From an optimization exercise on the open Yosys and OpenROAD flow, aimed at small area; shortcuts taken in it are not production practice. At most, simulation tests tie the RTL to the original design; equivalence was not proved. Some runs may be left out. An edit can pass the tests and still lose a function that they never use. Only the layout flow was run in runs 3 to 8 and 10; the RTL was not checked for function there.

[run.sh]
#!/bin/bash
# synth_recipe.tcl (not shown) runs the flow's synth.tcl, then flattens the netlist and writes it again
# the make line also repeats each setting of config.mk as NAME=value (left out here)
make -C /OpenROAD-flow-scripts/flow DESIGN_CONFIG=/design/flow/config.mk WORK_HOME=/design/flow/orfs CLKGATE_MAP_FILE= SYNTH_SCRIPT=/design/flow/synth_recipe.tcl finish
[config.mk]
export PLATFORM = sky130hd
export DESIGN_NAME = cordic_sin_cos
export DESIGN_NICKNAME = cordic_sin_cos
export VERILOG_FILES = /design/flow/design.v
export SDC_FILE = /design/flow/constraint.sdc
export NUM_CORES = 4
export LEC_CHECK = 0
export CAP_MARGIN = 20
export CORE_MARGIN = 2
export CORE_UTILIZATION = 40
export SLEW_MARGIN = 20
[constraint.sdc]
create_clock -name core_clock -period 6.0 [get_ports {clk}]
set_input_delay 1.2000 -clock core_clock [delete_from_list [all_inputs] [get_ports {clk}]]
set_output_delay 1.2000 -clock core_clock [all_outputs]
set_load 0.01 [all_outputs]
[design.v]
module cordic_sin_cos (
    input clk, input rst_n,
    input signed [31:0] angle, input pre_vaild,
    output signed [31:0] sin, output signed [31:0] cos, output post_vaild);
wire [24:0] a = angle[24:0];
wire signed [8:0] at = a[24:16];
wire site1 = (at >= -9'sd90) && (at <= 9'sd90);
wire site2 = (at > 9'sd90);
wire amin = (a == 25'd21757952);
wire nz = |a[5:0];
wire s = ~site1;
wire d0 = site1 ? ~a[24] : (site2 | amin);
wire [16:0] k1 = site1 ? (d0 ? 17'd84992 : 17'd46080) : (site2 ? 17'd7168 : (amin ? 17'd31744 : 17'd123904));
wire ci1 = s & ~nz;
wire [16:0] h1 = k1 + (a[22:6] ^ {17{s}}) + ci1;
wire d1 = ~h1_q1[16];
wire signed [20:0] hs1 = {{4{h1_q1[16]}}, h1_q1};
wire [1:0] cm2;
assign cm2[0] = hs1 >= -21'sd27203;
assign cm2[1] = hs1 >= 21'sd27203;
wire d2 = cm2[{d1}];
wire [3:0] cm3;
assign cm3[0] = hs1 >= -21'sd41576;
assign cm3[1] = hs1 >= 21'sd12830;
assign cm3[2] = hs1 >= -21'sd12830;
assign cm3[3] = hs1 >= 21'sd41576;
wire d3 = cm3[{d2,d1}];
wire [7:0] cm4;
assign cm4[0] = hs1 >= -21'sd48872;
assign cm4[1] = hs1 >= 21'sd5534;
assign cm4[2] = hs1 >= -21'sd20126;
assign cm4[3] = hs1 >= 21'sd34280;
assign cm4[4] = hs1 >= -21'sd34280;
assign cm4[5] = hs1 >= 21'sd20126;
assign cm4[6] = hs1 >= -21'sd5534;
assign cm4[7] = hs1 >= 21'sd48872;
wire d4 = cm4[{d3,d2,d1}];
reg [12:0] t5;
always @* begin
  case ({d4,d3,d2,d1})
    4'd0: t5 = 13'd3382;
    4'd1: t5 = 13'd6320;
    4'd2: t5 = 13'd7404;
    4'd3: t5 = 13'd2150;
    4'd4: t5 = 13'd5174;
    4'd5: t5 = 13'd8112;
    4'd6: t5 = 13'd1004;
    4'd7: t5 = 13'd3942;
    4'd8: t5 = 13'd4250;
    4'd9: t5 = 13'd7188;
    4'd10: t5 = 13'd80;
    4'd11: t5 = 13'd3018;
    4'd12: t5 = 13'd6042;
    4'd13: t5 = 13'd788;
    4'd14: t5 = 13'd1872;
    4'd15: t5 = 13'd4810;
    default: t5 = 13'd0;
  endcase
end
wire [12:0] h5 = h1_q1[12:0] + t5;
wire d5 = ~h5_q2[12];
wire signed [16:0] hs5 = {{4{h5_q2[12]}}, h5_q2};
wire [1:0] cm6;
assign cm6[0] = hs5 >= -17'sd1833;
assign cm6[1] = hs5 >= 17'sd1833;
wire d6 = cm6[{d5}];
wire [3:0] cm7;
assign cm7[0] = hs5 >= -17'sd2750;
assign cm7[1] = hs5 >= 17'sd916;
assign cm7[2] = hs5 >= -17'sd916;
assign cm7[3] = hs5 >= 17'sd2750;
wire d7 = cm7[{d6,d5}];
wire [7:0] cm8;
assign cm8[0] = hs5 >= -17'sd3208;
assign cm8[1] = hs5 >= 17'sd458;
assign cm8[2] = hs5 >= -17'sd1374;
assign cm8[3] = hs5 >= 17'sd2292;
assign cm8[4] = hs5 >= -17'sd2292;
assign cm8[5] = hs5 >= 17'sd1374;
assign cm8[6] = hs5 >= -17'sd458;
assign cm8[7] = hs5 >= 17'sd3208;
wire d8 = cm8[{d7,d6,d5}];
reg [8:0] t9;
always @* begin
  case ({d8,d7,d6,d5})
    4'd0: t9 = 9'd365;
    4'd1: t9 = 9'd283;
    4'd2: t9 = 9'd67;
    4'd3: t9 = 9'd497;
    4'd4: t9 = 9'd473;
    4'd5: t9 = 9'd391;
    4'd6: t9 = 9'd175;
    4'd7: t9 = 9'd93;
    4'd8: t9 = 9'd419;
    4'd9: t9 = 9'd337;
    4'd10: t9 = 9'd121;
    4'd11: t9 = 9'd39;
    4'd12: t9 = 9'd15;
    4'd13: t9 = 9'd445;
    4'd14: t9 = 9'd229;
    4'd15: t9 = 9'd147;
    default: t9 = 9'd0;
  endcase
end
wire [8:0] h9 = h5_q2[8:0] + t9;
wire d9 = ~h9_q3[8];
wire signed [12:0] hs9 = {{4{h9_q3[8]}}, h9_q3};
wire [1:0] cm10;
assign cm10[0] = hs9 >= -13'sd115;
assign cm10[1] = hs9 >= 13'sd115;
wire d10 = cm10[{d9}];
wire [3:0] cm11;
assign cm11[0] = hs9 >= -13'sd172;
assign cm11[1] = hs9 >= 13'sd58;
assign cm11[2] = hs9 >= -13'sd58;
assign cm11[3] = hs9 >= 13'sd172;
wire d11 = cm11[{d10,d9}];
wire [7:0] cm12;
assign cm12[0] = hs9 >= -13'sd201;
assign cm12[1] = hs9 >= 13'sd29;
assign cm12[2] = hs9 >= -13'sd87;
assign cm12[3] = hs9 >= 13'sd143;
assign cm12[4] = hs9 >= -13'sd143;
assign cm12[5] = hs9 >= 13'sd87;
assign cm12[6] = hs9 >= -13'sd29;
assign cm12[7] = hs9 >= 13'sd201;
wire d12 = cm12[{d11,d10,d9}];
reg [4:0] t13;
always @* begin
  case ({d12,d11,d10,d9})
    4'd0: t13 = 5'd23;
    4'd1: t13 = 5'd17;
    4'd2: t13 = 5'd5;
    4'd3: t13 = 5'd31;
    4'd4: t13 = 5'd29;
    4'd5: t13 = 5'd23;
    4'd6: t13 = 5'd11;
    4'd7: t13 = 5'd5;
    4'd8: t13 = 5'd27;
    4'd9: t13 = 5'd21;
    4'd10: t13 = 5'd9;
    4'd11: t13 = 5'd3;
    4'd12: t13 = 5'd1;
    4'd13: t13 = 5'd27;
    4'd14: t13 = 5'd15;
    4'd15: t13 = 5'd9;
    default: t13 = 5'd0;
  endcase
end
wire [4:0] h13 = h9_q3[4:0] + t13;
wire d13 = ~h13[4];
wire signed [8:0] hs13 = {{4{h13[4]}}, h13};
wire [1:0] cm14;
assign cm14[0] = hs13 >= -9'sd7;
assign cm14[1] = hs13 >= 9'sd7;
wire d14 = cm14[{d13}];
wire [3:0] cm15;
assign cm15[0] = hs13 >= -9'sd11;
assign cm15[1] = hs13 >= 9'sd3;
assign cm15[2] = hs13 >= -9'sd3;
assign cm15[3] = hs13 >= 9'sd11;
wire d15 = cm15[{d14,d13}];
reg [16:0] x5, yt5;
always @* begin
  case ({d4_q2,d3_q2,d2_q2,d1_q2,d0_q2})
    5'd0: begin x5 = 17'd123881; yt5 = 17'd65978; end
    5'd1: begin x5 = 17'd65094; yt5 = 17'd123884; end
    5'd2: begin x5 = 17'd47762; yt5 = 17'd86265; end
    5'd3: begin x5 = 17'd44809; yt5 = 17'd47765; end
    5'd4: begin x5 = 17'd24290; yt5 = 17'd70252; end
    5'd5: begin x5 = 17'd60820; yt5 = 17'd24289; end
    5'd6: begin x5 = 17'd63230; yt5 = 17'd114012; end
    5'd7: begin x5 = 17'd17060; yt5 = 17'd63231; end
    5'd8: begin x5 = 17'd9055; yt5 = 17'd66209; end
    5'd9: begin x5 = 17'd64863; yt5 = 17'd9056; end
    5'd10: begin x5 = 17'd57323; yt5 = 17'd99398; end
    5'd11: begin x5 = 17'd31673; yt5 = 17'd57324; end
    5'd12: begin x5 = 17'd38514; yt5 = 17'd78101; end
    5'd13: begin x5 = 17'd52971; yt5 = 17'd38513; end
    5'd14: begin x5 = 17'd65485; yt5 = 17'd130100; end
    5'd15: begin x5 = 17'd972; yt5 = 17'd65484; end
    5'd16: begin x5 = 17'd971; yt5 = 17'd65588; end
    5'd17: begin x5 = 17'd65484; yt5 = 17'd972; end
    5'd18: begin x5 = 17'd52970; yt5 = 17'd92559; end
    5'd19: begin x5 = 17'd38513; yt5 = 17'd52971; end
    5'd20: begin x5 = 17'd31674; yt5 = 17'd73748; end
    5'd21: begin x5 = 17'd57324; yt5 = 17'd31673; end
    5'd22: begin x5 = 17'd64864; yt5 = 17'd122016; end
    5'd23: begin x5 = 17'd9056; yt5 = 17'd64863; end
    5'd24: begin x5 = 17'd17061; yt5 = 17'd67841; end
    5'd25: begin x5 = 17'd63231; yt5 = 17'd17060; end
    5'd26: begin x5 = 17'd60821; yt5 = 17'd106782; end
    5'd27: begin x5 = 17'd24289; yt5 = 17'd60820; end
    5'd28: begin x5 = 17'd44810; yt5 = 17'd83307; end
    5'd29: begin x5 = 17'd47765; yt5 = 17'd44809; end
    5'd30: begin x5 = 17'd65097; yt5 = 17'd7188; end
    5'd31: begin x5 = 17'd123884; yt5 = 17'd65094; end
    default: begin x5 = 17'd0; yt5 = 17'd0; end
  endcase
end
wire [16:0] y5 = yt5 ^ {17{~d5}};
wire [17:0] x6_c;
wire [16:0] x6;
assign x6_c[0] = d5_q3;
wire [12:0] x6_l = {1'b0, x5_q3[11], x5_q3[10], x5_q3[9], x5_q3[8], x5_q3[7], x5_q3[6], x5_q3[5], x5_q3[4], x5_q3[3], x5_q3[2], x5_q3[1], x5_q3[0]} + {1'b0, ~y5_q3[16], ~y5_q3[15], ~y5_q3[14], ~y5_q3[13], ~y5_q3[12], ~y5_q3[11], ~y5_q3[10], ~y5_q3[9], ~y5_q3[8], ~y5_q3[7], ~y5_q3[6], ~y5_q3[5]} + d5_q3;
assign x6[11:0] = x6_l[11:0];
assign x6_c[12] = x6_l[12];
wire x6_t = ~y5_q3[16];
assign x6[12] = x5_q3[12] ^ x6_t ^ x6_c[12];
wire x6_lc13 = x6_t ? (x5_q3[12] | x6_c[12]) : (x5_q3[12] & x6_c[12]);
assign x6[13] = x5_q3[13] ^ x6_t ^ x6_lc13;
wire x6_lc14 = x6_t ? (x5_q3[13] | x6_lc13) : (x5_q3[13] & x6_lc13);
assign x6[14] = x5_q3[14] ^ x6_t ^ x6_lc14;
wire x6_lc15 = x6_t ? (x5_q3[14] | x6_lc14) : (x5_q3[14] & x6_lc14);
assign x6[15] = x5_q3[15] ^ x6_t ^ x6_lc15;
assign x6_c[16] = x6_t ? ((x5_q3[12] | x5_q3[13] | x5_q3[14] | x5_q3[15]) | x6_c[12]) : ((x5_q3[12] & x5_q3[13] & x5_q3[14] & x5_q3[15]) & x6_c[12]);
assign x6[16] = x5_q3[16] ^ x6_t ^ x6_c[16];
assign x6_c[17] = x6_t ? ((x5_q3[16]) | x6_c[16]) : ((x5_q3[16]) & x6_c[16]);
wire [17:0] yh6_c;
wire [16:0] yh6;
assign yh6_c[0] = 1'b0;
wire [12:0] yh6_l = {1'b0, y5_q3[11], y5_q3[10], y5_q3[9], y5_q3[8], y5_q3[7], y5_q3[6], y5_q3[5], y5_q3[4], y5_q3[3], y5_q3[2], y5_q3[1], y5_q3[0]} + {1'b0, x5_q3[16], x5_q3[15], x5_q3[14], x5_q3[13], x5_q3[12], x5_q3[11], x5_q3[10], x5_q3[9], x5_q3[8], x5_q3[7], x5_q3[6], x5_q3[5]} + 1'b0;
assign yh6[11:0] = yh6_l[11:0];
assign yh6_c[12] = yh6_l[12];
wire yh6_t = x5_q3[16];
assign yh6[12] = y5_q3[12] ^ yh6_t ^ yh6_c[12];
wire yh6_lc13 = yh6_t ? (y5_q3[12] | yh6_c[12]) : (y5_q3[12] & yh6_c[12]);
assign yh6[13] = y5_q3[13] ^ yh6_t ^ yh6_lc13;
wire yh6_lc14 = yh6_t ? (y5_q3[13] | yh6_lc13) : (y5_q3[13] & yh6_lc13);
assign yh6[14] = y5_q3[14] ^ yh6_t ^ yh6_lc14;
wire yh6_lc15 = yh6_t ? (y5_q3[14] | yh6_lc14) : (y5_q3[14] & yh6_lc14);
assign yh6[15] = y5_q3[15] ^ yh6_t ^ yh6_lc15;
assign yh6_c[16] = yh6_t ? ((y5_q3[12] | y5_q3[13] | y5_q3[14] | y5_q3[15]) | yh6_c[12]) : ((y5_q3[12] & y5_q3[13] & y5_q3[14] & y5_q3[15]) & yh6_c[12]);
assign yh6[16] = y5_q3[16] ^ yh6_t ^ yh6_c[16];
assign yh6_c[17] = yh6_t ? ((y5_q3[16]) | yh6_c[16]) : ((y5_q3[16]) & yh6_c[16]);
wire f5 = d5_q3 ^ d6_q3;
wire [16:0] y6 = yh6 ^ {17{f5}};
wire [17:0] x7_c;
wire [16:0] x7;
assign x7_c[0] = d6_q3;
wire [11:0] x7_l = {1'b0, x6[10], x6[9], x6[8], x6[7], x6[6], x6[5], x6[4], x6[3], x6[2], x6[1], x6[0]} + {1'b0, ~y6[16], ~y6[15], ~y6[14], ~y6[13], ~y6[12], ~y6[11], ~y6[10], ~y6[9], ~y6[8], ~y6[7], ~y6[6]} + d6_q3;
assign x7[10:0] = x7_l[10:0];
assign x7_c[11] = x7_l[11];
wire x7_t = ~y6[16];
assign x7[11] = x6[11] ^ x7_t ^ x7_c[11];
wire x7_lc12 = x7_t ? (x6[11] | x7_c[11]) : (x6[11] & x7_c[11]);
assign x7[12] = x6[12] ^ x7_t ^ x7_lc12;
wire x7_lc13 = x7_t ? (x6[12] | x7_lc12) : (x6[12] & x7_lc12);
assign x7[13] = x6[13] ^ x7_t ^ x7_lc13;
wire x7_lc14 = x7_t ? (x6[13] | x7_lc13) : (x6[13] & x7_lc13);
assign x7[14] = x6[14] ^ x7_t ^ x7_lc14;
assign x7_c[15] = x7_t ? ((x6[11] | x6[12] | x6[13] | x6[14]) | x7_c[11]) : ((x6[11] & x6[12] & x6[13] & x6[14]) & x7_c[11]);
assign x7[15] = x6[15] ^ x7_t ^ x7_c[15];
wire x7_lc16 = x7_t ? (x6[15] | x7_c[15]) : (x6[15] & x7_c[15]);
assign x7[16] = x6[16] ^ x7_t ^ x7_lc16;
assign x7_c[17] = x7_t ? ((x6[15] | x6[16]) | x7_c[15]) : ((x6[15] & x6[16]) & x7_c[15]);
wire [17:0] yh7_c;
wire [16:0] yh7;
assign yh7_c[0] = 1'b0;
wire [11:0] yh7_l = {1'b0, y6[10], y6[9], y6[8], y6[7], y6[6], y6[5], y6[4], y6[3], y6[2], y6[1], y6[0]} + {1'b0, x6[16], x6[15], x6[14], x6[13], x6[12], x6[11], x6[10], x6[9], x6[8], x6[7], x6[6]} + 1'b0;
assign yh7[10:0] = yh7_l[10:0];
assign yh7_c[11] = yh7_l[11];
wire yh7_t = x6[16];
assign yh7[11] = y6[11] ^ yh7_t ^ yh7_c[11];
wire yh7_lc12 = yh7_t ? (y6[11] | yh7_c[11]) : (y6[11] & yh7_c[11]);
assign yh7[12] = y6[12] ^ yh7_t ^ yh7_lc12;
wire yh7_lc13 = yh7_t ? (y6[12] | yh7_lc12) : (y6[12] & yh7_lc12);
assign yh7[13] = y6[13] ^ yh7_t ^ yh7_lc13;
wire yh7_lc14 = yh7_t ? (y6[13] | yh7_lc13) : (y6[13] & yh7_lc13);
assign yh7[14] = y6[14] ^ yh7_t ^ yh7_lc14;
assign yh7_c[15] = yh7_t ? ((y6[11] | y6[12] | y6[13] | y6[14]) | yh7_c[11]) : ((y6[11] & y6[12] & y6[13] & y6[14]) & yh7_c[11]);
assign yh7[15] = y6[15] ^ yh7_t ^ yh7_c[15];
wire yh7_lc16 = yh7_t ? (y6[15] | yh7_c[15]) : (y6[15] & yh7_c[15]);
assign yh7[16] = y6[16] ^ yh7_t ^ yh7_lc16;
assign yh7_c[17] = yh7_t ? ((y6[15] | y6[16]) | yh7_c[15]) : ((y6[15] & y6[16]) & yh7_c[15]);
wire f6 = d6_q3 ^ d7_q3;
wire [16:0] y7 = yh7 ^ {17{f6}};
wire [17:0] x8_c;
wire [16:0] x8;
assign x8_c[0] = d7_q4;
wire [10:0] x8_l = {1'b0, x7_q4[9], x7_q4[8], x7_q4[7], x7_q4[6], x7_q4[5], x7_q4[4], x7_q4[3], x7_q4[2], x7_q4[1], x7_q4[0]} + {1'b0, ~y7_q4[16], ~y7_q4[15], ~y7_q4[14], ~y7_q4[13], ~y7_q4[12], ~y7_q4[11], ~y7_q4[10], ~y7_q4[9], ~y7_q4[8], ~y7_q4[7]} + d7_q4;
assign x8[9:0] = x8_l[9:0];
assign x8_c[10] = x8_l[10];
wire x8_t = ~y7_q4[16];
assign x8[10] = x7_q4[10] ^ x8_t ^ x8_c[10];
wire x8_lc11 = x8_t ? (x7_q4[10] | x8_c[10]) : (x7_q4[10] & x8_c[10]);
assign x8[11] = x7_q4[11] ^ x8_t ^ x8_lc11;
wire x8_lc12 = x8_t ? (x7_q4[11] | x8_lc11) : (x7_q4[11] & x8_lc11);
assign x8[12] = x7_q4[12] ^ x8_t ^ x8_lc12;
wire x8_lc13 = x8_t ? (x7_q4[12] | x8_lc12) : (x7_q4[12] & x8_lc12);
assign x8[13] = x7_q4[13] ^ x8_t ^ x8_lc13;
assign x8_c[14] = x8_t ? ((x7_q4[10] | x7_q4[11] | x7_q4[12] | x7_q4[13]) | x8_c[10]) : ((x7_q4[10] & x7_q4[11] & x7_q4[12] & x7_q4[13]) & x8_c[10]);
assign x8[14] = x7_q4[14] ^ x8_t ^ x8_c[14];
wire x8_lc15 = x8_t ? (x7_q4[14] | x8_c[14]) : (x7_q4[14] & x8_c[14]);
assign x8[15] = x7_q4[15] ^ x8_t ^ x8_lc15;
wire x8_lc16 = x8_t ? (x7_q4[15] | x8_lc15) : (x7_q4[15] & x8_lc15);
assign x8[16] = x7_q4[16] ^ x8_t ^ x8_lc16;
assign x8_c[17] = x8_t ? ((x7_q4[14] | x7_q4[15] | x7_q4[16]) | x8_c[14]) : ((x7_q4[14] & x7_q4[15] & x7_q4[16]) & x8_c[14]);
wire [17:0] yh8_c;
wire [16:0] yh8;
assign yh8_c[0] = 1'b0;
wire [10:0] yh8_l = {1'b0, y7_q4[9], y7_q4[8], y7_q4[7], y7_q4[6], y7_q4[5], y7_q4[4], y7_q4[3], y7_q4[2], y7_q4[1], y7_q4[0]} + {1'b0, x7_q4[16], x7_q4[15], x7_q4[14], x7_q4[13], x7_q4[12], x7_q4[11], x7_q4[10], x7_q4[9], x7_q4[8], x7_q4[7]} + 1'b0;
assign yh8[9:0] = yh8_l[9:0];
assign yh8_c[10] = yh8_l[10];
wire yh8_t = x7_q4[16];
assign yh8[10] = y7_q4[10] ^ yh8_t ^ yh8_c[10];
wire yh8_lc11 = yh8_t ? (y7_q4[10] | yh8_c[10]) : (y7_q4[10] & yh8_c[10]);
assign yh8[11] = y7_q4[11] ^ yh8_t ^ yh8_lc11;
wire yh8_lc12 = yh8_t ? (y7_q4[11] | yh8_lc11) : (y7_q4[11] & yh8_lc11);
assign yh8[12] = y7_q4[12] ^ yh8_t ^ yh8_lc12;
wire yh8_lc13 = yh8_t ? (y7_q4[12] | yh8_lc12) : (y7_q4[12] & yh8_lc12);
assign yh8[13] = y7_q4[13] ^ yh8_t ^ yh8_lc13;
assign yh8_c[14] = yh8_t ? ((y7_q4[10] | y7_q4[11] | y7_q4[12] | y7_q4[13]) | yh8_c[10]) : ((y7_q4[10] & y7_q4[11] & y7_q4[12] & y7_q4[13]) & yh8_c[10]);
assign yh8[14] = y7_q4[14] ^ yh8_t ^ yh8_c[14];
wire yh8_lc15 = yh8_t ? (y7_q4[14] | yh8_c[14]) : (y7_q4[14] & yh8_c[14]);
assign yh8[15] = y7_q4[15] ^ yh8_t ^ yh8_lc15;
wire yh8_lc16 = yh8_t ? (y7_q4[15] | yh8_lc15) : (y7_q4[15] & yh8_lc15);
assign yh8[16] = y7_q4[16] ^ yh8_t ^ yh8_lc16;
assign yh8_c[17] = yh8_t ? ((y7_q4[14] | y7_q4[15] | y7_q4[16]) | yh8_c[14]) : ((y7_q4[14] & y7_q4[15] & y7_q4[16]) & yh8_c[14]);
wire f7 = d7_q4 ^ d8_q4;
wire [16:0] y8 = yh8 ^ {17{f7}};
wire [17:0] x9_c;
wire [16:0] x9;
assign x9_c[0] = d8_q4;
wire [9:0] x9_l = {1'b0, x8[8], x8[7], x8[6], x8[5], x8[4], x8[3], x8[2], x8[1], x8[0]} + {1'b0, ~y8[16], ~y8[15], ~y8[14], ~y8[13], ~y8[12], ~y8[11], ~y8[10], ~y8[9], ~y8[8]} + d8_q4;
assign x9[8:0] = x9_l[8:0];
assign x9_c[9] = x9_l[9];
wire x9_t = ~y8[16];
assign x9[9] = x8[9] ^ x9_t ^ x9_c[9];
wire x9_lc10 = x9_t ? (x8[9] | x9_c[9]) : (x8[9] & x9_c[9]);
assign x9[10] = x8[10] ^ x9_t ^ x9_lc10;
wire x9_lc11 = x9_t ? (x8[10] | x9_lc10) : (x8[10] & x9_lc10);
assign x9[11] = x8[11] ^ x9_t ^ x9_lc11;
wire x9_lc12 = x9_t ? (x8[11] | x9_lc11) : (x8[11] & x9_lc11);
assign x9[12] = x8[12] ^ x9_t ^ x9_lc12;
assign x9_c[13] = x9_t ? ((x8[9] | x8[10] | x8[11] | x8[12]) | x9_c[9]) : ((x8[9] & x8[10] & x8[11] & x8[12]) & x9_c[9]);
assign x9[13] = x8[13] ^ x9_t ^ x9_c[13];
wire x9_lc14 = x9_t ? (x8[13] | x9_c[13]) : (x8[13] & x9_c[13]);
assign x9[14] = x8[14] ^ x9_t ^ x9_lc14;
wire x9_lc15 = x9_t ? (x8[14] | x9_lc14) : (x8[14] & x9_lc14);
assign x9[15] = x8[15] ^ x9_t ^ x9_lc15;
wire x9_lc16 = x9_t ? (x8[15] | x9_lc15) : (x8[15] & x9_lc15);
assign x9[16] = x8[16] ^ x9_t ^ x9_lc16;
assign x9_c[17] = x9_t ? ((x8[13] | x8[14] | x8[15] | x8[16]) | x9_c[13]) : ((x8[13] & x8[14] & x8[15] & x8[16]) & x9_c[13]);
wire [17:0] yh9_c;
wire [16:0] yh9;
assign yh9_c[0] = 1'b0;
wire [9:0] yh9_l = {1'b0, y8[8], y8[7], y8[6], y8[5], y8[4], y8[3], y8[2], y8[1], y8[0]} + {1'b0, x8[16], x8[15], x8[14], x8[13], x8[12], x8[11], x8[10], x8[9], x8[8]} + 1'b0;
assign yh9[8:0] = yh9_l[8:0];
assign yh9_c[9] = yh9_l[9];
wire yh9_t = x8[16];
assign yh9[9] = y8[9] ^ yh9_t ^ yh9_c[9];
wire yh9_lc10 = yh9_t ? (y8[9] | yh9_c[9]) : (y8[9] & yh9_c[9]);
assign yh9[10] = y8[10] ^ yh9_t ^ yh9_lc10;
wire yh9_lc11 = yh9_t ? (y8[10] | yh9_lc10) : (y8[10] & yh9_lc10);
assign yh9[11] = y8[11] ^ yh9_t ^ yh9_lc11;
wire yh9_lc12 = yh9_t ? (y8[11] | yh9_lc11) : (y8[11] & yh9_lc11);
assign yh9[12] = y8[12] ^ yh9_t ^ yh9_lc12;
assign yh9_c[13] = yh9_t ? ((y8[9] | y8[10] | y8[11] | y8[12]) | yh9_c[9]) : ((y8[9] & y8[10] & y8[11] & y8[12]) & yh9_c[9]);
assign yh9[13] = y8[13] ^ yh9_t ^ yh9_c[13];
wire yh9_lc14 = yh9_t ? (y8[13] | yh9_c[13]) : (y8[13] & yh9_c[13]);
assign yh9[14] = y8[14] ^ yh9_t ^ yh9_lc14;
wire yh9_lc15 = yh9_t ? (y8[14] | yh9_lc14) : (y8[14] & yh9_lc14);
assign yh9[15] = y8[15] ^ yh9_t ^ yh9_lc15;
wire yh9_lc16 = yh9_t ? (y8[15] | yh9_lc15) : (y8[15] & yh9_lc15);
assign yh9[16] = y8[16] ^ yh9_t ^ yh9_lc16;
assign yh9_c[17] = yh9_t ? ((y8[13] | y8[14] | y8[15] | y8[16]) | yh9_c[13]) : ((y8[13] & y8[14] & y8[15] & y8[16]) & yh9_c[13]);
wire f8 = d8_q4 ^ d9_q4;
wire [16:0] y9 = yh9 ^ {17{f8}};
wire [17:0] x10_c;
wire [16:0] x10;
assign x10_c[0] = d9_q5;
wire [8:0] x10_l = {1'b0, x9_q5[7], x9_q5[6], x9_q5[5], x9_q5[4], x9_q5[3], x9_q5[2], x9_q5[1], x9_q5[0]} + {1'b0, ~y9_q5[16], ~y9_q5[15], ~y9_q5[14], ~y9_q5[13], ~y9_q5[12], ~y9_q5[11], ~y9_q5[10], ~y9_q5[9]} + d9_q5;
assign x10[7:0] = x10_l[7:0];
assign x10_c[8] = x10_l[8];
wire x10_t = ~y9_q5[16];
assign x10[8] = x9_q5[8] ^ x10_t ^ x10_c[8];
wire x10_lc9 = x10_t ? (x9_q5[8] | x10_c[8]) : (x9_q5[8] & x10_c[8]);
assign x10[9] = x9_q5[9] ^ x10_t ^ x10_lc9;
wire x10_lc10 = x10_t ? (x9_q5[9] | x10_lc9) : (x9_q5[9] & x10_lc9);
assign x10[10] = x9_q5[10] ^ x10_t ^ x10_lc10;
wire x10_lc11 = x10_t ? (x9_q5[10] | x10_lc10) : (x9_q5[10] & x10_lc10);
assign x10[11] = x9_q5[11] ^ x10_t ^ x10_lc11;
assign x10_c[12] = x10_t ? ((x9_q5[8] | x9_q5[9] | x9_q5[10] | x9_q5[11]) | x10_c[8]) : ((x9_q5[8] & x9_q5[9] & x9_q5[10] & x9_q5[11]) & x10_c[8]);
assign x10[12] = x9_q5[12] ^ x10_t ^ x10_c[12];
wire x10_lc13 = x10_t ? (x9_q5[12] | x10_c[12]) : (x9_q5[12] & x10_c[12]);
assign x10[13] = x9_q5[13] ^ x10_t ^ x10_lc13;
wire x10_lc14 = x10_t ? (x9_q5[13] | x10_lc13) : (x9_q5[13] & x10_lc13);
assign x10[14] = x9_q5[14] ^ x10_t ^ x10_lc14;
wire x10_lc15 = x10_t ? (x9_q5[14] | x10_lc14) : (x9_q5[14] & x10_lc14);
assign x10[15] = x9_q5[15] ^ x10_t ^ x10_lc15;
assign x10_c[16] = x10_t ? ((x9_q5[12] | x9_q5[13] | x9_q5[14] | x9_q5[15]) | x10_c[12]) : ((x9_q5[12] & x9_q5[13] & x9_q5[14] & x9_q5[15]) & x10_c[12]);
assign x10[16] = x9_q5[16] ^ x10_t ^ x10_c[16];
assign x10_c[17] = x10_t ? ((x9_q5[16]) | x10_c[16]) : ((x9_q5[16]) & x10_c[16]);
wire [17:0] yh10_c;
wire [16:0] yh10;
assign yh10_c[0] = 1'b0;
wire [8:0] yh10_l = {1'b0, y9_q5[7], y9_q5[6], y9_q5[5], y9_q5[4], y9_q5[3], y9_q5[2], y9_q5[1], y9_q5[0]} + {1'b0, x9_q5[16], x9_q5[15], x9_q5[14], x9_q5[13], x9_q5[12], x9_q5[11], x9_q5[10], x9_q5[9]} + 1'b0;
assign yh10[7:0] = yh10_l[7:0];
assign yh10_c[8] = yh10_l[8];
wire yh10_t = x9_q5[16];
assign yh10[8] = y9_q5[8] ^ yh10_t ^ yh10_c[8];
wire yh10_lc9 = yh10_t ? (y9_q5[8] | yh10_c[8]) : (y9_q5[8] & yh10_c[8]);
assign yh10[9] = y9_q5[9] ^ yh10_t ^ yh10_lc9;
wire yh10_lc10 = yh10_t ? (y9_q5[9] | yh10_lc9) : (y9_q5[9] & yh10_lc9);
assign yh10[10] = y9_q5[10] ^ yh10_t ^ yh10_lc10;
wire yh10_lc11 = yh10_t ? (y9_q5[10] | yh10_lc10) : (y9_q5[10] & yh10_lc10);
assign yh10[11] = y9_q5[11] ^ yh10_t ^ yh10_lc11;
assign yh10_c[12] = yh10_t ? ((y9_q5[8] | y9_q5[9] | y9_q5[10] | y9_q5[11]) | yh10_c[8]) : ((y9_q5[8] & y9_q5[9] & y9_q5[10] & y9_q5[11]) & yh10_c[8]);
assign yh10[12] = y9_q5[12] ^ yh10_t ^ yh10_c[12];
wire yh10_lc13 = yh10_t ? (y9_q5[12] | yh10_c[12]) : (y9_q5[12] & yh10_c[12]);
assign yh10[13] = y9_q5[13] ^ yh10_t ^ yh10_lc13;
wire yh10_lc14 = yh10_t ? (y9_q5[13] | yh10_lc13) : (y9_q5[13] & yh10_lc13);
assign yh10[14] = y9_q5[14] ^ yh10_t ^ yh10_lc14;
wire yh10_lc15 = yh10_t ? (y9_q5[14] | yh10_lc14) : (y9_q5[14] & yh10_lc14);
assign yh10[15] = y9_q5[15] ^ yh10_t ^ yh10_lc15;
assign yh10_c[16] = yh10_t ? ((y9_q5[12] | y9_q5[13] | y9_q5[14] | y9_q5[15]) | yh10_c[12]) : ((y9_q5[12] & y9_q5[13] & y9_q5[14] & y9_q5[15]) & yh10_c[12]);
assign yh10[16] = y9_q5[16] ^ yh10_t ^ yh10_c[16];
assign yh10_c[17] = yh10_t ? ((y9_q5[16]) | yh10_c[16]) : ((y9_q5[16]) & yh10_c[16]);
wire f9 = d9_q5 ^ d10_q5;
wire [16:0] y10 = yh10 ^ {17{f9}};
wire [18:0] x11_c;
wire [17:0] x11;
assign x11_c[0] = d10_q5;
wire [7:0] x11_l = {1'b0, x10[6], x10[5], x10[4], x10[3], x10[2], x10[1], x10[0]} + {1'b0, ~y10[16], ~y10[15], ~y10[14], ~y10[13], ~y10[12], ~y10[11], ~y10[10]} + d10_q5;
assign x11[6:0] = x11_l[6:0];
assign x11_c[7] = x11_l[7];
wire x11_t = ~y10[16];
assign x11[7] = x10[7] ^ x11_t ^ x11_c[7];
wire x11_lc8 = x11_t ? (x10[7] | x11_c[7]) : (x10[7] & x11_c[7]);
assign x11[8] = x10[8] ^ x11_t ^ x11_lc8;
wire x11_lc9 = x11_t ? (x10[8] | x11_lc8) : (x10[8] & x11_lc8);
assign x11[9] = x10[9] ^ x11_t ^ x11_lc9;
wire x11_lc10 = x11_t ? (x10[9] | x11_lc9) : (x10[9] & x11_lc9);
assign x11[10] = x10[10] ^ x11_t ^ x11_lc10;
assign x11_c[11] = x11_t ? ((x10[7] | x10[8] | x10[9] | x10[10]) | x11_c[7]) : ((x10[7] & x10[8] & x10[9] & x10[10]) & x11_c[7]);
assign x11[11] = x10[11] ^ x11_t ^ x11_c[11];
wire x11_lc12 = x11_t ? (x10[11] | x11_c[11]) : (x10[11] & x11_c[11]);
assign x11[12] = x10[12] ^ x11_t ^ x11_lc12;
wire x11_lc13 = x11_t ? (x10[12] | x11_lc12) : (x10[12] & x11_lc12);
assign x11[13] = x10[13] ^ x11_t ^ x11_lc13;
wire x11_lc14 = x11_t ? (x10[13] | x11_lc13) : (x10[13] & x11_lc13);
assign x11[14] = x10[14] ^ x11_t ^ x11_lc14;
assign x11_c[15] = x11_t ? ((x10[11] | x10[12] | x10[13] | x10[14]) | x11_c[11]) : ((x10[11] & x10[12] & x10[13] & x10[14]) & x11_c[11]);
assign x11[15] = x10[15] ^ x11_t ^ x11_c[15];
wire x11_lc16 = x11_t ? (x10[15] | x11_c[15]) : (x10[15] & x11_c[15]);
assign x11[16] = x10[16] ^ x11_t ^ x11_lc16;
wire x11_lc17 = x11_t ? (x10[16] | x11_lc16) : (x10[16] & x11_lc16);
assign x11[17] = x10[16] ^ x11_t ^ x11_lc17;
assign x11_c[18] = x11_t ? ((x10[15] | x10[16] | x10[16]) | x11_c[15]) : ((x10[15] & x10[16] & x10[16]) & x11_c[15]);
wire [18:0] yh11_c;
wire [17:0] yh11;
assign yh11_c[0] = 1'b0;
wire [7:0] yh11_l = {1'b0, y10[6], y10[5], y10[4], y10[3], y10[2], y10[1], y10[0]} + {1'b0, x10[16], x10[15], x10[14], x10[13], x10[12], x10[11], x10[10]} + 1'b0;
assign yh11[6:0] = yh11_l[6:0];
assign yh11_c[7] = yh11_l[7];
wire yh11_t = x10[16];
assign yh11[7] = y10[7] ^ yh11_t ^ yh11_c[7];
wire yh11_lc8 = yh11_t ? (y10[7] | yh11_c[7]) : (y10[7] & yh11_c[7]);
assign yh11[8] = y10[8] ^ yh11_t ^ yh11_lc8;
wire yh11_lc9 = yh11_t ? (y10[8] | yh11_lc8) : (y10[8] & yh11_lc8);
assign yh11[9] = y10[9] ^ yh11_t ^ yh11_lc9;
wire yh11_lc10 = yh11_t ? (y10[9] | yh11_lc9) : (y10[9] & yh11_lc9);
assign yh11[10] = y10[10] ^ yh11_t ^ yh11_lc10;
assign yh11_c[11] = yh11_t ? ((y10[7] | y10[8] | y10[9] | y10[10]) | yh11_c[7]) : ((y10[7] & y10[8] & y10[9] & y10[10]) & yh11_c[7]);
assign yh11[11] = y10[11] ^ yh11_t ^ yh11_c[11];
wire yh11_lc12 = yh11_t ? (y10[11] | yh11_c[11]) : (y10[11] & yh11_c[11]);
assign yh11[12] = y10[12] ^ yh11_t ^ yh11_lc12;
wire yh11_lc13 = yh11_t ? (y10[12] | yh11_lc12) : (y10[12] & yh11_lc12);
assign yh11[13] = y10[13] ^ yh11_t ^ yh11_lc13;
wire yh11_lc14 = yh11_t ? (y10[13] | yh11_lc13) : (y10[13] & yh11_lc13);
assign yh11[14] = y10[14] ^ yh11_t ^ yh11_lc14;
assign yh11_c[15] = yh11_t ? ((y10[11] | y10[12] | y10[13] | y10[14]) | yh11_c[11]) : ((y10[11] & y10[12] & y10[13] & y10[14]) & yh11_c[11]);
assign yh11[15] = y10[15] ^ yh11_t ^ yh11_c[15];
wire yh11_lc16 = yh11_t ? (y10[15] | yh11_c[15]) : (y10[15] & yh11_c[15]);
assign yh11[16] = y10[16] ^ yh11_t ^ yh11_lc16;
wire yh11_lc17 = yh11_t ? (y10[16] | yh11_lc16) : (y10[16] & yh11_lc16);
assign yh11[17] = y10[16] ^ yh11_t ^ yh11_lc17;
assign yh11_c[18] = yh11_t ? ((y10[15] | y10[16] | y10[16]) | yh11_c[15]) : ((y10[15] & y10[16] & y10[16]) & yh11_c[15]);
wire f10 = d10_q5 ^ d11_q5;
wire [17:0] y11 = yh11 ^ {18{f10}};
wire [18:0] x12_c;
wire [17:0] x12;
assign x12_c[0] = d11_q6;
wire [7:0] x12_l = {1'b0, x11_q6[6], x11_q6[5], x11_q6[4], x11_q6[3], x11_q6[2], x11_q6[1], x11_q6[0]} + {1'b0, ~y11_q6[17], ~y11_q6[16], ~y11_q6[15], ~y11_q6[14], ~y11_q6[13], ~y11_q6[12], ~y11_q6[11]} + d11_q6;
assign x12[6:0] = x12_l[6:0];
assign x12_c[7] = x12_l[7];
wire x12_t = ~y11_q6[17];
assign x12[7] = x11_q6[7] ^ x12_t ^ x12_c[7];
wire x12_lc8 = x12_t ? (x11_q6[7] | x12_c[7]) : (x11_q6[7] & x12_c[7]);
assign x12[8] = x11_q6[8] ^ x12_t ^ x12_lc8;
wire x12_lc9 = x12_t ? (x11_q6[8] | x12_lc8) : (x11_q6[8] & x12_lc8);
assign x12[9] = x11_q6[9] ^ x12_t ^ x12_lc9;
wire x12_lc10 = x12_t ? (x11_q6[9] | x12_lc9) : (x11_q6[9] & x12_lc9);
assign x12[10] = x11_q6[10] ^ x12_t ^ x12_lc10;
assign x12_c[11] = x12_t ? ((x11_q6[7] | x11_q6[8] | x11_q6[9] | x11_q6[10]) | x12_c[7]) : ((x11_q6[7] & x11_q6[8] & x11_q6[9] & x11_q6[10]) & x12_c[7]);
assign x12[11] = x11_q6[11] ^ x12_t ^ x12_c[11];
wire x12_lc12 = x12_t ? (x11_q6[11] | x12_c[11]) : (x11_q6[11] & x12_c[11]);
assign x12[12] = x11_q6[12] ^ x12_t ^ x12_lc12;
wire x12_lc13 = x12_t ? (x11_q6[12] | x12_lc12) : (x11_q6[12] & x12_lc12);
assign x12[13] = x11_q6[13] ^ x12_t ^ x12_lc13;
wire x12_lc14 = x12_t ? (x11_q6[13] | x12_lc13) : (x11_q6[13] & x12_lc13);
assign x12[14] = x11_q6[14] ^ x12_t ^ x12_lc14;
assign x12_c[15] = x12_t ? ((x11_q6[11] | x11_q6[12] | x11_q6[13] | x11_q6[14]) | x12_c[11]) : ((x11_q6[11] & x11_q6[12] & x11_q6[13] & x11_q6[14]) & x12_c[11]);
assign x12[15] = x11_q6[15] ^ x12_t ^ x12_c[15];
wire x12_lc16 = x12_t ? (x11_q6[15] | x12_c[15]) : (x11_q6[15] & x12_c[15]);
assign x12[16] = x11_q6[16] ^ x12_t ^ x12_lc16;
wire x12_lc17 = x12_t ? (x11_q6[16] | x12_lc16) : (x11_q6[16] & x12_lc16);
assign x12[17] = x11_q6[17] ^ x12_t ^ x12_lc17;
assign x12_c[18] = x12_t ? ((x11_q6[15] | x11_q6[16] | x11_q6[17]) | x12_c[15]) : ((x11_q6[15] & x11_q6[16] & x11_q6[17]) & x12_c[15]);
wire [18:0] yh12_c;
wire [17:0] yh12;
assign yh12_c[0] = 1'b0;
wire [7:0] yh12_l = {1'b0, y11_q6[6], y11_q6[5], y11_q6[4], y11_q6[3], y11_q6[2], y11_q6[1], y11_q6[0]} + {1'b0, x11_q6[17], x11_q6[16], x11_q6[15], x11_q6[14], x11_q6[13], x11_q6[12], x11_q6[11]} + 1'b0;
assign yh12[6:0] = yh12_l[6:0];
assign yh12_c[7] = yh12_l[7];
wire yh12_t = x11_q6[17];
assign yh12[7] = y11_q6[7] ^ yh12_t ^ yh12_c[7];
wire yh12_lc8 = yh12_t ? (y11_q6[7] | yh12_c[7]) : (y11_q6[7] & yh12_c[7]);
assign yh12[8] = y11_q6[8] ^ yh12_t ^ yh12_lc8;
wire yh12_lc9 = yh12_t ? (y11_q6[8] | yh12_lc8) : (y11_q6[8] & yh12_lc8);
assign yh12[9] = y11_q6[9] ^ yh12_t ^ yh12_lc9;
wire yh12_lc10 = yh12_t ? (y11_q6[9] | yh12_lc9) : (y11_q6[9] & yh12_lc9);
assign yh12[10] = y11_q6[10] ^ yh12_t ^ yh12_lc10;
assign yh12_c[11] = yh12_t ? ((y11_q6[7] | y11_q6[8] | y11_q6[9] | y11_q6[10]) | yh12_c[7]) : ((y11_q6[7] & y11_q6[8] & y11_q6[9] & y11_q6[10]) & yh12_c[7]);
assign yh12[11] = y11_q6[11] ^ yh12_t ^ yh12_c[11];
wire yh12_lc12 = yh12_t ? (y11_q6[11] | yh12_c[11]) : (y11_q6[11] & yh12_c[11]);
assign yh12[12] = y11_q6[12] ^ yh12_t ^ yh12_lc12;
wire yh12_lc13 = yh12_t ? (y11_q6[12] | yh12_lc12) : (y11_q6[12] & yh12_lc12);
assign yh12[13] = y11_q6[13] ^ yh12_t ^ yh12_lc13;
wire yh12_lc14 = yh12_t ? (y11_q6[13] | yh12_lc13) : (y11_q6[13] & yh12_lc13);
assign yh12[14] = y11_q6[14] ^ yh12_t ^ yh12_lc14;
assign yh12_c[15] = yh12_t ? ((y11_q6[11] | y11_q6[12] | y11_q6[13] | y11_q6[14]) | yh12_c[11]) : ((y11_q6[11] & y11_q6[12] & y11_q6[13] & y11_q6[14]) & yh12_c[11]);
assign yh12[15] = y11_q6[15] ^ yh12_t ^ yh12_c[15];
wire yh12_lc16 = yh12_t ? (y11_q6[15] | yh12_c[15]) : (y11_q6[15] & yh12_c[15]);
assign yh12[16] = y11_q6[16] ^ yh12_t ^ yh12_lc16;
wire yh12_lc17 = yh12_t ? (y11_q6[16] | yh12_lc16) : (y11_q6[16] & yh12_lc16);
assign yh12[17] = y11_q6[17] ^ yh12_t ^ yh12_lc17;
assign yh12_c[18] = yh12_t ? ((y11_q6[15] | y11_q6[16] | y11_q6[17]) | yh12_c[15]) : ((y11_q6[15] & y11_q6[16] & y11_q6[17]) & yh12_c[15]);
wire f11 = d11_q6 ^ d12_q6;
wire [17:0] y12 = yh12 ^ {18{f11}};
wire [18:0] x13_c;
wire [17:0] x13;
assign x13_c[0] = d12_q6;
wire [6:0] x13_l = {1'b0, x12[5], x12[4], x12[3], x12[2], x12[1], x12[0]} + {1'b0, ~y12[17], ~y12[16], ~y12[15], ~y12[14], ~y12[13], ~y12[12]} + d12_q6;
assign x13[5:0] = x13_l[5:0];
assign x13_c[6] = x13_l[6];
wire x13_t = ~y12[17];
assign x13[6] = x12[6] ^ x13_t ^ x13_c[6];
wire x13_lc7 = x13_t ? (x12[6] | x13_c[6]) : (x12[6] & x13_c[6]);
assign x13[7] = x12[7] ^ x13_t ^ x13_lc7;
wire x13_lc8 = x13_t ? (x12[7] | x13_lc7) : (x12[7] & x13_lc7);
assign x13[8] = x12[8] ^ x13_t ^ x13_lc8;
wire x13_lc9 = x13_t ? (x12[8] | x13_lc8) : (x12[8] & x13_lc8);
assign x13[9] = x12[9] ^ x13_t ^ x13_lc9;
assign x13_c[10] = x13_t ? ((x12[6] | x12[7] | x12[8] | x12[9]) | x13_c[6]) : ((x12[6] & x12[7] & x12[8] & x12[9]) & x13_c[6]);
assign x13[10] = x12[10] ^ x13_t ^ x13_c[10];
wire x13_lc11 = x13_t ? (x12[10] | x13_c[10]) : (x12[10] & x13_c[10]);
assign x13[11] = x12[11] ^ x13_t ^ x13_lc11;
wire x13_lc12 = x13_t ? (x12[11] | x13_lc11) : (x12[11] & x13_lc11);
assign x13[12] = x12[12] ^ x13_t ^ x13_lc12;
wire x13_lc13 = x13_t ? (x12[12] | x13_lc12) : (x12[12] & x13_lc12);
assign x13[13] = x12[13] ^ x13_t ^ x13_lc13;
assign x13_c[14] = x13_t ? ((x12[10] | x12[11] | x12[12] | x12[13]) | x13_c[10]) : ((x12[10] & x12[11] & x12[12] & x12[13]) & x13_c[10]);
assign x13[14] = x12[14] ^ x13_t ^ x13_c[14];
wire x13_lc15 = x13_t ? (x12[14] | x13_c[14]) : (x12[14] & x13_c[14]);
assign x13[15] = x12[15] ^ x13_t ^ x13_lc15;
wire x13_lc16 = x13_t ? (x12[15] | x13_lc15) : (x12[15] & x13_lc15);
assign x13[16] = x12[16] ^ x13_t ^ x13_lc16;
wire x13_lc17 = x13_t ? (x12[16] | x13_lc16) : (x12[16] & x13_lc16);
assign x13[17] = x12[17] ^ x13_t ^ x13_lc17;
assign x13_c[18] = x13_t ? ((x12[14] | x12[15] | x12[16] | x12[17]) | x13_c[14]) : ((x12[14] & x12[15] & x12[16] & x12[17]) & x13_c[14]);
wire [18:0] yh13_c;
wire [17:0] yh13;
assign yh13_c[0] = 1'b0;
wire [6:0] yh13_l = {1'b0, y12[5], y12[4], y12[3], y12[2], y12[1], y12[0]} + {1'b0, x12[17], x12[16], x12[15], x12[14], x12[13], x12[12]} + 1'b0;
assign yh13[5:0] = yh13_l[5:0];
assign yh13_c[6] = yh13_l[6];
wire yh13_t = x12[17];
assign yh13[6] = y12[6] ^ yh13_t ^ yh13_c[6];
wire yh13_lc7 = yh13_t ? (y12[6] | yh13_c[6]) : (y12[6] & yh13_c[6]);
assign yh13[7] = y12[7] ^ yh13_t ^ yh13_lc7;
wire yh13_lc8 = yh13_t ? (y12[7] | yh13_lc7) : (y12[7] & yh13_lc7);
assign yh13[8] = y12[8] ^ yh13_t ^ yh13_lc8;
wire yh13_lc9 = yh13_t ? (y12[8] | yh13_lc8) : (y12[8] & yh13_lc8);
assign yh13[9] = y12[9] ^ yh13_t ^ yh13_lc9;
assign yh13_c[10] = yh13_t ? ((y12[6] | y12[7] | y12[8] | y12[9]) | yh13_c[6]) : ((y12[6] & y12[7] & y12[8] & y12[9]) & yh13_c[6]);
assign yh13[10] = y12[10] ^ yh13_t ^ yh13_c[10];
wire yh13_lc11 = yh13_t ? (y12[10] | yh13_c[10]) : (y12[10] & yh13_c[10]);
assign yh13[11] = y12[11] ^ yh13_t ^ yh13_lc11;
wire yh13_lc12 = yh13_t ? (y12[11] | yh13_lc11) : (y12[11] & yh13_lc11);
assign yh13[12] = y12[12] ^ yh13_t ^ yh13_lc12;
wire yh13_lc13 = yh13_t ? (y12[12] | yh13_lc12) : (y12[12] & yh13_lc12);
assign yh13[13] = y12[13] ^ yh13_t ^ yh13_lc13;
assign yh13_c[14] = yh13_t ? ((y12[10] | y12[11] | y12[12] | y12[13]) | yh13_c[10]) : ((y12[10] & y12[11] & y12[12] & y12[13]) & yh13_c[10]);
assign yh13[14] = y12[14] ^ yh13_t ^ yh13_c[14];
wire yh13_lc15 = yh13_t ? (y12[14] | yh13_c[14]) : (y12[14] & yh13_c[14]);
assign yh13[15] = y12[15] ^ yh13_t ^ yh13_lc15;
wire yh13_lc16 = yh13_t ? (y12[15] | yh13_lc15) : (y12[15] & yh13_lc15);
assign yh13[16] = y12[16] ^ yh13_t ^ yh13_lc16;
wire yh13_lc17 = yh13_t ? (y12[16] | yh13_lc16) : (y12[16] & yh13_lc16);
assign yh13[17] = y12[17] ^ yh13_t ^ yh13_lc17;
assign yh13_c[18] = yh13_t ? ((y12[14] | y12[15] | y12[16] | y12[17]) | yh13_c[14]) : ((y12[14] & y12[15] & y12[16] & y12[17]) & yh13_c[14]);
wire f12 = d12_q6 ^ d13_q6;
wire [17:0] y13 = yh13 ^ {18{f12}};
wire [18:0] x14_c;
wire [17:0] x14;
assign x14_c[0] = d13_q7;
wire [5:0] x14_l = {1'b0, x13_q7[4], x13_q7[3], x13_q7[2], x13_q7[1], x13_q7[0]} + {1'b0, ~y13_q7[17], ~y13_q7[16], ~y13_q7[15], ~y13_q7[14], ~y13_q7[13]} + d13_q7;
assign x14[4:0] = x14_l[4:0];
assign x14_c[5] = x14_l[5];
wire x14_t = ~y13_q7[17];
assign x14[5] = x13_q7[5] ^ x14_t ^ x14_c[5];
wire x14_lc6 = x14_t ? (x13_q7[5] | x14_c[5]) : (x13_q7[5] & x14_c[5]);
assign x14[6] = x13_q7[6] ^ x14_t ^ x14_lc6;
wire x14_lc7 = x14_t ? (x13_q7[6] | x14_lc6) : (x13_q7[6] & x14_lc6);
assign x14[7] = x13_q7[7] ^ x14_t ^ x14_lc7;
wire x14_lc8 = x14_t ? (x13_q7[7] | x14_lc7) : (x13_q7[7] & x14_lc7);
assign x14[8] = x13_q7[8] ^ x14_t ^ x14_lc8;
assign x14_c[9] = x14_t ? ((x13_q7[5] | x13_q7[6] | x13_q7[7] | x13_q7[8]) | x14_c[5]) : ((x13_q7[5] & x13_q7[6] & x13_q7[7] & x13_q7[8]) & x14_c[5]);
assign x14[9] = x13_q7[9] ^ x14_t ^ x14_c[9];
wire x14_lc10 = x14_t ? (x13_q7[9] | x14_c[9]) : (x13_q7[9] & x14_c[9]);
assign x14[10] = x13_q7[10] ^ x14_t ^ x14_lc10;
wire x14_lc11 = x14_t ? (x13_q7[10] | x14_lc10) : (x13_q7[10] & x14_lc10);
assign x14[11] = x13_q7[11] ^ x14_t ^ x14_lc11;
wire x14_lc12 = x14_t ? (x13_q7[11] | x14_lc11) : (x13_q7[11] & x14_lc11);
assign x14[12] = x13_q7[12] ^ x14_t ^ x14_lc12;
assign x14_c[13] = x14_t ? ((x13_q7[9] | x13_q7[10] | x13_q7[11] | x13_q7[12]) | x14_c[9]) : ((x13_q7[9] & x13_q7[10] & x13_q7[11] & x13_q7[12]) & x14_c[9]);
assign x14[13] = x13_q7[13] ^ x14_t ^ x14_c[13];
wire x14_lc14 = x14_t ? (x13_q7[13] | x14_c[13]) : (x13_q7[13] & x14_c[13]);
assign x14[14] = x13_q7[14] ^ x14_t ^ x14_lc14;
wire x14_lc15 = x14_t ? (x13_q7[14] | x14_lc14) : (x13_q7[14] & x14_lc14);
assign x14[15] = x13_q7[15] ^ x14_t ^ x14_lc15;
wire x14_lc16 = x14_t ? (x13_q7[15] | x14_lc15) : (x13_q7[15] & x14_lc15);
assign x14[16] = x13_q7[16] ^ x14_t ^ x14_lc16;
assign x14_c[17] = x14_t ? ((x13_q7[13] | x13_q7[14] | x13_q7[15] | x13_q7[16]) | x14_c[13]) : ((x13_q7[13] & x13_q7[14] & x13_q7[15] & x13_q7[16]) & x14_c[13]);
assign x14[17] = x13_q7[17] ^ x14_t ^ x14_c[17];
assign x14_c[18] = x14_t ? ((x13_q7[17]) | x14_c[17]) : ((x13_q7[17]) & x14_c[17]);
wire [18:0] yh14_c;
wire [17:0] yh14;
assign yh14_c[0] = 1'b0;
wire [5:0] yh14_l = {1'b0, y13_q7[4], y13_q7[3], y13_q7[2], y13_q7[1], y13_q7[0]} + {1'b0, x13_q7[17], x13_q7[16], x13_q7[15], x13_q7[14], x13_q7[13]} + 1'b0;
assign yh14[4:0] = yh14_l[4:0];
assign yh14_c[5] = yh14_l[5];
wire yh14_t = x13_q7[17];
assign yh14[5] = y13_q7[5] ^ yh14_t ^ yh14_c[5];
wire yh14_lc6 = yh14_t ? (y13_q7[5] | yh14_c[5]) : (y13_q7[5] & yh14_c[5]);
assign yh14[6] = y13_q7[6] ^ yh14_t ^ yh14_lc6;
wire yh14_lc7 = yh14_t ? (y13_q7[6] | yh14_lc6) : (y13_q7[6] & yh14_lc6);
assign yh14[7] = y13_q7[7] ^ yh14_t ^ yh14_lc7;
wire yh14_lc8 = yh14_t ? (y13_q7[7] | yh14_lc7) : (y13_q7[7] & yh14_lc7);
assign yh14[8] = y13_q7[8] ^ yh14_t ^ yh14_lc8;
assign yh14_c[9] = yh14_t ? ((y13_q7[5] | y13_q7[6] | y13_q7[7] | y13_q7[8]) | yh14_c[5]) : ((y13_q7[5] & y13_q7[6] & y13_q7[7] & y13_q7[8]) & yh14_c[5]);
assign yh14[9] = y13_q7[9] ^ yh14_t ^ yh14_c[9];
wire yh14_lc10 = yh14_t ? (y13_q7[9] | yh14_c[9]) : (y13_q7[9] & yh14_c[9]);
assign yh14[10] = y13_q7[10] ^ yh14_t ^ yh14_lc10;
wire yh14_lc11 = yh14_t ? (y13_q7[10] | yh14_lc10) : (y13_q7[10] & yh14_lc10);
assign yh14[11] = y13_q7[11] ^ yh14_t ^ yh14_lc11;
wire yh14_lc12 = yh14_t ? (y13_q7[11] | yh14_lc11) : (y13_q7[11] & yh14_lc11);
assign yh14[12] = y13_q7[12] ^ yh14_t ^ yh14_lc12;
assign yh14_c[13] = yh14_t ? ((y13_q7[9] | y13_q7[10] | y13_q7[11] | y13_q7[12]) | yh14_c[9]) : ((y13_q7[9] & y13_q7[10] & y13_q7[11] & y13_q7[12]) & yh14_c[9]);
assign yh14[13] = y13_q7[13] ^ yh14_t ^ yh14_c[13];
wire yh14_lc14 = yh14_t ? (y13_q7[13] | yh14_c[13]) : (y13_q7[13] & yh14_c[13]);
assign yh14[14] = y13_q7[14] ^ yh14_t ^ yh14_lc14;
wire yh14_lc15 = yh14_t ? (y13_q7[14] | yh14_lc14) : (y13_q7[14] & yh14_lc14);
assign yh14[15] = y13_q7[15] ^ yh14_t ^ yh14_lc15;
wire yh14_lc16 = yh14_t ? (y13_q7[15] | yh14_lc15) : (y13_q7[15] & yh14_lc15);
assign yh14[16] = y13_q7[16] ^ yh14_t ^ yh14_lc16;
assign yh14_c[17] = yh14_t ? ((y13_q7[13] | y13_q7[14] | y13_q7[15] | y13_q7[16]) | yh14_c[13]) : ((y13_q7[13] & y13_q7[14] & y13_q7[15] & y13_q7[16]) & yh14_c[13]);
assign yh14[17] = y13_q7[17] ^ yh14_t ^ yh14_c[17];
assign yh14_c[18] = yh14_t ? ((y13_q7[17]) | yh14_c[17]) : ((y13_q7[17]) & yh14_c[17]);
wire f13 = d13_q7 ^ d14_q7;
wire [17:0] y14 = yh14 ^ {18{f13}};
wire [18:0] x15_c;
wire [17:0] x15;
assign x15_c[0] = d14_q7;
wire [4:0] x15_l = {1'b0, x14[3], x14[2], x14[1], x14[0]} + {1'b0, ~y14[17], ~y14[16], ~y14[15], ~y14[14]} + d14_q7;
assign x15[3:0] = x15_l[3:0];
assign x15_c[4] = x15_l[4];
wire x15_t = ~y14[17];
assign x15[4] = x14[4] ^ x15_t ^ x15_c[4];
wire x15_lc5 = x15_t ? (x14[4] | x15_c[4]) : (x14[4] & x15_c[4]);
assign x15[5] = x14[5] ^ x15_t ^ x15_lc5;
wire x15_lc6 = x15_t ? (x14[5] | x15_lc5) : (x14[5] & x15_lc5);
assign x15[6] = x14[6] ^ x15_t ^ x15_lc6;
wire x15_lc7 = x15_t ? (x14[6] | x15_lc6) : (x14[6] & x15_lc6);
assign x15[7] = x14[7] ^ x15_t ^ x15_lc7;
assign x15_c[8] = x15_t ? ((x14[4] | x14[5] | x14[6] | x14[7]) | x15_c[4]) : ((x14[4] & x14[5] & x14[6] & x14[7]) & x15_c[4]);
assign x15[8] = x14[8] ^ x15_t ^ x15_c[8];
wire x15_lc9 = x15_t ? (x14[8] | x15_c[8]) : (x14[8] & x15_c[8]);
assign x15[9] = x14[9] ^ x15_t ^ x15_lc9;
wire x15_lc10 = x15_t ? (x14[9] | x15_lc9) : (x14[9] & x15_lc9);
assign x15[10] = x14[10] ^ x15_t ^ x15_lc10;
wire x15_lc11 = x15_t ? (x14[10] | x15_lc10) : (x14[10] & x15_lc10);
assign x15[11] = x14[11] ^ x15_t ^ x15_lc11;
assign x15_c[12] = x15_t ? ((x14[8] | x14[9] | x14[10] | x14[11]) | x15_c[8]) : ((x14[8] & x14[9] & x14[10] & x14[11]) & x15_c[8]);
assign x15[12] = x14[12] ^ x15_t ^ x15_c[12];
wire x15_lc13 = x15_t ? (x14[12] | x15_c[12]) : (x14[12] & x15_c[12]);
assign x15[13] = x14[13] ^ x15_t ^ x15_lc13;
wire x15_lc14 = x15_t ? (x14[13] | x15_lc13) : (x14[13] & x15_lc13);
assign x15[14] = x14[14] ^ x15_t ^ x15_lc14;
wire x15_lc15 = x15_t ? (x14[14] | x15_lc14) : (x14[14] & x15_lc14);
assign x15[15] = x14[15] ^ x15_t ^ x15_lc15;
assign x15_c[16] = x15_t ? ((x14[12] | x14[13] | x14[14] | x14[15]) | x15_c[12]) : ((x14[12] & x14[13] & x14[14] & x14[15]) & x15_c[12]);
assign x15[16] = x14[16] ^ x15_t ^ x15_c[16];
wire x15_lc17 = x15_t ? (x14[16] | x15_c[16]) : (x14[16] & x15_c[16]);
assign x15[17] = x14[17] ^ x15_t ^ x15_lc17;
assign x15_c[18] = x15_t ? ((x14[16] | x14[17]) | x15_c[16]) : ((x14[16] & x14[17]) & x15_c[16]);
wire [18:0] yh15_c;
wire [17:0] yh15;
assign yh15_c[0] = 1'b0;
wire [4:0] yh15_l = {1'b0, y14[3], y14[2], y14[1], y14[0]} + {1'b0, x14[17], x14[16], x14[15], x14[14]} + 1'b0;
assign yh15[3:0] = yh15_l[3:0];
assign yh15_c[4] = yh15_l[4];
wire yh15_t = x14[17];
assign yh15[4] = y14[4] ^ yh15_t ^ yh15_c[4];
wire yh15_lc5 = yh15_t ? (y14[4] | yh15_c[4]) : (y14[4] & yh15_c[4]);
assign yh15[5] = y14[5] ^ yh15_t ^ yh15_lc5;
wire yh15_lc6 = yh15_t ? (y14[5] | yh15_lc5) : (y14[5] & yh15_lc5);
assign yh15[6] = y14[6] ^ yh15_t ^ yh15_lc6;
wire yh15_lc7 = yh15_t ? (y14[6] | yh15_lc6) : (y14[6] & yh15_lc6);
assign yh15[7] = y14[7] ^ yh15_t ^ yh15_lc7;
assign yh15_c[8] = yh15_t ? ((y14[4] | y14[5] | y14[6] | y14[7]) | yh15_c[4]) : ((y14[4] & y14[5] & y14[6] & y14[7]) & yh15_c[4]);
assign yh15[8] = y14[8] ^ yh15_t ^ yh15_c[8];
wire yh15_lc9 = yh15_t ? (y14[8] | yh15_c[8]) : (y14[8] & yh15_c[8]);
assign yh15[9] = y14[9] ^ yh15_t ^ yh15_lc9;
wire yh15_lc10 = yh15_t ? (y14[9] | yh15_lc9) : (y14[9] & yh15_lc9);
assign yh15[10] = y14[10] ^ yh15_t ^ yh15_lc10;
wire yh15_lc11 = yh15_t ? (y14[10] | yh15_lc10) : (y14[10] & yh15_lc10);
assign yh15[11] = y14[11] ^ yh15_t ^ yh15_lc11;
assign yh15_c[12] = yh15_t ? ((y14[8] | y14[9] | y14[10] | y14[11]) | yh15_c[8]) : ((y14[8] & y14[9] & y14[10] & y14[11]) & yh15_c[8]);
assign yh15[12] = y14[12] ^ yh15_t ^ yh15_c[12];
wire yh15_lc13 = yh15_t ? (y14[12] | yh15_c[12]) : (y14[12] & yh15_c[12]);
assign yh15[13] = y14[13] ^ yh15_t ^ yh15_lc13;
wire yh15_lc14 = yh15_t ? (y14[13] | yh15_lc13) : (y14[13] & yh15_lc13);
assign yh15[14] = y14[14] ^ yh15_t ^ yh15_lc14;
wire yh15_lc15 = yh15_t ? (y14[14] | yh15_lc14) : (y14[14] & yh15_lc14);
assign yh15[15] = y14[15] ^ yh15_t ^ yh15_lc15;
assign yh15_c[16] = yh15_t ? ((y14[12] | y14[13] | y14[14] | y14[15]) | yh15_c[12]) : ((y14[12] & y14[13] & y14[14] & y14[15]) & yh15_c[12]);
assign yh15[16] = y14[16] ^ yh15_t ^ yh15_c[16];
wire yh15_lc17 = yh15_t ? (y14[16] | yh15_c[16]) : (y14[16] & yh15_c[16]);
assign yh15[17] = y14[17] ^ yh15_t ^ yh15_lc17;
assign yh15_c[18] = yh15_t ? ((y14[16] | y14[17]) | yh15_c[16]) : ((y14[16] & y14[17]) & yh15_c[16]);
wire f14 = d14_q7 ^ d15_q7;
wire [17:0] y15 = yh15 ^ {18{f14}};
wire signed [4:0] v15 = {y15_q8[17], y15_q8[17], y15_q8[17:15]};
wire signed [4:0] g15 = s_q8 ? (v15 + 5'sd2 - {4'd0,d15_q8}) : (-v15 - 5'sd1 + {4'd0,d15_q8});
wire [17:0] c16 = (x15_q8 ^ {18{s_q8}}) + {{13{g15[4]}}, g15};
wire signed [17:0] xs15 = x15_q8;
wire signed [17:0] sx15 = xs15 >>> 15;
wire [17:0] y16 = (y15_q8 + sx15) ^ {18{~d15_q8}};
reg [16:0] h1_q1;
always @(posedge clk) h1_q1 <= h1;
reg [12:0] h5_q2;
always @(posedge clk) h5_q2 <= h5;
reg [8:0] h9_q3;
always @(posedge clk) h9_q3 <= h9;
reg d4_q2;
always @(posedge clk) d4_q2 <= d4;
reg d3_q2;
always @(posedge clk) d3_q2 <= d3;
reg d2_q2;
always @(posedge clk) d2_q2 <= d2;
reg d1_q2;
always @(posedge clk) d1_q2 <= d1;
reg d0_q1;
always @(posedge clk) d0_q1 <= d0;
reg d0_q2;
always @(posedge clk) d0_q2 <= d0_q1;
reg [16:0] x5_q3;
always @(posedge clk) x5_q3 <= x5;
reg [16:0] y5_q3;
always @(posedge clk) y5_q3 <= y5;
reg d5_q3;
always @(posedge clk) d5_q3 <= d5;
reg d6_q3;
always @(posedge clk) d6_q3 <= d6;
reg d7_q3;
always @(posedge clk) d7_q3 <= d7;
reg [16:0] x7_q4;
always @(posedge clk) x7_q4 <= x7;
reg [16:0] y7_q4;
always @(posedge clk) y7_q4 <= y7;
reg d7_q4;
always @(posedge clk) d7_q4 <= d7_q3;
reg d8_q3;
always @(posedge clk) d8_q3 <= d8;
reg d8_q4;
always @(posedge clk) d8_q4 <= d8_q3;
reg d9_q4;
always @(posedge clk) d9_q4 <= d9;
reg [16:0] x9_q5;
always @(posedge clk) x9_q5 <= x9;
reg [16:0] y9_q5;
always @(posedge clk) y9_q5 <= y9;
reg d9_q5;
always @(posedge clk) d9_q5 <= d9_q4;
reg d10_q4;
always @(posedge clk) d10_q4 <= d10;
reg d10_q5;
always @(posedge clk) d10_q5 <= d10_q4;
reg d11_q4;
always @(posedge clk) d11_q4 <= d11;
reg d11_q5;
always @(posedge clk) d11_q5 <= d11_q4;
reg [17:0] x11_q6;
always @(posedge clk) x11_q6 <= x11;
reg [17:0] y11_q6;
always @(posedge clk) y11_q6 <= y11;
reg d11_q6;
always @(posedge clk) d11_q6 <= d11_q5;
reg d12_q4;
always @(posedge clk) d12_q4 <= d12;
reg d12_q5;
always @(posedge clk) d12_q5 <= d12_q4;
reg d12_q6;
always @(posedge clk) d12_q6 <= d12_q5;
reg d13_q4;
always @(posedge clk) d13_q4 <= d13;
reg d13_q5;
always @(posedge clk) d13_q5 <= d13_q4;
reg d13_q6;
always @(posedge clk) d13_q6 <= d13_q5;
reg [17:0] x13_q7;
always @(posedge clk) x13_q7 <= x13;
reg [17:0] y13_q7;
always @(posedge clk) y13_q7 <= y13;
reg d13_q7;
always @(posedge clk) d13_q7 <= d13_q6;
reg d14_q4;
always @(posedge clk) d14_q4 <= d14;
reg d14_q5;
always @(posedge clk) d14_q5 <= d14_q4;
reg d14_q6;
always @(posedge clk) d14_q6 <= d14_q5;
reg d14_q7;
always @(posedge clk) d14_q7 <= d14_q6;
reg d15_q4;
always @(posedge clk) d15_q4 <= d15;
reg d15_q5;
always @(posedge clk) d15_q5 <= d15_q4;
reg d15_q6;
always @(posedge clk) d15_q6 <= d15_q5;
reg d15_q7;
always @(posedge clk) d15_q7 <= d15_q6;
reg s_q1;
always @(posedge clk) s_q1 <= s;
reg s_q2;
always @(posedge clk) s_q2 <= s_q1;
reg s_q3;
always @(posedge clk) s_q3 <= s_q2;
reg s_q4;
always @(posedge clk) s_q4 <= s_q3;
reg s_q5;
always @(posedge clk) s_q5 <= s_q4;
reg s_q6;
always @(posedge clk) s_q6 <= s_q5;
reg s_q7;
always @(posedge clk) s_q7 <= s_q6;
reg s_q8;
always @(posedge clk) s_q8 <= s_q7;
reg [17:0] x15_q8;
always @(posedge clk) x15_q8 <= x15;
reg [17:0] y15_q8;
always @(posedge clk) y15_q8 <= y15;
reg d15_q8;
always @(posedge clk) d15_q8 <= d15_q7;
reg [7:0] vr;
always @(posedge clk or negedge rst_n)
  if (!rst_n) vr <= 8'd0;
  else vr <= {vr[6:0], pre_vaild};
assign post_vaild = vr[7];
assign sin = {{14{y16[17]}}, y16};
assign cos = {{14{c16[17]}}, c16};
endmodule
Fig. 1: run 1, cell area per tile
The die is cut into 27 by 27 equal tiles; dark purple is low, yellow is high, 0 to 100% covered.
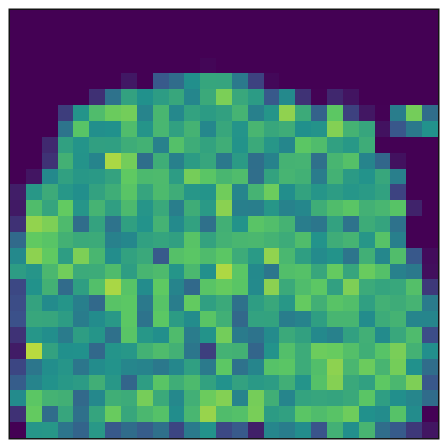
- mean over tiles: 42%
- nearly empty tiles: 23%
- tiles over 75% full: 6.9%

Fig. 2: run 1, port wiring
Scale bar: 100 um.
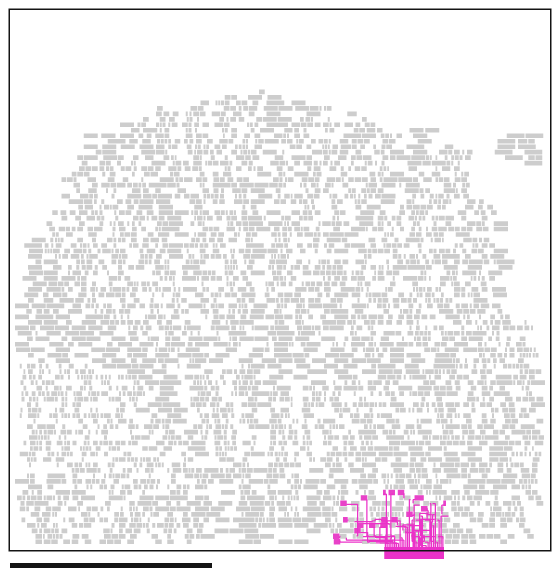
- magenta: `cos` (direction output; end cells 18; buffers 35; wire 736 um)

Fig. 3: run 1, signal wires by layer
Scale bar: 100 um.
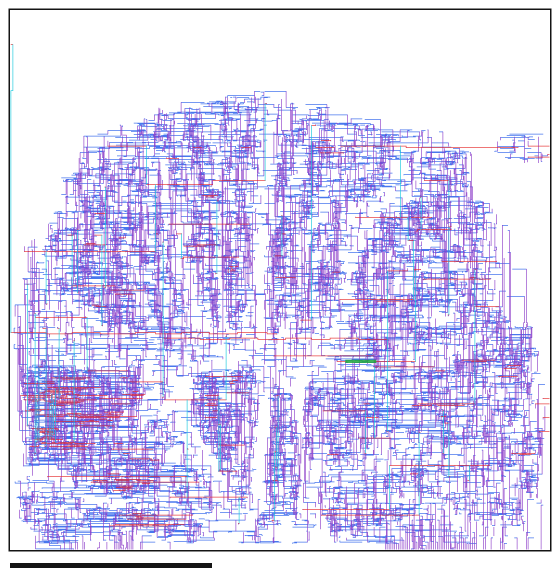
- green: met5 (wire length 13.8 um)
- red: met3 (wire length 2,680 um)
- blue: met1 (wire length 29.5 mm)
- cyan: met4 (wire length 1,870 um)
- purple: met2 (wire length 31.0 mm)

==> impl_results.md, run 1 <==
- Vias in the first global route: about 21,000
- Period minus WS final: about 5.6 ns
- Multiplexer share of the synthesized area: 1.71%
- Met3 wire length: about 2700 um
- Final non-filler cell total: 4,361
- Top sig layer: met5
- Post-CTS Hold Buffers: 0
- Worst Setup Start Kind: flip-flop
- Beginning of the critical path: x9_q5[9]$_DFF_P_
- Yosys warnings: 1
- CTS tree: done
- Max clock buf depth: 3
- Final Instance Area: 31,300 sq um
- Max-slew violations: 0
- Worst reg2reg path startpoint: x9_q5[9]$_DFF_P_
- Final Setup Violations: 0
- CTS resizes: 1
- Routed vias/inst: between 5 and 6
- M3 GR Usage: under 10%
- Buf/Inv on CP: 2
- Detailed-route via count: ~23,000
- Worst Hold End: x5_q3[4]$_DFF_P_
- Share of layout cells above drive strength 1: roughly 7.0%
- Dominant synthesized flop cell: dfxtp_1
- Initial antenna violation count: 1
- Placed Area: about 30,000 sq um
- Worst endpoint data arrival time: about 6.1 ns
- XOR/XNOR Fraction of Synth Area: ~20%
- Starting density of the core: 40.5%
- Nets: around 3,700
- H-tree levels: 2
- Post-CTS Setup Bufs: 0
- Status: finished clean
- Clock sinks: 329
- Setup crit end: x11_q6[16]$_DFF_P_
- Final cycle utilization of the critical path: a little over nine tenths
- Fin Setup TNS: 0 ns
- Slowest CP cell: fa_1
- FMAX: between 150 and 200 MHz
- Routed Antenna Nets: 0
- Setup CP Type: flip-flop to flip-flop
- Core Area: between 60,000 and 70,000 sq um
- Largest area contributor in the netlist: dfxtp_1
- Ports: 100
- HPWL after detailed placement: about 50,000 um
- Mean Syn Cell Area: between 8 and 9 sq um
- Hold Path Class: flip-flop to flip-flop
- Met1 usage: between 20% and 30%
- Die Height: 268 um
==> run 1: sequential cells by signal, indices dropped and copies added (netlist names), 18 cells and up <==
| signal | count |
|---|---|
| x11_q6 | 18 |
| y13_q7 | 18 |
| x13_q7 | 18 |
| y11_q6 | 18 |
| x15_q8 | 18 |
| y15_q8 | 18 |
==> run 1: layout make-up <==
type | count | area [sq um]
clock inverter | 22 | 294
clock buffer | 48 | 1070
sequential | 329 | 6630
timing repair buffer | 168 | 1530
fill | 6839 | 37400
inverter | 198 | 743
multi-input combinational | 2665 | 19900
tap | 931 | 1160
==> run 1: synth_stat cells (29+ instances only) <==
| master | number |
|---|---|
| fa_1 | 37 |
| nand2_1 | 213 |
| and2_1 | 29 |
| mux2i_1 | 42 |
| and3_1 | 33 |
| o211ai_1 | 34 |
| a21oi_1 | 213 |
| o21ai_0 | 137 |
| nand3_1 | 81 |
| a31oi_1 | 33 |
| xnor2_1 | 447 |
| nor2b_1 | 34 |
| ha_1 | 232 |
| a21o_1 | 88 |
| inv_1 | 194 |
| xor2_1 | 183 |
| o21bai_1 | 29 |
| or3_1 | 30 |
| dfxtp_1 | 321 |
| nor2_1 | 219 |
| clkbuf_1 | 102 |
| nor3_1 | 85 |
Fig. 4: run 1, met2 routing
Cells faint in the background.
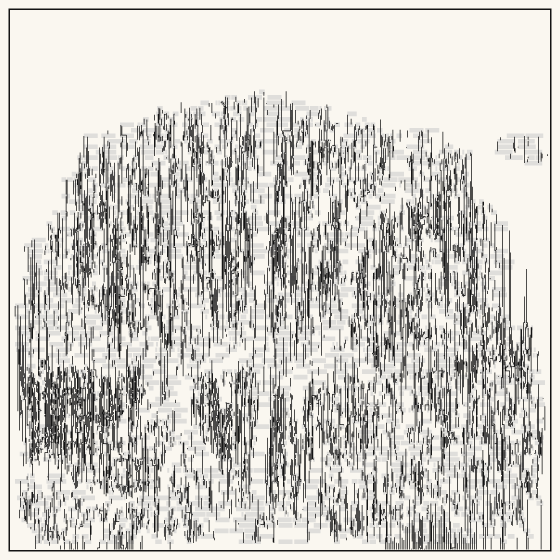

## Run 2: what changed since run 1
--- a/config.mk
+++ b/config.mk
@@ -8,4 +8,6 @@
 export CAP_MARGIN = 20
 export CORE_MARGIN = 2
 export CORE_UTILIZATION = 40
+export CTS_BUF_LIST = sky130_fd_sc_hd__clkbuf_4
+export CTS_CLUSTER_SIZE = 20
 export SLEW_MARGIN = 20
Fig. 5: run 2, met2 routing
Cells faint in the background.
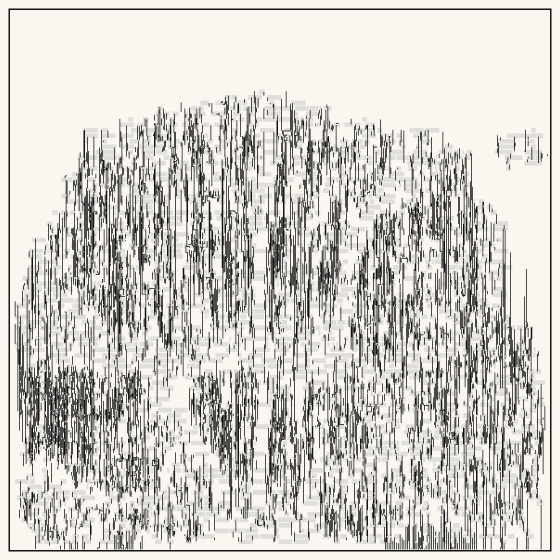
- main direction: vertical
- share of all routed wire: 47%

Fig. 6: run 2, port wiring
Scale bar: 100 um.
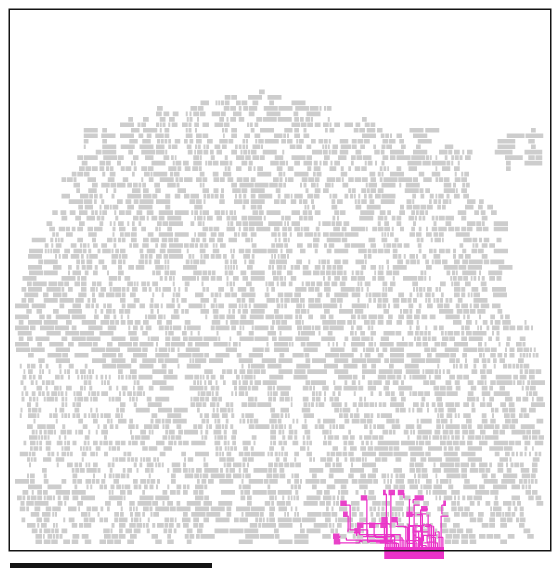
- magenta: `cos` (direction output; end cells 18; buffers 34; wire 688 um)

==> run 2 against run 1 <==
Highest routed layer unchanged. Die area unchanged. Largest cell class unchanged. Core utilization decreased by 0.55 points. Wire length increased by 0.82%. Area after synthesis unchanged. Register-to-register slack about the same. Global-route usage increased by 0.26 points. Design area decreased by 1.2%. Non-clock buffer count unchanged. Critical path depth decreased by 2.
==> impl_results.md, run 2 <==
- Synth Area in Compound Gates: 19.5%
- XOR/XNOR Fraction of Synth Area: 20.2%
- Largest family of logic cells by synthesized area: XOR/XNOR gates
- Multiplexer share of the synthesized area: approximately 1.7%
- Max-area cell class: multi-input combinational cells
- Commonest non-fill, non-tap cell in the layout: xnor2_1
- Mean Syn Cell Area: about 8.3 sq um
- First-pass GRT wire length: ~110,000 um
- Unique masters post-synth: 110
- Num sequential: approximately 330
- Largest net degree at the start of global routing: 36
- Final Wtd Congestion: 0.915
- Detailed-route via count: around 23,000
- Gr usage total: a little under a fifth
- Routed vias/inst: roughly 5.3
- Yosys reg bits: roughly 330
- Cell Area, Synth: 27,800 sq um
- Setup CP Type: flip-flop to primary output
- Register area share after synthesis: a little under a quarter
- Max-slew violations: 0
- Dominant synthesized flop cell: dfxtp_1
- Vias in the first global route: 22,000
- Share of layout cells above drive strength 1: a little under a tenth
- EDFF count, synth: 0
- FMAX: 176 MHz
- Multi-input combinational area share: between 60 and 70%
- Clock skew: 0.0705 ns
- HPWL after detailed placement: between 50,000 and 60,000 um
- Fin Setup TNS: 0 ns
- CTS tree: done
- Signal buf overhead: ~4.6%
- Layout area overhead: 11.3%
- M3 GR Usage: 3.26%
- Status: finished clean
- Non-clock inverter count: around 200
- Flip-flop and latch area: about 6600 sq um
- Critical Path RT: between 4 and 5 ns
- # placed instances: around 4,300
- Post-CTS Hold Buffers: 0
- Multi-input gate area: about 20,000 sq um
- Ports: 100
- Worst r2r path cells: 21
- Final Setup Violations: 0
- Worst reg2reg path startpoint: x9_q5[9]$_DFF_P_
- Tightest Pin Transition: slightly below 0.9 ns
- Worst endpoint data arrival time: ~4.5 ns
- Routed Antenna Nets: 0
- Hold Path Class: flip-flop to flip-flop
- Filler instances: 6,934
- Slowest CP cell: or4_4
- #MultiIn Comb: 2,665
- Layout clock buffers: ~120
- ClkCell Share: 3.46%
- Top cell type's share of synthesized area: 23.1%
- Non-clock buffers: about 170
- Port Buffer Count: 92
- FP Rows: 96
- Worst rel slew slack: about two fifths
- Met1 usage: 22.7%
- Yosys warnings: 1
- Worst Setup Start Kind: flip-flop
- Final core utilization: a little under half
- ANT cells: 5
- Worst Hold Depth: 0
- Most common cell in the netlist: xnor2_1
- Clock transition at path regs: roughly 0.070 ns
- CP max stage delay: 0.56 ns
- Worst Hold End: d8_q4$_DFF_P_
- H-tree levels: 3
- Final non-filler cell total: 4,444
- Setup crit end: cos[31]
- Die Height: 268 um
- Worst r2r dst: x11_q6[16]$_DFF_P_
- Adder-cell share of the synthesized area: about an eighth
- Beginning of the critical path: y15_q8[15]$_DFF_P_
- Max clock buf depth: 3
- Period minus WS final: ~5.7 ns
- Nets: roughly 3,800
- Pre-antenna DRT Iters: 5
- Largest area contributor in the netlist: dfxtp_1
- Buf/Inv on CP: 6
- Tap Count: ~930
- Final cycle utilization of the critical path: 94.8%
- Worst hold margin: roughly 0.3 ns
- Core Area: approximately 70,000 sq um
- Most used cell, CP: ha_1
- Fraction of area in registers: a little over a fifth
- Clock sinks: approximately 330
- Die area: 71,700 sq um
- Top post-synthesis cells by count: xnor2_1 (447), dfxtp_1 (321), ha_1 (232)
- Worst path cell trace: inv_1 > ha_1 > inv_1 > ha_1 > inv_1 > ha_1 > nand2_1 > o21ai_0 > buf_4 > ha_1 > or4_4 > a31oi_4 > a21oi_2 > nand2b_1 > nand3_1 > o41ai_2 > xor2_1 > buf_4 > clkbuf_2
- Starting density of the core: about two fifths
- Initial antenna violation count: 4
Fig. 7: run 2, signal routing as the flow saved it
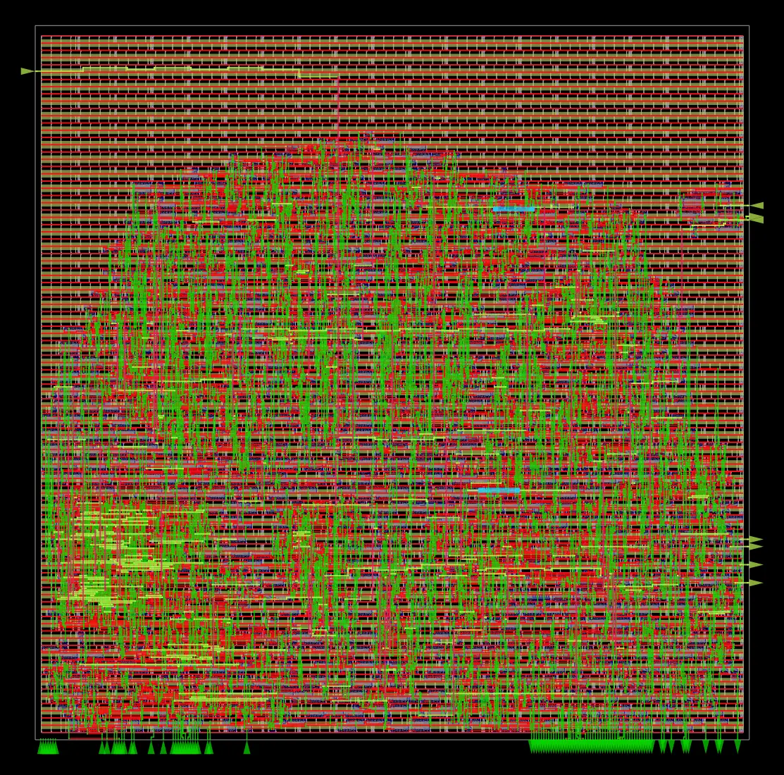
DR WL met2: 31,200 um
Avg WL per Cell: 14.8 um
top sig layer: met5
met3 wire length: 2480 um
DRT met1 WL: 29,700 um

Fig. 8: run 2, cell area per tile
The die is cut into 27 by 27 equal tiles; dark purple is low, yellow is high, 0 to 100% covered.
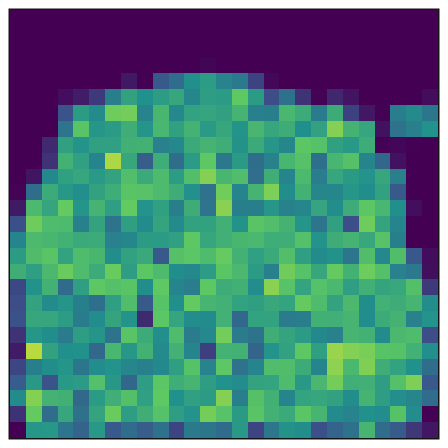
- fullest tile: 89%
- mean over tiles: 42%
- nearly empty tiles: 23%
- tiles over 75% full: 4.9%

## run 2: metal layers
layer	up-vias	wire (um)	share of wire [%]
li1	12000	-	-
met1	10800	29700	45
met2	437	31200	47
met3	151	2480	3.8
met4	4	2240	3.4
met5	-	27	0.041
## run 2: stage by stage
step | area (sq um) | worst slack (ns)
finish | 31000 | 0.311
global route | 31000 | -0.0328
CTS | 30900 | 0.0713
detailed placement | 29800 | 0.185
global placement | 29800 | 0.199
floorplan | 27800 | 0.219
## run 2: kinds of logic after synthesis
kind of cell / Yosys count
flip-flops: 329
adder cells (fa/ha/maj): 270
AO/OA/AOI/OAI: 808
XOR/XNOR: 635
buffers and inverters: 353
multiplexers: 47
AND/OR/NAND/NOR: 905
## run 2: timing repair
| action | in CTS | in global routing |
|---|---|---|
| hold endpoints to repair | 0 | 0 |
| setup buffers | 0 | 2 |
| cloned | 0 | 1 |
| endpoints found under the setup margin | 17 | 22 |
| pin swaps | 0 | 8 |
| resized for setup | 22 | 53 |
## Run 3: what changed since run 2
--- a/design.v
+++ b/design.v
@@ -14,7 +14,7 @@
 wire ci1 = s & ~nz;
 wire [16:0] h1 = k1 + (a[22:6] ^ {17{s}}) + ci1;
 wire d1 = ~h1_q1[16];
-wire signed [20:0] hs1 = {{4{h1_q1[16]}}, h1_q1};
+wire signed [20:0] hs1 = $signed(h1_q1);
 wire [1:0] cm2;
 assign cm2[0] = hs1 >= -21'sd27203;
 assign cm2[1] = hs1 >= 21'sd27203;
@@ -59,7 +59,7 @@
 end
 wire [12:0] h5 = h1_q1[12:0] + t5;
 wire d5 = ~h5_q2[12];
-wire signed [16:0] hs5 = {{4{h5_q2[12]}}, h5_q2};
+wire signed [16:0] hs5 = $signed(h5_q2);
 wire [1:0] cm6;
 assign cm6[0] = hs5 >= -17'sd1833;
 assign cm6[1] = hs5 >= 17'sd1833;
@@ -104,7 +104,7 @@
 end
 wire [8:0] h9 = h5_q2[8:0] + t9;
 wire d9 = ~h9_q3[8];
-wire signed [12:0] hs9 = {{4{h9_q3[8]}}, h9_q3};
+wire signed [12:0] hs9 = $signed(h9_q3);
 wire [1:0] cm10;
 assign cm10[0] = hs9 >= -13'sd115;
 assign cm10[1] = hs9 >= 13'sd115;
@@ -149,7 +149,7 @@
 end
 wire [4:0] h13 = h9_q3[4:0] + t13;
 wire d13 = ~h13[4];
-wire signed [8:0] hs13 = {{4{h13[4]}}, h13};
+wire signed [8:0] hs13 = $signed(h13);
 wire [1:0] cm14;
 assign cm14[0] = hs13 >= -9'sd7;
 assign cm14[1] = hs13 >= 9'sd7;
@@ -743,11 +743,10 @@
 assign yh15_c[18] = yh15_t ? ((y14[16] | y14[17]) | yh15_c[16]) : ((y14[16] & y14[17]) & yh15_c[16]);
 wire f14 = d14_q7 ^ d15_q7;
 wire [17:0] y15 = yh15 ^ {18{f14}};
-wire signed [4:0] v15 = {y15_q8[17], y15_q8[17], y15_q8[17:15]};
+wire signed [4:0] v15 = $signed(y15_q8[17:15]);
 wire signed [4:0] g15 = s_q8 ? (v15 + 5'sd2 - {4'd0,d15_q8}) : (-v15 - 5'sd1 + {4'd0,d15_q8});
 wire [17:0] c16 = (x15_q8 ^ {18{s_q8}}) + {{13{g15[4]}}, g15};
-wire signed [17:0] xs15 = x15_q8;
-wire signed [17:0] sx15 = xs15 >>> 15;
+wire signed [17:0] sx15 = $signed(x15_q8) >>> 15;
 wire [17:0] y16 = (y15_q8 + sx15) ^ {18{~d15_q8}};
 reg [16:0] h1_q1;
 always @(posedge clk) h1_q1 <= h1;
--- a/config.mk
+++ b/config.mk
@@ -8,6 +8,4 @@
 export CAP_MARGIN = 20
 export CORE_MARGIN = 2
 export CORE_UTILIZATION = 40
-export CTS_BUF_LIST = sky130_fd_sc_hd__clkbuf_4
-export CTS_CLUSTER_SIZE = 20
 export SLEW_MARGIN = 20
Fig. 9: run 3, signal routing as the flow saved it
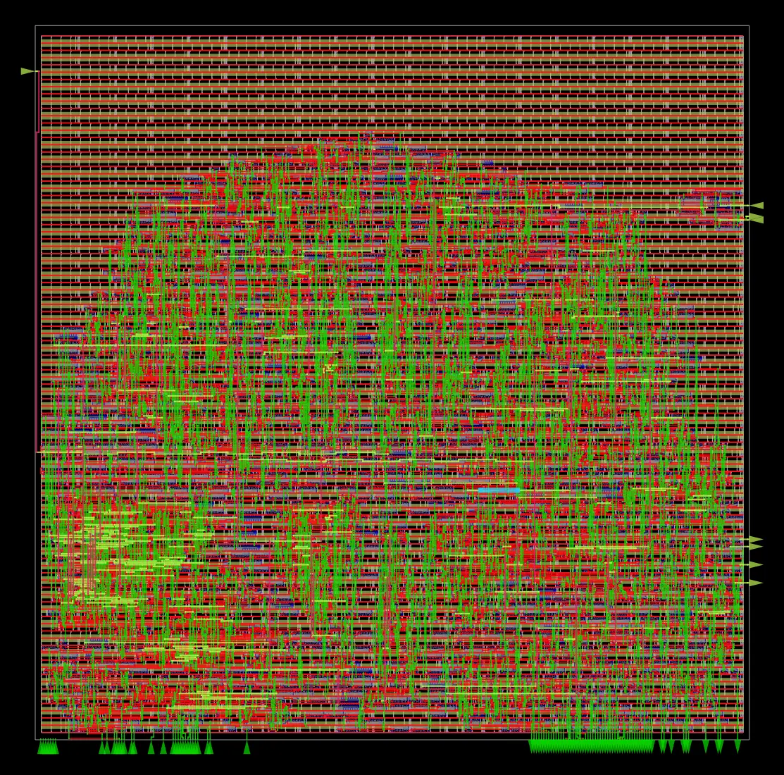
met3 wire length: 2680 um
final WL: 65,100 um
DR WL met2: 31,000 um
detailed-route via count: 23,000

==> run 3 against run 2 <==
Non-clock buffer count unchanged. Worst setup slack gained 0.072 ns. Maximum frequency is 1.3% higher. Highest routed layer unchanged.
==> impl_results.md, run 3 <==
- Unique masters post-synth: 110
- # placed instances: 4,287
- Post-route DRC: 0
- Period minus WS final: ~5.6 ns
- Status: finished clean
- Yosys warnings: 1
- Core Area: 68,700 sq um
- #MultiIn Comb: about 2,700
- XOR/XNOR Fraction of Synth Area: between 20% and 30%
- Max-area cell class: multi-input combinational cells
- Worst path cell trace: ha_1 > inv_1 > fa_1 > nor2b_1 > o2111ai_1 > and3_1 > o41a_1 > a311oi_2 > xor2_2 > ha_1 > a21oi_1 > o21bai_1 > a2111oi_1 > or3_1 > or2_2 > o31ai_1 > a22oi_2 > nor3_1 > a21oi_1 > fa_1 > inv_1
- Flip-flop and latch area: approximately 6600 sq um
- Cell Area, Synth: 27,800 sq um
- Gr usage total: roughly 18%
- Signal buf overhead: 4.89%
- Routed vias/inst: ~5.3
- Vias in the first global route: 21,500
- Top post-synthesis cells by count: xnor2_1 (447), dfxtp_1 (321), ha_1 (232)
- FMAX: approximately 180 MHz
- Worst reg2reg path startpoint: x9_q5[9]$_DFF_P_
- Most common cell in the netlist: xnor2_1
- Hold Path Class: flip-flop to flip-flop
- Non-clock inverter count: roughly 200
- Share of layout cells above drive strength 1: 7.00%
- Layout clock buffers: 48
- Tightest Pin Transition: roughly 0.88 ns
- Final Wtd Congestion: just over 0.9
- Critical Path RT: approximately 6.5 ns
- Multiplexer share of the synthesized area: under 10%
- ANT cells: 0
- Worst Setup Start Kind: flip-flop
- Fraction of area in registers: 21.1%
- Worst Setup Slack, final: around 0.38 ns
- CP max stage delay: around 0.54 ns
- Final Instance Area: between 30,000 and 40,000 sq um
- Mean Syn Cell Area: 8.31 sq um
- Port Buffer Count: between 90 and 100
- Worst rel slew slack: 41.2%
- Largest net degree at the start of global routing: 36
- Final core utilization: between 40 and 50%
- Setup crit end: x11_q6[16]$_DFF_P_
- Max clock buf depth: 3
- RSZ-0062 raised after global routing: yes
- Top sig layer: met5
- Routed Antenna Nets: 0
- Worst r2r dst: x11_q6[16]$_DFF_P_
- Max-slew violations: 0
- Register area share after synthesis: 23.8%
- Starting density of the core: around two fifths
- Num sequential: 329
- Beginning of the critical path: x9_q5[9]$_DFF_P_
- Final Setup Violations: 0
- Die Height: between 200 and 300 um
- HPWL after detailed placement: roughly 51,000 um
- Worst r2r path cells: 21
- Nets: 3,705
- Multi-input gate area: 19,900 sq um
- DRT iter0 DRCs: roughly 1,300
- Worst endpoint data arrival time: a little over 6 ns
- CTS tree: done
- Multi-input combinational area share: a little under two thirds
- Non-clock buffers: approximately 170
- Die area: a little over 70,000 sq um
- Fin Setup TNS: 0 ns
- Largest area contributor in the netlist: dfxtp_1
- Clock transition at path regs: 0.06 ns
- Worst Hold End: x5_q3[4]$_DFF_P_
- Synth Area in Compound Gates: between 10% and 20%
- Dominant synthesized flop cell: dfxtp_1
- Largest family of logic cells by synthesized area: XOR/XNOR gates
- Clock sinks: approximately 330
- Yosys reg bits: around 330
- Clock skew: approximately 0.015 ns
- Placed Area: ~30,000 sq um
- DRT met1 WL: 29,500 um
- Tap Count: roughly 930
- Initial antenna violation count: 1
- Top cell type's share of synthesized area: ~23%
- ClkCell Share: around 4.4%
- Final non-filler cell total: around 4,400
- First-pass GRT wire length: about 110,000 um
- Dpl ws: between 0.15 and 0.2 ns
- Slowest CP cell: fa_1
- Commonest non-fill, non-tap cell in the layout: xnor2_1
- Layout area overhead: 12.7%
- EDFF count, synth: 0
- Pre-antenna DRT Iters: 6
- Avg WL per Cell: roughly 15 um
- Worst hold margin: ~0.32 ns
- Ports: 100
- H-tree levels: 2
- Final cycle utilization of the critical path: between 90% and 100%
- Setup CP Type: flip-flop to flip-flop
run 3: cell counts after synthesis:
Identical to the previous run, type by type.
run 3: repair_timing:
| action | 4_1_cts | 5_1_grt |
|---|---|---|
| pin swaps | 0 | 5 |
| cloned | 0 | 1 |
| hold buffers | 0 | 0 |
| resized for setup | 1 | 36 |
| buffers inserted | 0 | 2 |
| setup endpoints to repair | 15 | 21 |
run 3: routing by layer:
layer  vias to the layer above  GRT usage (%)
li1                      11900              -
met1                     10600           22.8
met2                       440           31.2
met3                       114           2.64
met4                         2           5.92
met5                         -              0
run 3: worst max-delay path, delay by kind of cell (launching register included):
family | cells | cell delay [ns]
compound gates | 9 | 1.82
simple gates | 5 | 1.45
fa+ha+maj | 4 | 1.37
flops | 1 | 0.41
xor+xnor | 1 | 0.34
buf+inv | 2 | 0.09
## Run 4: files that changed since run 3, shown whole
==> design.v <==
module  cordic_sin_cos
#(    
    parameter PIPELINE  = 16                         
)
(
    input                               clk,
    input                               rst_n,
    input       signed  [31:0]          angle,       
    input                               pre_vaild,
    output  reg signed  [31:0]          sin, 
    output  reg signed  [31:0]          cos,
    output  reg                         post_vaild
); 
wire signed [31:0]  angle_array[15:0];
assign angle_array[0]  = 32'sd2949120;     
assign angle_array[1]  = 32'sd1740992;     
assign angle_array[2]  = 32'sd919872;      
assign angle_array[3]  = 32'sd466944;      
assign angle_array[4]  = 32'sd234368;      
assign angle_array[5]  = 32'sd117312;      
assign angle_array[6]  = 32'sd58688;       
assign angle_array[7]  = 32'sd29312;       
assign angle_array[8]  = 32'sd14656;       
assign angle_array[9]  = 32'sd7360;        
assign angle_array[10] = 32'sd3648;        
assign angle_array[11] = 32'sd1856;	      
assign angle_array[12] = 32'sd896;         
assign angle_array[13] = 32'sd448;         
assign angle_array[14] = 32'sd256;         
assign angle_array[15] = 32'sd128;         
localparam K        = 32'h09b74;	   
reg signed  [31:0]  angle_map;
reg         [1:0]   site;
wire signed [15:0]  angle_t;
assign  angle_t = angle >>> 16;
always@(posedge clk or negedge rst_n)begin 
    if(!rst_n)begin
        angle_map   <=  0;
        site        <=  2'd1;
    end
    else    if((angle_t >= (-16'sd90))&&(angle_t <= 16'sd90))begin
        angle_map   <=  angle;
        site        <=  2'd1;
    end
    else    if(angle_t > 16'sd90 && angle_t <= 16'sd180)begin
        angle_map   <=  32'sd11796480 - angle;                   
        site        <=  2'd2;
    end
    else    begin
        angle_map   <=  -32'sd11796480 - angle;
        site        <=  2'd3;
    end
end   
reg signed 	[31:0] 		x[PIPELINE:0];
reg signed 	[31:0] 		y[PIPELINE:0];
reg signed 	[31:0] 		z[PIPELINE:0];
always@(posedge clk or negedge rst_n)begin
   if(!rst_n)begin
       x[0]    <=  32'sd0;
       y[0]    <=  32'sd0;
       z[0]    <=  32'sd0;
   end
   else    begin
       x[0]    <=   K;
       y[0]    <=   32'sd0;
       z[0]    <=   angle_map;
   end
end
genvar i;
generate
    for(i = 1;i < PIPELINE+1;i = i + 1)begin:cal_xyz
        always@(posedge clk or negedge rst_n)begin
            if(!rst_n)begin
                x[i]    <=  32'sd0;
                y[i]    <=  32'sd0;
                z[i]    <=  32'sd0;
            end
            else    if(z[i-1][31])begin
                x[i]    <=  x[i-1] + (y[i-1] >>> (i-1));
                y[i]    <=  y[i-1] - (x[i-1] >>> (i-1));
                z[i]    <=  z[i-1] + angle_array[i-1];
            end
            else    begin
                x[i]    <=  x[i-1] - (y[i-1] >>> (i-1));
                y[i]    <=  y[i-1] + (x[i-1] >>> (i-1));
                z[i]    <=  z[i-1] - angle_array[i-1];
            end
        end 
    end
endgenerate
reg     [PIPELINE+1:0]      vaild_r;
reg     [2*PIPELINE+1:0]    site_r;
always@(posedge clk or negedge rst_n)begin
    if(!rst_n)
        vaild_r <=  {(PIPELINE+2){1'b0}};
    else
        vaild_r <=  {vaild_r[PIPELINE:0],pre_vaild};
end
always@(posedge clk )begin
    site_r  <=  {site_r[2*PIPELINE-1:0],site};   
end
always@(posedge clk or negedge rst_n)begin
    if(!rst_n)
        post_vaild  <=  0;
    else
        post_vaild  <=  vaild_r[PIPELINE+1];
end
always@(posedge clk or negedge rst_n)begin
    if(!rst_n)begin
        sin <=  0;
        cos <=  0;
    end
    else    if(~vaild_r[PIPELINE+1])begin
        sin <=  0;
        cos <=  0;
    end
    else    begin
        case(site_r[2*PIPELINE+1:2*PIPELINE])
            2'd1:begin
                sin <=  y[PIPELINE];
                cos <=  x[PIPELINE];
            end
            2'd2:begin
                sin <=  y[PIPELINE];
                cos <=  ~x[PIPELINE] + 1;
            end
            2'd3:begin
                sin <=  y[PIPELINE];
                cos <=  ~x[PIPELINE] + 1;
            end      
            default:begin
                sin <=  y[PIPELINE];
                cos <=  x[PIPELINE];
            end
        endcase  
    end
end
endmodule
Fig. 10: run 4, met2 routing
Cells faint in the background.
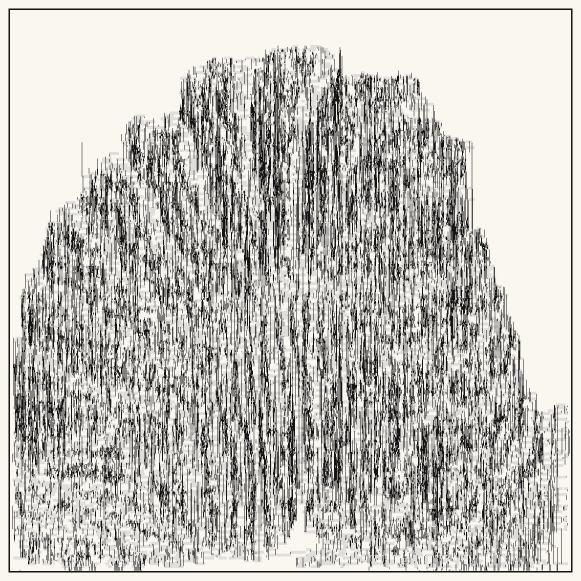
- share of all routed wire: 49%
- wire length on this layer: 133 mm
- longest straight run: 183 um
- nets with wire on the layer: 11,066

Fig. 11: run 4, cell area per tile
The die is cut into 26 by 26 equal tiles; dark purple is low, yellow is high, 0 to 100% covered.
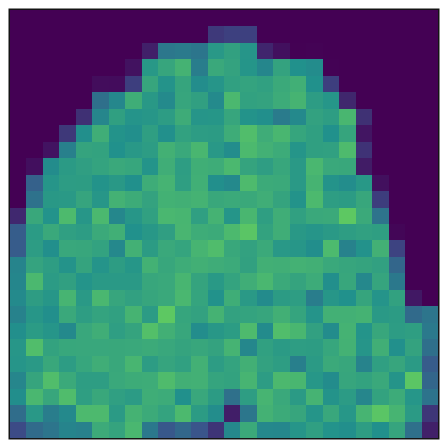
- nearly empty tiles: 22%
- mean over tiles: 42%
- fullest tile: 75%

==> run 4 against run 3 <==
Wire length grew to 4.2 times the previous value. Non-clock buffer count grew 15. Via count grew to 3.8 times the previous value. Synthesized cell count grew to 3.6 times the previous value. Worst hold slack lost 0.0030 ns. Maximum frequency grew 11%. Design area grew to 3.9 times the previous value. Core utilization shrank 1.3 points. Critical path type unchanged. Critical endpoint is now x[6][30]$_DFF_PN0_. Highest routed layer unchanged.
==> impl_results.md, run 4 <==
- Worst r2r dst: x[6][30]$_DFF_PN0_
- Ports: 100
- CTS tree: done
- Max clock buf depth: 4
- Post-CTS Hold Buffers: 0
- EDFF count, synth: 0
- Met1 usage: ~25%
- Top post-synthesis cells by count: dfrtp_1 (1,460), ha_1 (1,267), a21oi_1 (1,245)
- Initial antenna violation count: 2
- Worst r2r path cells: 16
- Largest Register: y
- Pre-antenna DRT Iters: 6
- DRT iter0 DRCs: 5,357
- ANT cells: 1
- Max-area cell class: multi-input combinational cells
- Non-clock inverter count: 513
- Final Setup Violations: 0
- First-pass GRT wire length: 443,000 um
- Top cell family by delay on the critical path: compound AO/OA/AOI/OAI gates
- H-tree levels: 4
- Unique masters post-synth: 93
- Die Height: around 530 um
- M3 GR Usage: between 1.5 and 2%
- Placed Area: between 100,000 and 150,000 sq um
- Fraction of area in registers: between 30% and 40%
- Register area share after synthesis: between 30% and 40%
- Layout area overhead: 10.4%
- Status: finished clean
- Nets: ~14,000
- Multi-input gate area: around 70,000 sq um
- Dpl ws: about 0.58 ns
- Share of layout cells above drive strength 1: roughly 4.3%
- Avg WL per Cell: ~17 um
- Post-route DRC: 0
- Non-clock buffers: between 150 and 200
- Most used cell, CP: o21ai_0
- Buf/Inv on CP: 0
- RSZ-0062 raised after global routing: no
- Final Instance Area: around 120,000 sq um
- Routed vias/inst: around 5.4
- FMAX: 197 MHz
- Met3 wire length: roughly 9000 um
- Starting density of the core: between 40 and 50%
- Critical Path RT: around 6.7 ns
- Worst rel slew slack: a little under a third
- FP Rows: about 190
Fig. 12: run 4, signal wires by layer
Scale bar: 200 um.
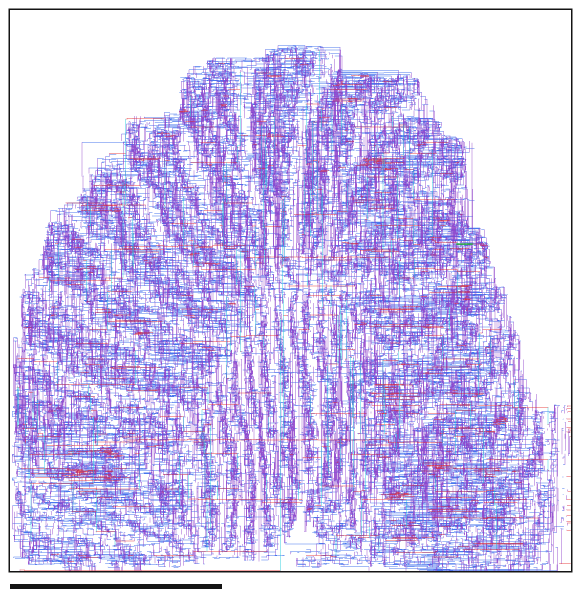
- green: met5 (wire length 13.8 um)
- purple: met2 (wire length 133 mm)
- cyan: met4 (wire length 5,580 um)
- red: met3 (wire length 8,900 um)
- blue: met1 (wire length 124 mm)

Fig. 13: run 4, signal routing as the flow saved it
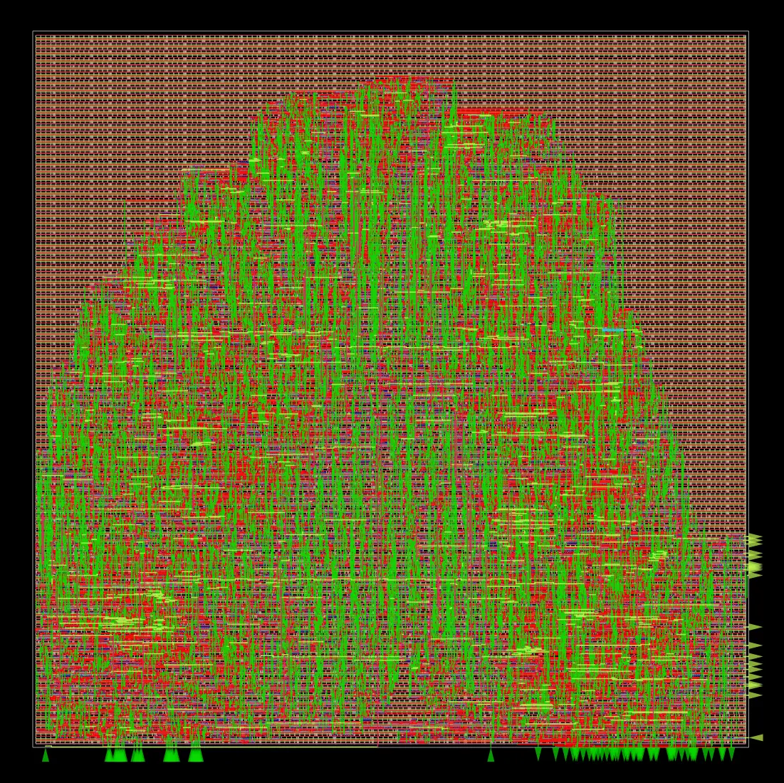
final WL: 271,000 um
DRT met1 WL: 124,000 um

run 4: worst max path at each step:
| stage | depth (start not counted) | startpoint | end |
|---|---|---|---|
| 6_report | 16 | y[5][8]$_DFF_PN0_ | x[6][30]$_DFF_PN0_ |
| 5_1_grt | 18 | y[12][21]$_DFF_PN0_ | x[13][31]$_DFF_PN0_ |
| 4_1_cts | 16 | y[5][8]$_DFF_PN0_ | x[6][30]$_DFF_PN0_ |
| 3_5_place_dp | 20 | angle[22] | angle_map[31]$_DFF_PN0_ |
| 3_3_place_gp | 20 | angle[22] | angle_map[31]$_DFF_PN0_ |
| 2_1_floorplan | 19 | angle[22] | angle_map[31]$_DFF_PN0_ |
run 4: logic make-up (layout without fill, tap and decap cells):
logic type | Yosys count | count (layout) | synth area share [%]
adder cells (fa/ha/maj) | 1309 | 1309 | 15.2
buffers and inverters | 713 | 1008 | 2.44
XOR/XNOR | 1720 | 1720 | 13.7
AND/OR/NAND/NOR | 3283 | 3283 | 14.4
multiplexers | 103 | 103 | 0.999
other | 1 | 2 | 0.00341
AO/OA/AOI/OAI | 3412 | 3412 | 19.6
flip-flops | 1477 | 1477 | 33.6
Fig. 14: run 4, port wiring
Scale bar: 200 um.
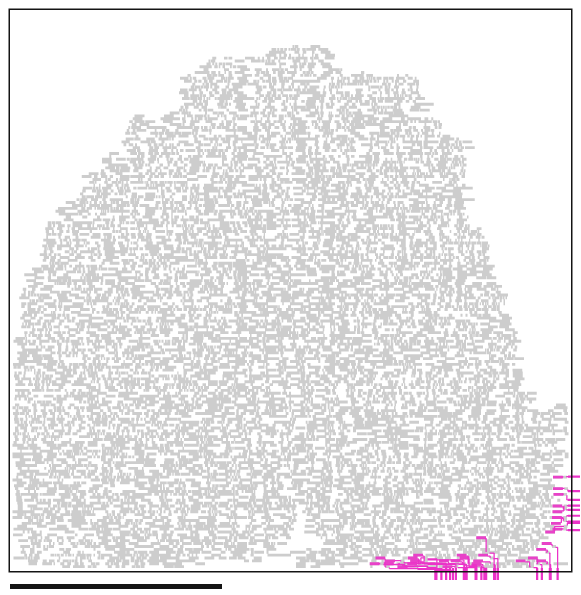

==> run 5: a larger rewrite; changed files in full <==
==> design.v <==
module cordic_sin_cos (
    input clk, input rst_n,
    input signed [31:0] angle, input pre_vaild,
    output signed [31:0] sin, output signed [31:0] cos, output post_vaild);
wire [24:0] a = angle[24:0];
wire signed [8:0] at = a[24:16];
wire site1 = (at >= -9'sd90) && (at <= 9'sd90);
wire site2 = (at > 9'sd90);
wire amin = (a == 25'd21757952);
wire nz = |a[5:0];
wire s = ~site1;
wire d0 = site1 ? ~a[24] : (site2 | amin);
wire [16:0] k1 = site1 ? (d0 ? 17'd84992 : 17'd46080) : (site2 ? 17'd7168 : (amin ? 17'd31744 : 17'd123904));
wire ci1 = s & ~nz;
wire [16:0] h1 = k1 + (a[22:6] ^ {17{s}}) + ci1;
wire d1 = ~h1_q1[16];
wire [15:0] h2 = h1_q1[15:0] + (d1 ? 16'd38333 : 16'd27203);
wire d2 = ~h2[15];
wire [14:0] h3 = h2[14:0] + (d2 ? 15'd18395 : 15'd14373);
wire d3 = ~h3_q2[14];
wire [13:0] h4 = h3_q2[13:0] + (d3 ? 14'd9088 : 14'd7296);
wire d4 = ~h4[13];
wire [12:0] h5 = h4[12:0] + (d4 ? 13'd4530 : 13'd3662);
wire d5 = ~h5_q3[12];
wire [11:0] h6 = h5_q3[11:0] + (d5 ? 12'd2263 : 12'd1833);
wire d6 = ~h6[11];
wire [10:0] h7 = h6[10:0] + (d6 ? 11'd1131 : 11'd917);
wire d7 = ~h7_q4[10];
wire [9:0] h8 = h7_q4[9:0] + (d7 ? 10'd566 : 10'd458);
wire d8 = ~h8[9];
wire [8:0] h9 = h8[8:0] + (d8 ? 9'd283 : 9'd229);
wire d9 = ~h9_q5[8];
wire [7:0] h10 = h9_q5[7:0] + (d9 ? 8'd141 : 8'd115);
wire d10 = ~h10[7];
wire [6:0] h11 = h10[6:0] + (d10 ? 7'd71 : 7'd57);
wire d11 = ~h11_q6[6];
wire [5:0] h12 = h11_q6[5:0] + (d11 ? 6'd35 : 6'd29);
wire d12 = ~h12[5];
wire [4:0] h13 = h12[4:0] + (d12 ? 5'd18 : 5'd14);
wire d13 = ~h13[4];
wire [3:0] h14 = h13[3:0] + (d13 ? 4'd9 : 4'd7);
wire d14 = ~h14[3];
wire [2:0] h15 = h14[2:0] + (d14 ? 3'd4 : 3'd4);
wire d15 = ~h15[2];
reg [16:0] x4, yt4;
always @* begin
  case ({d3,d2_q2,d1_q2,d0_q2})
    4'd0: begin x4 = 17'd127962; yt4 = 17'd65783; end
    4'd1: begin x4 = 17'd65289; yt4 = 17'd127964; end
    4'd2: begin x4 = 17'd50366; yt4 = 17'd89412; end
    4'd3: begin x4 = 17'd41661; yt4 = 17'd50368; end
    4'd4: begin x4 = 17'd27982; yt4 = 17'd72000; end
    4'd5: begin x4 = 17'd59072; yt4 = 17'd27981; end
    4'd6: begin x4 = 17'd64047; yt4 = 17'd118014; end
    4'd7: begin x4 = 17'd13058; yt4 = 17'd64047; end
    4'd8: begin x4 = 17'd13058; yt4 = 17'd67025; end
    4'd9: begin x4 = 17'd64047; yt4 = 17'd13058; end
    4'd10: begin x4 = 17'd59072; yt4 = 17'd103090; end
    4'd11: begin x4 = 17'd27981; yt4 = 17'd59072; end
    4'd12: begin x4 = 17'd41662; yt4 = 17'd80704; end
    4'd13: begin x4 = 17'd50368; yt4 = 17'd41661; end
    4'd14: begin x4 = 17'd65291; yt4 = 17'd3108; end
    4'd15: begin x4 = 17'd127964; yt4 = 17'd65289; end
    default: begin x4 = 17'd0; yt4 = 17'd0; end
  endcase
end
wire [16:0] y4 = yt4 ^ {17{~d4}};
wire signed [16:0] xe4 = $signed(x4_q3);
wire signed [16:0] ye4 = $signed(y4_q3);
wire signed [16:0] sy4 = $signed(y4_q3) >>> 4;
wire signed [16:0] sx4 = $signed(x4_q3) >>> 4;
wire [16:0] x5 = xe4 + ~sy4 + d4_q3;
wire [16:0] yh5 = ye4 + sx4;
wire f4 = d4_q3 ^ d5;
wire [16:0] y5 = yh5 ^ {17{f4}};
wire signed [16:0] xe5 = $signed(x5);
wire signed [16:0] ye5 = $signed(y5);
wire signed [16:0] sy5 = $signed(y5) >>> 5;
wire signed [16:0] sx5 = $signed(x5) >>> 5;
wire [16:0] x6 = xe5 + ~sy5 + d5;
wire [16:0] yh6 = ye5 + sx5;
wire f5 = d5 ^ d6;
wire [16:0] y6 = yh6 ^ {17{f5}};
wire signed [16:0] xe6 = $signed(x6_q4);
wire signed [16:0] ye6 = $signed(y6_q4);
wire signed [16:0] sy6 = $signed(y6_q4) >>> 6;
wire signed [16:0] sx6 = $signed(x6_q4) >>> 6;
wire [16:0] x7 = xe6 + ~sy6 + d6_q4;
wire [16:0] yh7 = ye6 + sx6;
wire f6 = d6_q4 ^ d7;
wire [16:0] y7 = yh7 ^ {17{f6}};
wire signed [16:0] xe7 = $signed(x7);
wire signed [16:0] ye7 = $signed(y7);
wire signed [16:0] sy7 = $signed(y7) >>> 7;
wire signed [16:0] sx7 = $signed(x7) >>> 7;
wire [16:0] x8 = xe7 + ~sy7 + d7;
wire [16:0] yh8 = ye7 + sx7;
wire f7 = d7 ^ d8;
wire [16:0] y8 = yh8 ^ {17{f7}};
wire signed [16:0] xe8 = $signed(x8_q5);
wire signed [16:0] ye8 = $signed(y8_q5);
wire signed [16:0] sy8 = $signed(y8_q5) >>> 8;
wire signed [16:0] sx8 = $signed(x8_q5) >>> 8;
wire [16:0] x9 = xe8 + ~sy8 + d8_q5;
wire [16:0] yh9 = ye8 + sx8;
wire f8 = d8_q5 ^ d9;
wire [16:0] y9 = yh9 ^ {17{f8}};
wire signed [16:0] xe9 = $signed(x9);
wire signed [16:0] ye9 = $signed(y9);
wire signed [16:0] sy9 = $signed(y9) >>> 9;
wire signed [16:0] sx9 = $signed(x9) >>> 9;
wire [16:0] x10 = xe9 + ~sy9 + d9;
wire [16:0] yh10 = ye9 + sx9;
wire f9 = d9 ^ d10;
wire [16:0] y10 = yh10 ^ {17{f9}};
wire signed [17:0] xe10 = $signed(x10_q6);
wire signed [17:0] ye10 = $signed(y10_q6);
wire signed [17:0] sy10 = $signed(y10_q6) >>> 10;
wire signed [17:0] sx10 = $signed(x10_q6) >>> 10;
wire [17:0] x11 = xe10 + ~sy10 + d10_q6;
wire [17:0] yh11 = ye10 + sx10;
wire f10 = d10_q6 ^ d11;
wire [17:0] y11 = yh11 ^ {18{f10}};
wire signed [17:0] xe11 = $signed(x11);
wire signed [17:0] ye11 = $signed(y11);
wire signed [17:0] sy11 = $signed(y11) >>> 11;
wire signed [17:0] sx11 = $signed(x11) >>> 11;
wire [17:0] x12 = xe11 + ~sy11 + d11;
wire [17:0] yh12 = ye11 + sx11;
wire f11 = d11 ^ d12;
wire [17:0] y12 = yh12 ^ {18{f11}};
wire signed [17:0] xe12 = $signed(x12_q7);
wire signed [17:0] ye12 = $signed(y12_q7);
wire signed [17:0] sy12 = $signed(y12_q7) >>> 12;
wire signed [17:0] sx12 = $signed(x12_q7) >>> 12;
wire [17:0] x13 = xe12 + ~sy12 + d12_q7;
wire [17:0] yh13 = ye12 + sx12;
wire f12 = d12_q7 ^ d13_q7;
wire [17:0] y13 = yh13 ^ {18{f12}};
wire signed [17:0] xe13 = $signed(x13);
wire signed [17:0] ye13 = $signed(y13);
wire signed [17:0] sy13 = $signed(y13) >>> 13;
wire signed [17:0] sx13 = $signed(x13) >>> 13;
wire [17:0] x14 = xe13 + ~sy13 + d13_q7;
wire [17:0] yh14 = ye13 + sx13;
wire f13 = d13_q7 ^ d14_q7;
wire [17:0] y14 = yh14 ^ {18{f13}};
wire signed [17:0] xe14 = $signed(x14_q8);
wire signed [17:0] ye14 = $signed(y14_q8);
wire signed [17:0] sy14 = $signed(y14_q8) >>> 14;
wire signed [17:0] sx14 = $signed(x14_q8) >>> 14;
wire [17:0] x15 = xe14 + ~sy14 + d14_q8;
wire [17:0] yh15 = ye14 + sx14;
wire f14 = d14_q8 ^ d15_q8;
wire [17:0] y15 = yh15 ^ {18{f14}};
wire signed [4:0] v15 = $signed(y15_q9[17:15]);
wire signed [4:0] g15 = s_q9 ? (v15 + 5'sd2 - {4'd0,d15_q9}) : (-v15 - 5'sd1 + {4'd0,d15_q9});
wire [17:0] c16 = (x15_q9 ^ {18{s_q9}}) + {{13{g15[4]}}, g15};
wire signed [17:0] sx15 = $signed(x15_q9) >>> 15;
wire [17:0] y16 = (y15_q9 + sx15) ^ {18{~d15_q9}};
reg [16:0] h1_q1;
always @(posedge clk) h1_q1 <= h1;
reg [14:0] h3_q2;
always @(posedge clk) h3_q2 <= h3;
reg [12:0] h5_q3;
always @(posedge clk) h5_q3 <= h5;
reg [10:0] h7_q4;
always @(posedge clk) h7_q4 <= h7;
reg [8:0] h9_q5;
always @(posedge clk) h9_q5 <= h9;
reg [6:0] h11_q6;
always @(posedge clk) h11_q6 <= h11;
reg d2_q2;
always @(posedge clk) d2_q2 <= d2;
reg d1_q2;
always @(posedge clk) d1_q2 <= d1;
reg d0_q1;
always @(posedge clk) d0_q1 <= d0;
reg d0_q2;
always @(posedge clk) d0_q2 <= d0_q1;
reg [16:0] x4_q3;
always @(posedge clk) x4_q3 <= x4;
reg [16:0] y4_q3;
always @(posedge clk) y4_q3 <= y4;
reg d4_q3;
always @(posedge clk) d4_q3 <= d4;
reg [16:0] x6_q4;
always @(posedge clk) x6_q4 <= x6;
reg [16:0] y6_q4;
always @(posedge clk) y6_q4 <= y6;
reg d6_q4;
always @(posedge clk) d6_q4 <= d6;
reg [16:0] x8_q5;
always @(posedge clk) x8_q5 <= x8;
reg [16:0] y8_q5;
always @(posedge clk) y8_q5 <= y8;
reg d8_q5;
always @(posedge clk) d8_q5 <= d8;
reg [16:0] x10_q6;
always @(posedge clk) x10_q6 <= x10;
reg [16:0] y10_q6;
always @(posedge clk) y10_q6 <= y10;
reg d10_q6;
always @(posedge clk) d10_q6 <= d10;
reg [17:0] x12_q7;
always @(posedge clk) x12_q7 <= x12;
reg [17:0] y12_q7;
always @(posedge clk) y12_q7 <= y12;
reg d12_q7;
always @(posedge clk) d12_q7 <= d12;
reg d13_q7;
always @(posedge clk) d13_q7 <= d13;
reg d14_q7;
always @(posedge clk) d14_q7 <= d14;
reg [17:0] x14_q8;
always @(posedge clk) x14_q8 <= x14;
reg [17:0] y14_q8;
always @(posedge clk) y14_q8 <= y14;
reg d14_q8;
always @(posedge clk) d14_q8 <= d14_q7;
reg d15_q7;
always @(posedge clk) d15_q7 <= d15;
reg d15_q8;
always @(posedge clk) d15_q8 <= d15_q7;
reg s_q1;
always @(posedge clk) s_q1 <= s;
reg s_q2;
always @(posedge clk) s_q2 <= s_q1;
reg s_q3;
always @(posedge clk) s_q3 <= s_q2;
reg s_q4;
always @(posedge clk) s_q4 <= s_q3;
reg s_q5;
always @(posedge clk) s_q5 <= s_q4;
reg s_q6;
always @(posedge clk) s_q6 <= s_q5;
reg s_q7;
always @(posedge clk) s_q7 <= s_q6;
reg s_q8;
always @(posedge clk) s_q8 <= s_q7;
reg s_q9;
always @(posedge clk) s_q9 <= s_q8;
reg [17:0] x15_q9;
always @(posedge clk) x15_q9 <= x15;
reg [17:0] y15_q9;
always @(posedge clk) y15_q9 <= y15;
reg d15_q9;
always @(posedge clk) d15_q9 <= d15_q8;
reg [8:0] vr;
always @(posedge clk or negedge rst_n)
  if (!rst_n) vr <= 9'd0;
  else vr <= {vr[7:0], pre_vaild};
assign post_vaild = vr[8];
assign sin = {{14{y16[17]}}, y16};
assign cos = {{14{c16[17]}}, c16};
endmodule
Fig. 15: run 5, port wiring
Scale bar: 100 um.
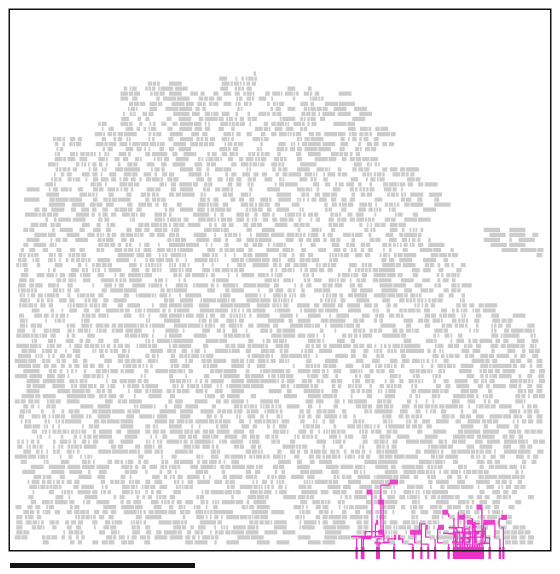
- magenta: `cos` (direction output; end cells 18; buffers 37; wire 632 um)

Fig. 16: run 5, cell area per tile
The die is cut into 29 by 29 equal tiles; dark purple is low, yellow is high, 0 to 100% covered.
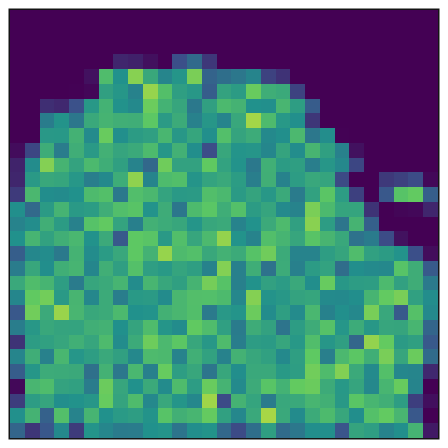
- fullest tile: 87%
- nearly empty tiles: 23%
- emptiest ninth of the die: upper right
- tiles over 75% full: 5.8%
- mean over tiles: 42%

Fig. 17: run 5, signal wires by layer
Scale bar: 100 um.
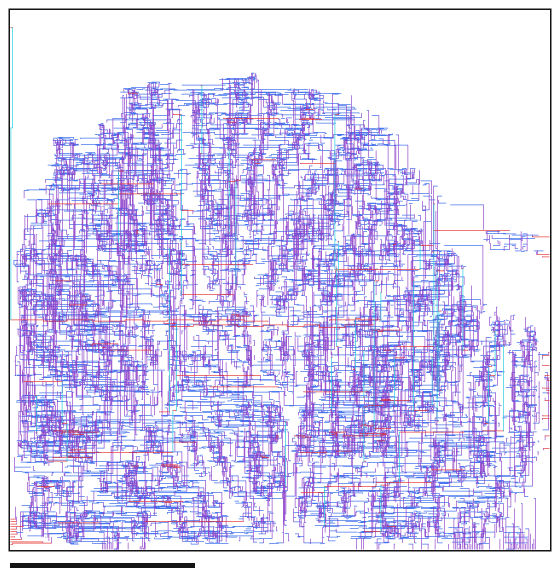
- blue: met1 (wire length 34.0 mm)
- red: met3 (wire length 1,710 um)
- cyan: met4 (wire length 1,580 um)
- purple: met2 (wire length 34.2 mm)

Fig. 18: run 5, signal routing as the flow saved it
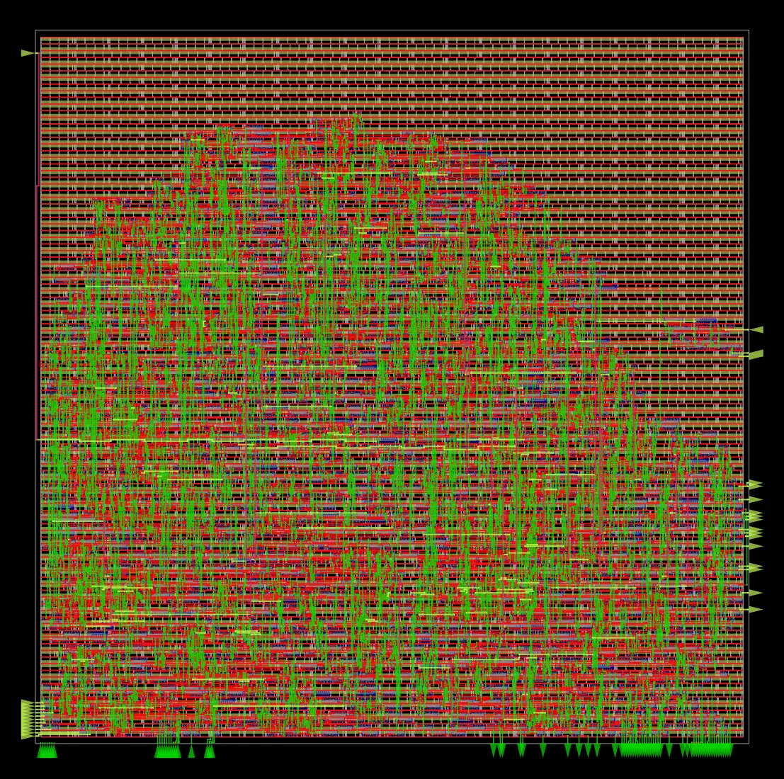
Avg WL per Cell: 14.1 um
gr usage total: 16.7%
DRT met1 WL: 34,000 um
top sig layer: met4
final WL: 71,500 um

==> run 5 against run 4 <==
Die area shrank 70%. Wire length is 74% lower. Sequential share of layout area shrank 11 points. Worst hold slack gained 0.0056 ns. Via count down 70%. Core utilization increased by 0.62 points. Synthesized cell count down 68%. Critical path type is now flip-flop to primary output. Highest routed layer is now met4.
==> impl_results.md, run 5 <==
- Status: finished clean
- Ports: 100
- Final core utilization: between 40% and 50%
- Dominant synthesized flop cell: dfxtp_1
- Fin Setup TNS: 0 ns
- Worst Setup Start Kind: flip-flop
- RSZ-0062 raised after global routing: no
- First-pass GRT wire length: between 100,000 and 150,000 um
- Share of layout cells above drive strength 1: roughly 5.1%
- Die area: roughly 85,000 sq um
- Largest net degree at the start of global routing: 39
- Max-area cell class: multi-input combinational cells
- Top cell type's share of synthesized area: between 20% and 30%
- Num sequential: approximately 350
- Worst Hold End: s_q6$_DFF_P_
- Critical Path RT: 4.80 ns
- Register area share after synthesis: 21.3%
- Non-clock buffers: between 100 and 150
- ClkCell Share: 3.84%
- Tap Count: about 1,100
- HPWL after detailed placement: a little under 60,000 um
- Slowest CP cell: o41a_1
- EDFF count, synth: 0
- Worst r2r path cells: 22
- Worst Hold Depth: 0
- Pre-antenna DRT Iters: 6
- Commonest non-fill, non-tap cell in the layout: xnor2_1
- Final Setup Violations: 0
- Worst r2r dst: y12_q7[17]$_DFF_P_
- Final Wtd Congestion: about 0.85
- Worst Setup Slack, final: 0.323 ns
- Worst endpoint data arrival time: between 4 and 5 ns
- Final cycle utilization of the critical path: 94.6%
- Worst hold margin: between 0.3 and 0.4 ns
- Max-slew violations: 0
- Core Area: just over 80,000 sq um
- Vias in the first global route: between 20,000 and 25,000
- Top cell family by delay on the critical path: compound AO/OA/AOI/OAI gates
- DRT iter0 DRCs: between 1,000 and 1,500
- Signal buf overhead: ~3.5%
- CP max stage delay: between 0.3 and 0.4 ns
- Dpl ws: approximately 0.13 ns
- Max clock buf depth: 3
- #MultiIn Comb: 3,131
- Layout area overhead: 11.5%
- Filler instances: 8,087
- Starting density of the core: between 40% and 50%
- Multi-input combinational area share: around two thirds
- Setup CP Type: flip-flop to primary output
- Nets: 4,533
- Worst path cell trace: inv_1 > ha_2 > inv_1 > ha_1 > inv_1 > ha_1 > mux2i_1 > ha_1 > a21oi_2 > nand2b_4 > a21boi_1 > o41a_1 > a41o_1 > o41ai_4 > o21ai_2 > o41ai_2 > xnor2_1 > buf_2 > buf_4 > buf_4 > clkdlybuf4s15_2
- Buf/Inv on CP: 7
- Mean Syn Cell Area: between 8 and 9 sq um
- Flip-flop and latch area: 7030 sq um
- Beginning of the critical path: y15_q9[15]$_DFF_P_
- ANT cells: 0
- FMAX: 176 MHz
- Routed Antenna Nets: 0
- Setup crit end: cos[24]
- CTS tree: done
- Post-route DRC: 0
- Final non-filler cell total: roughly 5,100
- Unique masters post-synth: between 90 and 100
- Cell Area, Synth: 33,000 sq um
- Initial antenna violation count: 0
- Period minus WS final: 5.68 ns
- Non-clock inverter count: 310
- Layout clock buffers: 46
[run 5: cell types whose count changed in the layout (fill, tap and decap cells not counted), moves of 380 or more]
| cell | before | now |
|---|---|---|
| nor2_1 | 1120 | 239 |
| o21ai_0 | 537 | 157 |
| dfrtp_1 | 1448 | 9 |
| a21oi_1 | 1245 | 271 |
| ha_1 | 1267 | 479 |
| xnor2_1 | 1157 | 543 |
| xor2_1 | 563 | 163 |
[run 5: cells by family after synthesis]
logic type	after synthesis	synth area share, %
multiplexers	7	0.212
adder cells (fa/ha/maj)	525	20.9
AND/OR/NAND/NOR	884	13.1
XOR/XNOR	727	19.7
AO/OA/AOI/OAI	988	20.0
buffers and inverters	390	4.79
flip-flops	349	21.3
[run 5: timing repair]
action                                  in CTS  in global routing
pin swaps                                    9                  7
hold buffers                                 0                  0
setup buffers                                7                  1
cloned                                       1                  0
resized for setup                           43                  8
endpoints found under the setup margin      17                 18
[run 5: metal layers]
metal  global-route usage, %  share of wire, %
met3                    1.80               2.4
met2                    29.5                48
met4                    4.56               2.2
met5                       0                 0
met1                    21.5                48
Fig. 19: run 5, met2 routing
Cells faint in the background.
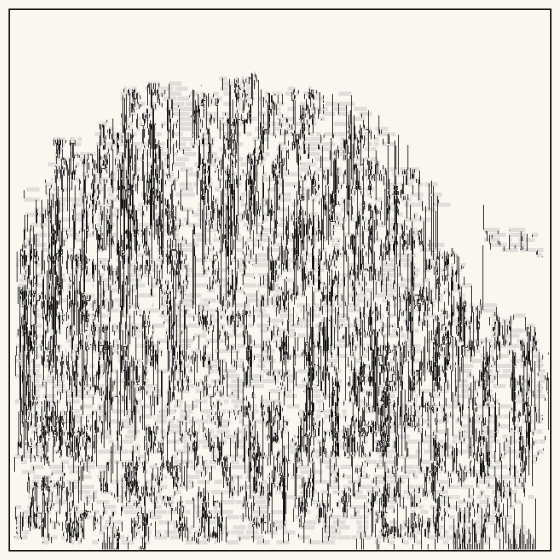

## Run 6: files that changed since run 5, shown whole
==> design.v <==
module cordic_sin_cos (
    input clk, input rst_n,
    input signed [31:0] angle, input pre_vaild,
    output signed [31:0] sin, output signed [31:0] cos, output post_vaild);
wire [24:0] a = angle[24:0];
wire signed [8:0] at = a[24:16];
wire site1 = (at >= -9'sd90) && (at <= 9'sd90);
wire site2 = (at > 9'sd90);
wire amin = (a == 25'd21757952);
wire nz = |a[5:0];
wire s = ~site1;
wire d0 = site1 ? ~a[24] : (site2 | amin);
wire [16:0] k1 = site1 ? (d0 ? 17'd84992 : 17'd46080) : (site2 ? 17'd7168 : (amin ? 17'd31744 : 17'd123904));
wire ci1 = s & ~nz;
wire [16:0] h1 = k1 + (a[22:6] ^ {17{s}}) + ci1;
wire d1 = ~h1_q1[16];
wire signed [20:0] hs1 = {{4{h1_q1[16]}}, h1_q1};
wire [1:0] cm2;
assign cm2[0] = hs1 >= -21'sd27203;
assign cm2[1] = hs1 >= 21'sd27203;
wire d2 = cm2[{d1}];
wire [3:0] cm3;
assign cm3[0] = hs1 >= -21'sd41576;
assign cm3[1] = hs1 >= 21'sd12830;
assign cm3[2] = hs1 >= -21'sd12830;
assign cm3[3] = hs1 >= 21'sd41576;
wire d3 = cm3[{d2,d1}];
wire [2:0] ts4 = {d3,d2,d1};
wire [13:0] t4 = (ts4 == 3'd0) ? 14'd16104 : (ts4 == 3'd1) ? 14'd10850 : (ts4 == 3'd2) ? 14'd3742 : (ts4 == 3'd3) ? 14'd14872 : (ts4 == 3'd4) ? 14'd1512 : (ts4 == 3'd5) ? 14'd12642 : (ts4 == 3'd6) ? 14'd5534 : 14'd280;
wire [13:0] h4 = h1_q1[13:0] + t4;
wire d4 = ~h4[13];
wire signed [17:0] hs4 = {{4{h4[13]}}, h4};
wire [1:0] cm5;
assign cm5[0] = hs4 >= -18'sd3662;
assign cm5[1] = hs4 >= 18'sd3662;
wire d5 = cm5[{d4}];
wire [3:0] cm6;
assign cm6[0] = hs4 >= -18'sd5495;
assign cm6[1] = hs4 >= 18'sd1829;
assign cm6[2] = hs4 >= -18'sd1829;
assign cm6[3] = hs4 >= 18'sd5495;
wire d6 = cm6[{d5,d4}];
wire [2:0] ts7 = {d6,d5,d4};
wire [10:0] t7 = (ts7 == 3'd0) ? 11'd268 : (ts7 == 3'd1) ? 11'd1136 : (ts7 == 3'd2) ? 11'd698 : (ts7 == 3'd3) ? 11'd1566 : (ts7 == 3'd4) ? 11'd482 : (ts7 == 3'd5) ? 11'd1350 : (ts7 == 3'd6) ? 11'd912 : 11'd1780;
wire [10:0] h7 = h4[10:0] + t7;
wire d7 = ~h7_q2[10];
wire signed [14:0] hs7 = {{4{h7_q2[10]}}, h7_q2};
wire [1:0] cm8;
assign cm8[0] = hs7 >= -15'sd458;
assign cm8[1] = hs7 >= 15'sd458;
wire d8 = cm8[{d7}];
wire [3:0] cm9;
assign cm9[0] = hs7 >= -15'sd687;
assign cm9[1] = hs7 >= 15'sd229;
assign cm9[2] = hs7 >= -15'sd229;
assign cm9[3] = hs7 >= 15'sd687;
wire d9 = cm9[{d8,d7}];
wire [2:0] ts10 = {d9,d8,d7};
wire [7:0] t10 = (ts10 == 3'd0) ? 8'd34 : (ts10 == 3'd1) ? 8'd142 : (ts10 == 3'd2) ? 8'd88 : (ts10 == 3'd3) ? 8'd196 : (ts10 == 3'd4) ? 8'd60 : (ts10 == 3'd5) ? 8'd168 : (ts10 == 3'd6) ? 8'd114 : 8'd222;
wire [7:0] h10 = h7_q2[7:0] + t10;
wire d10 = ~h10[7];
wire signed [11:0] hs10 = {{4{h10[7]}}, h10};
wire [1:0] cm11;
assign cm11[0] = hs10 >= -12'sd57;
assign cm11[1] = hs10 >= 12'sd57;
wire d11 = cm11[{d10}];
wire [3:0] cm12;
assign cm12[0] = hs10 >= -12'sd86;
assign cm12[1] = hs10 >= 12'sd28;
assign cm12[2] = hs10 >= -12'sd28;
assign cm12[3] = hs10 >= 12'sd86;
wire d12 = cm12[{d11,d10}];
wire [2:0] ts13 = {d12,d11,d10};
wire [4:0] t13 = (ts13 == 3'd0) ? 5'd4 : (ts13 == 3'd1) ? 5'd18 : (ts13 == 3'd2) ? 5'd10 : (ts13 == 3'd3) ? 5'd24 : (ts13 == 3'd4) ? 5'd8 : (ts13 == 3'd5) ? 5'd22 : (ts13 == 3'd6) ? 5'd14 : 5'd28;
wire [4:0] h13 = h10[4:0] + t13;
wire d13 = ~h13_q3[4];
wire signed [8:0] hs13 = {{4{h13_q3[4]}}, h13_q3};
wire [1:0] cm14;
assign cm14[0] = hs13 >= -9'sd7;
assign cm14[1] = hs13 >= 9'sd7;
wire d14 = cm14[{d13}];
wire [3:0] cm15;
assign cm15[0] = hs13 >= -9'sd11;
assign cm15[1] = hs13 >= 9'sd3;
assign cm15[2] = hs13 >= -9'sd3;
assign cm15[3] = hs13 >= 9'sd11;
wire d15 = cm15[{d14,d13}];
wire [4:0] rs5 = {d4_q2,d3_q2,d2_q2,d1_q2,d0_q2};
wire [16:0] x5 = (rs5 == 5'd0) ? 17'd123881 : (rs5 == 5'd1) ? 17'd65094 : (rs5 == 5'd2) ? 17'd47762 : (rs5 == 5'd3) ? 17'd44809 : (rs5 == 5'd4) ? 17'd24290 : (rs5 == 5'd5) ? 17'd60820 : (rs5 == 5'd6) ? 17'd63230 : (rs5 == 5'd7) ? 17'd17060 : (rs5 == 5'd8) ? 17'd9055 : (rs5 == 5'd9) ? 17'd64863 : (rs5 == 5'd10) ? 17'd57323 : (rs5 == 5'd11) ? 17'd31673 : (rs5 == 5'd12) ? 17'd38514 : (rs5 == 5'd13) ? 17'd52971 : (rs5 == 5'd14) ? 17'd65485 : (rs5 == 5'd15) ? 17'd972 : (rs5 == 5'd16) ? 17'd971 : (rs5 == 5'd17) ? 17'd65484 : (rs5 == 5'd18) ? 17'd52970 : (rs5 == 5'd19) ? 17'd38513 : (rs5 == 5'd20) ? 17'd31674 : (rs5 == 5'd21) ? 17'd57324 : (rs5 == 5'd22) ? 17'd64864 : (rs5 == 5'd23) ? 17'd9056 : (rs5 == 5'd24) ? 17'd17061 : (rs5 == 5'd25) ? 17'd63231 : (rs5 == 5'd26) ? 17'd60821 : (rs5 == 5'd27) ? 17'd24289 : (rs5 == 5'd28) ? 17'd44810 : (rs5 == 5'd29) ? 17'd47765 : (rs5 == 5'd30) ? 17'd65097 : 17'd123884;
wire [16:0] yt5 = (rs5 == 5'd0) ? 17'd65978 : (rs5 == 5'd1) ? 17'd123884 : (rs5 == 5'd2) ? 17'd86265 : (rs5 == 5'd3) ? 17'd47765 : (rs5 == 5'd4) ? 17'd70252 : (rs5 == 5'd5) ? 17'd24289 : (rs5 == 5'd6) ? 17'd114012 : (rs5 == 5'd7) ? 17'd63231 : (rs5 == 5'd8) ? 17'd66209 : (rs5 == 5'd9) ? 17'd9056 : (rs5 == 5'd10) ? 17'd99398 : (rs5 == 5'd11) ? 17'd57324 : (rs5 == 5'd12) ? 17'd78101 : (rs5 == 5'd13) ? 17'd38513 : (rs5 == 5'd14) ? 17'd130100 : (rs5 == 5'd15) ? 17'd65484 : (rs5 == 5'd16) ? 17'd65588 : (rs5 == 5'd17) ? 17'd972 : (rs5 == 5'd18) ? 17'd92559 : (rs5 == 5'd19) ? 17'd52971 : (rs5 == 5'd20) ? 17'd73748 : (rs5 == 5'd21) ? 17'd31673 : (rs5 == 5'd22) ? 17'd122016 : (rs5 == 5'd23) ? 17'd64863 : (rs5 == 5'd24) ? 17'd67841 : (rs5 == 5'd25) ? 17'd17060 : (rs5 == 5'd26) ? 17'd106782 : (rs5 == 5'd27) ? 17'd60820 : (rs5 == 5'd28) ? 17'd83307 : (rs5 == 5'd29) ? 17'd44809 : (rs5 == 5'd30) ? 17'd7188 : 17'd65094;
wire [16:0] y5 = yt5 ^ {17{~d5_q2}};
wire [17:0] x6_c;
wire [16:0] x6;
assign x6_c[0] = d5_q2;
wire [12:0] x6_l = {1'b0, x5[11], x5[10], x5[9], x5[8], x5[7], x5[6], x5[5], x5[4], x5[3], x5[2], x5[1], x5[0]} + {1'b0, ~y5[16], ~y5[15], ~y5[14], ~y5[13], ~y5[12], ~y5[11], ~y5[10], ~y5[9], ~y5[8], ~y5[7], ~y5[6], ~y5[5]} + d5_q2;
assign x6[11:0] = x6_l[11:0];
assign x6_c[12] = x6_l[12];
wire x6_t = ~y5[16];
assign x6[12] = x5[12] ^ x6_t ^ x6_c[12];
wire x6_lc13 = x6_t ? (x5[12] | x6_c[12]) : (x5[12] & x6_c[12]);
assign x6[13] = x5[13] ^ x6_t ^ x6_lc13;
wire x6_lc14 = x6_t ? (x5[13] | x6_lc13) : (x5[13] & x6_lc13);
assign x6[14] = x5[14] ^ x6_t ^ x6_lc14;
wire x6_lc15 = x6_t ? (x5[14] | x6_lc14) : (x5[14] & x6_lc14);
assign x6[15] = x5[15] ^ x6_t ^ x6_lc15;
assign x6_c[16] = x6_t ? ((x5[12] | x5[13] | x5[14] | x5[15]) | x6_c[12]) : ((x5[12] & x5[13] & x5[14] & x5[15]) & x6_c[12]);
assign x6[16] = x5[16] ^ x6_t ^ x6_c[16];
assign x6_c[17] = x6_t ? ((x5[16]) | x6_c[16]) : ((x5[16]) & x6_c[16]);
wire [17:0] yh6_c;
wire [16:0] yh6;
assign yh6_c[0] = 1'b0;
wire [12:0] yh6_l = {1'b0, y5[11], y5[10], y5[9], y5[8], y5[7], y5[6], y5[5], y5[4], y5[3], y5[2], y5[1], y5[0]} + {1'b0, x5[16], x5[15], x5[14], x5[13], x5[12], x5[11], x5[10], x5[9], x5[8], x5[7], x5[6], x5[5]} + 1'b0;
assign yh6[11:0] = yh6_l[11:0];
assign yh6_c[12] = yh6_l[12];
wire yh6_t = x5[16];
assign yh6[12] = y5[12] ^ yh6_t ^ yh6_c[12];
wire yh6_lc13 = yh6_t ? (y5[12] | yh6_c[12]) : (y5[12] & yh6_c[12]);
assign yh6[13] = y5[13] ^ yh6_t ^ yh6_lc13;
wire yh6_lc14 = yh6_t ? (y5[13] | yh6_lc13) : (y5[13] & yh6_lc13);
assign yh6[14] = y5[14] ^ yh6_t ^ yh6_lc14;
wire yh6_lc15 = yh6_t ? (y5[14] | yh6_lc14) : (y5[14] & yh6_lc14);
assign yh6[15] = y5[15] ^ yh6_t ^ yh6_lc15;
assign yh6_c[16] = yh6_t ? ((y5[12] | y5[13] | y5[14] | y5[15]) | yh6_c[12]) : ((y5[12] & y5[13] & y5[14] & y5[15]) & yh6_c[12]);
assign yh6[16] = y5[16] ^ yh6_t ^ yh6_c[16];
assign yh6_c[17] = yh6_t ? ((y5[16]) | yh6_c[16]) : ((y5[16]) & yh6_c[16]);
wire f5 = d5_q2 ^ d6_q2;
wire [16:0] y6 = yh6 ^ {17{f5}};
wire [17:0] x7_c;
wire [16:0] x7;
assign x7_c[0] = d6_q3;
wire [11:0] x7_l = {1'b0, x6_q3[10], x6_q3[9], x6_q3[8], x6_q3[7], x6_q3[6], x6_q3[5], x6_q3[4], x6_q3[3], x6_q3[2], x6_q3[1], x6_q3[0]} + {1'b0, ~y6_q3[16], ~y6_q3[15], ~y6_q3[14], ~y6_q3[13], ~y6_q3[12], ~y6_q3[11], ~y6_q3[10], ~y6_q3[9], ~y6_q3[8], ~y6_q3[7], ~y6_q3[6]} + d6_q3;
assign x7[10:0] = x7_l[10:0];
assign x7_c[11] = x7_l[11];
wire x7_t = ~y6_q3[16];
assign x7[11] = x6_q3[11] ^ x7_t ^ x7_c[11];
wire x7_lc12 = x7_t ? (x6_q3[11] | x7_c[11]) : (x6_q3[11] & x7_c[11]);
assign x7[12] = x6_q3[12] ^ x7_t ^ x7_lc12;
wire x7_lc13 = x7_t ? (x6_q3[12] | x7_lc12) : (x6_q3[12] & x7_lc12);
assign x7[13] = x6_q3[13] ^ x7_t ^ x7_lc13;
wire x7_lc14 = x7_t ? (x6_q3[13] | x7_lc13) : (x6_q3[13] & x7_lc13);
assign x7[14] = x6_q3[14] ^ x7_t ^ x7_lc14;
assign x7_c[15] = x7_t ? ((x6_q3[11] | x6_q3[12] | x6_q3[13] | x6_q3[14]) | x7_c[11]) : ((x6_q3[11] & x6_q3[12] & x6_q3[13] & x6_q3[14]) & x7_c[11]);
assign x7[15] = x6_q3[15] ^ x7_t ^ x7_c[15];
wire x7_lc16 = x7_t ? (x6_q3[15] | x7_c[15]) : (x6_q3[15] & x7_c[15]);
assign x7[16] = x6_q3[16] ^ x7_t ^ x7_lc16;
assign x7_c[17] = x7_t ? ((x6_q3[15] | x6_q3[16]) | x7_c[15]) : ((x6_q3[15] & x6_q3[16]) & x7_c[15]);
wire [17:0] yh7_c;
wire [16:0] yh7;
assign yh7_c[0] = 1'b0;
wire [11:0] yh7_l = {1'b0, y6_q3[10], y6_q3[9], y6_q3[8], y6_q3[7], y6_q3[6], y6_q3[5], y6_q3[4], y6_q3[3], y6_q3[2], y6_q3[1], y6_q3[0]} + {1'b0, x6_q3[16], x6_q3[15], x6_q3[14], x6_q3[13], x6_q3[12], x6_q3[11], x6_q3[10], x6_q3[9], x6_q3[8], x6_q3[7], x6_q3[6]} + 1'b0;
assign yh7[10:0] = yh7_l[10:0];
assign yh7_c[11] = yh7_l[11];
wire yh7_t = x6_q3[16];
assign yh7[11] = y6_q3[11] ^ yh7_t ^ yh7_c[11];
wire yh7_lc12 = yh7_t ? (y6_q3[11] | yh7_c[11]) : (y6_q3[11] & yh7_c[11]);
assign yh7[12] = y6_q3[12] ^ yh7_t ^ yh7_lc12;
wire yh7_lc13 = yh7_t ? (y6_q3[12] | yh7_lc12) : (y6_q3[12] & yh7_lc12);
assign yh7[13] = y6_q3[13] ^ yh7_t ^ yh7_lc13;
wire yh7_lc14 = yh7_t ? (y6_q3[13] | yh7_lc13) : (y6_q3[13] & yh7_lc13);
assign yh7[14] = y6_q3[14] ^ yh7_t ^ yh7_lc14;
assign yh7_c[15] = yh7_t ? ((y6_q3[11] | y6_q3[12] | y6_q3[13] | y6_q3[14]) | yh7_c[11]) : ((y6_q3[11] & y6_q3[12] & y6_q3[13] & y6_q3[14]) & yh7_c[11]);
assign yh7[15] = y6_q3[15] ^ yh7_t ^ yh7_c[15];
wire yh7_lc16 = yh7_t ? (y6_q3[15] | yh7_c[15]) : (y6_q3[15] & yh7_c[15]);
assign yh7[16] = y6_q3[16] ^ yh7_t ^ yh7_lc16;
assign yh7_c[17] = yh7_t ? ((y6_q3[15] | y6_q3[16]) | yh7_c[15]) : ((y6_q3[15] & y6_q3[16]) & yh7_c[15]);
wire f6 = d6_q3 ^ d7_q3;
wire [16:0] y7 = yh7 ^ {17{f6}};
wire [17:0] x8_c;
wire [16:0] x8;
assign x8_c[0] = d7_q3;
wire [10:0] x8_l = {1'b0, x7[9], x7[8], x7[7], x7[6], x7[5], x7[4], x7[3], x7[2], x7[1], x7[0]} + {1'b0, ~y7[16], ~y7[15], ~y7[14], ~y7[13], ~y7[12], ~y7[11], ~y7[10], ~y7[9], ~y7[8], ~y7[7]} + d7_q3;
assign x8[9:0] = x8_l[9:0];
assign x8_c[10] = x8_l[10];
wire x8_t = ~y7[16];
assign x8[10] = x7[10] ^ x8_t ^ x8_c[10];
wire x8_lc11 = x8_t ? (x7[10] | x8_c[10]) : (x7[10] & x8_c[10]);
assign x8[11] = x7[11] ^ x8_t ^ x8_lc11;
wire x8_lc12 = x8_t ? (x7[11] | x8_lc11) : (x7[11] & x8_lc11);
assign x8[12] = x7[12] ^ x8_t ^ x8_lc12;
wire x8_lc13 = x8_t ? (x7[12] | x8_lc12) : (x7[12] & x8_lc12);
assign x8[13] = x7[13] ^ x8_t ^ x8_lc13;
assign x8_c[14] = x8_t ? ((x7[10] | x7[11] | x7[12] | x7[13]) | x8_c[10]) : ((x7[10] & x7[11] & x7[12] & x7[13]) & x8_c[10]);
assign x8[14] = x7[14] ^ x8_t ^ x8_c[14];
wire x8_lc15 = x8_t ? (x7[14] | x8_c[14]) : (x7[14] & x8_c[14]);
assign x8[15] = x7[15] ^ x8_t ^ x8_lc15;
wire x8_lc16 = x8_t ? (x7[15] | x8_lc15) : (x7[15] & x8_lc15);
assign x8[16] = x7[16] ^ x8_t ^ x8_lc16;
assign x8_c[17] = x8_t ? ((x7[14] | x7[15] | x7[16]) | x8_c[14]) : ((x7[14] & x7[15] & x7[16]) & x8_c[14]);
wire [17:0] yh8_c;
wire [16:0] yh8;
assign yh8_c[0] = 1'b0;
wire [10:0] yh8_l = {1'b0, y7[9], y7[8], y7[7], y7[6], y7[5], y7[4], y7[3], y7[2], y7[1], y7[0]} + {1'b0, x7[16], x7[15], x7[14], x7[13], x7[12], x7[11], x7[10], x7[9], x7[8], x7[7]} + 1'b0;
assign yh8[9:0] = yh8_l[9:0];
assign yh8_c[10] = yh8_l[10];
wire yh8_t = x7[16];
assign yh8[10] = y7[10] ^ yh8_t ^ yh8_c[10];
wire yh8_lc11 = yh8_t ? (y7[10] | yh8_c[10]) : (y7[10] & yh8_c[10]);
assign yh8[11] = y7[11] ^ yh8_t ^ yh8_lc11;
wire yh8_lc12 = yh8_t ? (y7[11] | yh8_lc11) : (y7[11] & yh8_lc11);
assign yh8[12] = y7[12] ^ yh8_t ^ yh8_lc12;
wire yh8_lc13 = yh8_t ? (y7[12] | yh8_lc12) : (y7[12] & yh8_lc12);
assign yh8[13] = y7[13] ^ yh8_t ^ yh8_lc13;
assign yh8_c[14] = yh8_t ? ((y7[10] | y7[11] | y7[12] | y7[13]) | yh8_c[10]) : ((y7[10] & y7[11] & y7[12] & y7[13]) & yh8_c[10]);
assign yh8[14] = y7[14] ^ yh8_t ^ yh8_c[14];
wire yh8_lc15 = yh8_t ? (y7[14] | yh8_c[14]) : (y7[14] & yh8_c[14]);
assign yh8[15] = y7[15] ^ yh8_t ^ yh8_lc15;
wire yh8_lc16 = yh8_t ? (y7[15] | yh8_lc15) : (y7[15] & yh8_lc15);
assign yh8[16] = y7[16] ^ yh8_t ^ yh8_lc16;
assign yh8_c[17] = yh8_t ? ((y7[14] | y7[15] | y7[16]) | yh8_c[14]) : ((y7[14] & y7[15] & y7[16]) & yh8_c[14]);
wire f7 = d7_q3 ^ d8_q3;
wire [16:0] y8 = yh8 ^ {17{f7}};
wire [17:0] x9_c;
wire [16:0] x9;
assign x9_c[0] = d8_q4;
wire [9:0] x9_l = {1'b0, x8_q4[8], x8_q4[7], x8_q4[6], x8_q4[5], x8_q4[4], x8_q4[3], x8_q4[2], x8_q4[1], x8_q4[0]} + {1'b0, ~y8_q4[16], ~y8_q4[15], ~y8_q4[14], ~y8_q4[13], ~y8_q4[12], ~y8_q4[11], ~y8_q4[10], ~y8_q4[9], ~y8_q4[8]} + d8_q4;
assign x9[8:0] = x9_l[8:0];
assign x9_c[9] = x9_l[9];
wire x9_t = ~y8_q4[16];
assign x9[9] = x8_q4[9] ^ x9_t ^ x9_c[9];
wire x9_lc10 = x9_t ? (x8_q4[9] | x9_c[9]) : (x8_q4[9] & x9_c[9]);
assign x9[10] = x8_q4[10] ^ x9_t ^ x9_lc10;
wire x9_lc11 = x9_t ? (x8_q4[10] | x9_lc10) : (x8_q4[10] & x9_lc10);
assign x9[11] = x8_q4[11] ^ x9_t ^ x9_lc11;
wire x9_lc12 = x9_t ? (x8_q4[11] | x9_lc11) : (x8_q4[11] & x9_lc11);
assign x9[12] = x8_q4[12] ^ x9_t ^ x9_lc12;
assign x9_c[13] = x9_t ? ((x8_q4[9] | x8_q4[10] | x8_q4[11] | x8_q4[12]) | x9_c[9]) : ((x8_q4[9] & x8_q4[10] & x8_q4[11] & x8_q4[12]) & x9_c[9]);
assign x9[13] = x8_q4[13] ^ x9_t ^ x9_c[13];
wire x9_lc14 = x9_t ? (x8_q4[13] | x9_c[13]) : (x8_q4[13] & x9_c[13]);
assign x9[14] = x8_q4[14] ^ x9_t ^ x9_lc14;
wire x9_lc15 = x9_t ? (x8_q4[14] | x9_lc14) : (x8_q4[14] & x9_lc14);
assign x9[15] = x8_q4[15] ^ x9_t ^ x9_lc15;
wire x9_lc16 = x9_t ? (x8_q4[15] | x9_lc15) : (x8_q4[15] & x9_lc15);
assign x9[16] = x8_q4[16] ^ x9_t ^ x9_lc16;
assign x9_c[17] = x9_t ? ((x8_q4[13] | x8_q4[14] | x8_q4[15] | x8_q4[16]) | x9_c[13]) : ((x8_q4[13] & x8_q4[14] & x8_q4[15] & x8_q4[16]) & x9_c[13]);
wire [17:0] yh9_c;
wire [16:0] yh9;
assign yh9_c[0] = 1'b0;
wire [9:0] yh9_l = {1'b0, y8_q4[8], y8_q4[7], y8_q4[6], y8_q4[5], y8_q4[4], y8_q4[3], y8_q4[2], y8_q4[1], y8_q4[0]} + {1'b0, x8_q4[16], x8_q4[15], x8_q4[14], x8_q4[13], x8_q4[12], x8_q4[11], x8_q4[10], x8_q4[9], x8_q4[8]} + 1'b0;
assign yh9[8:0] = yh9_l[8:0];
assign yh9_c[9] = yh9_l[9];
wire yh9_t = x8_q4[16];
assign yh9[9] = y8_q4[9] ^ yh9_t ^ yh9_c[9];
wire yh9_lc10 = yh9_t ? (y8_q4[9] | yh9_c[9]) : (y8_q4[9] & yh9_c[9]);
assign yh9[10] = y8_q4[10] ^ yh9_t ^ yh9_lc10;
wire yh9_lc11 = yh9_t ? (y8_q4[10] | yh9_lc10) : (y8_q4[10] & yh9_lc10);
assign yh9[11] = y8_q4[11] ^ yh9_t ^ yh9_lc11;
wire yh9_lc12 = yh9_t ? (y8_q4[11] | yh9_lc11) : (y8_q4[11] & yh9_lc11);
assign yh9[12] = y8_q4[12] ^ yh9_t ^ yh9_lc12;
assign yh9_c[13] = yh9_t ? ((y8_q4[9] | y8_q4[10] | y8_q4[11] | y8_q4[12]) | yh9_c[9]) : ((y8_q4[9] & y8_q4[10] & y8_q4[11] & y8_q4[12]) & yh9_c[9]);
assign yh9[13] = y8_q4[13] ^ yh9_t ^ yh9_c[13];
wire yh9_lc14 = yh9_t ? (y8_q4[13] | yh9_c[13]) : (y8_q4[13] & yh9_c[13]);
assign yh9[14] = y8_q4[14] ^ yh9_t ^ yh9_lc14;
wire yh9_lc15 = yh9_t ? (y8_q4[14] | yh9_lc14) : (y8_q4[14] & yh9_lc14);
assign yh9[15] = y8_q4[15] ^ yh9_t ^ yh9_lc15;
wire yh9_lc16 = yh9_t ? (y8_q4[15] | yh9_lc15) : (y8_q4[15] & yh9_lc15);
assign yh9[16] = y8_q4[16] ^ yh9_t ^ yh9_lc16;
assign yh9_c[17] = yh9_t ? ((y8_q4[13] | y8_q4[14] | y8_q4[15] | y8_q4[16]) | yh9_c[13]) : ((y8_q4[13] & y8_q4[14] & y8_q4[15] & y8_q4[16]) & yh9_c[13]);
wire f8 = d8_q4 ^ d9_q4;
wire [16:0] y9 = yh9 ^ {17{f8}};
wire [17:0] x10_c;
wire [16:0] x10;
assign x10_c[0] = d9_q4;
wire [8:0] x10_l = {1'b0, x9[7], x9[6], x9[5], x9[4], x9[3], x9[2], x9[1], x9[0]} + {1'b0, ~y9[16], ~y9[15], ~y9[14], ~y9[13], ~y9[12], ~y9[11], ~y9[10], ~y9[9]} + d9_q4;
assign x10[7:0] = x10_l[7:0];
assign x10_c[8] = x10_l[8];
wire x10_t = ~y9[16];
assign x10[8] = x9[8] ^ x10_t ^ x10_c[8];
wire x10_lc9 = x10_t ? (x9[8] | x10_c[8]) : (x9[8] & x10_c[8]);
assign x10[9] = x9[9] ^ x10_t ^ x10_lc9;
wire x10_lc10 = x10_t ? (x9[9] | x10_lc9) : (x9[9] & x10_lc9);
assign x10[10] = x9[10] ^ x10_t ^ x10_lc10;
wire x10_lc11 = x10_t ? (x9[10] | x10_lc10) : (x9[10] & x10_lc10);
assign x10[11] = x9[11] ^ x10_t ^ x10_lc11;
assign x10_c[12] = x10_t ? ((x9[8] | x9[9] | x9[10] | x9[11]) | x10_c[8]) : ((x9[8] & x9[9] & x9[10] & x9[11]) & x10_c[8]);
assign x10[12] = x9[12] ^ x10_t ^ x10_c[12];
wire x10_lc13 = x10_t ? (x9[12] | x10_c[12]) : (x9[12] & x10_c[12]);
assign x10[13] = x9[13] ^ x10_t ^ x10_lc13;
wire x10_lc14 = x10_t ? (x9[13] | x10_lc13) : (x9[13] & x10_lc13);
assign x10[14] = x9[14] ^ x10_t ^ x10_lc14;
wire x10_lc15 = x10_t ? (x9[14] | x10_lc14) : (x9[14] & x10_lc14);
assign x10[15] = x9[15] ^ x10_t ^ x10_lc15;
assign x10_c[16] = x10_t ? ((x9[12] | x9[13] | x9[14] | x9[15]) | x10_c[12]) : ((x9[12] & x9[13] & x9[14] & x9[15]) & x10_c[12]);
assign x10[16] = x9[16] ^ x10_t ^ x10_c[16];
assign x10_c[17] = x10_t ? ((x9[16]) | x10_c[16]) : ((x9[16]) & x10_c[16]);
wire [17:0] yh10_c;
wire [16:0] yh10;
assign yh10_c[0] = 1'b0;
wire [8:0] yh10_l = {1'b0, y9[7], y9[6], y9[5], y9[4], y9[3], y9[2], y9[1], y9[0]} + {1'b0, x9[16], x9[15], x9[14], x9[13], x9[12], x9[11], x9[10], x9[9]} + 1'b0;
assign yh10[7:0] = yh10_l[7:0];
assign yh10_c[8] = yh10_l[8];
wire yh10_t = x9[16];
assign yh10[8] = y9[8] ^ yh10_t ^ yh10_c[8];
wire yh10_lc9 = yh10_t ? (y9[8] | yh10_c[8]) : (y9[8] & yh10_c[8]);
assign yh10[9] = y9[9] ^ yh10_t ^ yh10_lc9;
wire yh10_lc10 = yh10_t ? (y9[9] | yh10_lc9) : (y9[9] & yh10_lc9);
assign yh10[10] = y9[10] ^ yh10_t ^ yh10_lc10;
wire yh10_lc11 = yh10_t ? (y9[10] | yh10_lc10) : (y9[10] & yh10_lc10);
assign yh10[11] = y9[11] ^ yh10_t ^ yh10_lc11;
assign yh10_c[12] = yh10_t ? ((y9[8] | y9[9] | y9[10] | y9[11]) | yh10_c[8]) : ((y9[8] & y9[9] & y9[10] & y9[11]) & yh10_c[8]);
assign yh10[12] = y9[12] ^ yh10_t ^ yh10_c[12];
wire yh10_lc13 = yh10_t ? (y9[12] | yh10_c[12]) : (y9[12] & yh10_c[12]);
assign yh10[13] = y9[13] ^ yh10_t ^ yh10_lc13;
wire yh10_lc14 = yh10_t ? (y9[13] | yh10_lc13) : (y9[13] & yh10_lc13);
assign yh10[14] = y9[14] ^ yh10_t ^ yh10_lc14;
wire yh10_lc15 = yh10_t ? (y9[14] | yh10_lc14) : (y9[14] & yh10_lc14);
assign yh10[15] = y9[15] ^ yh10_t ^ yh10_lc15;
assign yh10_c[16] = yh10_t ? ((y9[12] | y9[13] | y9[14] | y9[15]) | yh10_c[12]) : ((y9[12] & y9[13] & y9[14] & y9[15]) & yh10_c[12]);
assign yh10[16] = y9[16] ^ yh10_t ^ yh10_c[16];
assign yh10_c[17] = yh10_t ? ((y9[16]) | yh10_c[16]) : ((y9[16]) & yh10_c[16]);
wire f9 = d9_q4 ^ d10_q4;
wire [16:0] y10 = yh10 ^ {17{f9}};
wire [18:0] x11_c;
wire [17:0] x11;
assign x11_c[0] = d10_q5;
wire [7:0] x11_l = {1'b0, x10_q5[6], x10_q5[5], x10_q5[4], x10_q5[3], x10_q5[2], x10_q5[1], x10_q5[0]} + {1'b0, ~y10_q5[16], ~y10_q5[15], ~y10_q5[14], ~y10_q5[13], ~y10_q5[12], ~y10_q5[11], ~y10_q5[10]} + d10_q5;
assign x11[6:0] = x11_l[6:0];
assign x11_c[7] = x11_l[7];
wire x11_t = ~y10_q5[16];
assign x11[7] = x10_q5[7] ^ x11_t ^ x11_c[7];
wire x11_lc8 = x11_t ? (x10_q5[7] | x11_c[7]) : (x10_q5[7] & x11_c[7]);
assign x11[8] = x10_q5[8] ^ x11_t ^ x11_lc8;
wire x11_lc9 = x11_t ? (x10_q5[8] | x11_lc8) : (x10_q5[8] & x11_lc8);
assign x11[9] = x10_q5[9] ^ x11_t ^ x11_lc9;
wire x11_lc10 = x11_t ? (x10_q5[9] | x11_lc9) : (x10_q5[9] & x11_lc9);
assign x11[10] = x10_q5[10] ^ x11_t ^ x11_lc10;
assign x11_c[11] = x11_t ? ((x10_q5[7] | x10_q5[8] | x10_q5[9] | x10_q5[10]) | x11_c[7]) : ((x10_q5[7] & x10_q5[8] & x10_q5[9] & x10_q5[10]) & x11_c[7]);
assign x11[11] = x10_q5[11] ^ x11_t ^ x11_c[11];
wire x11_lc12 = x11_t ? (x10_q5[11] | x11_c[11]) : (x10_q5[11] & x11_c[11]);
assign x11[12] = x10_q5[12] ^ x11_t ^ x11_lc12;
wire x11_lc13 = x11_t ? (x10_q5[12] | x11_lc12) : (x10_q5[12] & x11_lc12);
assign x11[13] = x10_q5[13] ^ x11_t ^ x11_lc13;
wire x11_lc14 = x11_t ? (x10_q5[13] | x11_lc13) : (x10_q5[13] & x11_lc13);
assign x11[14] = x10_q5[14] ^ x11_t ^ x11_lc14;
assign x11_c[15] = x11_t ? ((x10_q5[11] | x10_q5[12] | x10_q5[13] | x10_q5[14]) | x11_c[11]) : ((x10_q5[11] & x10_q5[12] & x10_q5[13] & x10_q5[14]) & x11_c[11]);
assign x11[15] = x10_q5[15] ^ x11_t ^ x11_c[15];
wire x11_lc16 = x11_t ? (x10_q5[15] | x11_c[15]) : (x10_q5[15] & x11_c[15]);
assign x11[16] = x10_q5[16] ^ x11_t ^ x11_lc16;
wire x11_lc17 = x11_t ? (x10_q5[16] | x11_lc16) : (x10_q5[16] & x11_lc16);
assign x11[17] = x10_q5[16] ^ x11_t ^ x11_lc17;
assign x11_c[18] = x11_t ? ((x10_q5[15] | x10_q5[16] | x10_q5[16]) | x11_c[15]) : ((x10_q5[15] & x10_q5[16] & x10_q5[16]) & x11_c[15]);
wire [18:0] yh11_c;
wire [17:0] yh11;
assign yh11_c[0] = 1'b0;
wire [7:0] yh11_l = {1'b0, y10_q5[6], y10_q5[5], y10_q5[4], y10_q5[3], y10_q5[2], y10_q5[1], y10_q5[0]} + {1'b0, x10_q5[16], x10_q5[15], x10_q5[14], x10_q5[13], x10_q5[12], x10_q5[11], x10_q5[10]} + 1'b0;
assign yh11[6:0] = yh11_l[6:0];
assign yh11_c[7] = yh11_l[7];
wire yh11_t = x10_q5[16];
assign yh11[7] = y10_q5[7] ^ yh11_t ^ yh11_c[7];
wire yh11_lc8 = yh11_t ? (y10_q5[7] | yh11_c[7]) : (y10_q5[7] & yh11_c[7]);
assign yh11[8] = y10_q5[8] ^ yh11_t ^ yh11_lc8;
wire yh11_lc9 = yh11_t ? (y10_q5[8] | yh11_lc8) : (y10_q5[8] & yh11_lc8);
assign yh11[9] = y10_q5[9] ^ yh11_t ^ yh11_lc9;
wire yh11_lc10 = yh11_t ? (y10_q5[9] | yh11_lc9) : (y10_q5[9] & yh11_lc9);
assign yh11[10] = y10_q5[10] ^ yh11_t ^ yh11_lc10;
assign yh11_c[11] = yh11_t ? ((y10_q5[7] | y10_q5[8] | y10_q5[9] | y10_q5[10]) | yh11_c[7]) : ((y10_q5[7] & y10_q5[8] & y10_q5[9] & y10_q5[10]) & yh11_c[7]);
assign yh11[11] = y10_q5[11] ^ yh11_t ^ yh11_c[11];
wire yh11_lc12 = yh11_t ? (y10_q5[11] | yh11_c[11]) : (y10_q5[11] & yh11_c[11]);
assign yh11[12] = y10_q5[12] ^ yh11_t ^ yh11_lc12;
wire yh11_lc13 = yh11_t ? (y10_q5[12] | yh11_lc12) : (y10_q5[12] & yh11_lc12);
assign yh11[13] = y10_q5[13] ^ yh11_t ^ yh11_lc13;
wire yh11_lc14 = yh11_t ? (y10_q5[13] | yh11_lc13) : (y10_q5[13] & yh11_lc13);
assign yh11[14] = y10_q5[14] ^ yh11_t ^ yh11_lc14;
assign yh11_c[15] = yh11_t ? ((y10_q5[11] | y10_q5[12] | y10_q5[13] | y10_q5[14]) | yh11_c[11]) : ((y10_q5[11] & y10_q5[12] & y10_q5[13] & y10_q5[14]) & yh11_c[11]);
assign yh11[15] = y10_q5[15] ^ yh11_t ^ yh11_c[15];
wire yh11_lc16 = yh11_t ? (y10_q5[15] | yh11_c[15]) : (y10_q5[15] & yh11_c[15]);
assign yh11[16] = y10_q5[16] ^ yh11_t ^ yh11_lc16;
wire yh11_lc17 = yh11_t ? (y10_q5[16] | yh11_lc16) : (y10_q5[16] & yh11_lc16);
assign yh11[17] = y10_q5[16] ^ yh11_t ^ yh11_lc17;
assign yh11_c[18] = yh11_t ? ((y10_q5[15] | y10_q5[16] | y10_q5[16]) | yh11_c[15]) : ((y10_q5[15] & y10_q5[16] & y10_q5[16]) & yh11_c[15]);
wire f10 = d10_q5 ^ d11_q5;
wire [17:0] y11 = yh11 ^ {18{f10}};
wire [18:0] x12_c;
wire [17:0] x12;
assign x12_c[0] = d11_q5;
wire [7:0] x12_l = {1'b0, x11[6], x11[5], x11[4], x11[3], x11[2], x11[1], x11[0]} + {1'b0, ~y11[17], ~y11[16], ~y11[15], ~y11[14], ~y11[13], ~y11[12], ~y11[11]} + d11_q5;
assign x12[6:0] = x12_l[6:0];
assign x12_c[7] = x12_l[7];
wire x12_t = ~y11[17];
assign x12[7] = x11[7] ^ x12_t ^ x12_c[7];
wire x12_lc8 = x12_t ? (x11[7] | x12_c[7]) : (x11[7] & x12_c[7]);
assign x12[8] = x11[8] ^ x12_t ^ x12_lc8;
wire x12_lc9 = x12_t ? (x11[8] | x12_lc8) : (x11[8] & x12_lc8);
assign x12[9] = x11[9] ^ x12_t ^ x12_lc9;
wire x12_lc10 = x12_t ? (x11[9] | x12_lc9) : (x11[9] & x12_lc9);
assign x12[10] = x11[10] ^ x12_t ^ x12_lc10;
assign x12_c[11] = x12_t ? ((x11[7] | x11[8] | x11[9] | x11[10]) | x12_c[7]) : ((x11[7] & x11[8] & x11[9] & x11[10]) & x12_c[7]);
assign x12[11] = x11[11] ^ x12_t ^ x12_c[11];
wire x12_lc12 = x12_t ? (x11[11] | x12_c[11]) : (x11[11] & x12_c[11]);
assign x12[12] = x11[12] ^ x12_t ^ x12_lc12;
wire x12_lc13 = x12_t ? (x11[12] | x12_lc12) : (x11[12] & x12_lc12);
assign x12[13] = x11[13] ^ x12_t ^ x12_lc13;
wire x12_lc14 = x12_t ? (x11[13] | x12_lc13) : (x11[13] & x12_lc13);
assign x12[14] = x11[14] ^ x12_t ^ x12_lc14;
assign x12_c[15] = x12_t ? ((x11[11] | x11[12] | x11[13] | x11[14]) | x12_c[11]) : ((x11[11] & x11[12] & x11[13] & x11[14]) & x12_c[11]);
assign x12[15] = x11[15] ^ x12_t ^ x12_c[15];
wire x12_lc16 = x12_t ? (x11[15] | x12_c[15]) : (x11[15] & x12_c[15]);
assign x12[16] = x11[16] ^ x12_t ^ x12_lc16;
wire x12_lc17 = x12_t ? (x11[16] | x12_lc16) : (x11[16] & x12_lc16);
assign x12[17] = x11[17] ^ x12_t ^ x12_lc17;
assign x12_c[18] = x12_t ? ((x11[15] | x11[16] | x11[17]) | x12_c[15]) : ((x11[15] & x11[16] & x11[17]) & x12_c[15]);
wire [18:0] yh12_c;
wire [17:0] yh12;
assign yh12_c[0] = 1'b0;
wire [7:0] yh12_l = {1'b0, y11[6], y11[5], y11[4], y11[3], y11[2], y11[1], y11[0]} + {1'b0, x11[17], x11[16], x11[15], x11[14], x11[13], x11[12], x11[11]} + 1'b0;
assign yh12[6:0] = yh12_l[6:0];
assign yh12_c[7] = yh12_l[7];
wire yh12_t = x11[17];
assign yh12[7] = y11[7] ^ yh12_t ^ yh12_c[7];
wire yh12_lc8 = yh12_t ? (y11[7] | yh12_c[7]) : (y11[7] & yh12_c[7]);
assign yh12[8] = y11[8] ^ yh12_t ^ yh12_lc8;
wire yh12_lc9 = yh12_t ? (y11[8] | yh12_lc8) : (y11[8] & yh12_lc8);
assign yh12[9] = y11[9] ^ yh12_t ^ yh12_lc9;
wire yh12_lc10 = yh12_t ? (y11[9] | yh12_lc9) : (y11[9] & yh12_lc9);
assign yh12[10] = y11[10] ^ yh12_t ^ yh12_lc10;
assign yh12_c[11] = yh12_t ? ((y11[7] | y11[8] | y11[9] | y11[10]) | yh12_c[7]) : ((y11[7] & y11[8] & y11[9] & y11[10]) & yh12_c[7]);
assign yh12[11] = y11[11] ^ yh12_t ^ yh12_c[11];
wire yh12_lc12 = yh12_t ? (y11[11] | yh12_c[11]) : (y11[11] & yh12_c[11]);
assign yh12[12] = y11[12] ^ yh12_t ^ yh12_lc12;
wire yh12_lc13 = yh12_t ? (y11[12] | yh12_lc12) : (y11[12] & yh12_lc12);
assign yh12[13] = y11[13] ^ yh12_t ^ yh12_lc13;
wire yh12_lc14 = yh12_t ? (y11[13] | yh12_lc13) : (y11[13] & yh12_lc13);
assign yh12[14] = y11[14] ^ yh12_t ^ yh12_lc14;
assign yh12_c[15] = yh12_t ? ((y11[11] | y11[12] | y11[13] | y11[14]) | yh12_c[11]) : ((y11[11] & y11[12] & y11[13] & y11[14]) & yh12_c[11]);
assign yh12[15] = y11[15] ^ yh12_t ^ yh12_c[15];
wire yh12_lc16 = yh12_t ? (y11[15] | yh12_c[15]) : (y11[15] & yh12_c[15]);
assign yh12[16] = y11[16] ^ yh12_t ^ yh12_lc16;
wire yh12_lc17 = yh12_t ? (y11[16] | yh12_lc16) : (y11[16] & yh12_lc16);
assign yh12[17] = y11[17] ^ yh12_t ^ yh12_lc17;
assign yh12_c[18] = yh12_t ? ((y11[15] | y11[16] | y11[17]) | yh12_c[15]) : ((y11[15] & y11[16] & y11[17]) & yh12_c[15]);
wire f11 = d11_q5 ^ d12_q5;
wire [17:0] y12 = yh12 ^ {18{f11}};
wire [18:0] x13_c;
wire [17:0] x13;
assign x13_c[0] = d12_q6;
wire [6:0] x13_l = {1'b0, x12_q6[5], x12_q6[4], x12_q6[3], x12_q6[2], x12_q6[1], x12_q6[0]} + {1'b0, ~y12_q6[17], ~y12_q6[16], ~y12_q6[15], ~y12_q6[14], ~y12_q6[13], ~y12_q6[12]} + d12_q6;
assign x13[5:0] = x13_l[5:0];
assign x13_c[6] = x13_l[6];
wire x13_t = ~y12_q6[17];
assign x13[6] = x12_q6[6] ^ x13_t ^ x13_c[6];
wire x13_lc7 = x13_t ? (x12_q6[6] | x13_c[6]) : (x12_q6[6] & x13_c[6]);
assign x13[7] = x12_q6[7] ^ x13_t ^ x13_lc7;
wire x13_lc8 = x13_t ? (x12_q6[7] | x13_lc7) : (x12_q6[7] & x13_lc7);
assign x13[8] = x12_q6[8] ^ x13_t ^ x13_lc8;
wire x13_lc9 = x13_t ? (x12_q6[8] | x13_lc8) : (x12_q6[8] & x13_lc8);
assign x13[9] = x12_q6[9] ^ x13_t ^ x13_lc9;
assign x13_c[10] = x13_t ? ((x12_q6[6] | x12_q6[7] | x12_q6[8] | x12_q6[9]) | x13_c[6]) : ((x12_q6[6] & x12_q6[7] & x12_q6[8] & x12_q6[9]) & x13_c[6]);
assign x13[10] = x12_q6[10] ^ x13_t ^ x13_c[10];
wire x13_lc11 = x13_t ? (x12_q6[10] | x13_c[10]) : (x12_q6[10] & x13_c[10]);
assign x13[11] = x12_q6[11] ^ x13_t ^ x13_lc11;
wire x13_lc12 = x13_t ? (x12_q6[11] | x13_lc11) : (x12_q6[11] & x13_lc11);
assign x13[12] = x12_q6[12] ^ x13_t ^ x13_lc12;
wire x13_lc13 = x13_t ? (x12_q6[12] | x13_lc12) : (x12_q6[12] & x13_lc12);
assign x13[13] = x12_q6[13] ^ x13_t ^ x13_lc13;
assign x13_c[14] = x13_t ? ((x12_q6[10] | x12_q6[11] | x12_q6[12] | x12_q6[13]) | x13_c[10]) : ((x12_q6[10] & x12_q6[11] & x12_q6[12] & x12_q6[13]) & x13_c[10]);
assign x13[14] = x12_q6[14] ^ x13_t ^ x13_c[14];
wire x13_lc15 = x13_t ? (x12_q6[14] | x13_c[14]) : (x12_q6[14] & x13_c[14]);
assign x13[15] = x12_q6[15] ^ x13_t ^ x13_lc15;
wire x13_lc16 = x13_t ? (x12_q6[15] | x13_lc15) : (x12_q6[15] & x13_lc15);
assign x13[16] = x12_q6[16] ^ x13_t ^ x13_lc16;
wire x13_lc17 = x13_t ? (x12_q6[16] | x13_lc16) : (x12_q6[16] & x13_lc16);
assign x13[17] = x12_q6[17] ^ x13_t ^ x13_lc17;
assign x13_c[18] = x13_t ? ((x12_q6[14] | x12_q6[15] | x12_q6[16] | x12_q6[17]) | x13_c[14]) : ((x12_q6[14] & x12_q6[15] & x12_q6[16] & x12_q6[17]) & x13_c[14]);
wire [18:0] yh13_c;
wire [17:0] yh13;
assign yh13_c[0] = 1'b0;
wire [6:0] yh13_l = {1'b0, y12_q6[5], y12_q6[4], y12_q6[3], y12_q6[2], y12_q6[1], y12_q6[0]} + {1'b0, x12_q6[17], x12_q6[16], x12_q6[15], x12_q6[14], x12_q6[13], x12_q6[12]} + 1'b0;
assign yh13[5:0] = yh13_l[5:0];
assign yh13_c[6] = yh13_l[6];
wire yh13_t = x12_q6[17];
assign yh13[6] = y12_q6[6] ^ yh13_t ^ yh13_c[6];
wire yh13_lc7 = yh13_t ? (y12_q6[6] | yh13_c[6]) : (y12_q6[6] & yh13_c[6]);
assign yh13[7] = y12_q6[7] ^ yh13_t ^ yh13_lc7;
wire yh13_lc8 = yh13_t ? (y12_q6[7] | yh13_lc7) : (y12_q6[7] & yh13_lc7);
assign yh13[8] = y12_q6[8] ^ yh13_t ^ yh13_lc8;
wire yh13_lc9 = yh13_t ? (y12_q6[8] | yh13_lc8) : (y12_q6[8] & yh13_lc8);
assign yh13[9] = y12_q6[9] ^ yh13_t ^ yh13_lc9;
assign yh13_c[10] = yh13_t ? ((y12_q6[6] | y12_q6[7] | y12_q6[8] | y12_q6[9]) | yh13_c[6]) : ((y12_q6[6] & y12_q6[7] & y12_q6[8] & y12_q6[9]) & yh13_c[6]);
assign yh13[10] = y12_q6[10] ^ yh13_t ^ yh13_c[10];
wire yh13_lc11 = yh13_t ? (y12_q6[10] | yh13_c[10]) : (y12_q6[10] & yh13_c[10]);
assign yh13[11] = y12_q6[11] ^ yh13_t ^ yh13_lc11;
wire yh13_lc12 = yh13_t ? (y12_q6[11] | yh13_lc11) : (y12_q6[11] & yh13_lc11);
assign yh13[12] = y12_q6[12] ^ yh13_t ^ yh13_lc12;
wire yh13_lc13 = yh13_t ? (y12_q6[12] | yh13_lc12) : (y12_q6[12] & yh13_lc12);
assign yh13[13] = y12_q6[13] ^ yh13_t ^ yh13_lc13;
assign yh13_c[14] = yh13_t ? ((y12_q6[10] | y12_q6[11] | y12_q6[12] | y12_q6[13]) | yh13_c[10]) : ((y12_q6[10] & y12_q6[11] & y12_q6[12] & y12_q6[13]) & yh13_c[10]);
assign yh13[14] = y12_q6[14] ^ yh13_t ^ yh13_c[14];
wire yh13_lc15 = yh13_t ? (y12_q6[14] | yh13_c[14]) : (y12_q6[14] & yh13_c[14]);
assign yh13[15] = y12_q6[15] ^ yh13_t ^ yh13_lc15;
wire yh13_lc16 = yh13_t ? (y12_q6[15] | yh13_lc15) : (y12_q6[15] & yh13_lc15);
assign yh13[16] = y12_q6[16] ^ yh13_t ^ yh13_lc16;
wire yh13_lc17 = yh13_t ? (y12_q6[16] | yh13_lc16) : (y12_q6[16] & yh13_lc16);
assign yh13[17] = y12_q6[17] ^ yh13_t ^ yh13_lc17;
assign yh13_c[18] = yh13_t ? ((y12_q6[14] | y12_q6[15] | y12_q6[16] | y12_q6[17]) | yh13_c[14]) : ((y12_q6[14] & y12_q6[15] & y12_q6[16] & y12_q6[17]) & yh13_c[14]);
wire f12 = d12_q6 ^ d13_q6;
wire [17:0] y13 = yh13 ^ {18{f12}};
wire [18:0] x14_c;
wire [17:0] x14;
assign x14_c[0] = d13_q6;
wire [5:0] x14_l = {1'b0, x13[4], x13[3], x13[2], x13[1], x13[0]} + {1'b0, ~y13[17], ~y13[16], ~y13[15], ~y13[14], ~y13[13]} + d13_q6;
assign x14[4:0] = x14_l[4:0];
assign x14_c[5] = x14_l[5];
wire x14_t = ~y13[17];
assign x14[5] = x13[5] ^ x14_t ^ x14_c[5];
wire x14_lc6 = x14_t ? (x13[5] | x14_c[5]) : (x13[5] & x14_c[5]);
assign x14[6] = x13[6] ^ x14_t ^ x14_lc6;
wire x14_lc7 = x14_t ? (x13[6] | x14_lc6) : (x13[6] & x14_lc6);
assign x14[7] = x13[7] ^ x14_t ^ x14_lc7;
wire x14_lc8 = x14_t ? (x13[7] | x14_lc7) : (x13[7] & x14_lc7);
assign x14[8] = x13[8] ^ x14_t ^ x14_lc8;
assign x14_c[9] = x14_t ? ((x13[5] | x13[6] | x13[7] | x13[8]) | x14_c[5]) : ((x13[5] & x13[6] & x13[7] & x13[8]) & x14_c[5]);
assign x14[9] = x13[9] ^ x14_t ^ x14_c[9];
wire x14_lc10 = x14_t ? (x13[9] | x14_c[9]) : (x13[9] & x14_c[9]);
assign x14[10] = x13[10] ^ x14_t ^ x14_lc10;
wire x14_lc11 = x14_t ? (x13[10] | x14_lc10) : (x13[10] & x14_lc10);
assign x14[11] = x13[11] ^ x14_t ^ x14_lc11;
wire x14_lc12 = x14_t ? (x13[11] | x14_lc11) : (x13[11] & x14_lc11);
assign x14[12] = x13[12] ^ x14_t ^ x14_lc12;
assign x14_c[13] = x14_t ? ((x13[9] | x13[10] | x13[11] | x13[12]) | x14_c[9]) : ((x13[9] & x13[10] & x13[11] & x13[12]) & x14_c[9]);
assign x14[13] = x13[13] ^ x14_t ^ x14_c[13];
wire x14_lc14 = x14_t ? (x13[13] | x14_c[13]) : (x13[13] & x14_c[13]);
assign x14[14] = x13[14] ^ x14_t ^ x14_lc14;
wire x14_lc15 = x14_t ? (x13[14] | x14_lc14) : (x13[14] & x14_lc14);
assign x14[15] = x13[15] ^ x14_t ^ x14_lc15;
wire x14_lc16 = x14_t ? (x13[15] | x14_lc15) : (x13[15] & x14_lc15);
assign x14[16] = x13[16] ^ x14_t ^ x14_lc16;
assign x14_c[17] = x14_t ? ((x13[13] | x13[14] | x13[15] | x13[16]) | x14_c[13]) : ((x13[13] & x13[14] & x13[15] & x13[16]) & x14_c[13]);
assign x14[17] = x13[17] ^ x14_t ^ x14_c[17];
assign x14_c[18] = x14_t ? ((x13[17]) | x14_c[17]) : ((x13[17]) & x14_c[17]);
wire [18:0] yh14_c;
wire [17:0] yh14;
assign yh14_c[0] = 1'b0;
wire [5:0] yh14_l = {1'b0, y13[4], y13[3], y13[2], y13[1], y13[0]} + {1'b0, x13[17], x13[16], x13[15], x13[14], x13[13]} + 1'b0;
assign yh14[4:0] = yh14_l[4:0];
assign yh14_c[5] = yh14_l[5];
wire yh14_t = x13[17];
assign yh14[5] = y13[5] ^ yh14_t ^ yh14_c[5];
wire yh14_lc6 = yh14_t ? (y13[5] | yh14_c[5]) : (y13[5] & yh14_c[5]);
assign yh14[6] = y13[6] ^ yh14_t ^ yh14_lc6;
wire yh14_lc7 = yh14_t ? (y13[6] | yh14_lc6) : (y13[6] & yh14_lc6);
assign yh14[7] = y13[7] ^ yh14_t ^ yh14_lc7;
wire yh14_lc8 = yh14_t ? (y13[7] | yh14_lc7) : (y13[7] & yh14_lc7);
assign yh14[8] = y13[8] ^ yh14_t ^ yh14_lc8;
assign yh14_c[9] = yh14_t ? ((y13[5] | y13[6] | y13[7] | y13[8]) | yh14_c[5]) : ((y13[5] & y13[6] & y13[7] & y13[8]) & yh14_c[5]);
assign yh14[9] = y13[9] ^ yh14_t ^ yh14_c[9];
wire yh14_lc10 = yh14_t ? (y13[9] | yh14_c[9]) : (y13[9] & yh14_c[9]);
assign yh14[10] = y13[10] ^ yh14_t ^ yh14_lc10;
wire yh14_lc11 = yh14_t ? (y13[10] | yh14_lc10) : (y13[10] & yh14_lc10);
assign yh14[11] = y13[11] ^ yh14_t ^ yh14_lc11;
wire yh14_lc12 = yh14_t ? (y13[11] | yh14_lc11) : (y13[11] & yh14_lc11);
assign yh14[12] = y13[12] ^ yh14_t ^ yh14_lc12;
assign yh14_c[13] = yh14_t ? ((y13[9] | y13[10] | y13[11] | y13[12]) | yh14_c[9]) : ((y13[9] & y13[10] & y13[11] & y13[12]) & yh14_c[9]);
assign yh14[13] = y13[13] ^ yh14_t ^ yh14_c[13];
wire yh14_lc14 = yh14_t ? (y13[13] | yh14_c[13]) : (y13[13] & yh14_c[13]);
assign yh14[14] = y13[14] ^ yh14_t ^ yh14_lc14;
wire yh14_lc15 = yh14_t ? (y13[14] | yh14_lc14) : (y13[14] & yh14_lc14);
assign yh14[15] = y13[15] ^ yh14_t ^ yh14_lc15;
wire yh14_lc16 = yh14_t ? (y13[15] | yh14_lc15) : (y13[15] & yh14_lc15);
assign yh14[16] = y13[16] ^ yh14_t ^ yh14_lc16;
assign yh14_c[17] = yh14_t ? ((y13[13] | y13[14] | y13[15] | y13[16]) | yh14_c[13]) : ((y13[13] & y13[14] & y13[15] & y13[16]) & yh14_c[13]);
assign yh14[17] = y13[17] ^ yh14_t ^ yh14_c[17];
assign yh14_c[18] = yh14_t ? ((y13[17]) | yh14_c[17]) : ((y13[17]) & yh14_c[17]);
wire f13 = d13_q6 ^ d14_q6;
wire [17:0] y14 = yh14 ^ {18{f13}};
wire [18:0] x15_c;
wire [17:0] x15;
assign x15_c[0] = d14_q7;
assign x15[0] = x14_q7[0] ^ ~y14_q7[14] ^ x15_c[0];
assign x15_c[1] = (x14_q7[0] & ~y14_q7[14]) | (x14_q7[0] & x15_c[0]) | (~y14_q7[14] & x15_c[0]);
assign x15[1] = x14_q7[1] ^ ~y14_q7[15] ^ x15_c[1];
assign x15_c[2] = (x14_q7[1] & ~y14_q7[15]) | (x14_q7[1] & x15_c[1]) | (~y14_q7[15] & x15_c[1]);
assign x15[2] = x14_q7[2] ^ ~y14_q7[16] ^ x15_c[2];
assign x15_c[3] = (x14_q7[2] & ~y14_q7[16]) | (x14_q7[2] & x15_c[2]) | (~y14_q7[16] & x15_c[2]);
assign x15[3] = x14_q7[3] ^ ~y14_q7[17] ^ x15_c[3];
assign x15_c[4] = (x14_q7[3] & ~y14_q7[17]) | (x14_q7[3] & x15_c[3]) | (~y14_q7[17] & x15_c[3]);
wire x15_t = ~y14_q7[17];
assign x15[4] = x14_q7[4] ^ x15_t ^ x15_c[4];
wire x15_lc5 = x15_t ? (x14_q7[4] | x15_c[4]) : (x14_q7[4] & x15_c[4]);
assign x15[5] = x14_q7[5] ^ x15_t ^ x15_lc5;
wire x15_lc6 = x15_t ? (x14_q7[5] | x15_lc5) : (x14_q7[5] & x15_lc5);
assign x15[6] = x14_q7[6] ^ x15_t ^ x15_lc6;
wire x15_lc7 = x15_t ? (x14_q7[6] | x15_lc6) : (x14_q7[6] & x15_lc6);
assign x15[7] = x14_q7[7] ^ x15_t ^ x15_lc7;
assign x15_c[8] = x15_t ? ((x14_q7[4] | x14_q7[5] | x14_q7[6] | x14_q7[7]) | x15_c[4]) : ((x14_q7[4] & x14_q7[5] & x14_q7[6] & x14_q7[7]) & x15_c[4]);
assign x15[8] = x14_q7[8] ^ x15_t ^ x15_c[8];
wire x15_lc9 = x15_t ? (x14_q7[8] | x15_c[8]) : (x14_q7[8] & x15_c[8]);
assign x15[9] = x14_q7[9] ^ x15_t ^ x15_lc9;
wire x15_lc10 = x15_t ? (x14_q7[9] | x15_lc9) : (x14_q7[9] & x15_lc9);
assign x15[10] = x14_q7[10] ^ x15_t ^ x15_lc10;
wire x15_lc11 = x15_t ? (x14_q7[10] | x15_lc10) : (x14_q7[10] & x15_lc10);
assign x15[11] = x14_q7[11] ^ x15_t ^ x15_lc11;
assign x15_c[12] = x15_t ? ((x14_q7[8] | x14_q7[9] | x14_q7[10] | x14_q7[11]) | x15_c[8]) : ((x14_q7[8] & x14_q7[9] & x14_q7[10] & x14_q7[11]) & x15_c[8]);
assign x15[12] = x14_q7[12] ^ x15_t ^ x15_c[12];
wire x15_lc13 = x15_t ? (x14_q7[12] | x15_c[12]) : (x14_q7[12] & x15_c[12]);
assign x15[13] = x14_q7[13] ^ x15_t ^ x15_lc13;
wire x15_lc14 = x15_t ? (x14_q7[13] | x15_lc13) : (x14_q7[13] & x15_lc13);
assign x15[14] = x14_q7[14] ^ x15_t ^ x15_lc14;
wire x15_lc15 = x15_t ? (x14_q7[14] | x15_lc14) : (x14_q7[14] & x15_lc14);
assign x15[15] = x14_q7[15] ^ x15_t ^ x15_lc15;
assign x15_c[16] = x15_t ? ((x14_q7[12] | x14_q7[13] | x14_q7[14] | x14_q7[15]) | x15_c[12]) : ((x14_q7[12] & x14_q7[13] & x14_q7[14] & x14_q7[15]) & x15_c[12]);
assign x15[16] = x14_q7[16] ^ x15_t ^ x15_c[16];
wire x15_lc17 = x15_t ? (x14_q7[16] | x15_c[16]) : (x14_q7[16] & x15_c[16]);
assign x15[17] = x14_q7[17] ^ x15_t ^ x15_lc17;
assign x15_c[18] = x15_t ? ((x14_q7[16] | x14_q7[17]) | x15_c[16]) : ((x14_q7[16] & x14_q7[17]) & x15_c[16]);
wire [18:0] yh15_c;
wire [17:0] yh15;
assign yh15_c[0] = 1'b0;
assign yh15[0] = y14_q7[0] ^ x14_q7[14] ^ yh15_c[0];
assign yh15_c[1] = (y14_q7[0] & x14_q7[14]) | (y14_q7[0] & yh15_c[0]) | (x14_q7[14] & yh15_c[0]);
assign yh15[1] = y14_q7[1] ^ x14_q7[15] ^ yh15_c[1];
assign yh15_c[2] = (y14_q7[1] & x14_q7[15]) | (y14_q7[1] & yh15_c[1]) | (x14_q7[15] & yh15_c[1]);
assign yh15[2] = y14_q7[2] ^ x14_q7[16] ^ yh15_c[2];
assign yh15_c[3] = (y14_q7[2] & x14_q7[16]) | (y14_q7[2] & yh15_c[2]) | (x14_q7[16] & yh15_c[2]);
assign yh15[3] = y14_q7[3] ^ x14_q7[17] ^ yh15_c[3];
assign yh15_c[4] = (y14_q7[3] & x14_q7[17]) | (y14_q7[3] & yh15_c[3]) | (x14_q7[17] & yh15_c[3]);
wire yh15_t = x14_q7[17];
assign yh15[4] = y14_q7[4] ^ yh15_t ^ yh15_c[4];
wire yh15_lc5 = yh15_t ? (y14_q7[4] | yh15_c[4]) : (y14_q7[4] & yh15_c[4]);
assign yh15[5] = y14_q7[5] ^ yh15_t ^ yh15_lc5;
wire yh15_lc6 = yh15_t ? (y14_q7[5] | yh15_lc5) : (y14_q7[5] & yh15_lc5);
assign yh15[6] = y14_q7[6] ^ yh15_t ^ yh15_lc6;
wire yh15_lc7 = yh15_t ? (y14_q7[6] | yh15_lc6) : (y14_q7[6] & yh15_lc6);
assign yh15[7] = y14_q7[7] ^ yh15_t ^ yh15_lc7;
assign yh15_c[8] = yh15_t ? ((y14_q7[4] | y14_q7[5] | y14_q7[6] | y14_q7[7]) | yh15_c[4]) : ((y14_q7[4] & y14_q7[5] & y14_q7[6] & y14_q7[7]) & yh15_c[4]);
assign yh15[8] = y14_q7[8] ^ yh15_t ^ yh15_c[8];
wire yh15_lc9 = yh15_t ? (y14_q7[8] | yh15_c[8]) : (y14_q7[8] & yh15_c[8]);
assign yh15[9] = y14_q7[9] ^ yh15_t ^ yh15_lc9;
wire yh15_lc10 = yh15_t ? (y14_q7[9] | yh15_lc9) : (y14_q7[9] & yh15_lc9);
assign yh15[10] = y14_q7[10] ^ yh15_t ^ yh15_lc10;
wire yh15_lc11 = yh15_t ? (y14_q7[10] | yh15_lc10) : (y14_q7[10] & yh15_lc10);
assign yh15[11] = y14_q7[11] ^ yh15_t ^ yh15_lc11;
assign yh15_c[12] = yh15_t ? ((y14_q7[8] | y14_q7[9] | y14_q7[10] | y14_q7[11]) | yh15_c[8]) : ((y14_q7[8] & y14_q7[9] & y14_q7[10] & y14_q7[11]) & yh15_c[8]);
assign yh15[12] = y14_q7[12] ^ yh15_t ^ yh15_c[12];
wire yh15_lc13 = yh15_t ? (y14_q7[12] | yh15_c[12]) : (y14_q7[12] & yh15_c[12]);
assign yh15[13] = y14_q7[13] ^ yh15_t ^ yh15_lc13;
wire yh15_lc14 = yh15_t ? (y14_q7[13] | yh15_lc13) : (y14_q7[13] & yh15_lc13);
assign yh15[14] = y14_q7[14] ^ yh15_t ^ yh15_lc14;
wire yh15_lc15 = yh15_t ? (y14_q7[14] | yh15_lc14) : (y14_q7[14] & yh15_lc14);
assign yh15[15] = y14_q7[15] ^ yh15_t ^ yh15_lc15;
assign yh15_c[16] = yh15_t ? ((y14_q7[12] | y14_q7[13] | y14_q7[14] | y14_q7[15]) | yh15_c[12]) : ((y14_q7[12] & y14_q7[13] & y14_q7[14] & y14_q7[15]) & yh15_c[12]);
assign yh15[16] = y14_q7[16] ^ yh15_t ^ yh15_c[16];
wire yh15_lc17 = yh15_t ? (y14_q7[16] | yh15_c[16]) : (y14_q7[16] & yh15_c[16]);
assign yh15[17] = y14_q7[17] ^ yh15_t ^ yh15_lc17;
assign yh15_c[18] = yh15_t ? ((y14_q7[16] | y14_q7[17]) | yh15_c[16]) : ((y14_q7[16] & y14_q7[17]) & yh15_c[16]);
wire f14 = ~d14_q7;
wire [17:0] y15 = yh15 ^ {18{f14}};
wire [17:0] x15n = x15 ^ {18{s_q7}};
wire signed [3:0] v15 = {y15_q8[17], y15_q8[17:15]};
wire signed [3:0] e15 = d15_q8 ? v15 : -v15;
wire signed [3:0] g15 = s_q8 ? (4'sd1 + e15) : -e15;
wire [17:0] c16 = x15n_q8 + {{14{g15[3]}}, g15};
wire [2:0] xt15 = x15n_q8[17:15] ^ {3{s_q8}};
wire signed [3:0] u15 = {xt15[2], xt15};
wire signed [3:0] w15 = d15_q8 ? u15 : -u15;
wire [17:0] y16 = y15_q8 + {{14{w15[3]}}, w15};
reg [16:0] h1_q1;
always @(posedge clk) h1_q1 <= h1;
reg [10:0] h7_q2;
always @(posedge clk) h7_q2 <= h7;
reg [4:0] h13_q3;
always @(posedge clk) h13_q3 <= h13;
reg d4_q2;
always @(posedge clk) d4_q2 <= d4;
reg d3_q2;
always @(posedge clk) d3_q2 <= d3;
reg d2_q2;
always @(posedge clk) d2_q2 <= d2;
reg d1_q2;
always @(posedge clk) d1_q2 <= d1;
reg d0_q1;
always @(posedge clk) d0_q1 <= d0;
reg d0_q2;
always @(posedge clk) d0_q2 <= d0_q1;
reg d5_q2;
always @(posedge clk) d5_q2 <= d5;
reg d6_q2;
always @(posedge clk) d6_q2 <= d6;
reg [16:0] x6_q3;
always @(posedge clk) x6_q3 <= x6;
reg [16:0] y6_q3;
always @(posedge clk) y6_q3 <= y6;
reg d6_q3;
always @(posedge clk) d6_q3 <= d6_q2;
reg d7_q3;
always @(posedge clk) d7_q3 <= d7;
reg d8_q3;
always @(posedge clk) d8_q3 <= d8;
reg [16:0] x8_q4;
always @(posedge clk) x8_q4 <= x8;
reg [16:0] y8_q4;
always @(posedge clk) y8_q4 <= y8;
reg d8_q4;
always @(posedge clk) d8_q4 <= d8_q3;
reg d9_q3;
always @(posedge clk) d9_q3 <= d9;
reg d9_q4;
always @(posedge clk) d9_q4 <= d9_q3;
reg d10_q3;
always @(posedge clk) d10_q3 <= d10;
reg d10_q4;
always @(posedge clk) d10_q4 <= d10_q3;
reg [16:0] x10_q5;
always @(posedge clk) x10_q5 <= x10;
reg [16:0] y10_q5;
always @(posedge clk) y10_q5 <= y10;
reg d10_q5;
always @(posedge clk) d10_q5 <= d10_q4;
reg d11_q3;
always @(posedge clk) d11_q3 <= d11;
reg d11_q4;
always @(posedge clk) d11_q4 <= d11_q3;
reg d11_q5;
always @(posedge clk) d11_q5 <= d11_q4;
reg d12_q3;
always @(posedge clk) d12_q3 <= d12;
reg d12_q4;
always @(posedge clk) d12_q4 <= d12_q3;
reg d12_q5;
always @(posedge clk) d12_q5 <= d12_q4;
reg [17:0] x12_q6;
always @(posedge clk) x12_q6 <= x12;
reg [17:0] y12_q6;
always @(posedge clk) y12_q6 <= y12;
reg d12_q6;
always @(posedge clk) d12_q6 <= d12_q5;
reg d13_q4;
always @(posedge clk) d13_q4 <= d13;
reg d13_q5;
always @(posedge clk) d13_q5 <= d13_q4;
reg d13_q6;
always @(posedge clk) d13_q6 <= d13_q5;
reg d14_q4;
always @(posedge clk) d14_q4 <= d14;
reg d14_q5;
always @(posedge clk) d14_q5 <= d14_q4;
reg d14_q6;
always @(posedge clk) d14_q6 <= d14_q5;
reg [17:0] x14_q7;
always @(posedge clk) x14_q7 <= x14;
reg [17:0] y14_q7;
always @(posedge clk) y14_q7 <= y14;
reg d14_q7;
always @(posedge clk) d14_q7 <= d14_q6;
reg d15_q4;
always @(posedge clk) d15_q4 <= d15;
reg d15_q5;
always @(posedge clk) d15_q5 <= d15_q4;
reg d15_q6;
always @(posedge clk) d15_q6 <= d15_q5;
reg d15_q7;
always @(posedge clk) d15_q7 <= d15_q6;
reg s_q1;
always @(posedge clk) s_q1 <= s;
reg s_q2;
always @(posedge clk) s_q2 <= s_q1;
reg s_q3;
always @(posedge clk) s_q3 <= s_q2;
reg s_q4;
always @(posedge clk) s_q4 <= s_q3;
reg s_q5;
always @(posedge clk) s_q5 <= s_q4;
reg s_q6;
always @(posedge clk) s_q6 <= s_q5;
reg s_q7;
always @(posedge clk) s_q7 <= s_q6;
reg s_q8;
always @(posedge clk) s_q8 <= s_q7;
reg [17:0] y15_q8;
always @(posedge clk) y15_q8 <= y15;
reg d15_q8;
always @(posedge clk) d15_q8 <= d15_q7;
reg [17:0] x15n_q8;
always @(posedge clk) x15n_q8 <= x15n;
reg [7:0] vr;
always @(posedge clk or negedge rst_n)
  if (!rst_n) vr <= 8'd0;
  else vr <= {vr[6:0], pre_vaild};
assign post_vaild = vr[7];
assign sin = {{14{y16[17]}}, y16};
assign cos = {{14{c16[17]}}, c16};
endmodule
==> config.mk <==
export PLATFORM = sky130hd
export DESIGN_NAME = cordic_sin_cos
export DESIGN_NICKNAME = cordic_sin_cos
export VERILOG_FILES = /design/flow/design.v
export SDC_FILE = /design/flow/constraint.sdc
export NUM_CORES = 4
export LEC_CHECK = 0
export CAP_MARGIN = 20
export CORE_MARGIN = 2
export CORE_UTILIZATION = 40
export CTS_BUF_LIST = sky130_fd_sc_hd__clkbuf_8
export CTS_CLUSTER_DIAMETER = 50
export CTS_CLUSTER_SIZE = 20
export SLEW_MARGIN = 20
Fig. 20: run 6, met2 routing
Cells faint in the background.
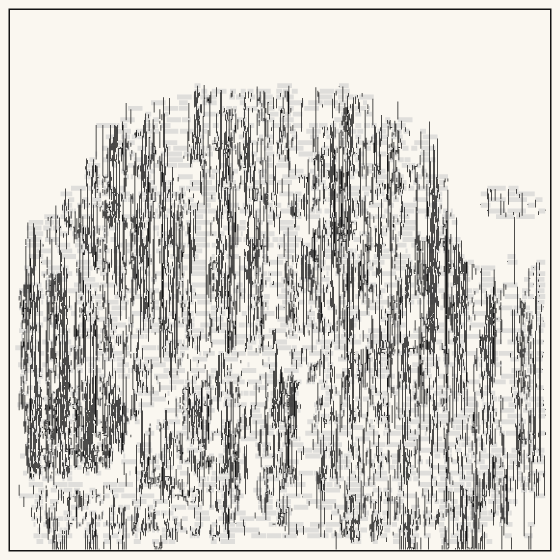
- share of all routed wire: 49%
- longest straight run: 80.6 um
- nets with wire on the layer: 2,820
- wire length on this layer: 28.9 mm
- main direction: vertical

Fig. 21: run 6, port wiring
Scale bar: 100 um.
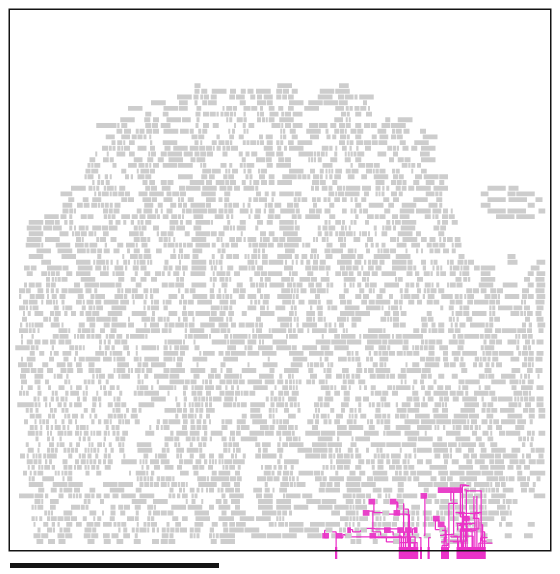
- magenta: `cos` (direction output; end cells 18; buffers 38; wire 781 um)

Fig. 22: run 6, signal routing as the flow saved it
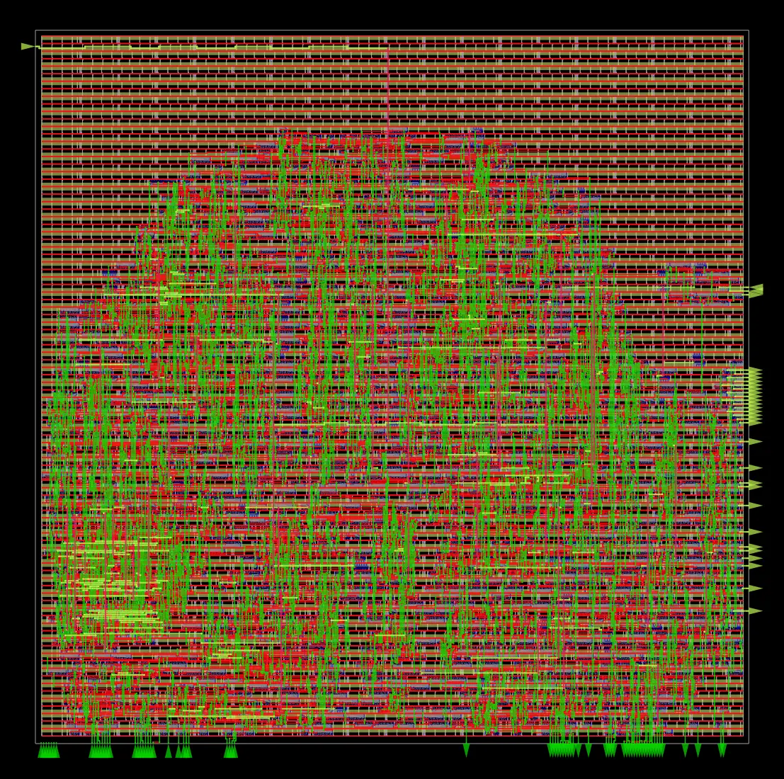
gr usage total: 17.5%
DR WL met2: 28,900 um

Fig. 23: run 6, cell area per tile
The die is cut into 26 by 26 equal tiles; dark purple is low, yellow is high, 0 to 100% covered.
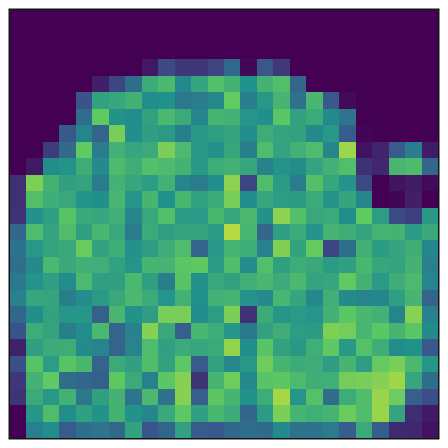
- fullest tile: 89%
- emptiest ninth of the die: upper right
- tiles over 75% full: 6.1%

==> run 6 against run 5 <==
First-iteration DRC count decreased by 0.19%. Still clean. Register-to-register slack worse by 0.21 ns. Count of clock-buffer cells in the layout decreased by 5. Non-clock buffer count rose by 46. Sequential share of layout area rose by 1.3 points. Die area decreased by 22%. Largest cell class unchanged.
==> impl_results.md, run 6 <==
- Status: finished clean
- Post-CTS Setup Bufs: 6
- Worst Hold Depth: 0
- Dpl ws: between 0.06 and 0.07 ns
- Period minus WS final: 5.76 ns
- Final cycle utilization of the critical path: just under 100%
- Area share of and/or/nand/nor cells after synthesis: between 15 and 20%
- Synth Area in Compound Gates: 19.0%
- Detailed-route via count: around 21,000
- Max-slew violations: 0
- Final core utilization: 45.5%
- Flip-flop and latch area: between 5000 and 6000 sq um
- Die Height: 258 um
- Pre-antenna DRT Iters: 5
- Setup crit end: sin[24]
- Ports: 100
- DRT iter0 DRCs: about 1,000
- FP Rows: 93
- Setup CP Type: flip-flop to primary output
- Placed Area: roughly 28,000 sq um
- Routed Antenna Nets: 0
- Worst Hold End: s_q5$_DFF_P_
- Yosys reg bits: between 200 and 300
- Core Area: roughly 64,000 sq um
- Yosys warnings: 1
- Fin Setup TNS: 0 ns
- Largest area contributor in the netlist: dfxtp_1
- Final Setup Violations: 0
- Largest net degree at the start of global routing: 31
- Top cell family by delay on the critical path: compound AO/OA/AOI/OAI gates
- Post-route DRC: 0
- XOR/XNOR Fraction of Synth Area: between 20% and 30%
- Register area share after synthesis: 23.1%
- CP Depth: 21
- # placed instances: between 4,000 and 5,000
- First-pass GRT wire length: a little under 100,000 um
- Slowest CP cell: dfxtp_4
- Die area: 66,500 sq um
- Top post-synthesis cells by count: xnor2_1 (461), dfxtp_1 (287), a21oi_1 (236)
- Commonest non-fill, non-tap cell in the layout: xnor2_1
- Cell Area, Synth: around 26,000 sq um
- Vias in the first global route: about 20,000
- Worst Setup Start Kind: flip-flop
- CP max stage delay: a little over 0.4 ns
- Worst r2r path cells: 28
- RSZ-0062 raised after global routing: yes
- Port Buffer Count: between 90 and 100
- Top cell type's share of synthesized area: between 20% and 30%
- Final Instance Area: just under 30,000 sq um
- Routed vias/inst: between 5 and 6
- FMAX: between 150 and 200 MHz
- Avg WL per Cell: roughly 14 um
- Most common cell in the netlist: xnor2_1
- HPWL after detailed placement: 47,100 um
- Worst hold margin: 0.328 ns
- Multiplexer share of the synthesized area: between 2 and 2.5%
- Final Wtd Congestion: 0.894
## run 6: changes by cell type after synthesis, moves of 47 or more
cell | before | now
ha_1 | 480 | 219
mux2i_1 | 7 | 54
xnor2_1 | 547 | 461
a21o_1 | 122 | 71
inv_1 | 306 | 197
dfxtp_1 | 340 | 287
## run 6: layer usage
layer	global-route usage, %	share of wire [%]	routed length, um
met3	2.28	3.4	2010
met5	0	0	0
met2	31.4	49	28900
met1	21.5	45	26500
met4	5.88	2.9	1720
## run 6: area by class of cell
class                           count  share of cell area [%]
Inverter                          203                    2.61
Sequential cell                   295                    20.4
Clock inverter                     32                    1.02
Tap cell                          855                    3.67
Multi-Input combinational cell   2511                    64.6
Clock buffer                       41                    1.94
Antenna cell                        1                 0.00858
Timing Repair Buffer              188                    5.75
## run 6: kinds of logic (layout without fill, tap and decap cells)
group                      Yosys count  after routing
xor gates and xnor gates           617            617
and+or+nand+nor                    813            813
AOI/OAI and AO/OA                  761            761
buffers and inverters              319            464
DFF                                295            295
adders and majority gates          261            261
muxes                               59             59
other                                0              1
Fig. 24: run 6, signal wires by layer
Scale bar: 100 um.
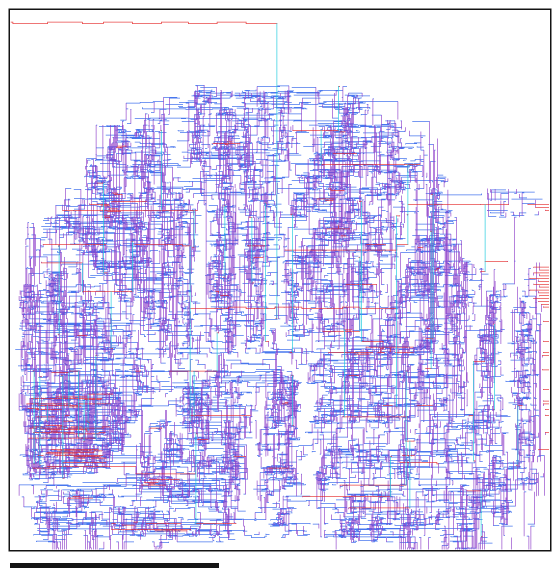

## Run 7: what changed since run 6
--- a/config.mk
+++ b/config.mk
@@ -8,7 +8,7 @@
 export CAP_MARGIN = 20
 export CORE_MARGIN = 2
 export CORE_UTILIZATION = 40
-export CTS_BUF_LIST = sky130_fd_sc_hd__clkbuf_8
-export CTS_CLUSTER_DIAMETER = 50
-export CTS_CLUSTER_SIZE = 20
+export CTS_BUF_LIST = sky130_fd_sc_hd__clkbuf_4
+export CTS_CLUSTER_DIAMETER = 40
+export CTS_CLUSTER_SIZE = 12
 export SLEW_MARGIN = 20
Fig. 25: run 7, signal wires by layer
Scale bar: 100 um.
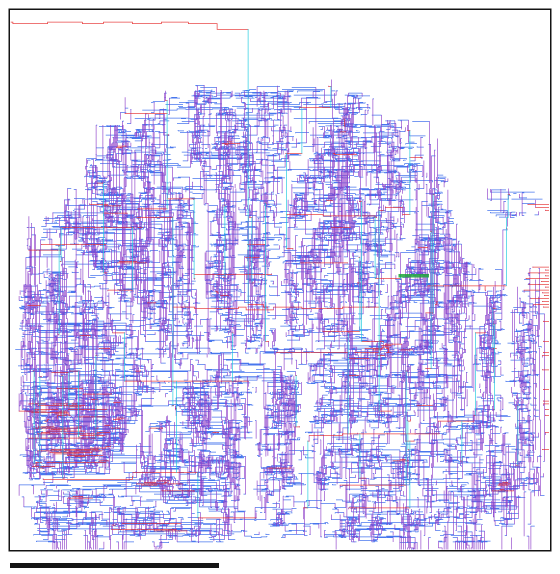
- blue: met1 (wire length 26.3 mm)
- red: met3 (wire length 2,080 um)
- purple: met2 (wire length 29.3 mm)
- cyan: met4 (wire length 1,800 um)
- green: met5 (wire length 12.9 um)

Fig. 26: run 7, cell area per tile
The die is cut into 26 by 26 equal tiles; dark purple is low, yellow is high, 0 to 100% covered.
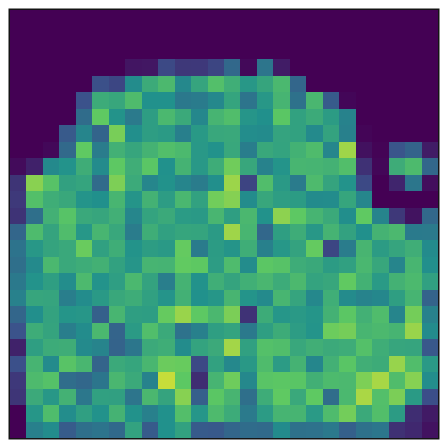
- tiles over 75% full: 5.8%
- emptiest ninth of the die: upper right
- fullest tile: 91%
- mean over tiles: 42%

Fig. 27: run 7, port wiring
Scale bar: 100 um.
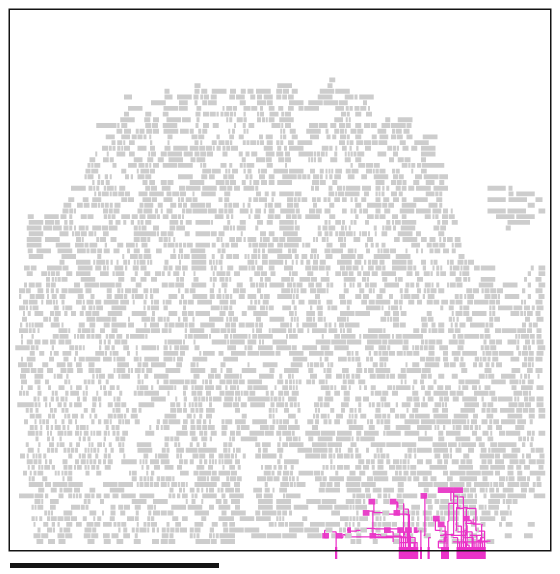
- magenta: `cos` (direction output; end cells 18; buffers 37; wire 659 um)

Fig. 28: run 7, signal routing as the flow saved it
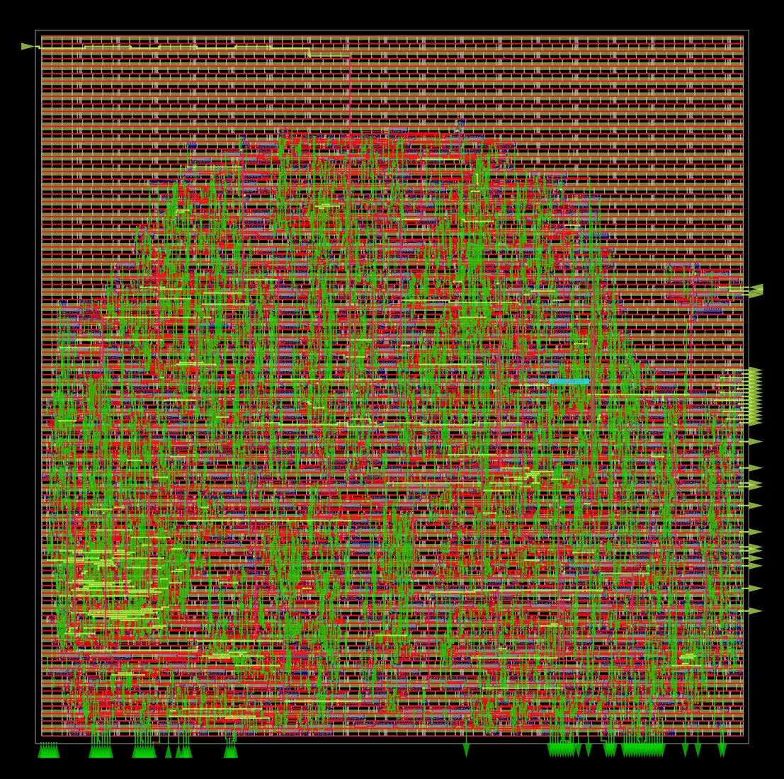
DR WL met2: 29,300 um
met3 wire length: 2080 um
detailed-route via count: 21,400
Avg WL per Cell: 14.3 um
gr usage total: 17.6%

==> run 7 against run 6 <==
Core utilization is 0.055 points lower. Worst setup slack gained 0.0071 ns. Area after synthesis unchanged. Wire length grew 0.44%. Maximum frequency increased by 0.12%. Count of clock-buffer cells in the layout grew 11. Die area did not move. Critical endpoint is now h7_q2[10]$_DFF_P_.
==> impl_results.md, run 7 <==
- Worst r2r path cells: 30
- Slowest CP cell: or4_4
- Core Area: approximately 64,000 sq um
- Vias in the first global route: 20,300
- Clock transition at path regs: between 0.1 and 0.15 ns
- Area share of and/or/nand/nor cells after synthesis: 15.6%
- H-tree levels: 2
- Worst endpoint data arrival time: 6.47 ns
- Max clock buf depth: 3
- Share of layout cells above drive strength 1: 10.2%
- Register area share after synthesis: between 20% and 30%
- Critical Path RT: ~6.7 ns
- Yosys reg bits: roughly 300
- Hold Path Class: flip-flop to flip-flop
- EDFF count, synth: 0
- Pre-antenna DRT Iters: 6
- Adder-cell share of the synthesized area: between 10% and 20%
- FP Rows: between 90 and 100
- Top cell type's share of synthesized area: about 22%
- Post-route DRC: 0
- Worst Setup Start Kind: flip-flop
- Fin Setup TNS: 0 ns
- Placed Area: 27,800 sq um
- Clock sinks: just under 300
- Final core utilization: between 40% and 50%
- Period minus WS final: about 5.8 ns
- Commonest non-fill, non-tap cell in the layout: xnor2_1
- Final cycle utilization of the critical path: between 90% and 100%
- Worst Hold End: s_q5$_DFF_P_
- Dominant synthesized flop cell: dfxtp_1
- Routed vias/inst: slightly above 5
- Clock skew: 0.0512 ns
- CTS tree: done
- Final Wtd Congestion: a little under 0.9
- Final non-filler cell total: around 4,200
- Worst Hold Depth: 0
- FMAX: around 170 MHz
- Top cell family by delay on the critical path: compound AO/OA/AOI/OAI gates
- Port Buffer Count: a little over 90
- Final Setup Violations: 0
- Largest family of logic cells by synthesized area: XOR/XNOR gates
- Top post-synthesis cells by count: xnor2_1 (461), dfxtp_1 (287), a21oi_1 (236)
- Buf/Inv on CP: 5
- Die area: around 66,000 sq um
- RSZ-0062 raised after global routing: yes
- Most common cell in the netlist: xnor2_1
- Synth Area in Compound Gates: about a fifth
- Nets: 3,554
- Tightest Pin Transition: 1.11 ns
- Multiplexer share of the synthesized area: under 10%
- First-pass GRT wire length: about 99,000 um
- Worst reg2reg path startpoint: h1_q1[0]$_DFF_P_
- CP max stage delay: between 0.5 and 0.6 ns
- Final WL: a little under 60,000 um
- XOR/XNOR Fraction of Synth Area: between 20% and 30%
- Largest net degree at the start of global routing: 31
- # placed instances: about 4,000
- Mean Syn Cell Area: about 8.2 sq um
- Dpl ws: between 0.06 and 0.07 ns
- Cell Area, Synth: around 26,000 sq um
- Worst rel slew slack: 25.8%
- Final Instance Area: ~29,000 sq um
- Initial antenna violation count: 2
- Beginning of the critical path: h1_q1[0]$_DFF_P_
- Routed Antenna Nets: 0
- Worst hold margin: 0.302 ns
- Ports: 100
- Yosys warnings: 1
- Max Cap Viol: 0
- Max-slew violations: 0
- Unique masters post-synth: 94
- Largest area contributor in the netlist: dfxtp_1
- HPWL after detailed placement: ~47,000 um
- Starting density of the core: between 40% and 50%
- Die Height: roughly 260 um
- Status: finished clean
- Worst Setup Slack, final: 0.247 ns
- DRT iter0 DRCs: ~1,100
- Worst r2r dst: h7_q2[10]$_DFF_P_
- Setup CP Type: flip-flop to flip-flop
-- run 7: per-layer routing --
layer / global-route usage, % / up-vias / routed length, um
met2: 31.7 / 370 / 29300
met1: 21.5 / 9763 / 26300
met5: 0 / - / 12
li1: - / 11200 / -
met4: 6.17 / 2 / 1800
met3: 2.31 / 103 / 2080
-- run 7: repair_timing --
item / in CTS / in global routing
buffers inserted: 19 / 12
endpoints found under the setup margin: 39 / 48
hold buffers: 0 / 0
gates resized for setup: 101 / 100
pin swaps: 20 / 34
gates cloned: 1 / 1
-- run 7: layout make-up --
type,instances,area (sq um)
clock inverters,36,375
diodes,1,2.50
flip-flops and latches,295,5960
inverters,203,762
multi-input cells,2512,18900
clock buffers,52,390
well taps,855,1070
fillers,6380,35000
repair buffers,198,1660
-- run 7: how the worst max path moves through the flow --
stage                              endpoint  depth (start not counted)
after floorplan                     cos[18]                         17
after global placement    h7_q2[10]$_DFF_P_                         29
after detailed placement  h7_q2[10]$_DFF_P_                         29
after CTS                           sin[26]                         21
after global routing      h7_q2[10]$_DFF_P_                         29
final                     h7_q2[10]$_DFF_P_                         30
Fig. 29: run 7, met2 routing
Cells faint in the background.
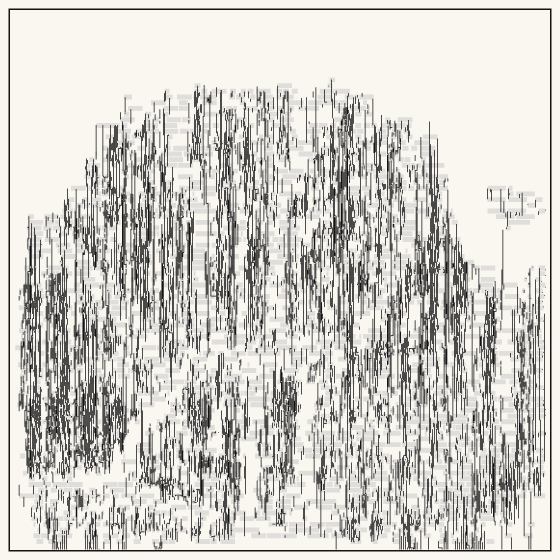

## Run 8: what changed since run 7
--- a/design.v
+++ b/design.v
@@ -25,56 +25,71 @@
 assign cm3[2] = hs1 >= -21'sd12830;
 assign cm3[3] = hs1 >= 21'sd41576;
 wire d3 = cm3[{d2,d1}];
-wire [2:0] ts4 = {d3,d2,d1};
-wire [13:0] t4 = (ts4 == 3'd0) ? 14'd16104 : (ts4 == 3'd1) ? 14'd10850 : (ts4 == 3'd2) ? 14'd3742 : (ts4 == 3'd3) ? 14'd14872 : (ts4 == 3'd4) ? 14'd1512 : (ts4 == 3'd5) ? 14'd12642 : (ts4 == 3'd6) ? 14'd5534 : 14'd280;
-wire [13:0] h4 = h1_q1[13:0] + t4;
-wire d4 = ~h4[13];
-wire signed [17:0] hs4 = {{4{h4[13]}}, h4};
-wire [1:0] cm5;
-assign cm5[0] = hs4 >= -18'sd3662;
-assign cm5[1] = hs4 >= 18'sd3662;
-wire d5 = cm5[{d4}];
-wire [3:0] cm6;
-assign cm6[0] = hs4 >= -18'sd5495;
-assign cm6[1] = hs4 >= 18'sd1829;
-assign cm6[2] = hs4 >= -18'sd1829;
-assign cm6[3] = hs4 >= 18'sd5495;
-wire d6 = cm6[{d5,d4}];
-wire [2:0] ts7 = {d6,d5,d4};
-wire [10:0] t7 = (ts7 == 3'd0) ? 11'd268 : (ts7 == 3'd1) ? 11'd1136 : (ts7 == 3'd2) ? 11'd698 : (ts7 == 3'd3) ? 11'd1566 : (ts7 == 3'd4) ? 11'd482 : (ts7 == 3'd5) ? 11'd1350 : (ts7 == 3'd6) ? 11'd912 : 11'd1780;
-wire [10:0] h7 = h4[10:0] + t7;
-wire d7 = ~h7_q2[10];
-wire signed [14:0] hs7 = {{4{h7_q2[10]}}, h7_q2};
-wire [1:0] cm8;
-assign cm8[0] = hs7 >= -15'sd458;
-assign cm8[1] = hs7 >= 15'sd458;
-wire d8 = cm8[{d7}];
-wire [3:0] cm9;
-assign cm9[0] = hs7 >= -15'sd687;
-assign cm9[1] = hs7 >= 15'sd229;
-assign cm9[2] = hs7 >= -15'sd229;
-assign cm9[3] = hs7 >= 15'sd687;
-wire d9 = cm9[{d8,d7}];
-wire [2:0] ts10 = {d9,d8,d7};
-wire [7:0] t10 = (ts10 == 3'd0) ? 8'd34 : (ts10 == 3'd1) ? 8'd142 : (ts10 == 3'd2) ? 8'd88 : (ts10 == 3'd3) ? 8'd196 : (ts10 == 3'd4) ? 8'd60 : (ts10 == 3'd5) ? 8'd168 : (ts10 == 3'd6) ? 8'd114 : 8'd222;
-wire [7:0] h10 = h7_q2[7:0] + t10;
-wire d10 = ~h10[7];
-wire signed [11:0] hs10 = {{4{h10[7]}}, h10};
-wire [1:0] cm11;
-assign cm11[0] = hs10 >= -12'sd57;
-assign cm11[1] = hs10 >= 12'sd57;
-wire d11 = cm11[{d10}];
-wire [3:0] cm12;
-assign cm12[0] = hs10 >= -12'sd86;
-assign cm12[1] = hs10 >= 12'sd28;
-assign cm12[2] = hs10 >= -12'sd28;
-assign cm12[3] = hs10 >= 12'sd86;
-wire d12 = cm12[{d11,d10}];
-wire [2:0] ts13 = {d12,d11,d10};
-wire [4:0] t13 = (ts13 == 3'd0) ? 5'd4 : (ts13 == 3'd1) ? 5'd18 : (ts13 == 3'd2) ? 5'd10 : (ts13 == 3'd3) ? 5'd24 : (ts13 == 3'd4) ? 5'd8 : (ts13 == 3'd5) ? 5'd22 : (ts13 == 3'd6) ? 5'd14 : 5'd28;
-wire [4:0] h13 = h10[4:0] + t13;
-wire d13 = ~h13_q3[4];
-wire signed [8:0] hs13 = {{4{h13_q3[4]}}, h13_q3};
+wire [7:0] cm4;
+assign cm4[0] = hs1 >= -21'sd48872;
+assign cm4[1] = hs1 >= 21'sd5534;
+assign cm4[2] = hs1 >= -21'sd20126;
+assign cm4[3] = hs1 >= 21'sd34280;
+assign cm4[4] = hs1 >= -21'sd34280;
+assign cm4[5] = hs1 >= 21'sd20126;
+assign cm4[6] = hs1 >= -21'sd5534;
+assign cm4[7] = hs1 >= 21'sd48872;
+wire d4 = cm4[{d3,d2,d1}];
+wire [3:0] ts5 = {d4,d3,d2,d1};
+wire [12:0] t5 = (ts5 == 4'd0) ? 13'd3382 : (ts5 == 4'd1) ? 13'd6320 : (ts5 == 4'd2) ? 13'd7404 : (ts5 == 4'd3) ? 13'd2150 : (ts5 == 4'd4) ? 13'd5174 : (ts5 == 4'd5) ? 13'd8112 : (ts5 == 4'd6) ? 13'd1004 : (ts5 == 4'd7) ? 13'd3942 : (ts5 == 4'd8) ? 13'd4250 : (ts5 == 4'd9) ? 13'd7188 : (ts5 == 4'd10) ? 13'd80 : (ts5 == 4'd11) ? 13'd3018 : (ts5 == 4'd12) ? 13'd6042 : (ts5 == 4'd13) ? 13'd788 : (ts5 == 4'd14) ? 13'd1872 : 13'd4810;
+wire [12:0] h5 = h1_q1[12:0] + t5;
+wire d5 = ~h5_q2[12];
+wire signed [16:0] hs5 = {{4{h5_q2[12]}}, h5_q2};
+wire [1:0] cm6;
+assign cm6[0] = hs5 >= -17'sd1833;
+assign cm6[1] = hs5 >= 17'sd1833;
+wire d6 = cm6[{d5}];
+wire [3:0] cm7;
+assign cm7[0] = hs5 >= -17'sd2750;
+assign cm7[1] = hs5 >= 17'sd916;
+assign cm7[2] = hs5 >= -17'sd916;
+assign cm7[3] = hs5 >= 17'sd2750;
+wire d7 = cm7[{d6,d5}];
+wire [7:0] cm8;
+assign cm8[0] = hs5 >= -17'sd3208;
+assign cm8[1] = hs5 >= 17'sd458;
+assign cm8[2] = hs5 >= -17'sd1374;
+assign cm8[3] = hs5 >= 17'sd2292;
+assign cm8[4] = hs5 >= -17'sd2292;
+assign cm8[5] = hs5 >= 17'sd1374;
+assign cm8[6] = hs5 >= -17'sd458;
+assign cm8[7] = hs5 >= 17'sd3208;
+wire d8 = cm8[{d7,d6,d5}];
+wire [3:0] ts9 = {d8,d7,d6,d5};
+wire [8:0] t9 = (ts9 == 4'd0) ? 9'd365 : (ts9 == 4'd1) ? 9'd283 : (ts9 == 4'd2) ? 9'd67 : (ts9 == 4'd3) ? 9'd497 : (ts9 == 4'd4) ? 9'd473 : (ts9 == 4'd5) ? 9'd391 : (ts9 == 4'd6) ? 9'd175 : (ts9 == 4'd7) ? 9'd93 : (ts9 == 4'd8) ? 9'd419 : (ts9 == 4'd9) ? 9'd337 : (ts9 == 4'd10) ? 9'd121 : (ts9 == 4'd11) ? 9'd39 : (ts9 == 4'd12) ? 9'd15 : (ts9 == 4'd13) ? 9'd445 : (ts9 == 4'd14) ? 9'd229 : 9'd147;
+wire [8:0] h9 = h5_q2[8:0] + t9;
+wire d9 = ~h9_q3[8];
+wire signed [12:0] hs9 = {{4{h9_q3[8]}}, h9_q3};
+wire [1:0] cm10;
+assign cm10[0] = hs9 >= -13'sd115;
+assign cm10[1] = hs9 >= 13'sd115;
+wire d10 = cm10[{d9}];
+wire [3:0] cm11;
+assign cm11[0] = hs9 >= -13'sd172;
+assign cm11[1] = hs9 >= 13'sd58;
+assign cm11[2] = hs9 >= -13'sd58;
+assign cm11[3] = hs9 >= 13'sd172;
+wire d11 = cm11[{d10,d9}];
+wire [7:0] cm12;
+assign cm12[0] = hs9 >= -13'sd201;
+assign cm12[1] = hs9 >= 13'sd29;
+assign cm12[2] = hs9 >= -13'sd87;
+assign cm12[3] = hs9 >= 13'sd143;
+assign cm12[4] = hs9 >= -13'sd143;
+assign cm12[5] = hs9 >= 13'sd87;
+assign cm12[6] = hs9 >= -13'sd29;
+assign cm12[7] = hs9 >= 13'sd201;
+wire d12 = cm12[{d11,d10,d9}];
+wire [3:0] ts13 = {d12,d11,d10,d9};
+wire [4:0] t13 = (ts13 == 4'd0) ? 5'd23 : (ts13 == 4'd1) ? 5'd17 : (ts13 == 4'd2) ? 5'd5 : (ts13 == 4'd3) ? 5'd31 : (ts13 == 4'd4) ? 5'd29 : (ts13 == 4'd5) ? 5'd23 : (ts13 == 4'd6) ? 5'd11 : (ts13 == 4'd7) ? 5'd5 : (ts13 == 4'd8) ? 5'd27 : (ts13 == 4'd9) ? 5'd21 : (ts13 == 4'd10) ? 5'd9 : (ts13 == 4'd11) ? 5'd3 : (ts13 == 4'd12) ? 5'd1 : (ts13 == 4'd13) ? 5'd27 : (ts13 == 4'd14) ? 5'd15 : 5'd9;
+wire [4:0] h13 = h9_q3[4:0] + t13;
+wire d13 = ~h13[4];
+wire signed [8:0] hs13 = {{4{h13[4]}}, h13};
 wire [1:0] cm14;
 assign cm14[0] = hs13 >= -9'sd7;
 assign cm14[1] = hs13 >= 9'sd7;
@@ -88,11 +103,11 @@
 wire [4:0] rs5 = {d4_q2,d3_q2,d2_q2,d1_q2,d0_q2};
 wire [16:0] x5 = (rs5 == 5'd0) ? 17'd123881 : (rs5 == 5'd1) ? 17'd65094 : (rs5 == 5'd2) ? 17'd47762 : (rs5 == 5'd3) ? 17'd44809 : (rs5 == 5'd4) ? 17'd24290 : (rs5 == 5'd5) ? 17'd60820 : (rs5 == 5'd6) ? 17'd63230 : (rs5 == 5'd7) ? 17'd17060 : (rs5 == 5'd8) ? 17'd9055 : (rs5 == 5'd9) ? 17'd64863 : (rs5 == 5'd10) ? 17'd57323 : (rs5 == 5'd11) ? 17'd31673 : (rs5 == 5'd12) ? 17'd38514 : (rs5 == 5'd13) ? 17'd52971 : (rs5 == 5'd14) ? 17'd65485 : (rs5 == 5'd15) ? 17'd972 : (rs5 == 5'd16) ? 17'd971 : (rs5 == 5'd17) ? 17'd65484 : (rs5 == 5'd18) ? 17'd52970 : (rs5 == 5'd19) ? 17'd38513 : (rs5 == 5'd20) ? 17'd31674 : (rs5 == 5'd21) ? 17'd57324 : (rs5 == 5'd22) ? 17'd64864 : (rs5 == 5'd23) ? 17'd9056 : (rs5 == 5'd24) ? 17'd17061 : (rs5 == 5'd25) ? 17'd63231 : (rs5 == 5'd26) ? 17'd60821 : (rs5 == 5'd27) ? 17'd24289 : (rs5 == 5'd28) ? 17'd44810 : (rs5 == 5'd29) ? 17'd47765 : (rs5 == 5'd30) ? 17'd65097 : 17'd123884;
 wire [16:0] yt5 = (rs5 == 5'd0) ? 17'd65978 : (rs5 == 5'd1) ? 17'd123884 : (rs5 == 5'd2) ? 17'd86265 : (rs5 == 5'd3) ? 17'd47765 : (rs5 == 5'd4) ? 17'd70252 : (rs5 == 5'd5) ? 17'd24289 : (rs5 == 5'd6) ? 17'd114012 : (rs5 == 5'd7) ? 17'd63231 : (rs5 == 5'd8) ? 17'd66209 : (rs5 == 5'd9) ? 17'd9056 : (rs5 == 5'd10) ? 17'd99398 : (rs5 == 5'd11) ? 17'd57324 : (rs5 == 5'd12) ? 17'd78101 : (rs5 == 5'd13) ? 17'd38513 : (rs5 == 5'd14) ? 17'd130100 : (rs5 == 5'd15) ? 17'd65484 : (rs5 == 5'd16) ? 17'd65588 : (rs5 == 5'd17) ? 17'd972 : (rs5 == 5'd18) ? 17'd92559 : (rs5 == 5'd19) ? 17'd52971 : (rs5 == 5'd20) ? 17'd73748 : (rs5 == 5'd21) ? 17'd31673 : (rs5 == 5'd22) ? 17'd122016 : (rs5 == 5'd23) ? 17'd64863 : (rs5 == 5'd24) ? 17'd67841 : (rs5 == 5'd25) ? 17'd17060 : (rs5 == 5'd26) ? 17'd106782 : (rs5 == 5'd27) ? 17'd60820 : (rs5 == 5'd28) ? 17'd83307 : (rs5 == 5'd29) ? 17'd44809 : (rs5 == 5'd30) ? 17'd7188 : 17'd65094;
-wire [16:0] y5 = yt5 ^ {17{~d5_q2}};
+wire [16:0] y5 = yt5 ^ {17{~d5}};
 wire [17:0] x6_c;
 wire [16:0] x6;
-assign x6_c[0] = d5_q2;
-wire [12:0] x6_l = {1'b0, x5[11], x5[10], x5[9], x5[8], x5[7], x5[6], x5[5], x5[4], x5[3], x5[2], x5[1], x5[0]} + {1'b0, ~y5[16], ~y5[15], ~y5[14], ~y5[13], ~y5[12], ~y5[11], ~y5[10], ~y5[9], ~y5[8], ~y5[7], ~y5[6], ~y5[5]} + d5_q2;
+assign x6_c[0] = d5;
+wire [12:0] x6_l = {1'b0, x5[11], x5[10], x5[9], x5[8], x5[7], x5[6], x5[5], x5[4], x5[3], x5[2], x5[1], x5[0]} + {1'b0, ~y5[16], ~y5[15], ~y5[14], ~y5[13], ~y5[12], ~y5[11], ~y5[10], ~y5[9], ~y5[8], ~y5[7], ~y5[6], ~y5[5]} + d5;
 assign x6[11:0] = x6_l[11:0];
 assign x6_c[12] = x6_l[12];
 wire x6_t = ~y5[16];
@@ -123,7 +138,7 @@
 assign yh6_c[16] = yh6_t ? ((y5[12] | y5[13] | y5[14] | y5[15]) | yh6_c[12]) : ((y5[12] & y5[13] & y5[14] & y5[15]) & yh6_c[12]);
 assign yh6[16] = y5[16] ^ yh6_t ^ yh6_c[16];
 assign yh6_c[17] = yh6_t ? ((y5[16]) | yh6_c[16]) : ((y5[16]) & yh6_c[16]);
-wire f5 = d5_q2 ^ d6_q2;
+wire f5 = d5 ^ d6;
 wire [16:0] y6 = yh6 ^ {17{f5}};
 wire [17:0] x7_c;
 wire [16:0] x7;
@@ -643,21 +658,19 @@
 assign yh15_c[18] = yh15_t ? ((y14_q7[16] | y14_q7[17]) | yh15_c[16]) : ((y14_q7[16] & y14_q7[17]) & yh15_c[16]);
 wire f14 = ~d14_q7;
 wire [17:0] y15 = yh15 ^ {18{f14}};
-wire [17:0] x15n = x15 ^ {18{s_q7}};
 wire signed [3:0] v15 = {y15_q8[17], y15_q8[17:15]};
 wire signed [3:0] e15 = d15_q8 ? v15 : -v15;
 wire signed [3:0] g15 = s_q8 ? (4'sd1 + e15) : -e15;
-wire [17:0] c16 = x15n_q8 + {{14{g15[3]}}, g15};
-wire [2:0] xt15 = x15n_q8[17:15] ^ {3{s_q8}};
-wire signed [3:0] u15 = {xt15[2], xt15};
+wire [17:0] c16 = (x15_q8 ^ {18{s_q8}}) + {{14{g15[3]}}, g15};
+wire signed [3:0] u15 = {x15_q8[17], x15_q8[17:15]};
 wire signed [3:0] w15 = d15_q8 ? u15 : -u15;
 wire [17:0] y16 = y15_q8 + {{14{w15[3]}}, w15};
 reg [16:0] h1_q1;
 always @(posedge clk) h1_q1 <= h1;
-reg [10:0] h7_q2;
-always @(posedge clk) h7_q2 <= h7;
-reg [4:0] h13_q3;
-always @(posedge clk) h13_q3 <= h13;
+reg [12:0] h5_q2;
+always @(posedge clk) h5_q2 <= h5;
+reg [8:0] h9_q3;
+always @(posedge clk) h9_q3 <= h9;
 reg d4_q2;
 always @(posedge clk) d4_q2 <= d4;
 reg d3_q2;
@@ -670,16 +683,12 @@
 always @(posedge clk) d0_q1 <= d0;
 reg d0_q2;
 always @(posedge clk) d0_q2 <= d0_q1;
-reg d5_q2;
-always @(posedge clk) d5_q2 <= d5;
-reg d6_q2;
-always @(posedge clk) d6_q2 <= d6;
 reg [16:0] x6_q3;
 always @(posedge clk) x6_q3 <= x6;
 reg [16:0] y6_q3;
 always @(posedge clk) y6_q3 <= y6;
 reg d6_q3;
-always @(posedge clk) d6_q3 <= d6_q2;
+always @(posedge clk) d6_q3 <= d6;
 reg d7_q3;
 always @(posedge clk) d7_q3 <= d7;
 reg d8_q3;
@@ -690,30 +699,22 @@
 always @(posedge clk) y8_q4 <= y8;
 reg d8_q4;
 always @(posedge clk) d8_q4 <= d8_q3;
-reg d9_q3;
-always @(posedge clk) d9_q3 <= d9;
 reg d9_q4;
-always @(posedge clk) d9_q4 <= d9_q3;
-reg d10_q3;
-always @(posedge clk) d10_q3 <= d10;
+always @(posedge clk) d9_q4 <= d9;
 reg d10_q4;
-always @(posedge clk) d10_q4 <= d10_q3;
+always @(posedge clk) d10_q4 <= d10;
 reg [16:0] x10_q5;
 always @(posedge clk) x10_q5 <= x10;
 reg [16:0] y10_q5;
 always @(posedge clk) y10_q5 <= y10;
 reg d10_q5;
 always @(posedge clk) d10_q5 <= d10_q4;
-reg d11_q3;
-always @(posedge clk) d11_q3 <= d11;
 reg d11_q4;
-always @(posedge clk) d11_q4 <= d11_q3;
+always @(posedge clk) d11_q4 <= d11;
 reg d11_q5;
 always @(posedge clk) d11_q5 <= d11_q4;
-reg d12_q3;
-always @(posedge clk) d12_q3 <= d12;
 reg d12_q4;
-always @(posedge clk) d12_q4 <= d12_q3;
+always @(posedge clk) d12_q4 <= d12;
 reg d12_q5;
 always @(posedge clk) d12_q5 <= d12_q4;
 reg [17:0] x12_q6;
@@ -764,12 +765,12 @@
 always @(posedge clk) s_q7 <= s_q6;
 reg s_q8;
 always @(posedge clk) s_q8 <= s_q7;
+reg [17:0] x15_q8;
+always @(posedge clk) x15_q8 <= x15;
 reg [17:0] y15_q8;
 always @(posedge clk) y15_q8 <= y15;
 reg d15_q8;
 always @(posedge clk) d15_q8 <= d15_q7;
-reg [17:0] x15n_q8;
-always @(posedge clk) x15n_q8 <= x15n;
 reg [7:0] vr;
 always @(posedge clk or negedge rst_n)
   if (!rst_n) vr <= 8'd0;
--- a/config.mk
+++ b/config.mk
@@ -8,7 +8,4 @@
 export CAP_MARGIN = 20
 export CORE_MARGIN = 2
 export CORE_UTILIZATION = 40
-export CTS_BUF_LIST = sky130_fd_sc_hd__clkbuf_4
-export CTS_CLUSTER_DIAMETER = 40
-export CTS_CLUSTER_SIZE = 12
 export SLEW_MARGIN = 20
Fig. 30: run 8, met2 routing
Cells faint in the background.
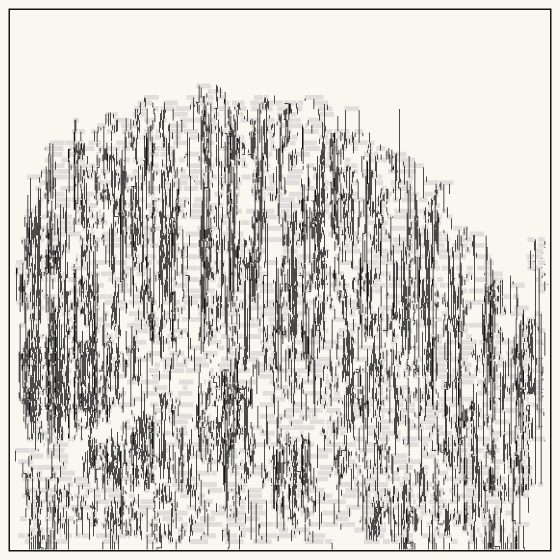
- nets with wire on the layer: 2,795
- main direction: vertical

Fig. 31: run 8, signal routing as the flow saved it
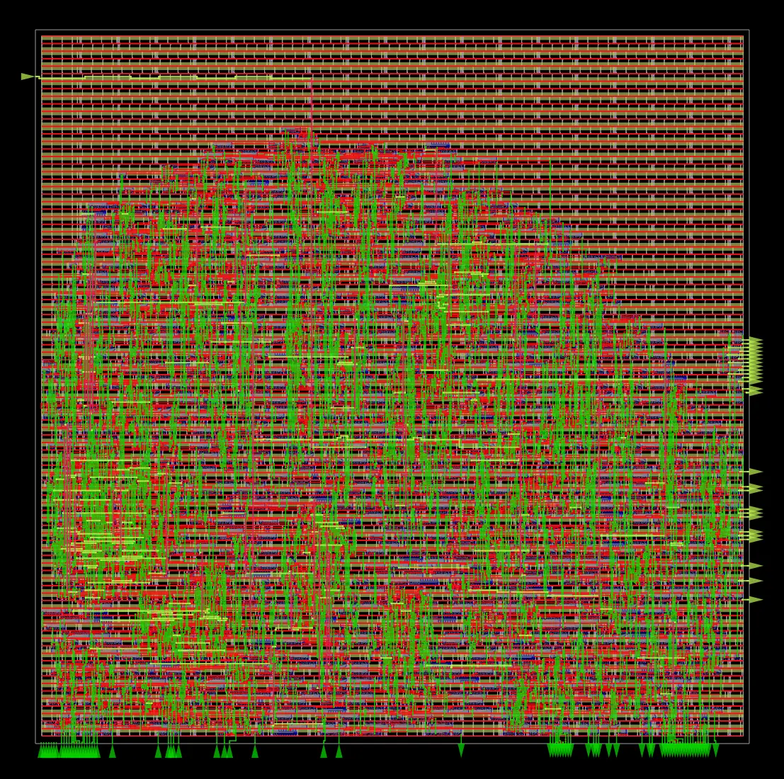
final WL: 57,500 um
DR WL met2: 28,900 um
met3 wire length: 1810 um
detailed-route via count: 21,200
gr usage total: 16.9%

==> run 8 against run 7 <==
Maximum frequency down 1.3%. Worst setup slack worse by 0.077 ns. First-iteration DRC count up 6.4%.
==> impl_results.md, run 8 <==
- Final Setup Violations: 0
- Top post-synthesis cells by count: xnor2_1 (440), dfxtp_1 (287), nor2_1 (238)
- Multi-input gate area: ~19,000 sq um
- Worst Setup Slack, final: 0.170 ns
- Dpl ws: about 0.25 ns
- Mean Syn Cell Area: roughly 8.2 sq um
- Synth Net Count: ~3,400
- Most common cell in the netlist: xnor2_1
- Clock sinks: 295
- Flip-flop and latch area: roughly 6000 sq um
- Worst-skew pair later-pin latency: 0.55 ns
- Post-route DRC: 0
- Filler instances: about 6,400
- Flop-to-flop setup slack: 0.52 ns
- Critical Path RT: roughly 4.8 ns
- Met1 usage: about a fifth
- CP max stage delay: 0.35 ns
- Share of layout cells above drive strength 1: around 7.4%
- Worst Hold End: d12_q5$_DFF_P_
- Worst rel slew slack: 41.8%
- CTS resizes: 24
- Dominant synthesized flop cell: dfxtp_1
- Port Buffer Count: 92
- Final cycle utilization of the critical path: just under 100%
- Clock skew: 0.0187 ns
- Worst reg2reg path startpoint: x12_q6[12]$_DFF_P_
- Hold Path Class: flip-flop to flip-flop
- Period minus WS final: 5.83 ns
- HPWL after detailed placement: 45,400 um
- Setup CP Type: flip-flop to primary output
- Crit Path Max Fanout: 4
- Worst r2r dst: x14_q7[17]$_DFF_P_
- Top cell type's share of synthesized area: about 22%
- Nets: around 3,500
- ANT cells: 0
- Ranking of synthesized cells by area: dfxtp_1 (22%), xnor2_1 (15%), ha_1 (10%), xor2_1 (5.6%), a21oi_1 (4.5%)
- Beginning of the critical path: y15_q8[15]$_DFF_P_
- Routed Antenna Nets: 0
- Tightest Pin Transition: 0.867 ns
- Max clock buf depth: 3
- First-pass GRT wire length: 95,400 um
- Die area: around 67,000 sq um
- Worst endpoint data arrival time: 4.63 ns
- Final Wtd Congestion: between 0.8 and 0.9
- Routed vias/inst: between 5 and 6
- Top Usage Layer GRT: met2
- FP Rows: between 90 and 100
- Worst Hold Depth: 0
- Core Area: roughly 64,000 sq um
- CTS tree: done
- Global Route met2 Usage: 30.9%
- Avg WL per Cell: around 14 um
- Largest net degree at the start of global routing: 37
- Fin Setup TNS: 0 ns
- Synth Instances: 3,150
- Yosys reg bits: 295
- Starting density of the core: approximately 40%
- Largest area contributor in the netlist: dfxtp_1
- Most used cell, CP: xnor2_1
- H-tree levels: 2
- Die Height: 258 um
- Ports: 100
- Fin. Hold Viols: 0
- EDFF count, synth: 0
- FMAX: between 150 and 200 MHz
- Max-slew violations: 0
- Worst r2r path cells: 23
- Status: finished clean
- Commonest non-fill, non-tap cell in the layout: xnor2_1
- Post-CTS Setup Bufs: 5
- Yosys warnings: 1
- Initial antenna violation count: 0
- Top cell family by delay on the critical path: compound AO/OA/AOI/OAI gates
- Register area share after synthesis: a little under a quarter
- M3 GR Usage: just over 2%
- Worst Setup Start Kind: flip-flop
- Buf/Inv on CP: 5
- Root buffer cell: clkbuf_16
- Post-CTS Hold Buffers: 0
- DRT iter0 DRCs: 1,168
- Clock transition at path regs: ~0.06 ns
- Vias in the first global route: a little under 20,000
- Worst path cell trace: inv_2 > ha_4 > mux2i_1 > inv_1 > ha_2 > mux2_4 > a22oi_2 > xnor2_1 > ha_1 > a21oi_2 > nand2b_4 > a21boi_2 > nor4_1 > nor3_1 > nand3_1 > a31oi_4 > a211o_1 > o31ai_2 > xnor2_1 > buf_2 > buf_4 > clkbuf_2
- Pre-antenna DRT Iters: 5
- Slowest CP cell: a211o_1
- Unique masters post-synth: between 90 and 100
- CP Depth: 22
- Max Cap Viol: 0
- Cell Area, Synth: around 26,000 sq um
- Top sig layer: met4
- Async S/R FF share, synth: between 2 and 3%
- Setup crit end: cos[24]
- Layout area overhead: 12.5%
- DRT met1 WL: between 20,000 and 30,000 um
Fig. 32: run 8, port wiring
Scale bar: 100 um.
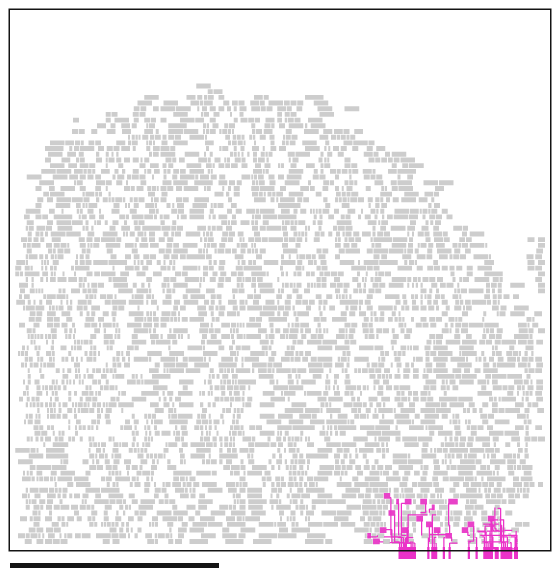
- magenta: `cos` (direction output; end cells 18; buffers 36; wire 548 um)

Fig. 33: run 8, cell area per tile
The die is cut into 26 by 26 equal tiles; dark purple is low, yellow is high, 0 to 100% covered.
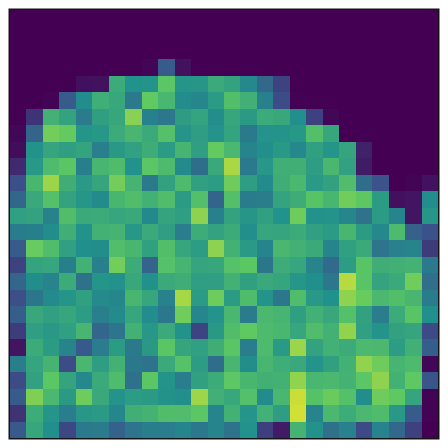
- emptiest ninth of the die: upper right
- tiles over 75% full: 5.2%
- mean over tiles: 42%
- fullest tile: 93%
- nearly empty tiles: 23%

run 8: cell types whose count changed after synthesis, moves of 10 or more:
cell      change
clkbuf_1     +30
ha_1         -10
inv_1        -10
mux2i_1      -11
nand2_1      -25
nor2_1       +30
nor3_1       -12
o21ai_0      +20
xnor2_1      -21
xor2_1       +11
run 8: final cells by class:
type,instances,share of cell area [%]
multi-input combinational,2515,64.0
sequential,295,20.5
timing repair buffer,167,4.91
tap,855,3.68
clock buffer,46,3.51
inverter,193,2.50
clock inverter,20,0.879
run 8: per-stage QoR:
stage	util, %	std cells	area [sq um]	hold slack [ns]
final	45.3	4091	29000	0.323
after global routing	45.3	4091	29000	0.322
after CTS	45.1	4079	28900	0.325
after detailed placement	43.0	4007	27600	0.312
after global placement	43.0	4007	27600	0.310
after floorplan	-	3150	25800	0.310
run 8: cells by family after synthesis:
group	Yosys count	share of synthesized area (%)
AO/OA/AOI/OAI	788	19.5
XOR/XNOR	612	21.0
adder cells (fa/ha/maj)	249	13.2
buffers and inverters	340	5.38
flip-flops	295	23.0
multiplexers	51	2.02
AND/OR/NAND/NOR	815	15.8
Fig. 34: run 8, signal wires by layer
Scale bar: 100 um.
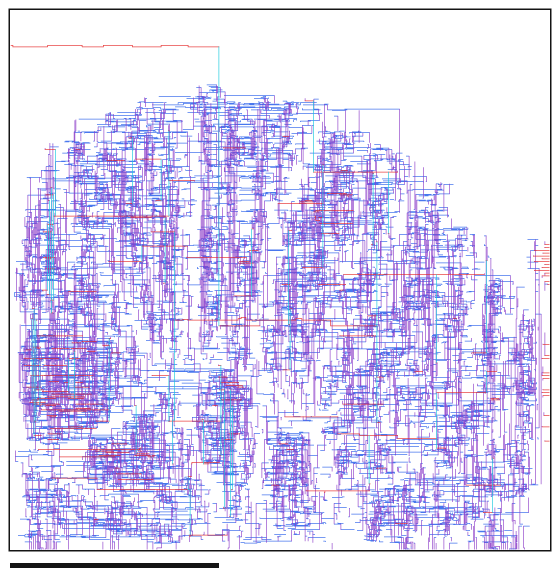

## Run 9: large edit since run 8, in outline
design.v: 781 -> 719 lines; modules unchanged: 0
  cordic_sin_cos: edited, 781 -> 719 lines
==> flow/run.sh (new file) <==
#!/bin/bash
set -euo pipefail
export BUFFER_PORTS_ARGS="-buffer_cell sky130_fd_sc_hd__buf_1"
export CTS_ARGS="-sink_clustering_enable -repair_clock_nets -dont_use_dummy_load -buf_list sky130_fd_sc_hd__clkbuf_8 -sink_clustering_size 20 -sink_clustering_max_diameter 50"
bash standard.sh > standard.log 2>&1
==> standard.sh (new file) <==
#!/bin/bash
# synth_recipe.tcl (not shown) runs the flow's synth.tcl, then flattens the netlist and writes it again
# the make line also repeats each setting of config.mk as NAME=value (left out here)
make -C /OpenROAD-flow-scripts/flow DESIGN_CONFIG=/design/flow/config.mk WORK_HOME=/design/flow/orfs CLKGATE_MAP_FILE= SYNTH_SCRIPT=/design/flow/synth_recipe.tcl "${@:-finish}"
removed: run.sh
Fig. 35: run 9, signal wires by layer
Scale bar: 100 um.
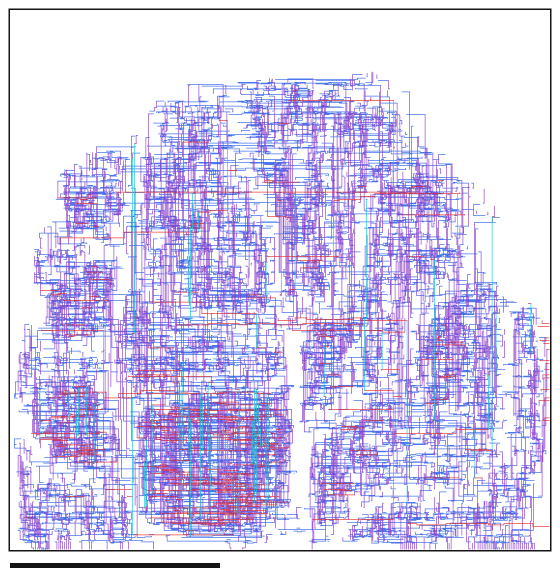
- purple: met2 (wire length 32.6 mm)
- cyan: met4 (wire length 2,580 um)
- blue: met1 (wire length 29.9 mm)
- red: met3 (wire length 3,660 um)

Fig. 36: run 9, cell area per tile
The die is cut into 26 by 26 equal tiles; dark purple is low, yellow is high, 0 to 100% covered.
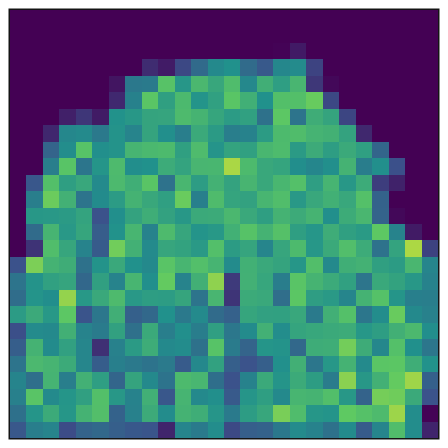
- mean over tiles: 40%
- fullest tile: 87%
- tiles over 75% full: 2.8%
- nearly empty tiles: 23%

Fig. 37: run 9, signal routing as the flow saved it
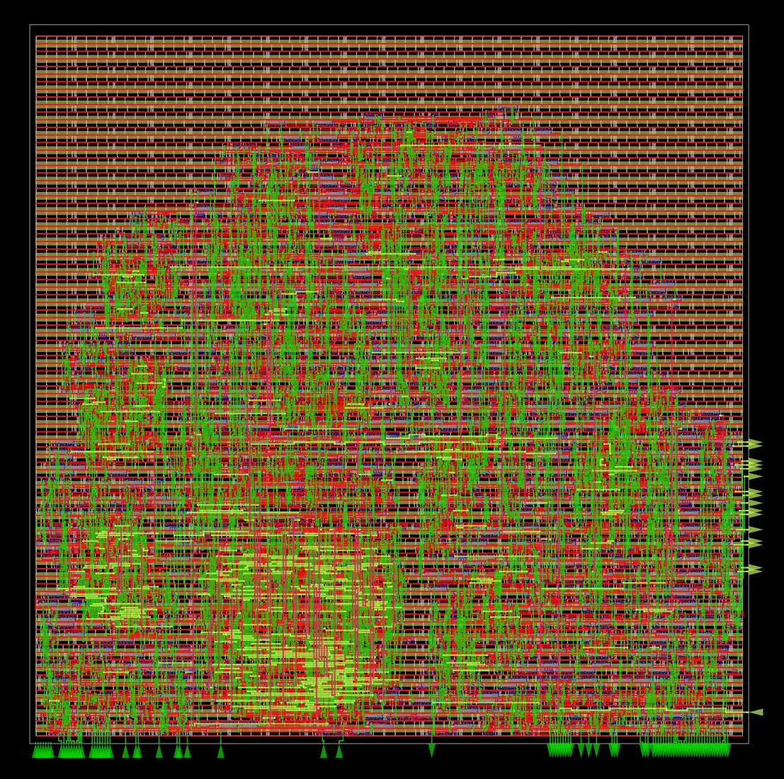
final WL: 68,800 um
DRT met1 WL: 29,900 um

Fig. 38: run 9, port wiring
Scale bar: 100 um.
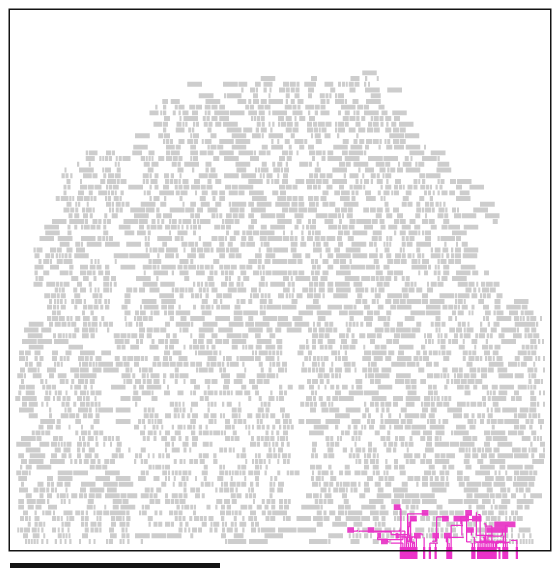
- magenta: `cos` (direction output; end cells 19; buffers 32; wire 481 um)

==> run 9 against run 8 <==
Still clean on timing, DRC and antenna. Register-to-register slack got worse by 0.15 ns. First-iteration DRC count increased by 41%. Sequential cell count fell by 42. Design area decreased by 4.7%. Critical path depth down 2. Cell count up 1.5%. Critical path type unchanged.
==> impl_results.md, run 9 <==
- Critical Path RT: 4.80 ns
- Initial antenna violation count: 0
- Ranking of synthesized cells by area: dfxtp_1 (19%), xnor2_1 (15%), ha_1 (9.4%), a21oi_1 (4.4%), xor2_1 (4.1%)
- Starting density of the core: around 41%
- Worst Setup Start Kind: flip-flop
- Worst Hold End: s_q5$_DFF_P_
- Avg WL per Cell: ~17 um
- CP max stage delay: between 0.4 and 0.5 ns
- HPWL after detailed placement: around 54,000 um
- Status: finished clean
- Final Instance Area: about 28,000 sq um
- Post-route DRC: 0
- Die area: 66,100 sq um
- Top cell family by delay on the critical path: compound AO/OA/AOI/OAI gates
- Buf/Inv on CP: 4
- Flop-to-flop setup slack: 0.37 ns
- Top post-synthesis cells by count: xnor2_1 (434), dfxtp_1 (246), nor2_1 (244)
- H-tree levels: 2
- Worst path cell trace: inv_2 > ha_4 > mux2i_4 > inv_1 > ha_1 > nand2_1 > o21ai_1 > xnor2_1 > ha_1 > a21oi_2 > nor2b_1 > o21a_1 > o41a_1 > a21bo_2 > o21ai_2 > o211ai_1 > o31ai_2 > buf_4 > xnor2_4 > buf_1
- First-pass GRT wire length: roughly 110,000 um
- Fin Setup TNS: 0 ns
- Worst-skew pair later-pin latency: around 0.61 ns
- Vias in the first global route: ~22,000
- Most used cell, CP: ha_1
- Met3 wire length: between 3000 and 4000 um
- Routed Antenna Nets: 0
- Core Area: 63,200 sq um
- Filler instances: 6,491
- CTS tree: done
- CP Depth: 20
- Worst Hold Depth: 0
- Final cycle utilization of the critical path: around 96%
- FMAX: about 170 MHz
- Top cell type's share of synthesized area: 19.2%
- CTS resizes: 12
- Clock transition at path regs: around 0.070 ns
- Commonest non-fill, non-tap cell in the layout: xnor2_1
- Largest net degree at the start of global routing: 80
- RSZ-0062 raised after global routing: yes
- Top sig layer: met4
- Final Wtd Congestion: around 0.96
- Final non-filler cell total: around 4,200
- Mean Syn Cell Area: about 7.8 sq um
- FP Rows: between 90 and 100
- Layout area overhead: 8.09%
- Ports: 100
- Die Height: 257 um
- Yosys warnings: 1
- Max-slew violations: 0
- Root buffer cell: clkbuf_8
run 9: kinds of logic (layout without fill, tap and decap cells):
group,after synthesis,count (layout),synth area share (%)
multiplexers,31,31,1.22
flip-flops,253,253,19.9
adder cells (fa/ha/maj),225,225,12.0
AND/OR/NAND/NOR,893,893,17.4
buffers and inverters,364,401,5.78
XOR/XNOR,560,562,19.4
AO/OA/AOI/OAI,942,942,24.4
run 9: worst max path at each step:
stage,start,slack [ns],to
after floorplan,d9_q4$_DFF_P_,0.32,y11_q5[16]$_DFF_P_
after global routing,y15_q7[15]$_DFF_P_,-0.03,cos[20]
after detailed placement,d9_q4$_DFF_P_,0.19,y11_q5[16]$_DFF_P_
after CTS,y15_q7[16]$_DFF_P_,0.04,cos[27]
after global placement,d9_q4$_DFF_P_,0.31,y11_q5[16]$_DFF_P_
final,y15_q7[15]$_DFF_P_,0.24,cos[20]
run 9: final cells by class:
cell class	count	area, sq um	area share (%)
multi-input cells	2653	19300	69.6
well taps	846	1060	3.82
repair buffers	184	1070	3.86
clock buffers	38	523	1.89
inverters	179	672	2.43
flip-flops and latches	253	5110	18.5
Fig. 39: run 9, met2 routing
Cells faint in the background.
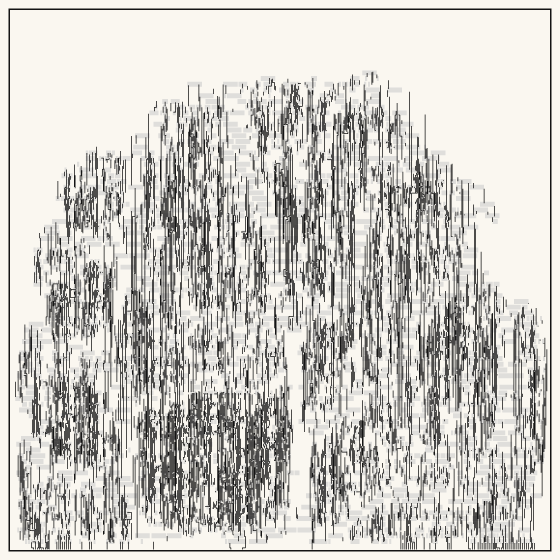

## Run 10: what changed since run 9
--- a/design.v
+++ b/design.v
@@ -543,9 +543,14 @@
 wire [18:0] x15_c;
 wire [17:0] x15;
 assign x15_c[0] = d14_q6;
-wire [4:0] x15_l = {1'b0, x14[3], x14[2], x14[1], x14[0]} + {1'b0, ~y14[17], ~y14[16], ~y14[15], ~y14[14]} + d14_q6;
-assign x15[3:0] = x15_l[3:0];
-assign x15_c[4] = x15_l[4];
+assign x15[0] = x14[0] ^ ~y14[14] ^ x15_c[0];
+assign x15_c[1] = (x14[0] & ~y14[14]) | (x14[0] & x15_c[0]) | (~y14[14] & x15_c[0]);
+assign x15[1] = x14[1] ^ ~y14[15] ^ x15_c[1];
+assign x15_c[2] = (x14[1] & ~y14[15]) | (x14[1] & x15_c[1]) | (~y14[15] & x15_c[1]);
+assign x15[2] = x14[2] ^ ~y14[16] ^ x15_c[2];
+assign x15_c[3] = (x14[2] & ~y14[16]) | (x14[2] & x15_c[2]) | (~y14[16] & x15_c[2]);
+assign x15[3] = x14[3] ^ ~y14[17] ^ x15_c[3];
+assign x15_c[4] = (x14[3] & ~y14[17]) | (x14[3] & x15_c[3]) | (~y14[17] & x15_c[3]);
 wire x15_t = ~y14[17];
 assign x15[4] = x14[4] ^ x15_t ^ x15_c[4];
 wire x15_lc5 = x15_t ? (x14[4] | x15_c[4]) : (x14[4] & x15_c[4]);
@@ -578,9 +583,14 @@
 wire [18:0] yh15_c;
 wire [17:0] yh15;
 assign yh15_c[0] = 1'b0;
-wire [4:0] yh15_l = {1'b0, y14[3], y14[2], y14[1], y14[0]} + {1'b0, x14[17], x14[16], x14[15], x14[14]} + 1'b0;
-assign yh15[3:0] = yh15_l[3:0];
-assign yh15_c[4] = yh15_l[4];
+assign yh15[0] = y14[0] ^ x14[14] ^ yh15_c[0];
+assign yh15_c[1] = (y14[0] & x14[14]) | (y14[0] & yh15_c[0]) | (x14[14] & yh15_c[0]);
+assign yh15[1] = y14[1] ^ x14[15] ^ yh15_c[1];
+assign yh15_c[2] = (y14[1] & x14[15]) | (y14[1] & yh15_c[1]) | (x14[15] & yh15_c[1]);
+assign yh15[2] = y14[2] ^ x14[16] ^ yh15_c[2];
+assign yh15_c[3] = (y14[2] & x14[16]) | (y14[2] & yh15_c[2]) | (x14[16] & yh15_c[2]);
+assign yh15[3] = y14[3] ^ x14[17] ^ yh15_c[3];
+assign yh15_c[4] = (y14[3] & x14[17]) | (y14[3] & yh15_c[3]) | (x14[17] & yh15_c[3]);
 wire yh15_t = x14[17];
 assign yh15[4] = y14[4] ^ yh15_t ^ yh15_c[4];
 wire yh15_lc5 = yh15_t ? (y14[4] | yh15_c[4]) : (y14[4] & yh15_c[4]);
Fig. 40: run 10, met2 routing
Cells faint in the background.
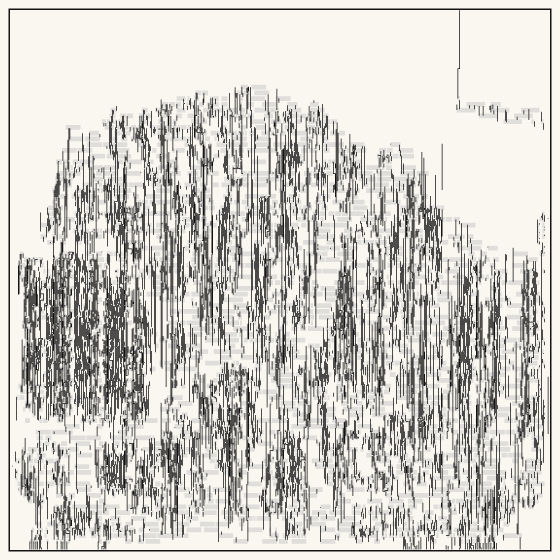
- longest straight run: 105 um
- nets with wire on the layer: 2,840
- wire length on this layer: 30.0 mm
- share of all routed wire: 48%

Fig. 41: run 10, port wiring
Scale bar: 100 um.
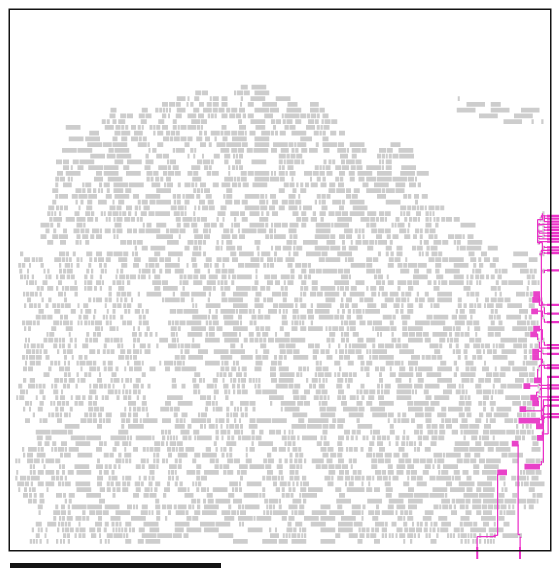
- magenta: `cos` (direction output; end cells 18; buffers 32; wire 453 um)

==> run 10 against run 9 <==
Still clean. Via count is 2.6% lower. Worst setup slack better by 0.056 ns. Non-clock buffer count is 2 lower. Sequential share of layout area is 0.23 points higher. Critical path depth stayed put. Count of clock-buffer cells in the layout fell by 2. Sequential cell count did not move. Design area decreased by 1.2%. First-iteration DRC count rose by 5.8%. Critical path type unchanged. Largest cell class unchanged. Highest routed layer unchanged.
==> impl_results.md, run 10 <==
- Status: finished clean
- Flip-flop and latch area: 5110 sq um
- Die area: between 60,000 and 70,000 sq um
- Worst path cell trace: inv_1 > ha_1 > mux2_2 > ha_1 > inv_1 > mux2i_1 > xnor2_1 > ha_1 > a21o_1 > a21oi_2 > o21bai_1 > a21o_1 > a21oi_1 > o21ai_1 > o41ai_2 > buf_4 > o21ai_0 > a21oi_1 > xnor2_1 > clkbuf_2
- Worst hold margin: between 0.3 and 0.4 ns
- Nets: 3,536
- Top cell type's share of synthesized area: about a fifth
- Hold Path Class: flip-flop to flip-flop
- Detailed-route via count: roughly 22,000
- FMAX: about 180 MHz
- Worst Hold Depth: 0
- Yosys warnings: 1
- Fin. Hold Viols: 0
- Most used cell, CP: ha_1
- Worst rel slew slack: a little over a third
- Synth Instances: approximately 3,200
- Share of layout cells above drive strength 1: roughly 6.5%
- Flop-to-flop setup slack: between 0.4 and 0.5 ns
- Initial antenna violation count: 0
- HPWL after detailed placement: ~50,000 um
- Async S/R FF share, synth: roughly 2.8%
- Max Cap Viol: 0
- Routed vias/inst: 5.44
- Setup crit end: cos[16]
- Register area share after synthesis: 20.2%
- Most common cell in the netlist: xnor2_1
- Period minus WS final: approximately 5.7 ns
- Core Area: around 63,000 sq um
- Pre-antenna DRT Iters: 7
- Routed Antenna Nets: 0
- Clock skew: 0.0689 ns
- Worst r2r path cells: 24
- Post-route DRC: 0
- Crit Path Max Fanout: 4
- Beginning of the critical path: y15_q7[16]$_DFF_P_
- CTS tree: done
- Tightest Pin Transition: roughly 0.94 ns
- Commonest non-fill, non-tap cell in the layout: xnor2_1
- Multi-input gate area: roughly 19,000 sq um
- Worst endpoint data arrival time: ~4.5 ns
- Ports: 100
- Max clock buf depth: 3
- Worst-skew pair later-pin latency: roughly 0.62 ns
- Cell Area, Synth: around 25,000 sq um
- Die Height: 255 um
- Dominant synthesized flop cell: dfxtp_1
- Vias in the first global route: 20,900
- Final cycle utilization of the critical path: 95.0%
- Critical Path RT: approximately 4.8 ns
- EDFF count, synth: 0
- Worst Hold End: h5_q2[0]$_DFF_P_
- CP max stage delay: between 0.3 and 0.4 ns
- Top cell family by delay on the critical path: compound AO/OA/AOI/OAI gates
- Final Wtd Congestion: approximately 0.96
- Port Buffer Count: around 90
- # placed instances: between 4,000 and 5,000
Fig. 42: run 10, cell area per tile
The die is cut into 26 by 26 equal tiles; dark purple is low, yellow is high, 0 to 100% covered.
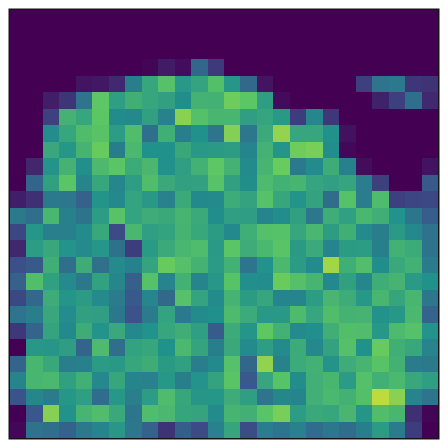
- fullest tile: 90%
- emptiest ninth of the die: upper right
- tiles over 75% full: 2.5%
- nearly empty tiles: 22%
- mean over tiles: 40%

Fig. 43: run 10, signal routing as the flow saved it
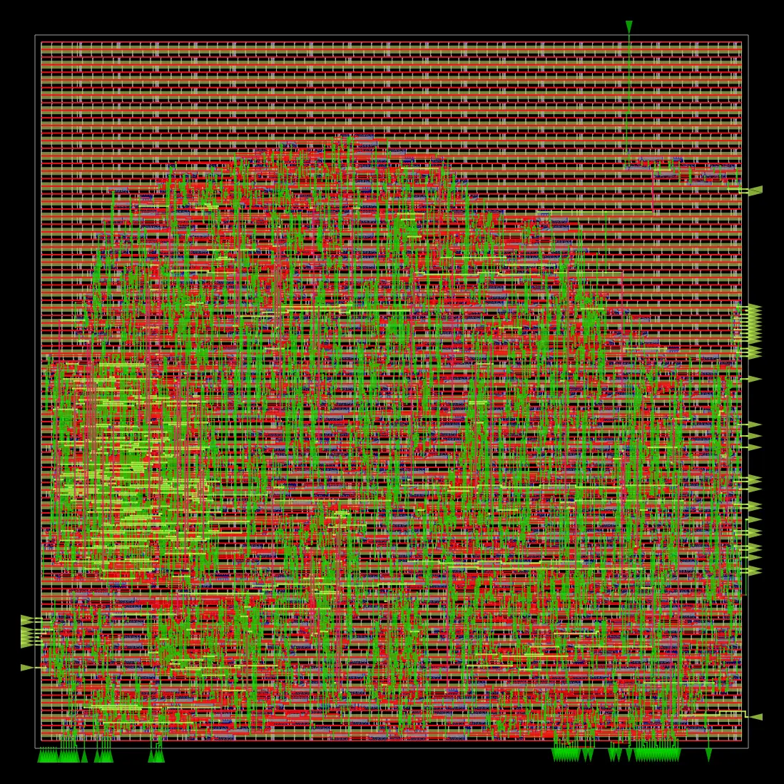
Avg WL per Cell: 15.3 um
final WL: 63,000 um
gr usage total: 18.7%
met3 wire length: 3000 um

-- run 10: cell count changes in the layout (fill, tap and decap cells not counted), moves of 15 or more --
cell     before  now
xor2_1      117  143
a21o_1       88   67
o21ai_0     165  192
a21oi_1     223  238
and2_1       34   16
o21a_1       39   24
a22oi_1      30   14
nand2_1     191  209
xnor2_1     429  410
-- run 10: logic make-up (layout without fill, tap and decap cells) --
family | after synthesis | after routing | synth area share (%)
AND/OR/NAND/NOR | 927 | 927 | 18.4
adder cells (fa/ha/maj) | 223 | 223 | 12.1
XOR/XNOR | 567 | 568 | 19.8
other | 0 | 1 | 0
multiplexers | 47 | 47 | 1.88
buffers and inverters | 347 | 392 | 5.61
flip-flops | 253 | 253 | 20.2
AO/OA/AOI/OAI | 866 | 866 | 22.1
-- run 10: cell type report --
type / instances / area share, %
inverter: 174 / 2.39
tap: 846 / 3.87
antenna: 1 / 0.00915
multi-input combinational: 2631 / 69.4
sequential: 253 / 18.7
clock buffer: 36 / 1.81
timing repair buffer: 182 / 3.88
-- run 10: timing repair --
item                                    CTS  global route
pin swaps                                 1             4
setup buffers                             0             2
cloned                                    1             0
resized for setup                         8            20
hold buffers                              0             0
endpoints found under the setup margin   31            36

port drivers added, routing unchanged:
Ports are ideal in the flow. The routed layouts listed here were re-timed in OpenROAD. Step 1 sets driving cells, clkbuf_16 on the clock port and buf_2 on the other inputs (assumed; they add their load-dependent delay and slew). Step 2, shift: input delay + t, output delay - t, t = (earliest + latest rising clock arrival at the registers) / 2. This alone moves slack from input paths to output paths. Three values: ideal, step 1, step 2; two values: the first two.
| run | t (ns) | setup WS [ns] | slew at the worst register clock pin (ns) |
|---|---|---|---|
| run 1 | 0.621 | 0.382 / 0.357 / 0.382 | 0.06 / 0.06 |
| run 2 | 0.899 | 0.311 / 0.251 / 0.386 | 0.08 / 0.08 |
| run 3 | 0.621 | 0.382 / 0.357 / 0.382 | 0.06 / 0.06 |
| run 4 | 0.898 | 0.930 / 0.930 / 0.551 | 0.07 / 0.07 |
| run 5 | 0.635 | 0.323 / 0.261 / 0.519 | 0.07 / 0.07 |
| run 6 | 0.671 | 0.240 / 0.181 / 0.308 | 0.10 / 0.10 |
| run 7 | 0.843 | 0.247 / 0.224 / 0.247 | 0.12 / 0.12 |
| run 8 | 0.605 | 0.170 / 0.108 / 0.517 | 0.06 / 0.06 |
| run 9 | 0.636 | 0.243 / 0.188 / 0.366 | 0.08 / 0.08 |
| run 10 | 0.642 | 0.299 / 0.244 / 0.424 | 0.09 / 0.09 |
After both steps every run listed still meets setup and hold. For run 4, which loses most, drivers alone change the setup slack by 0.000 ns; drivers and shift together by -0.379 ns.
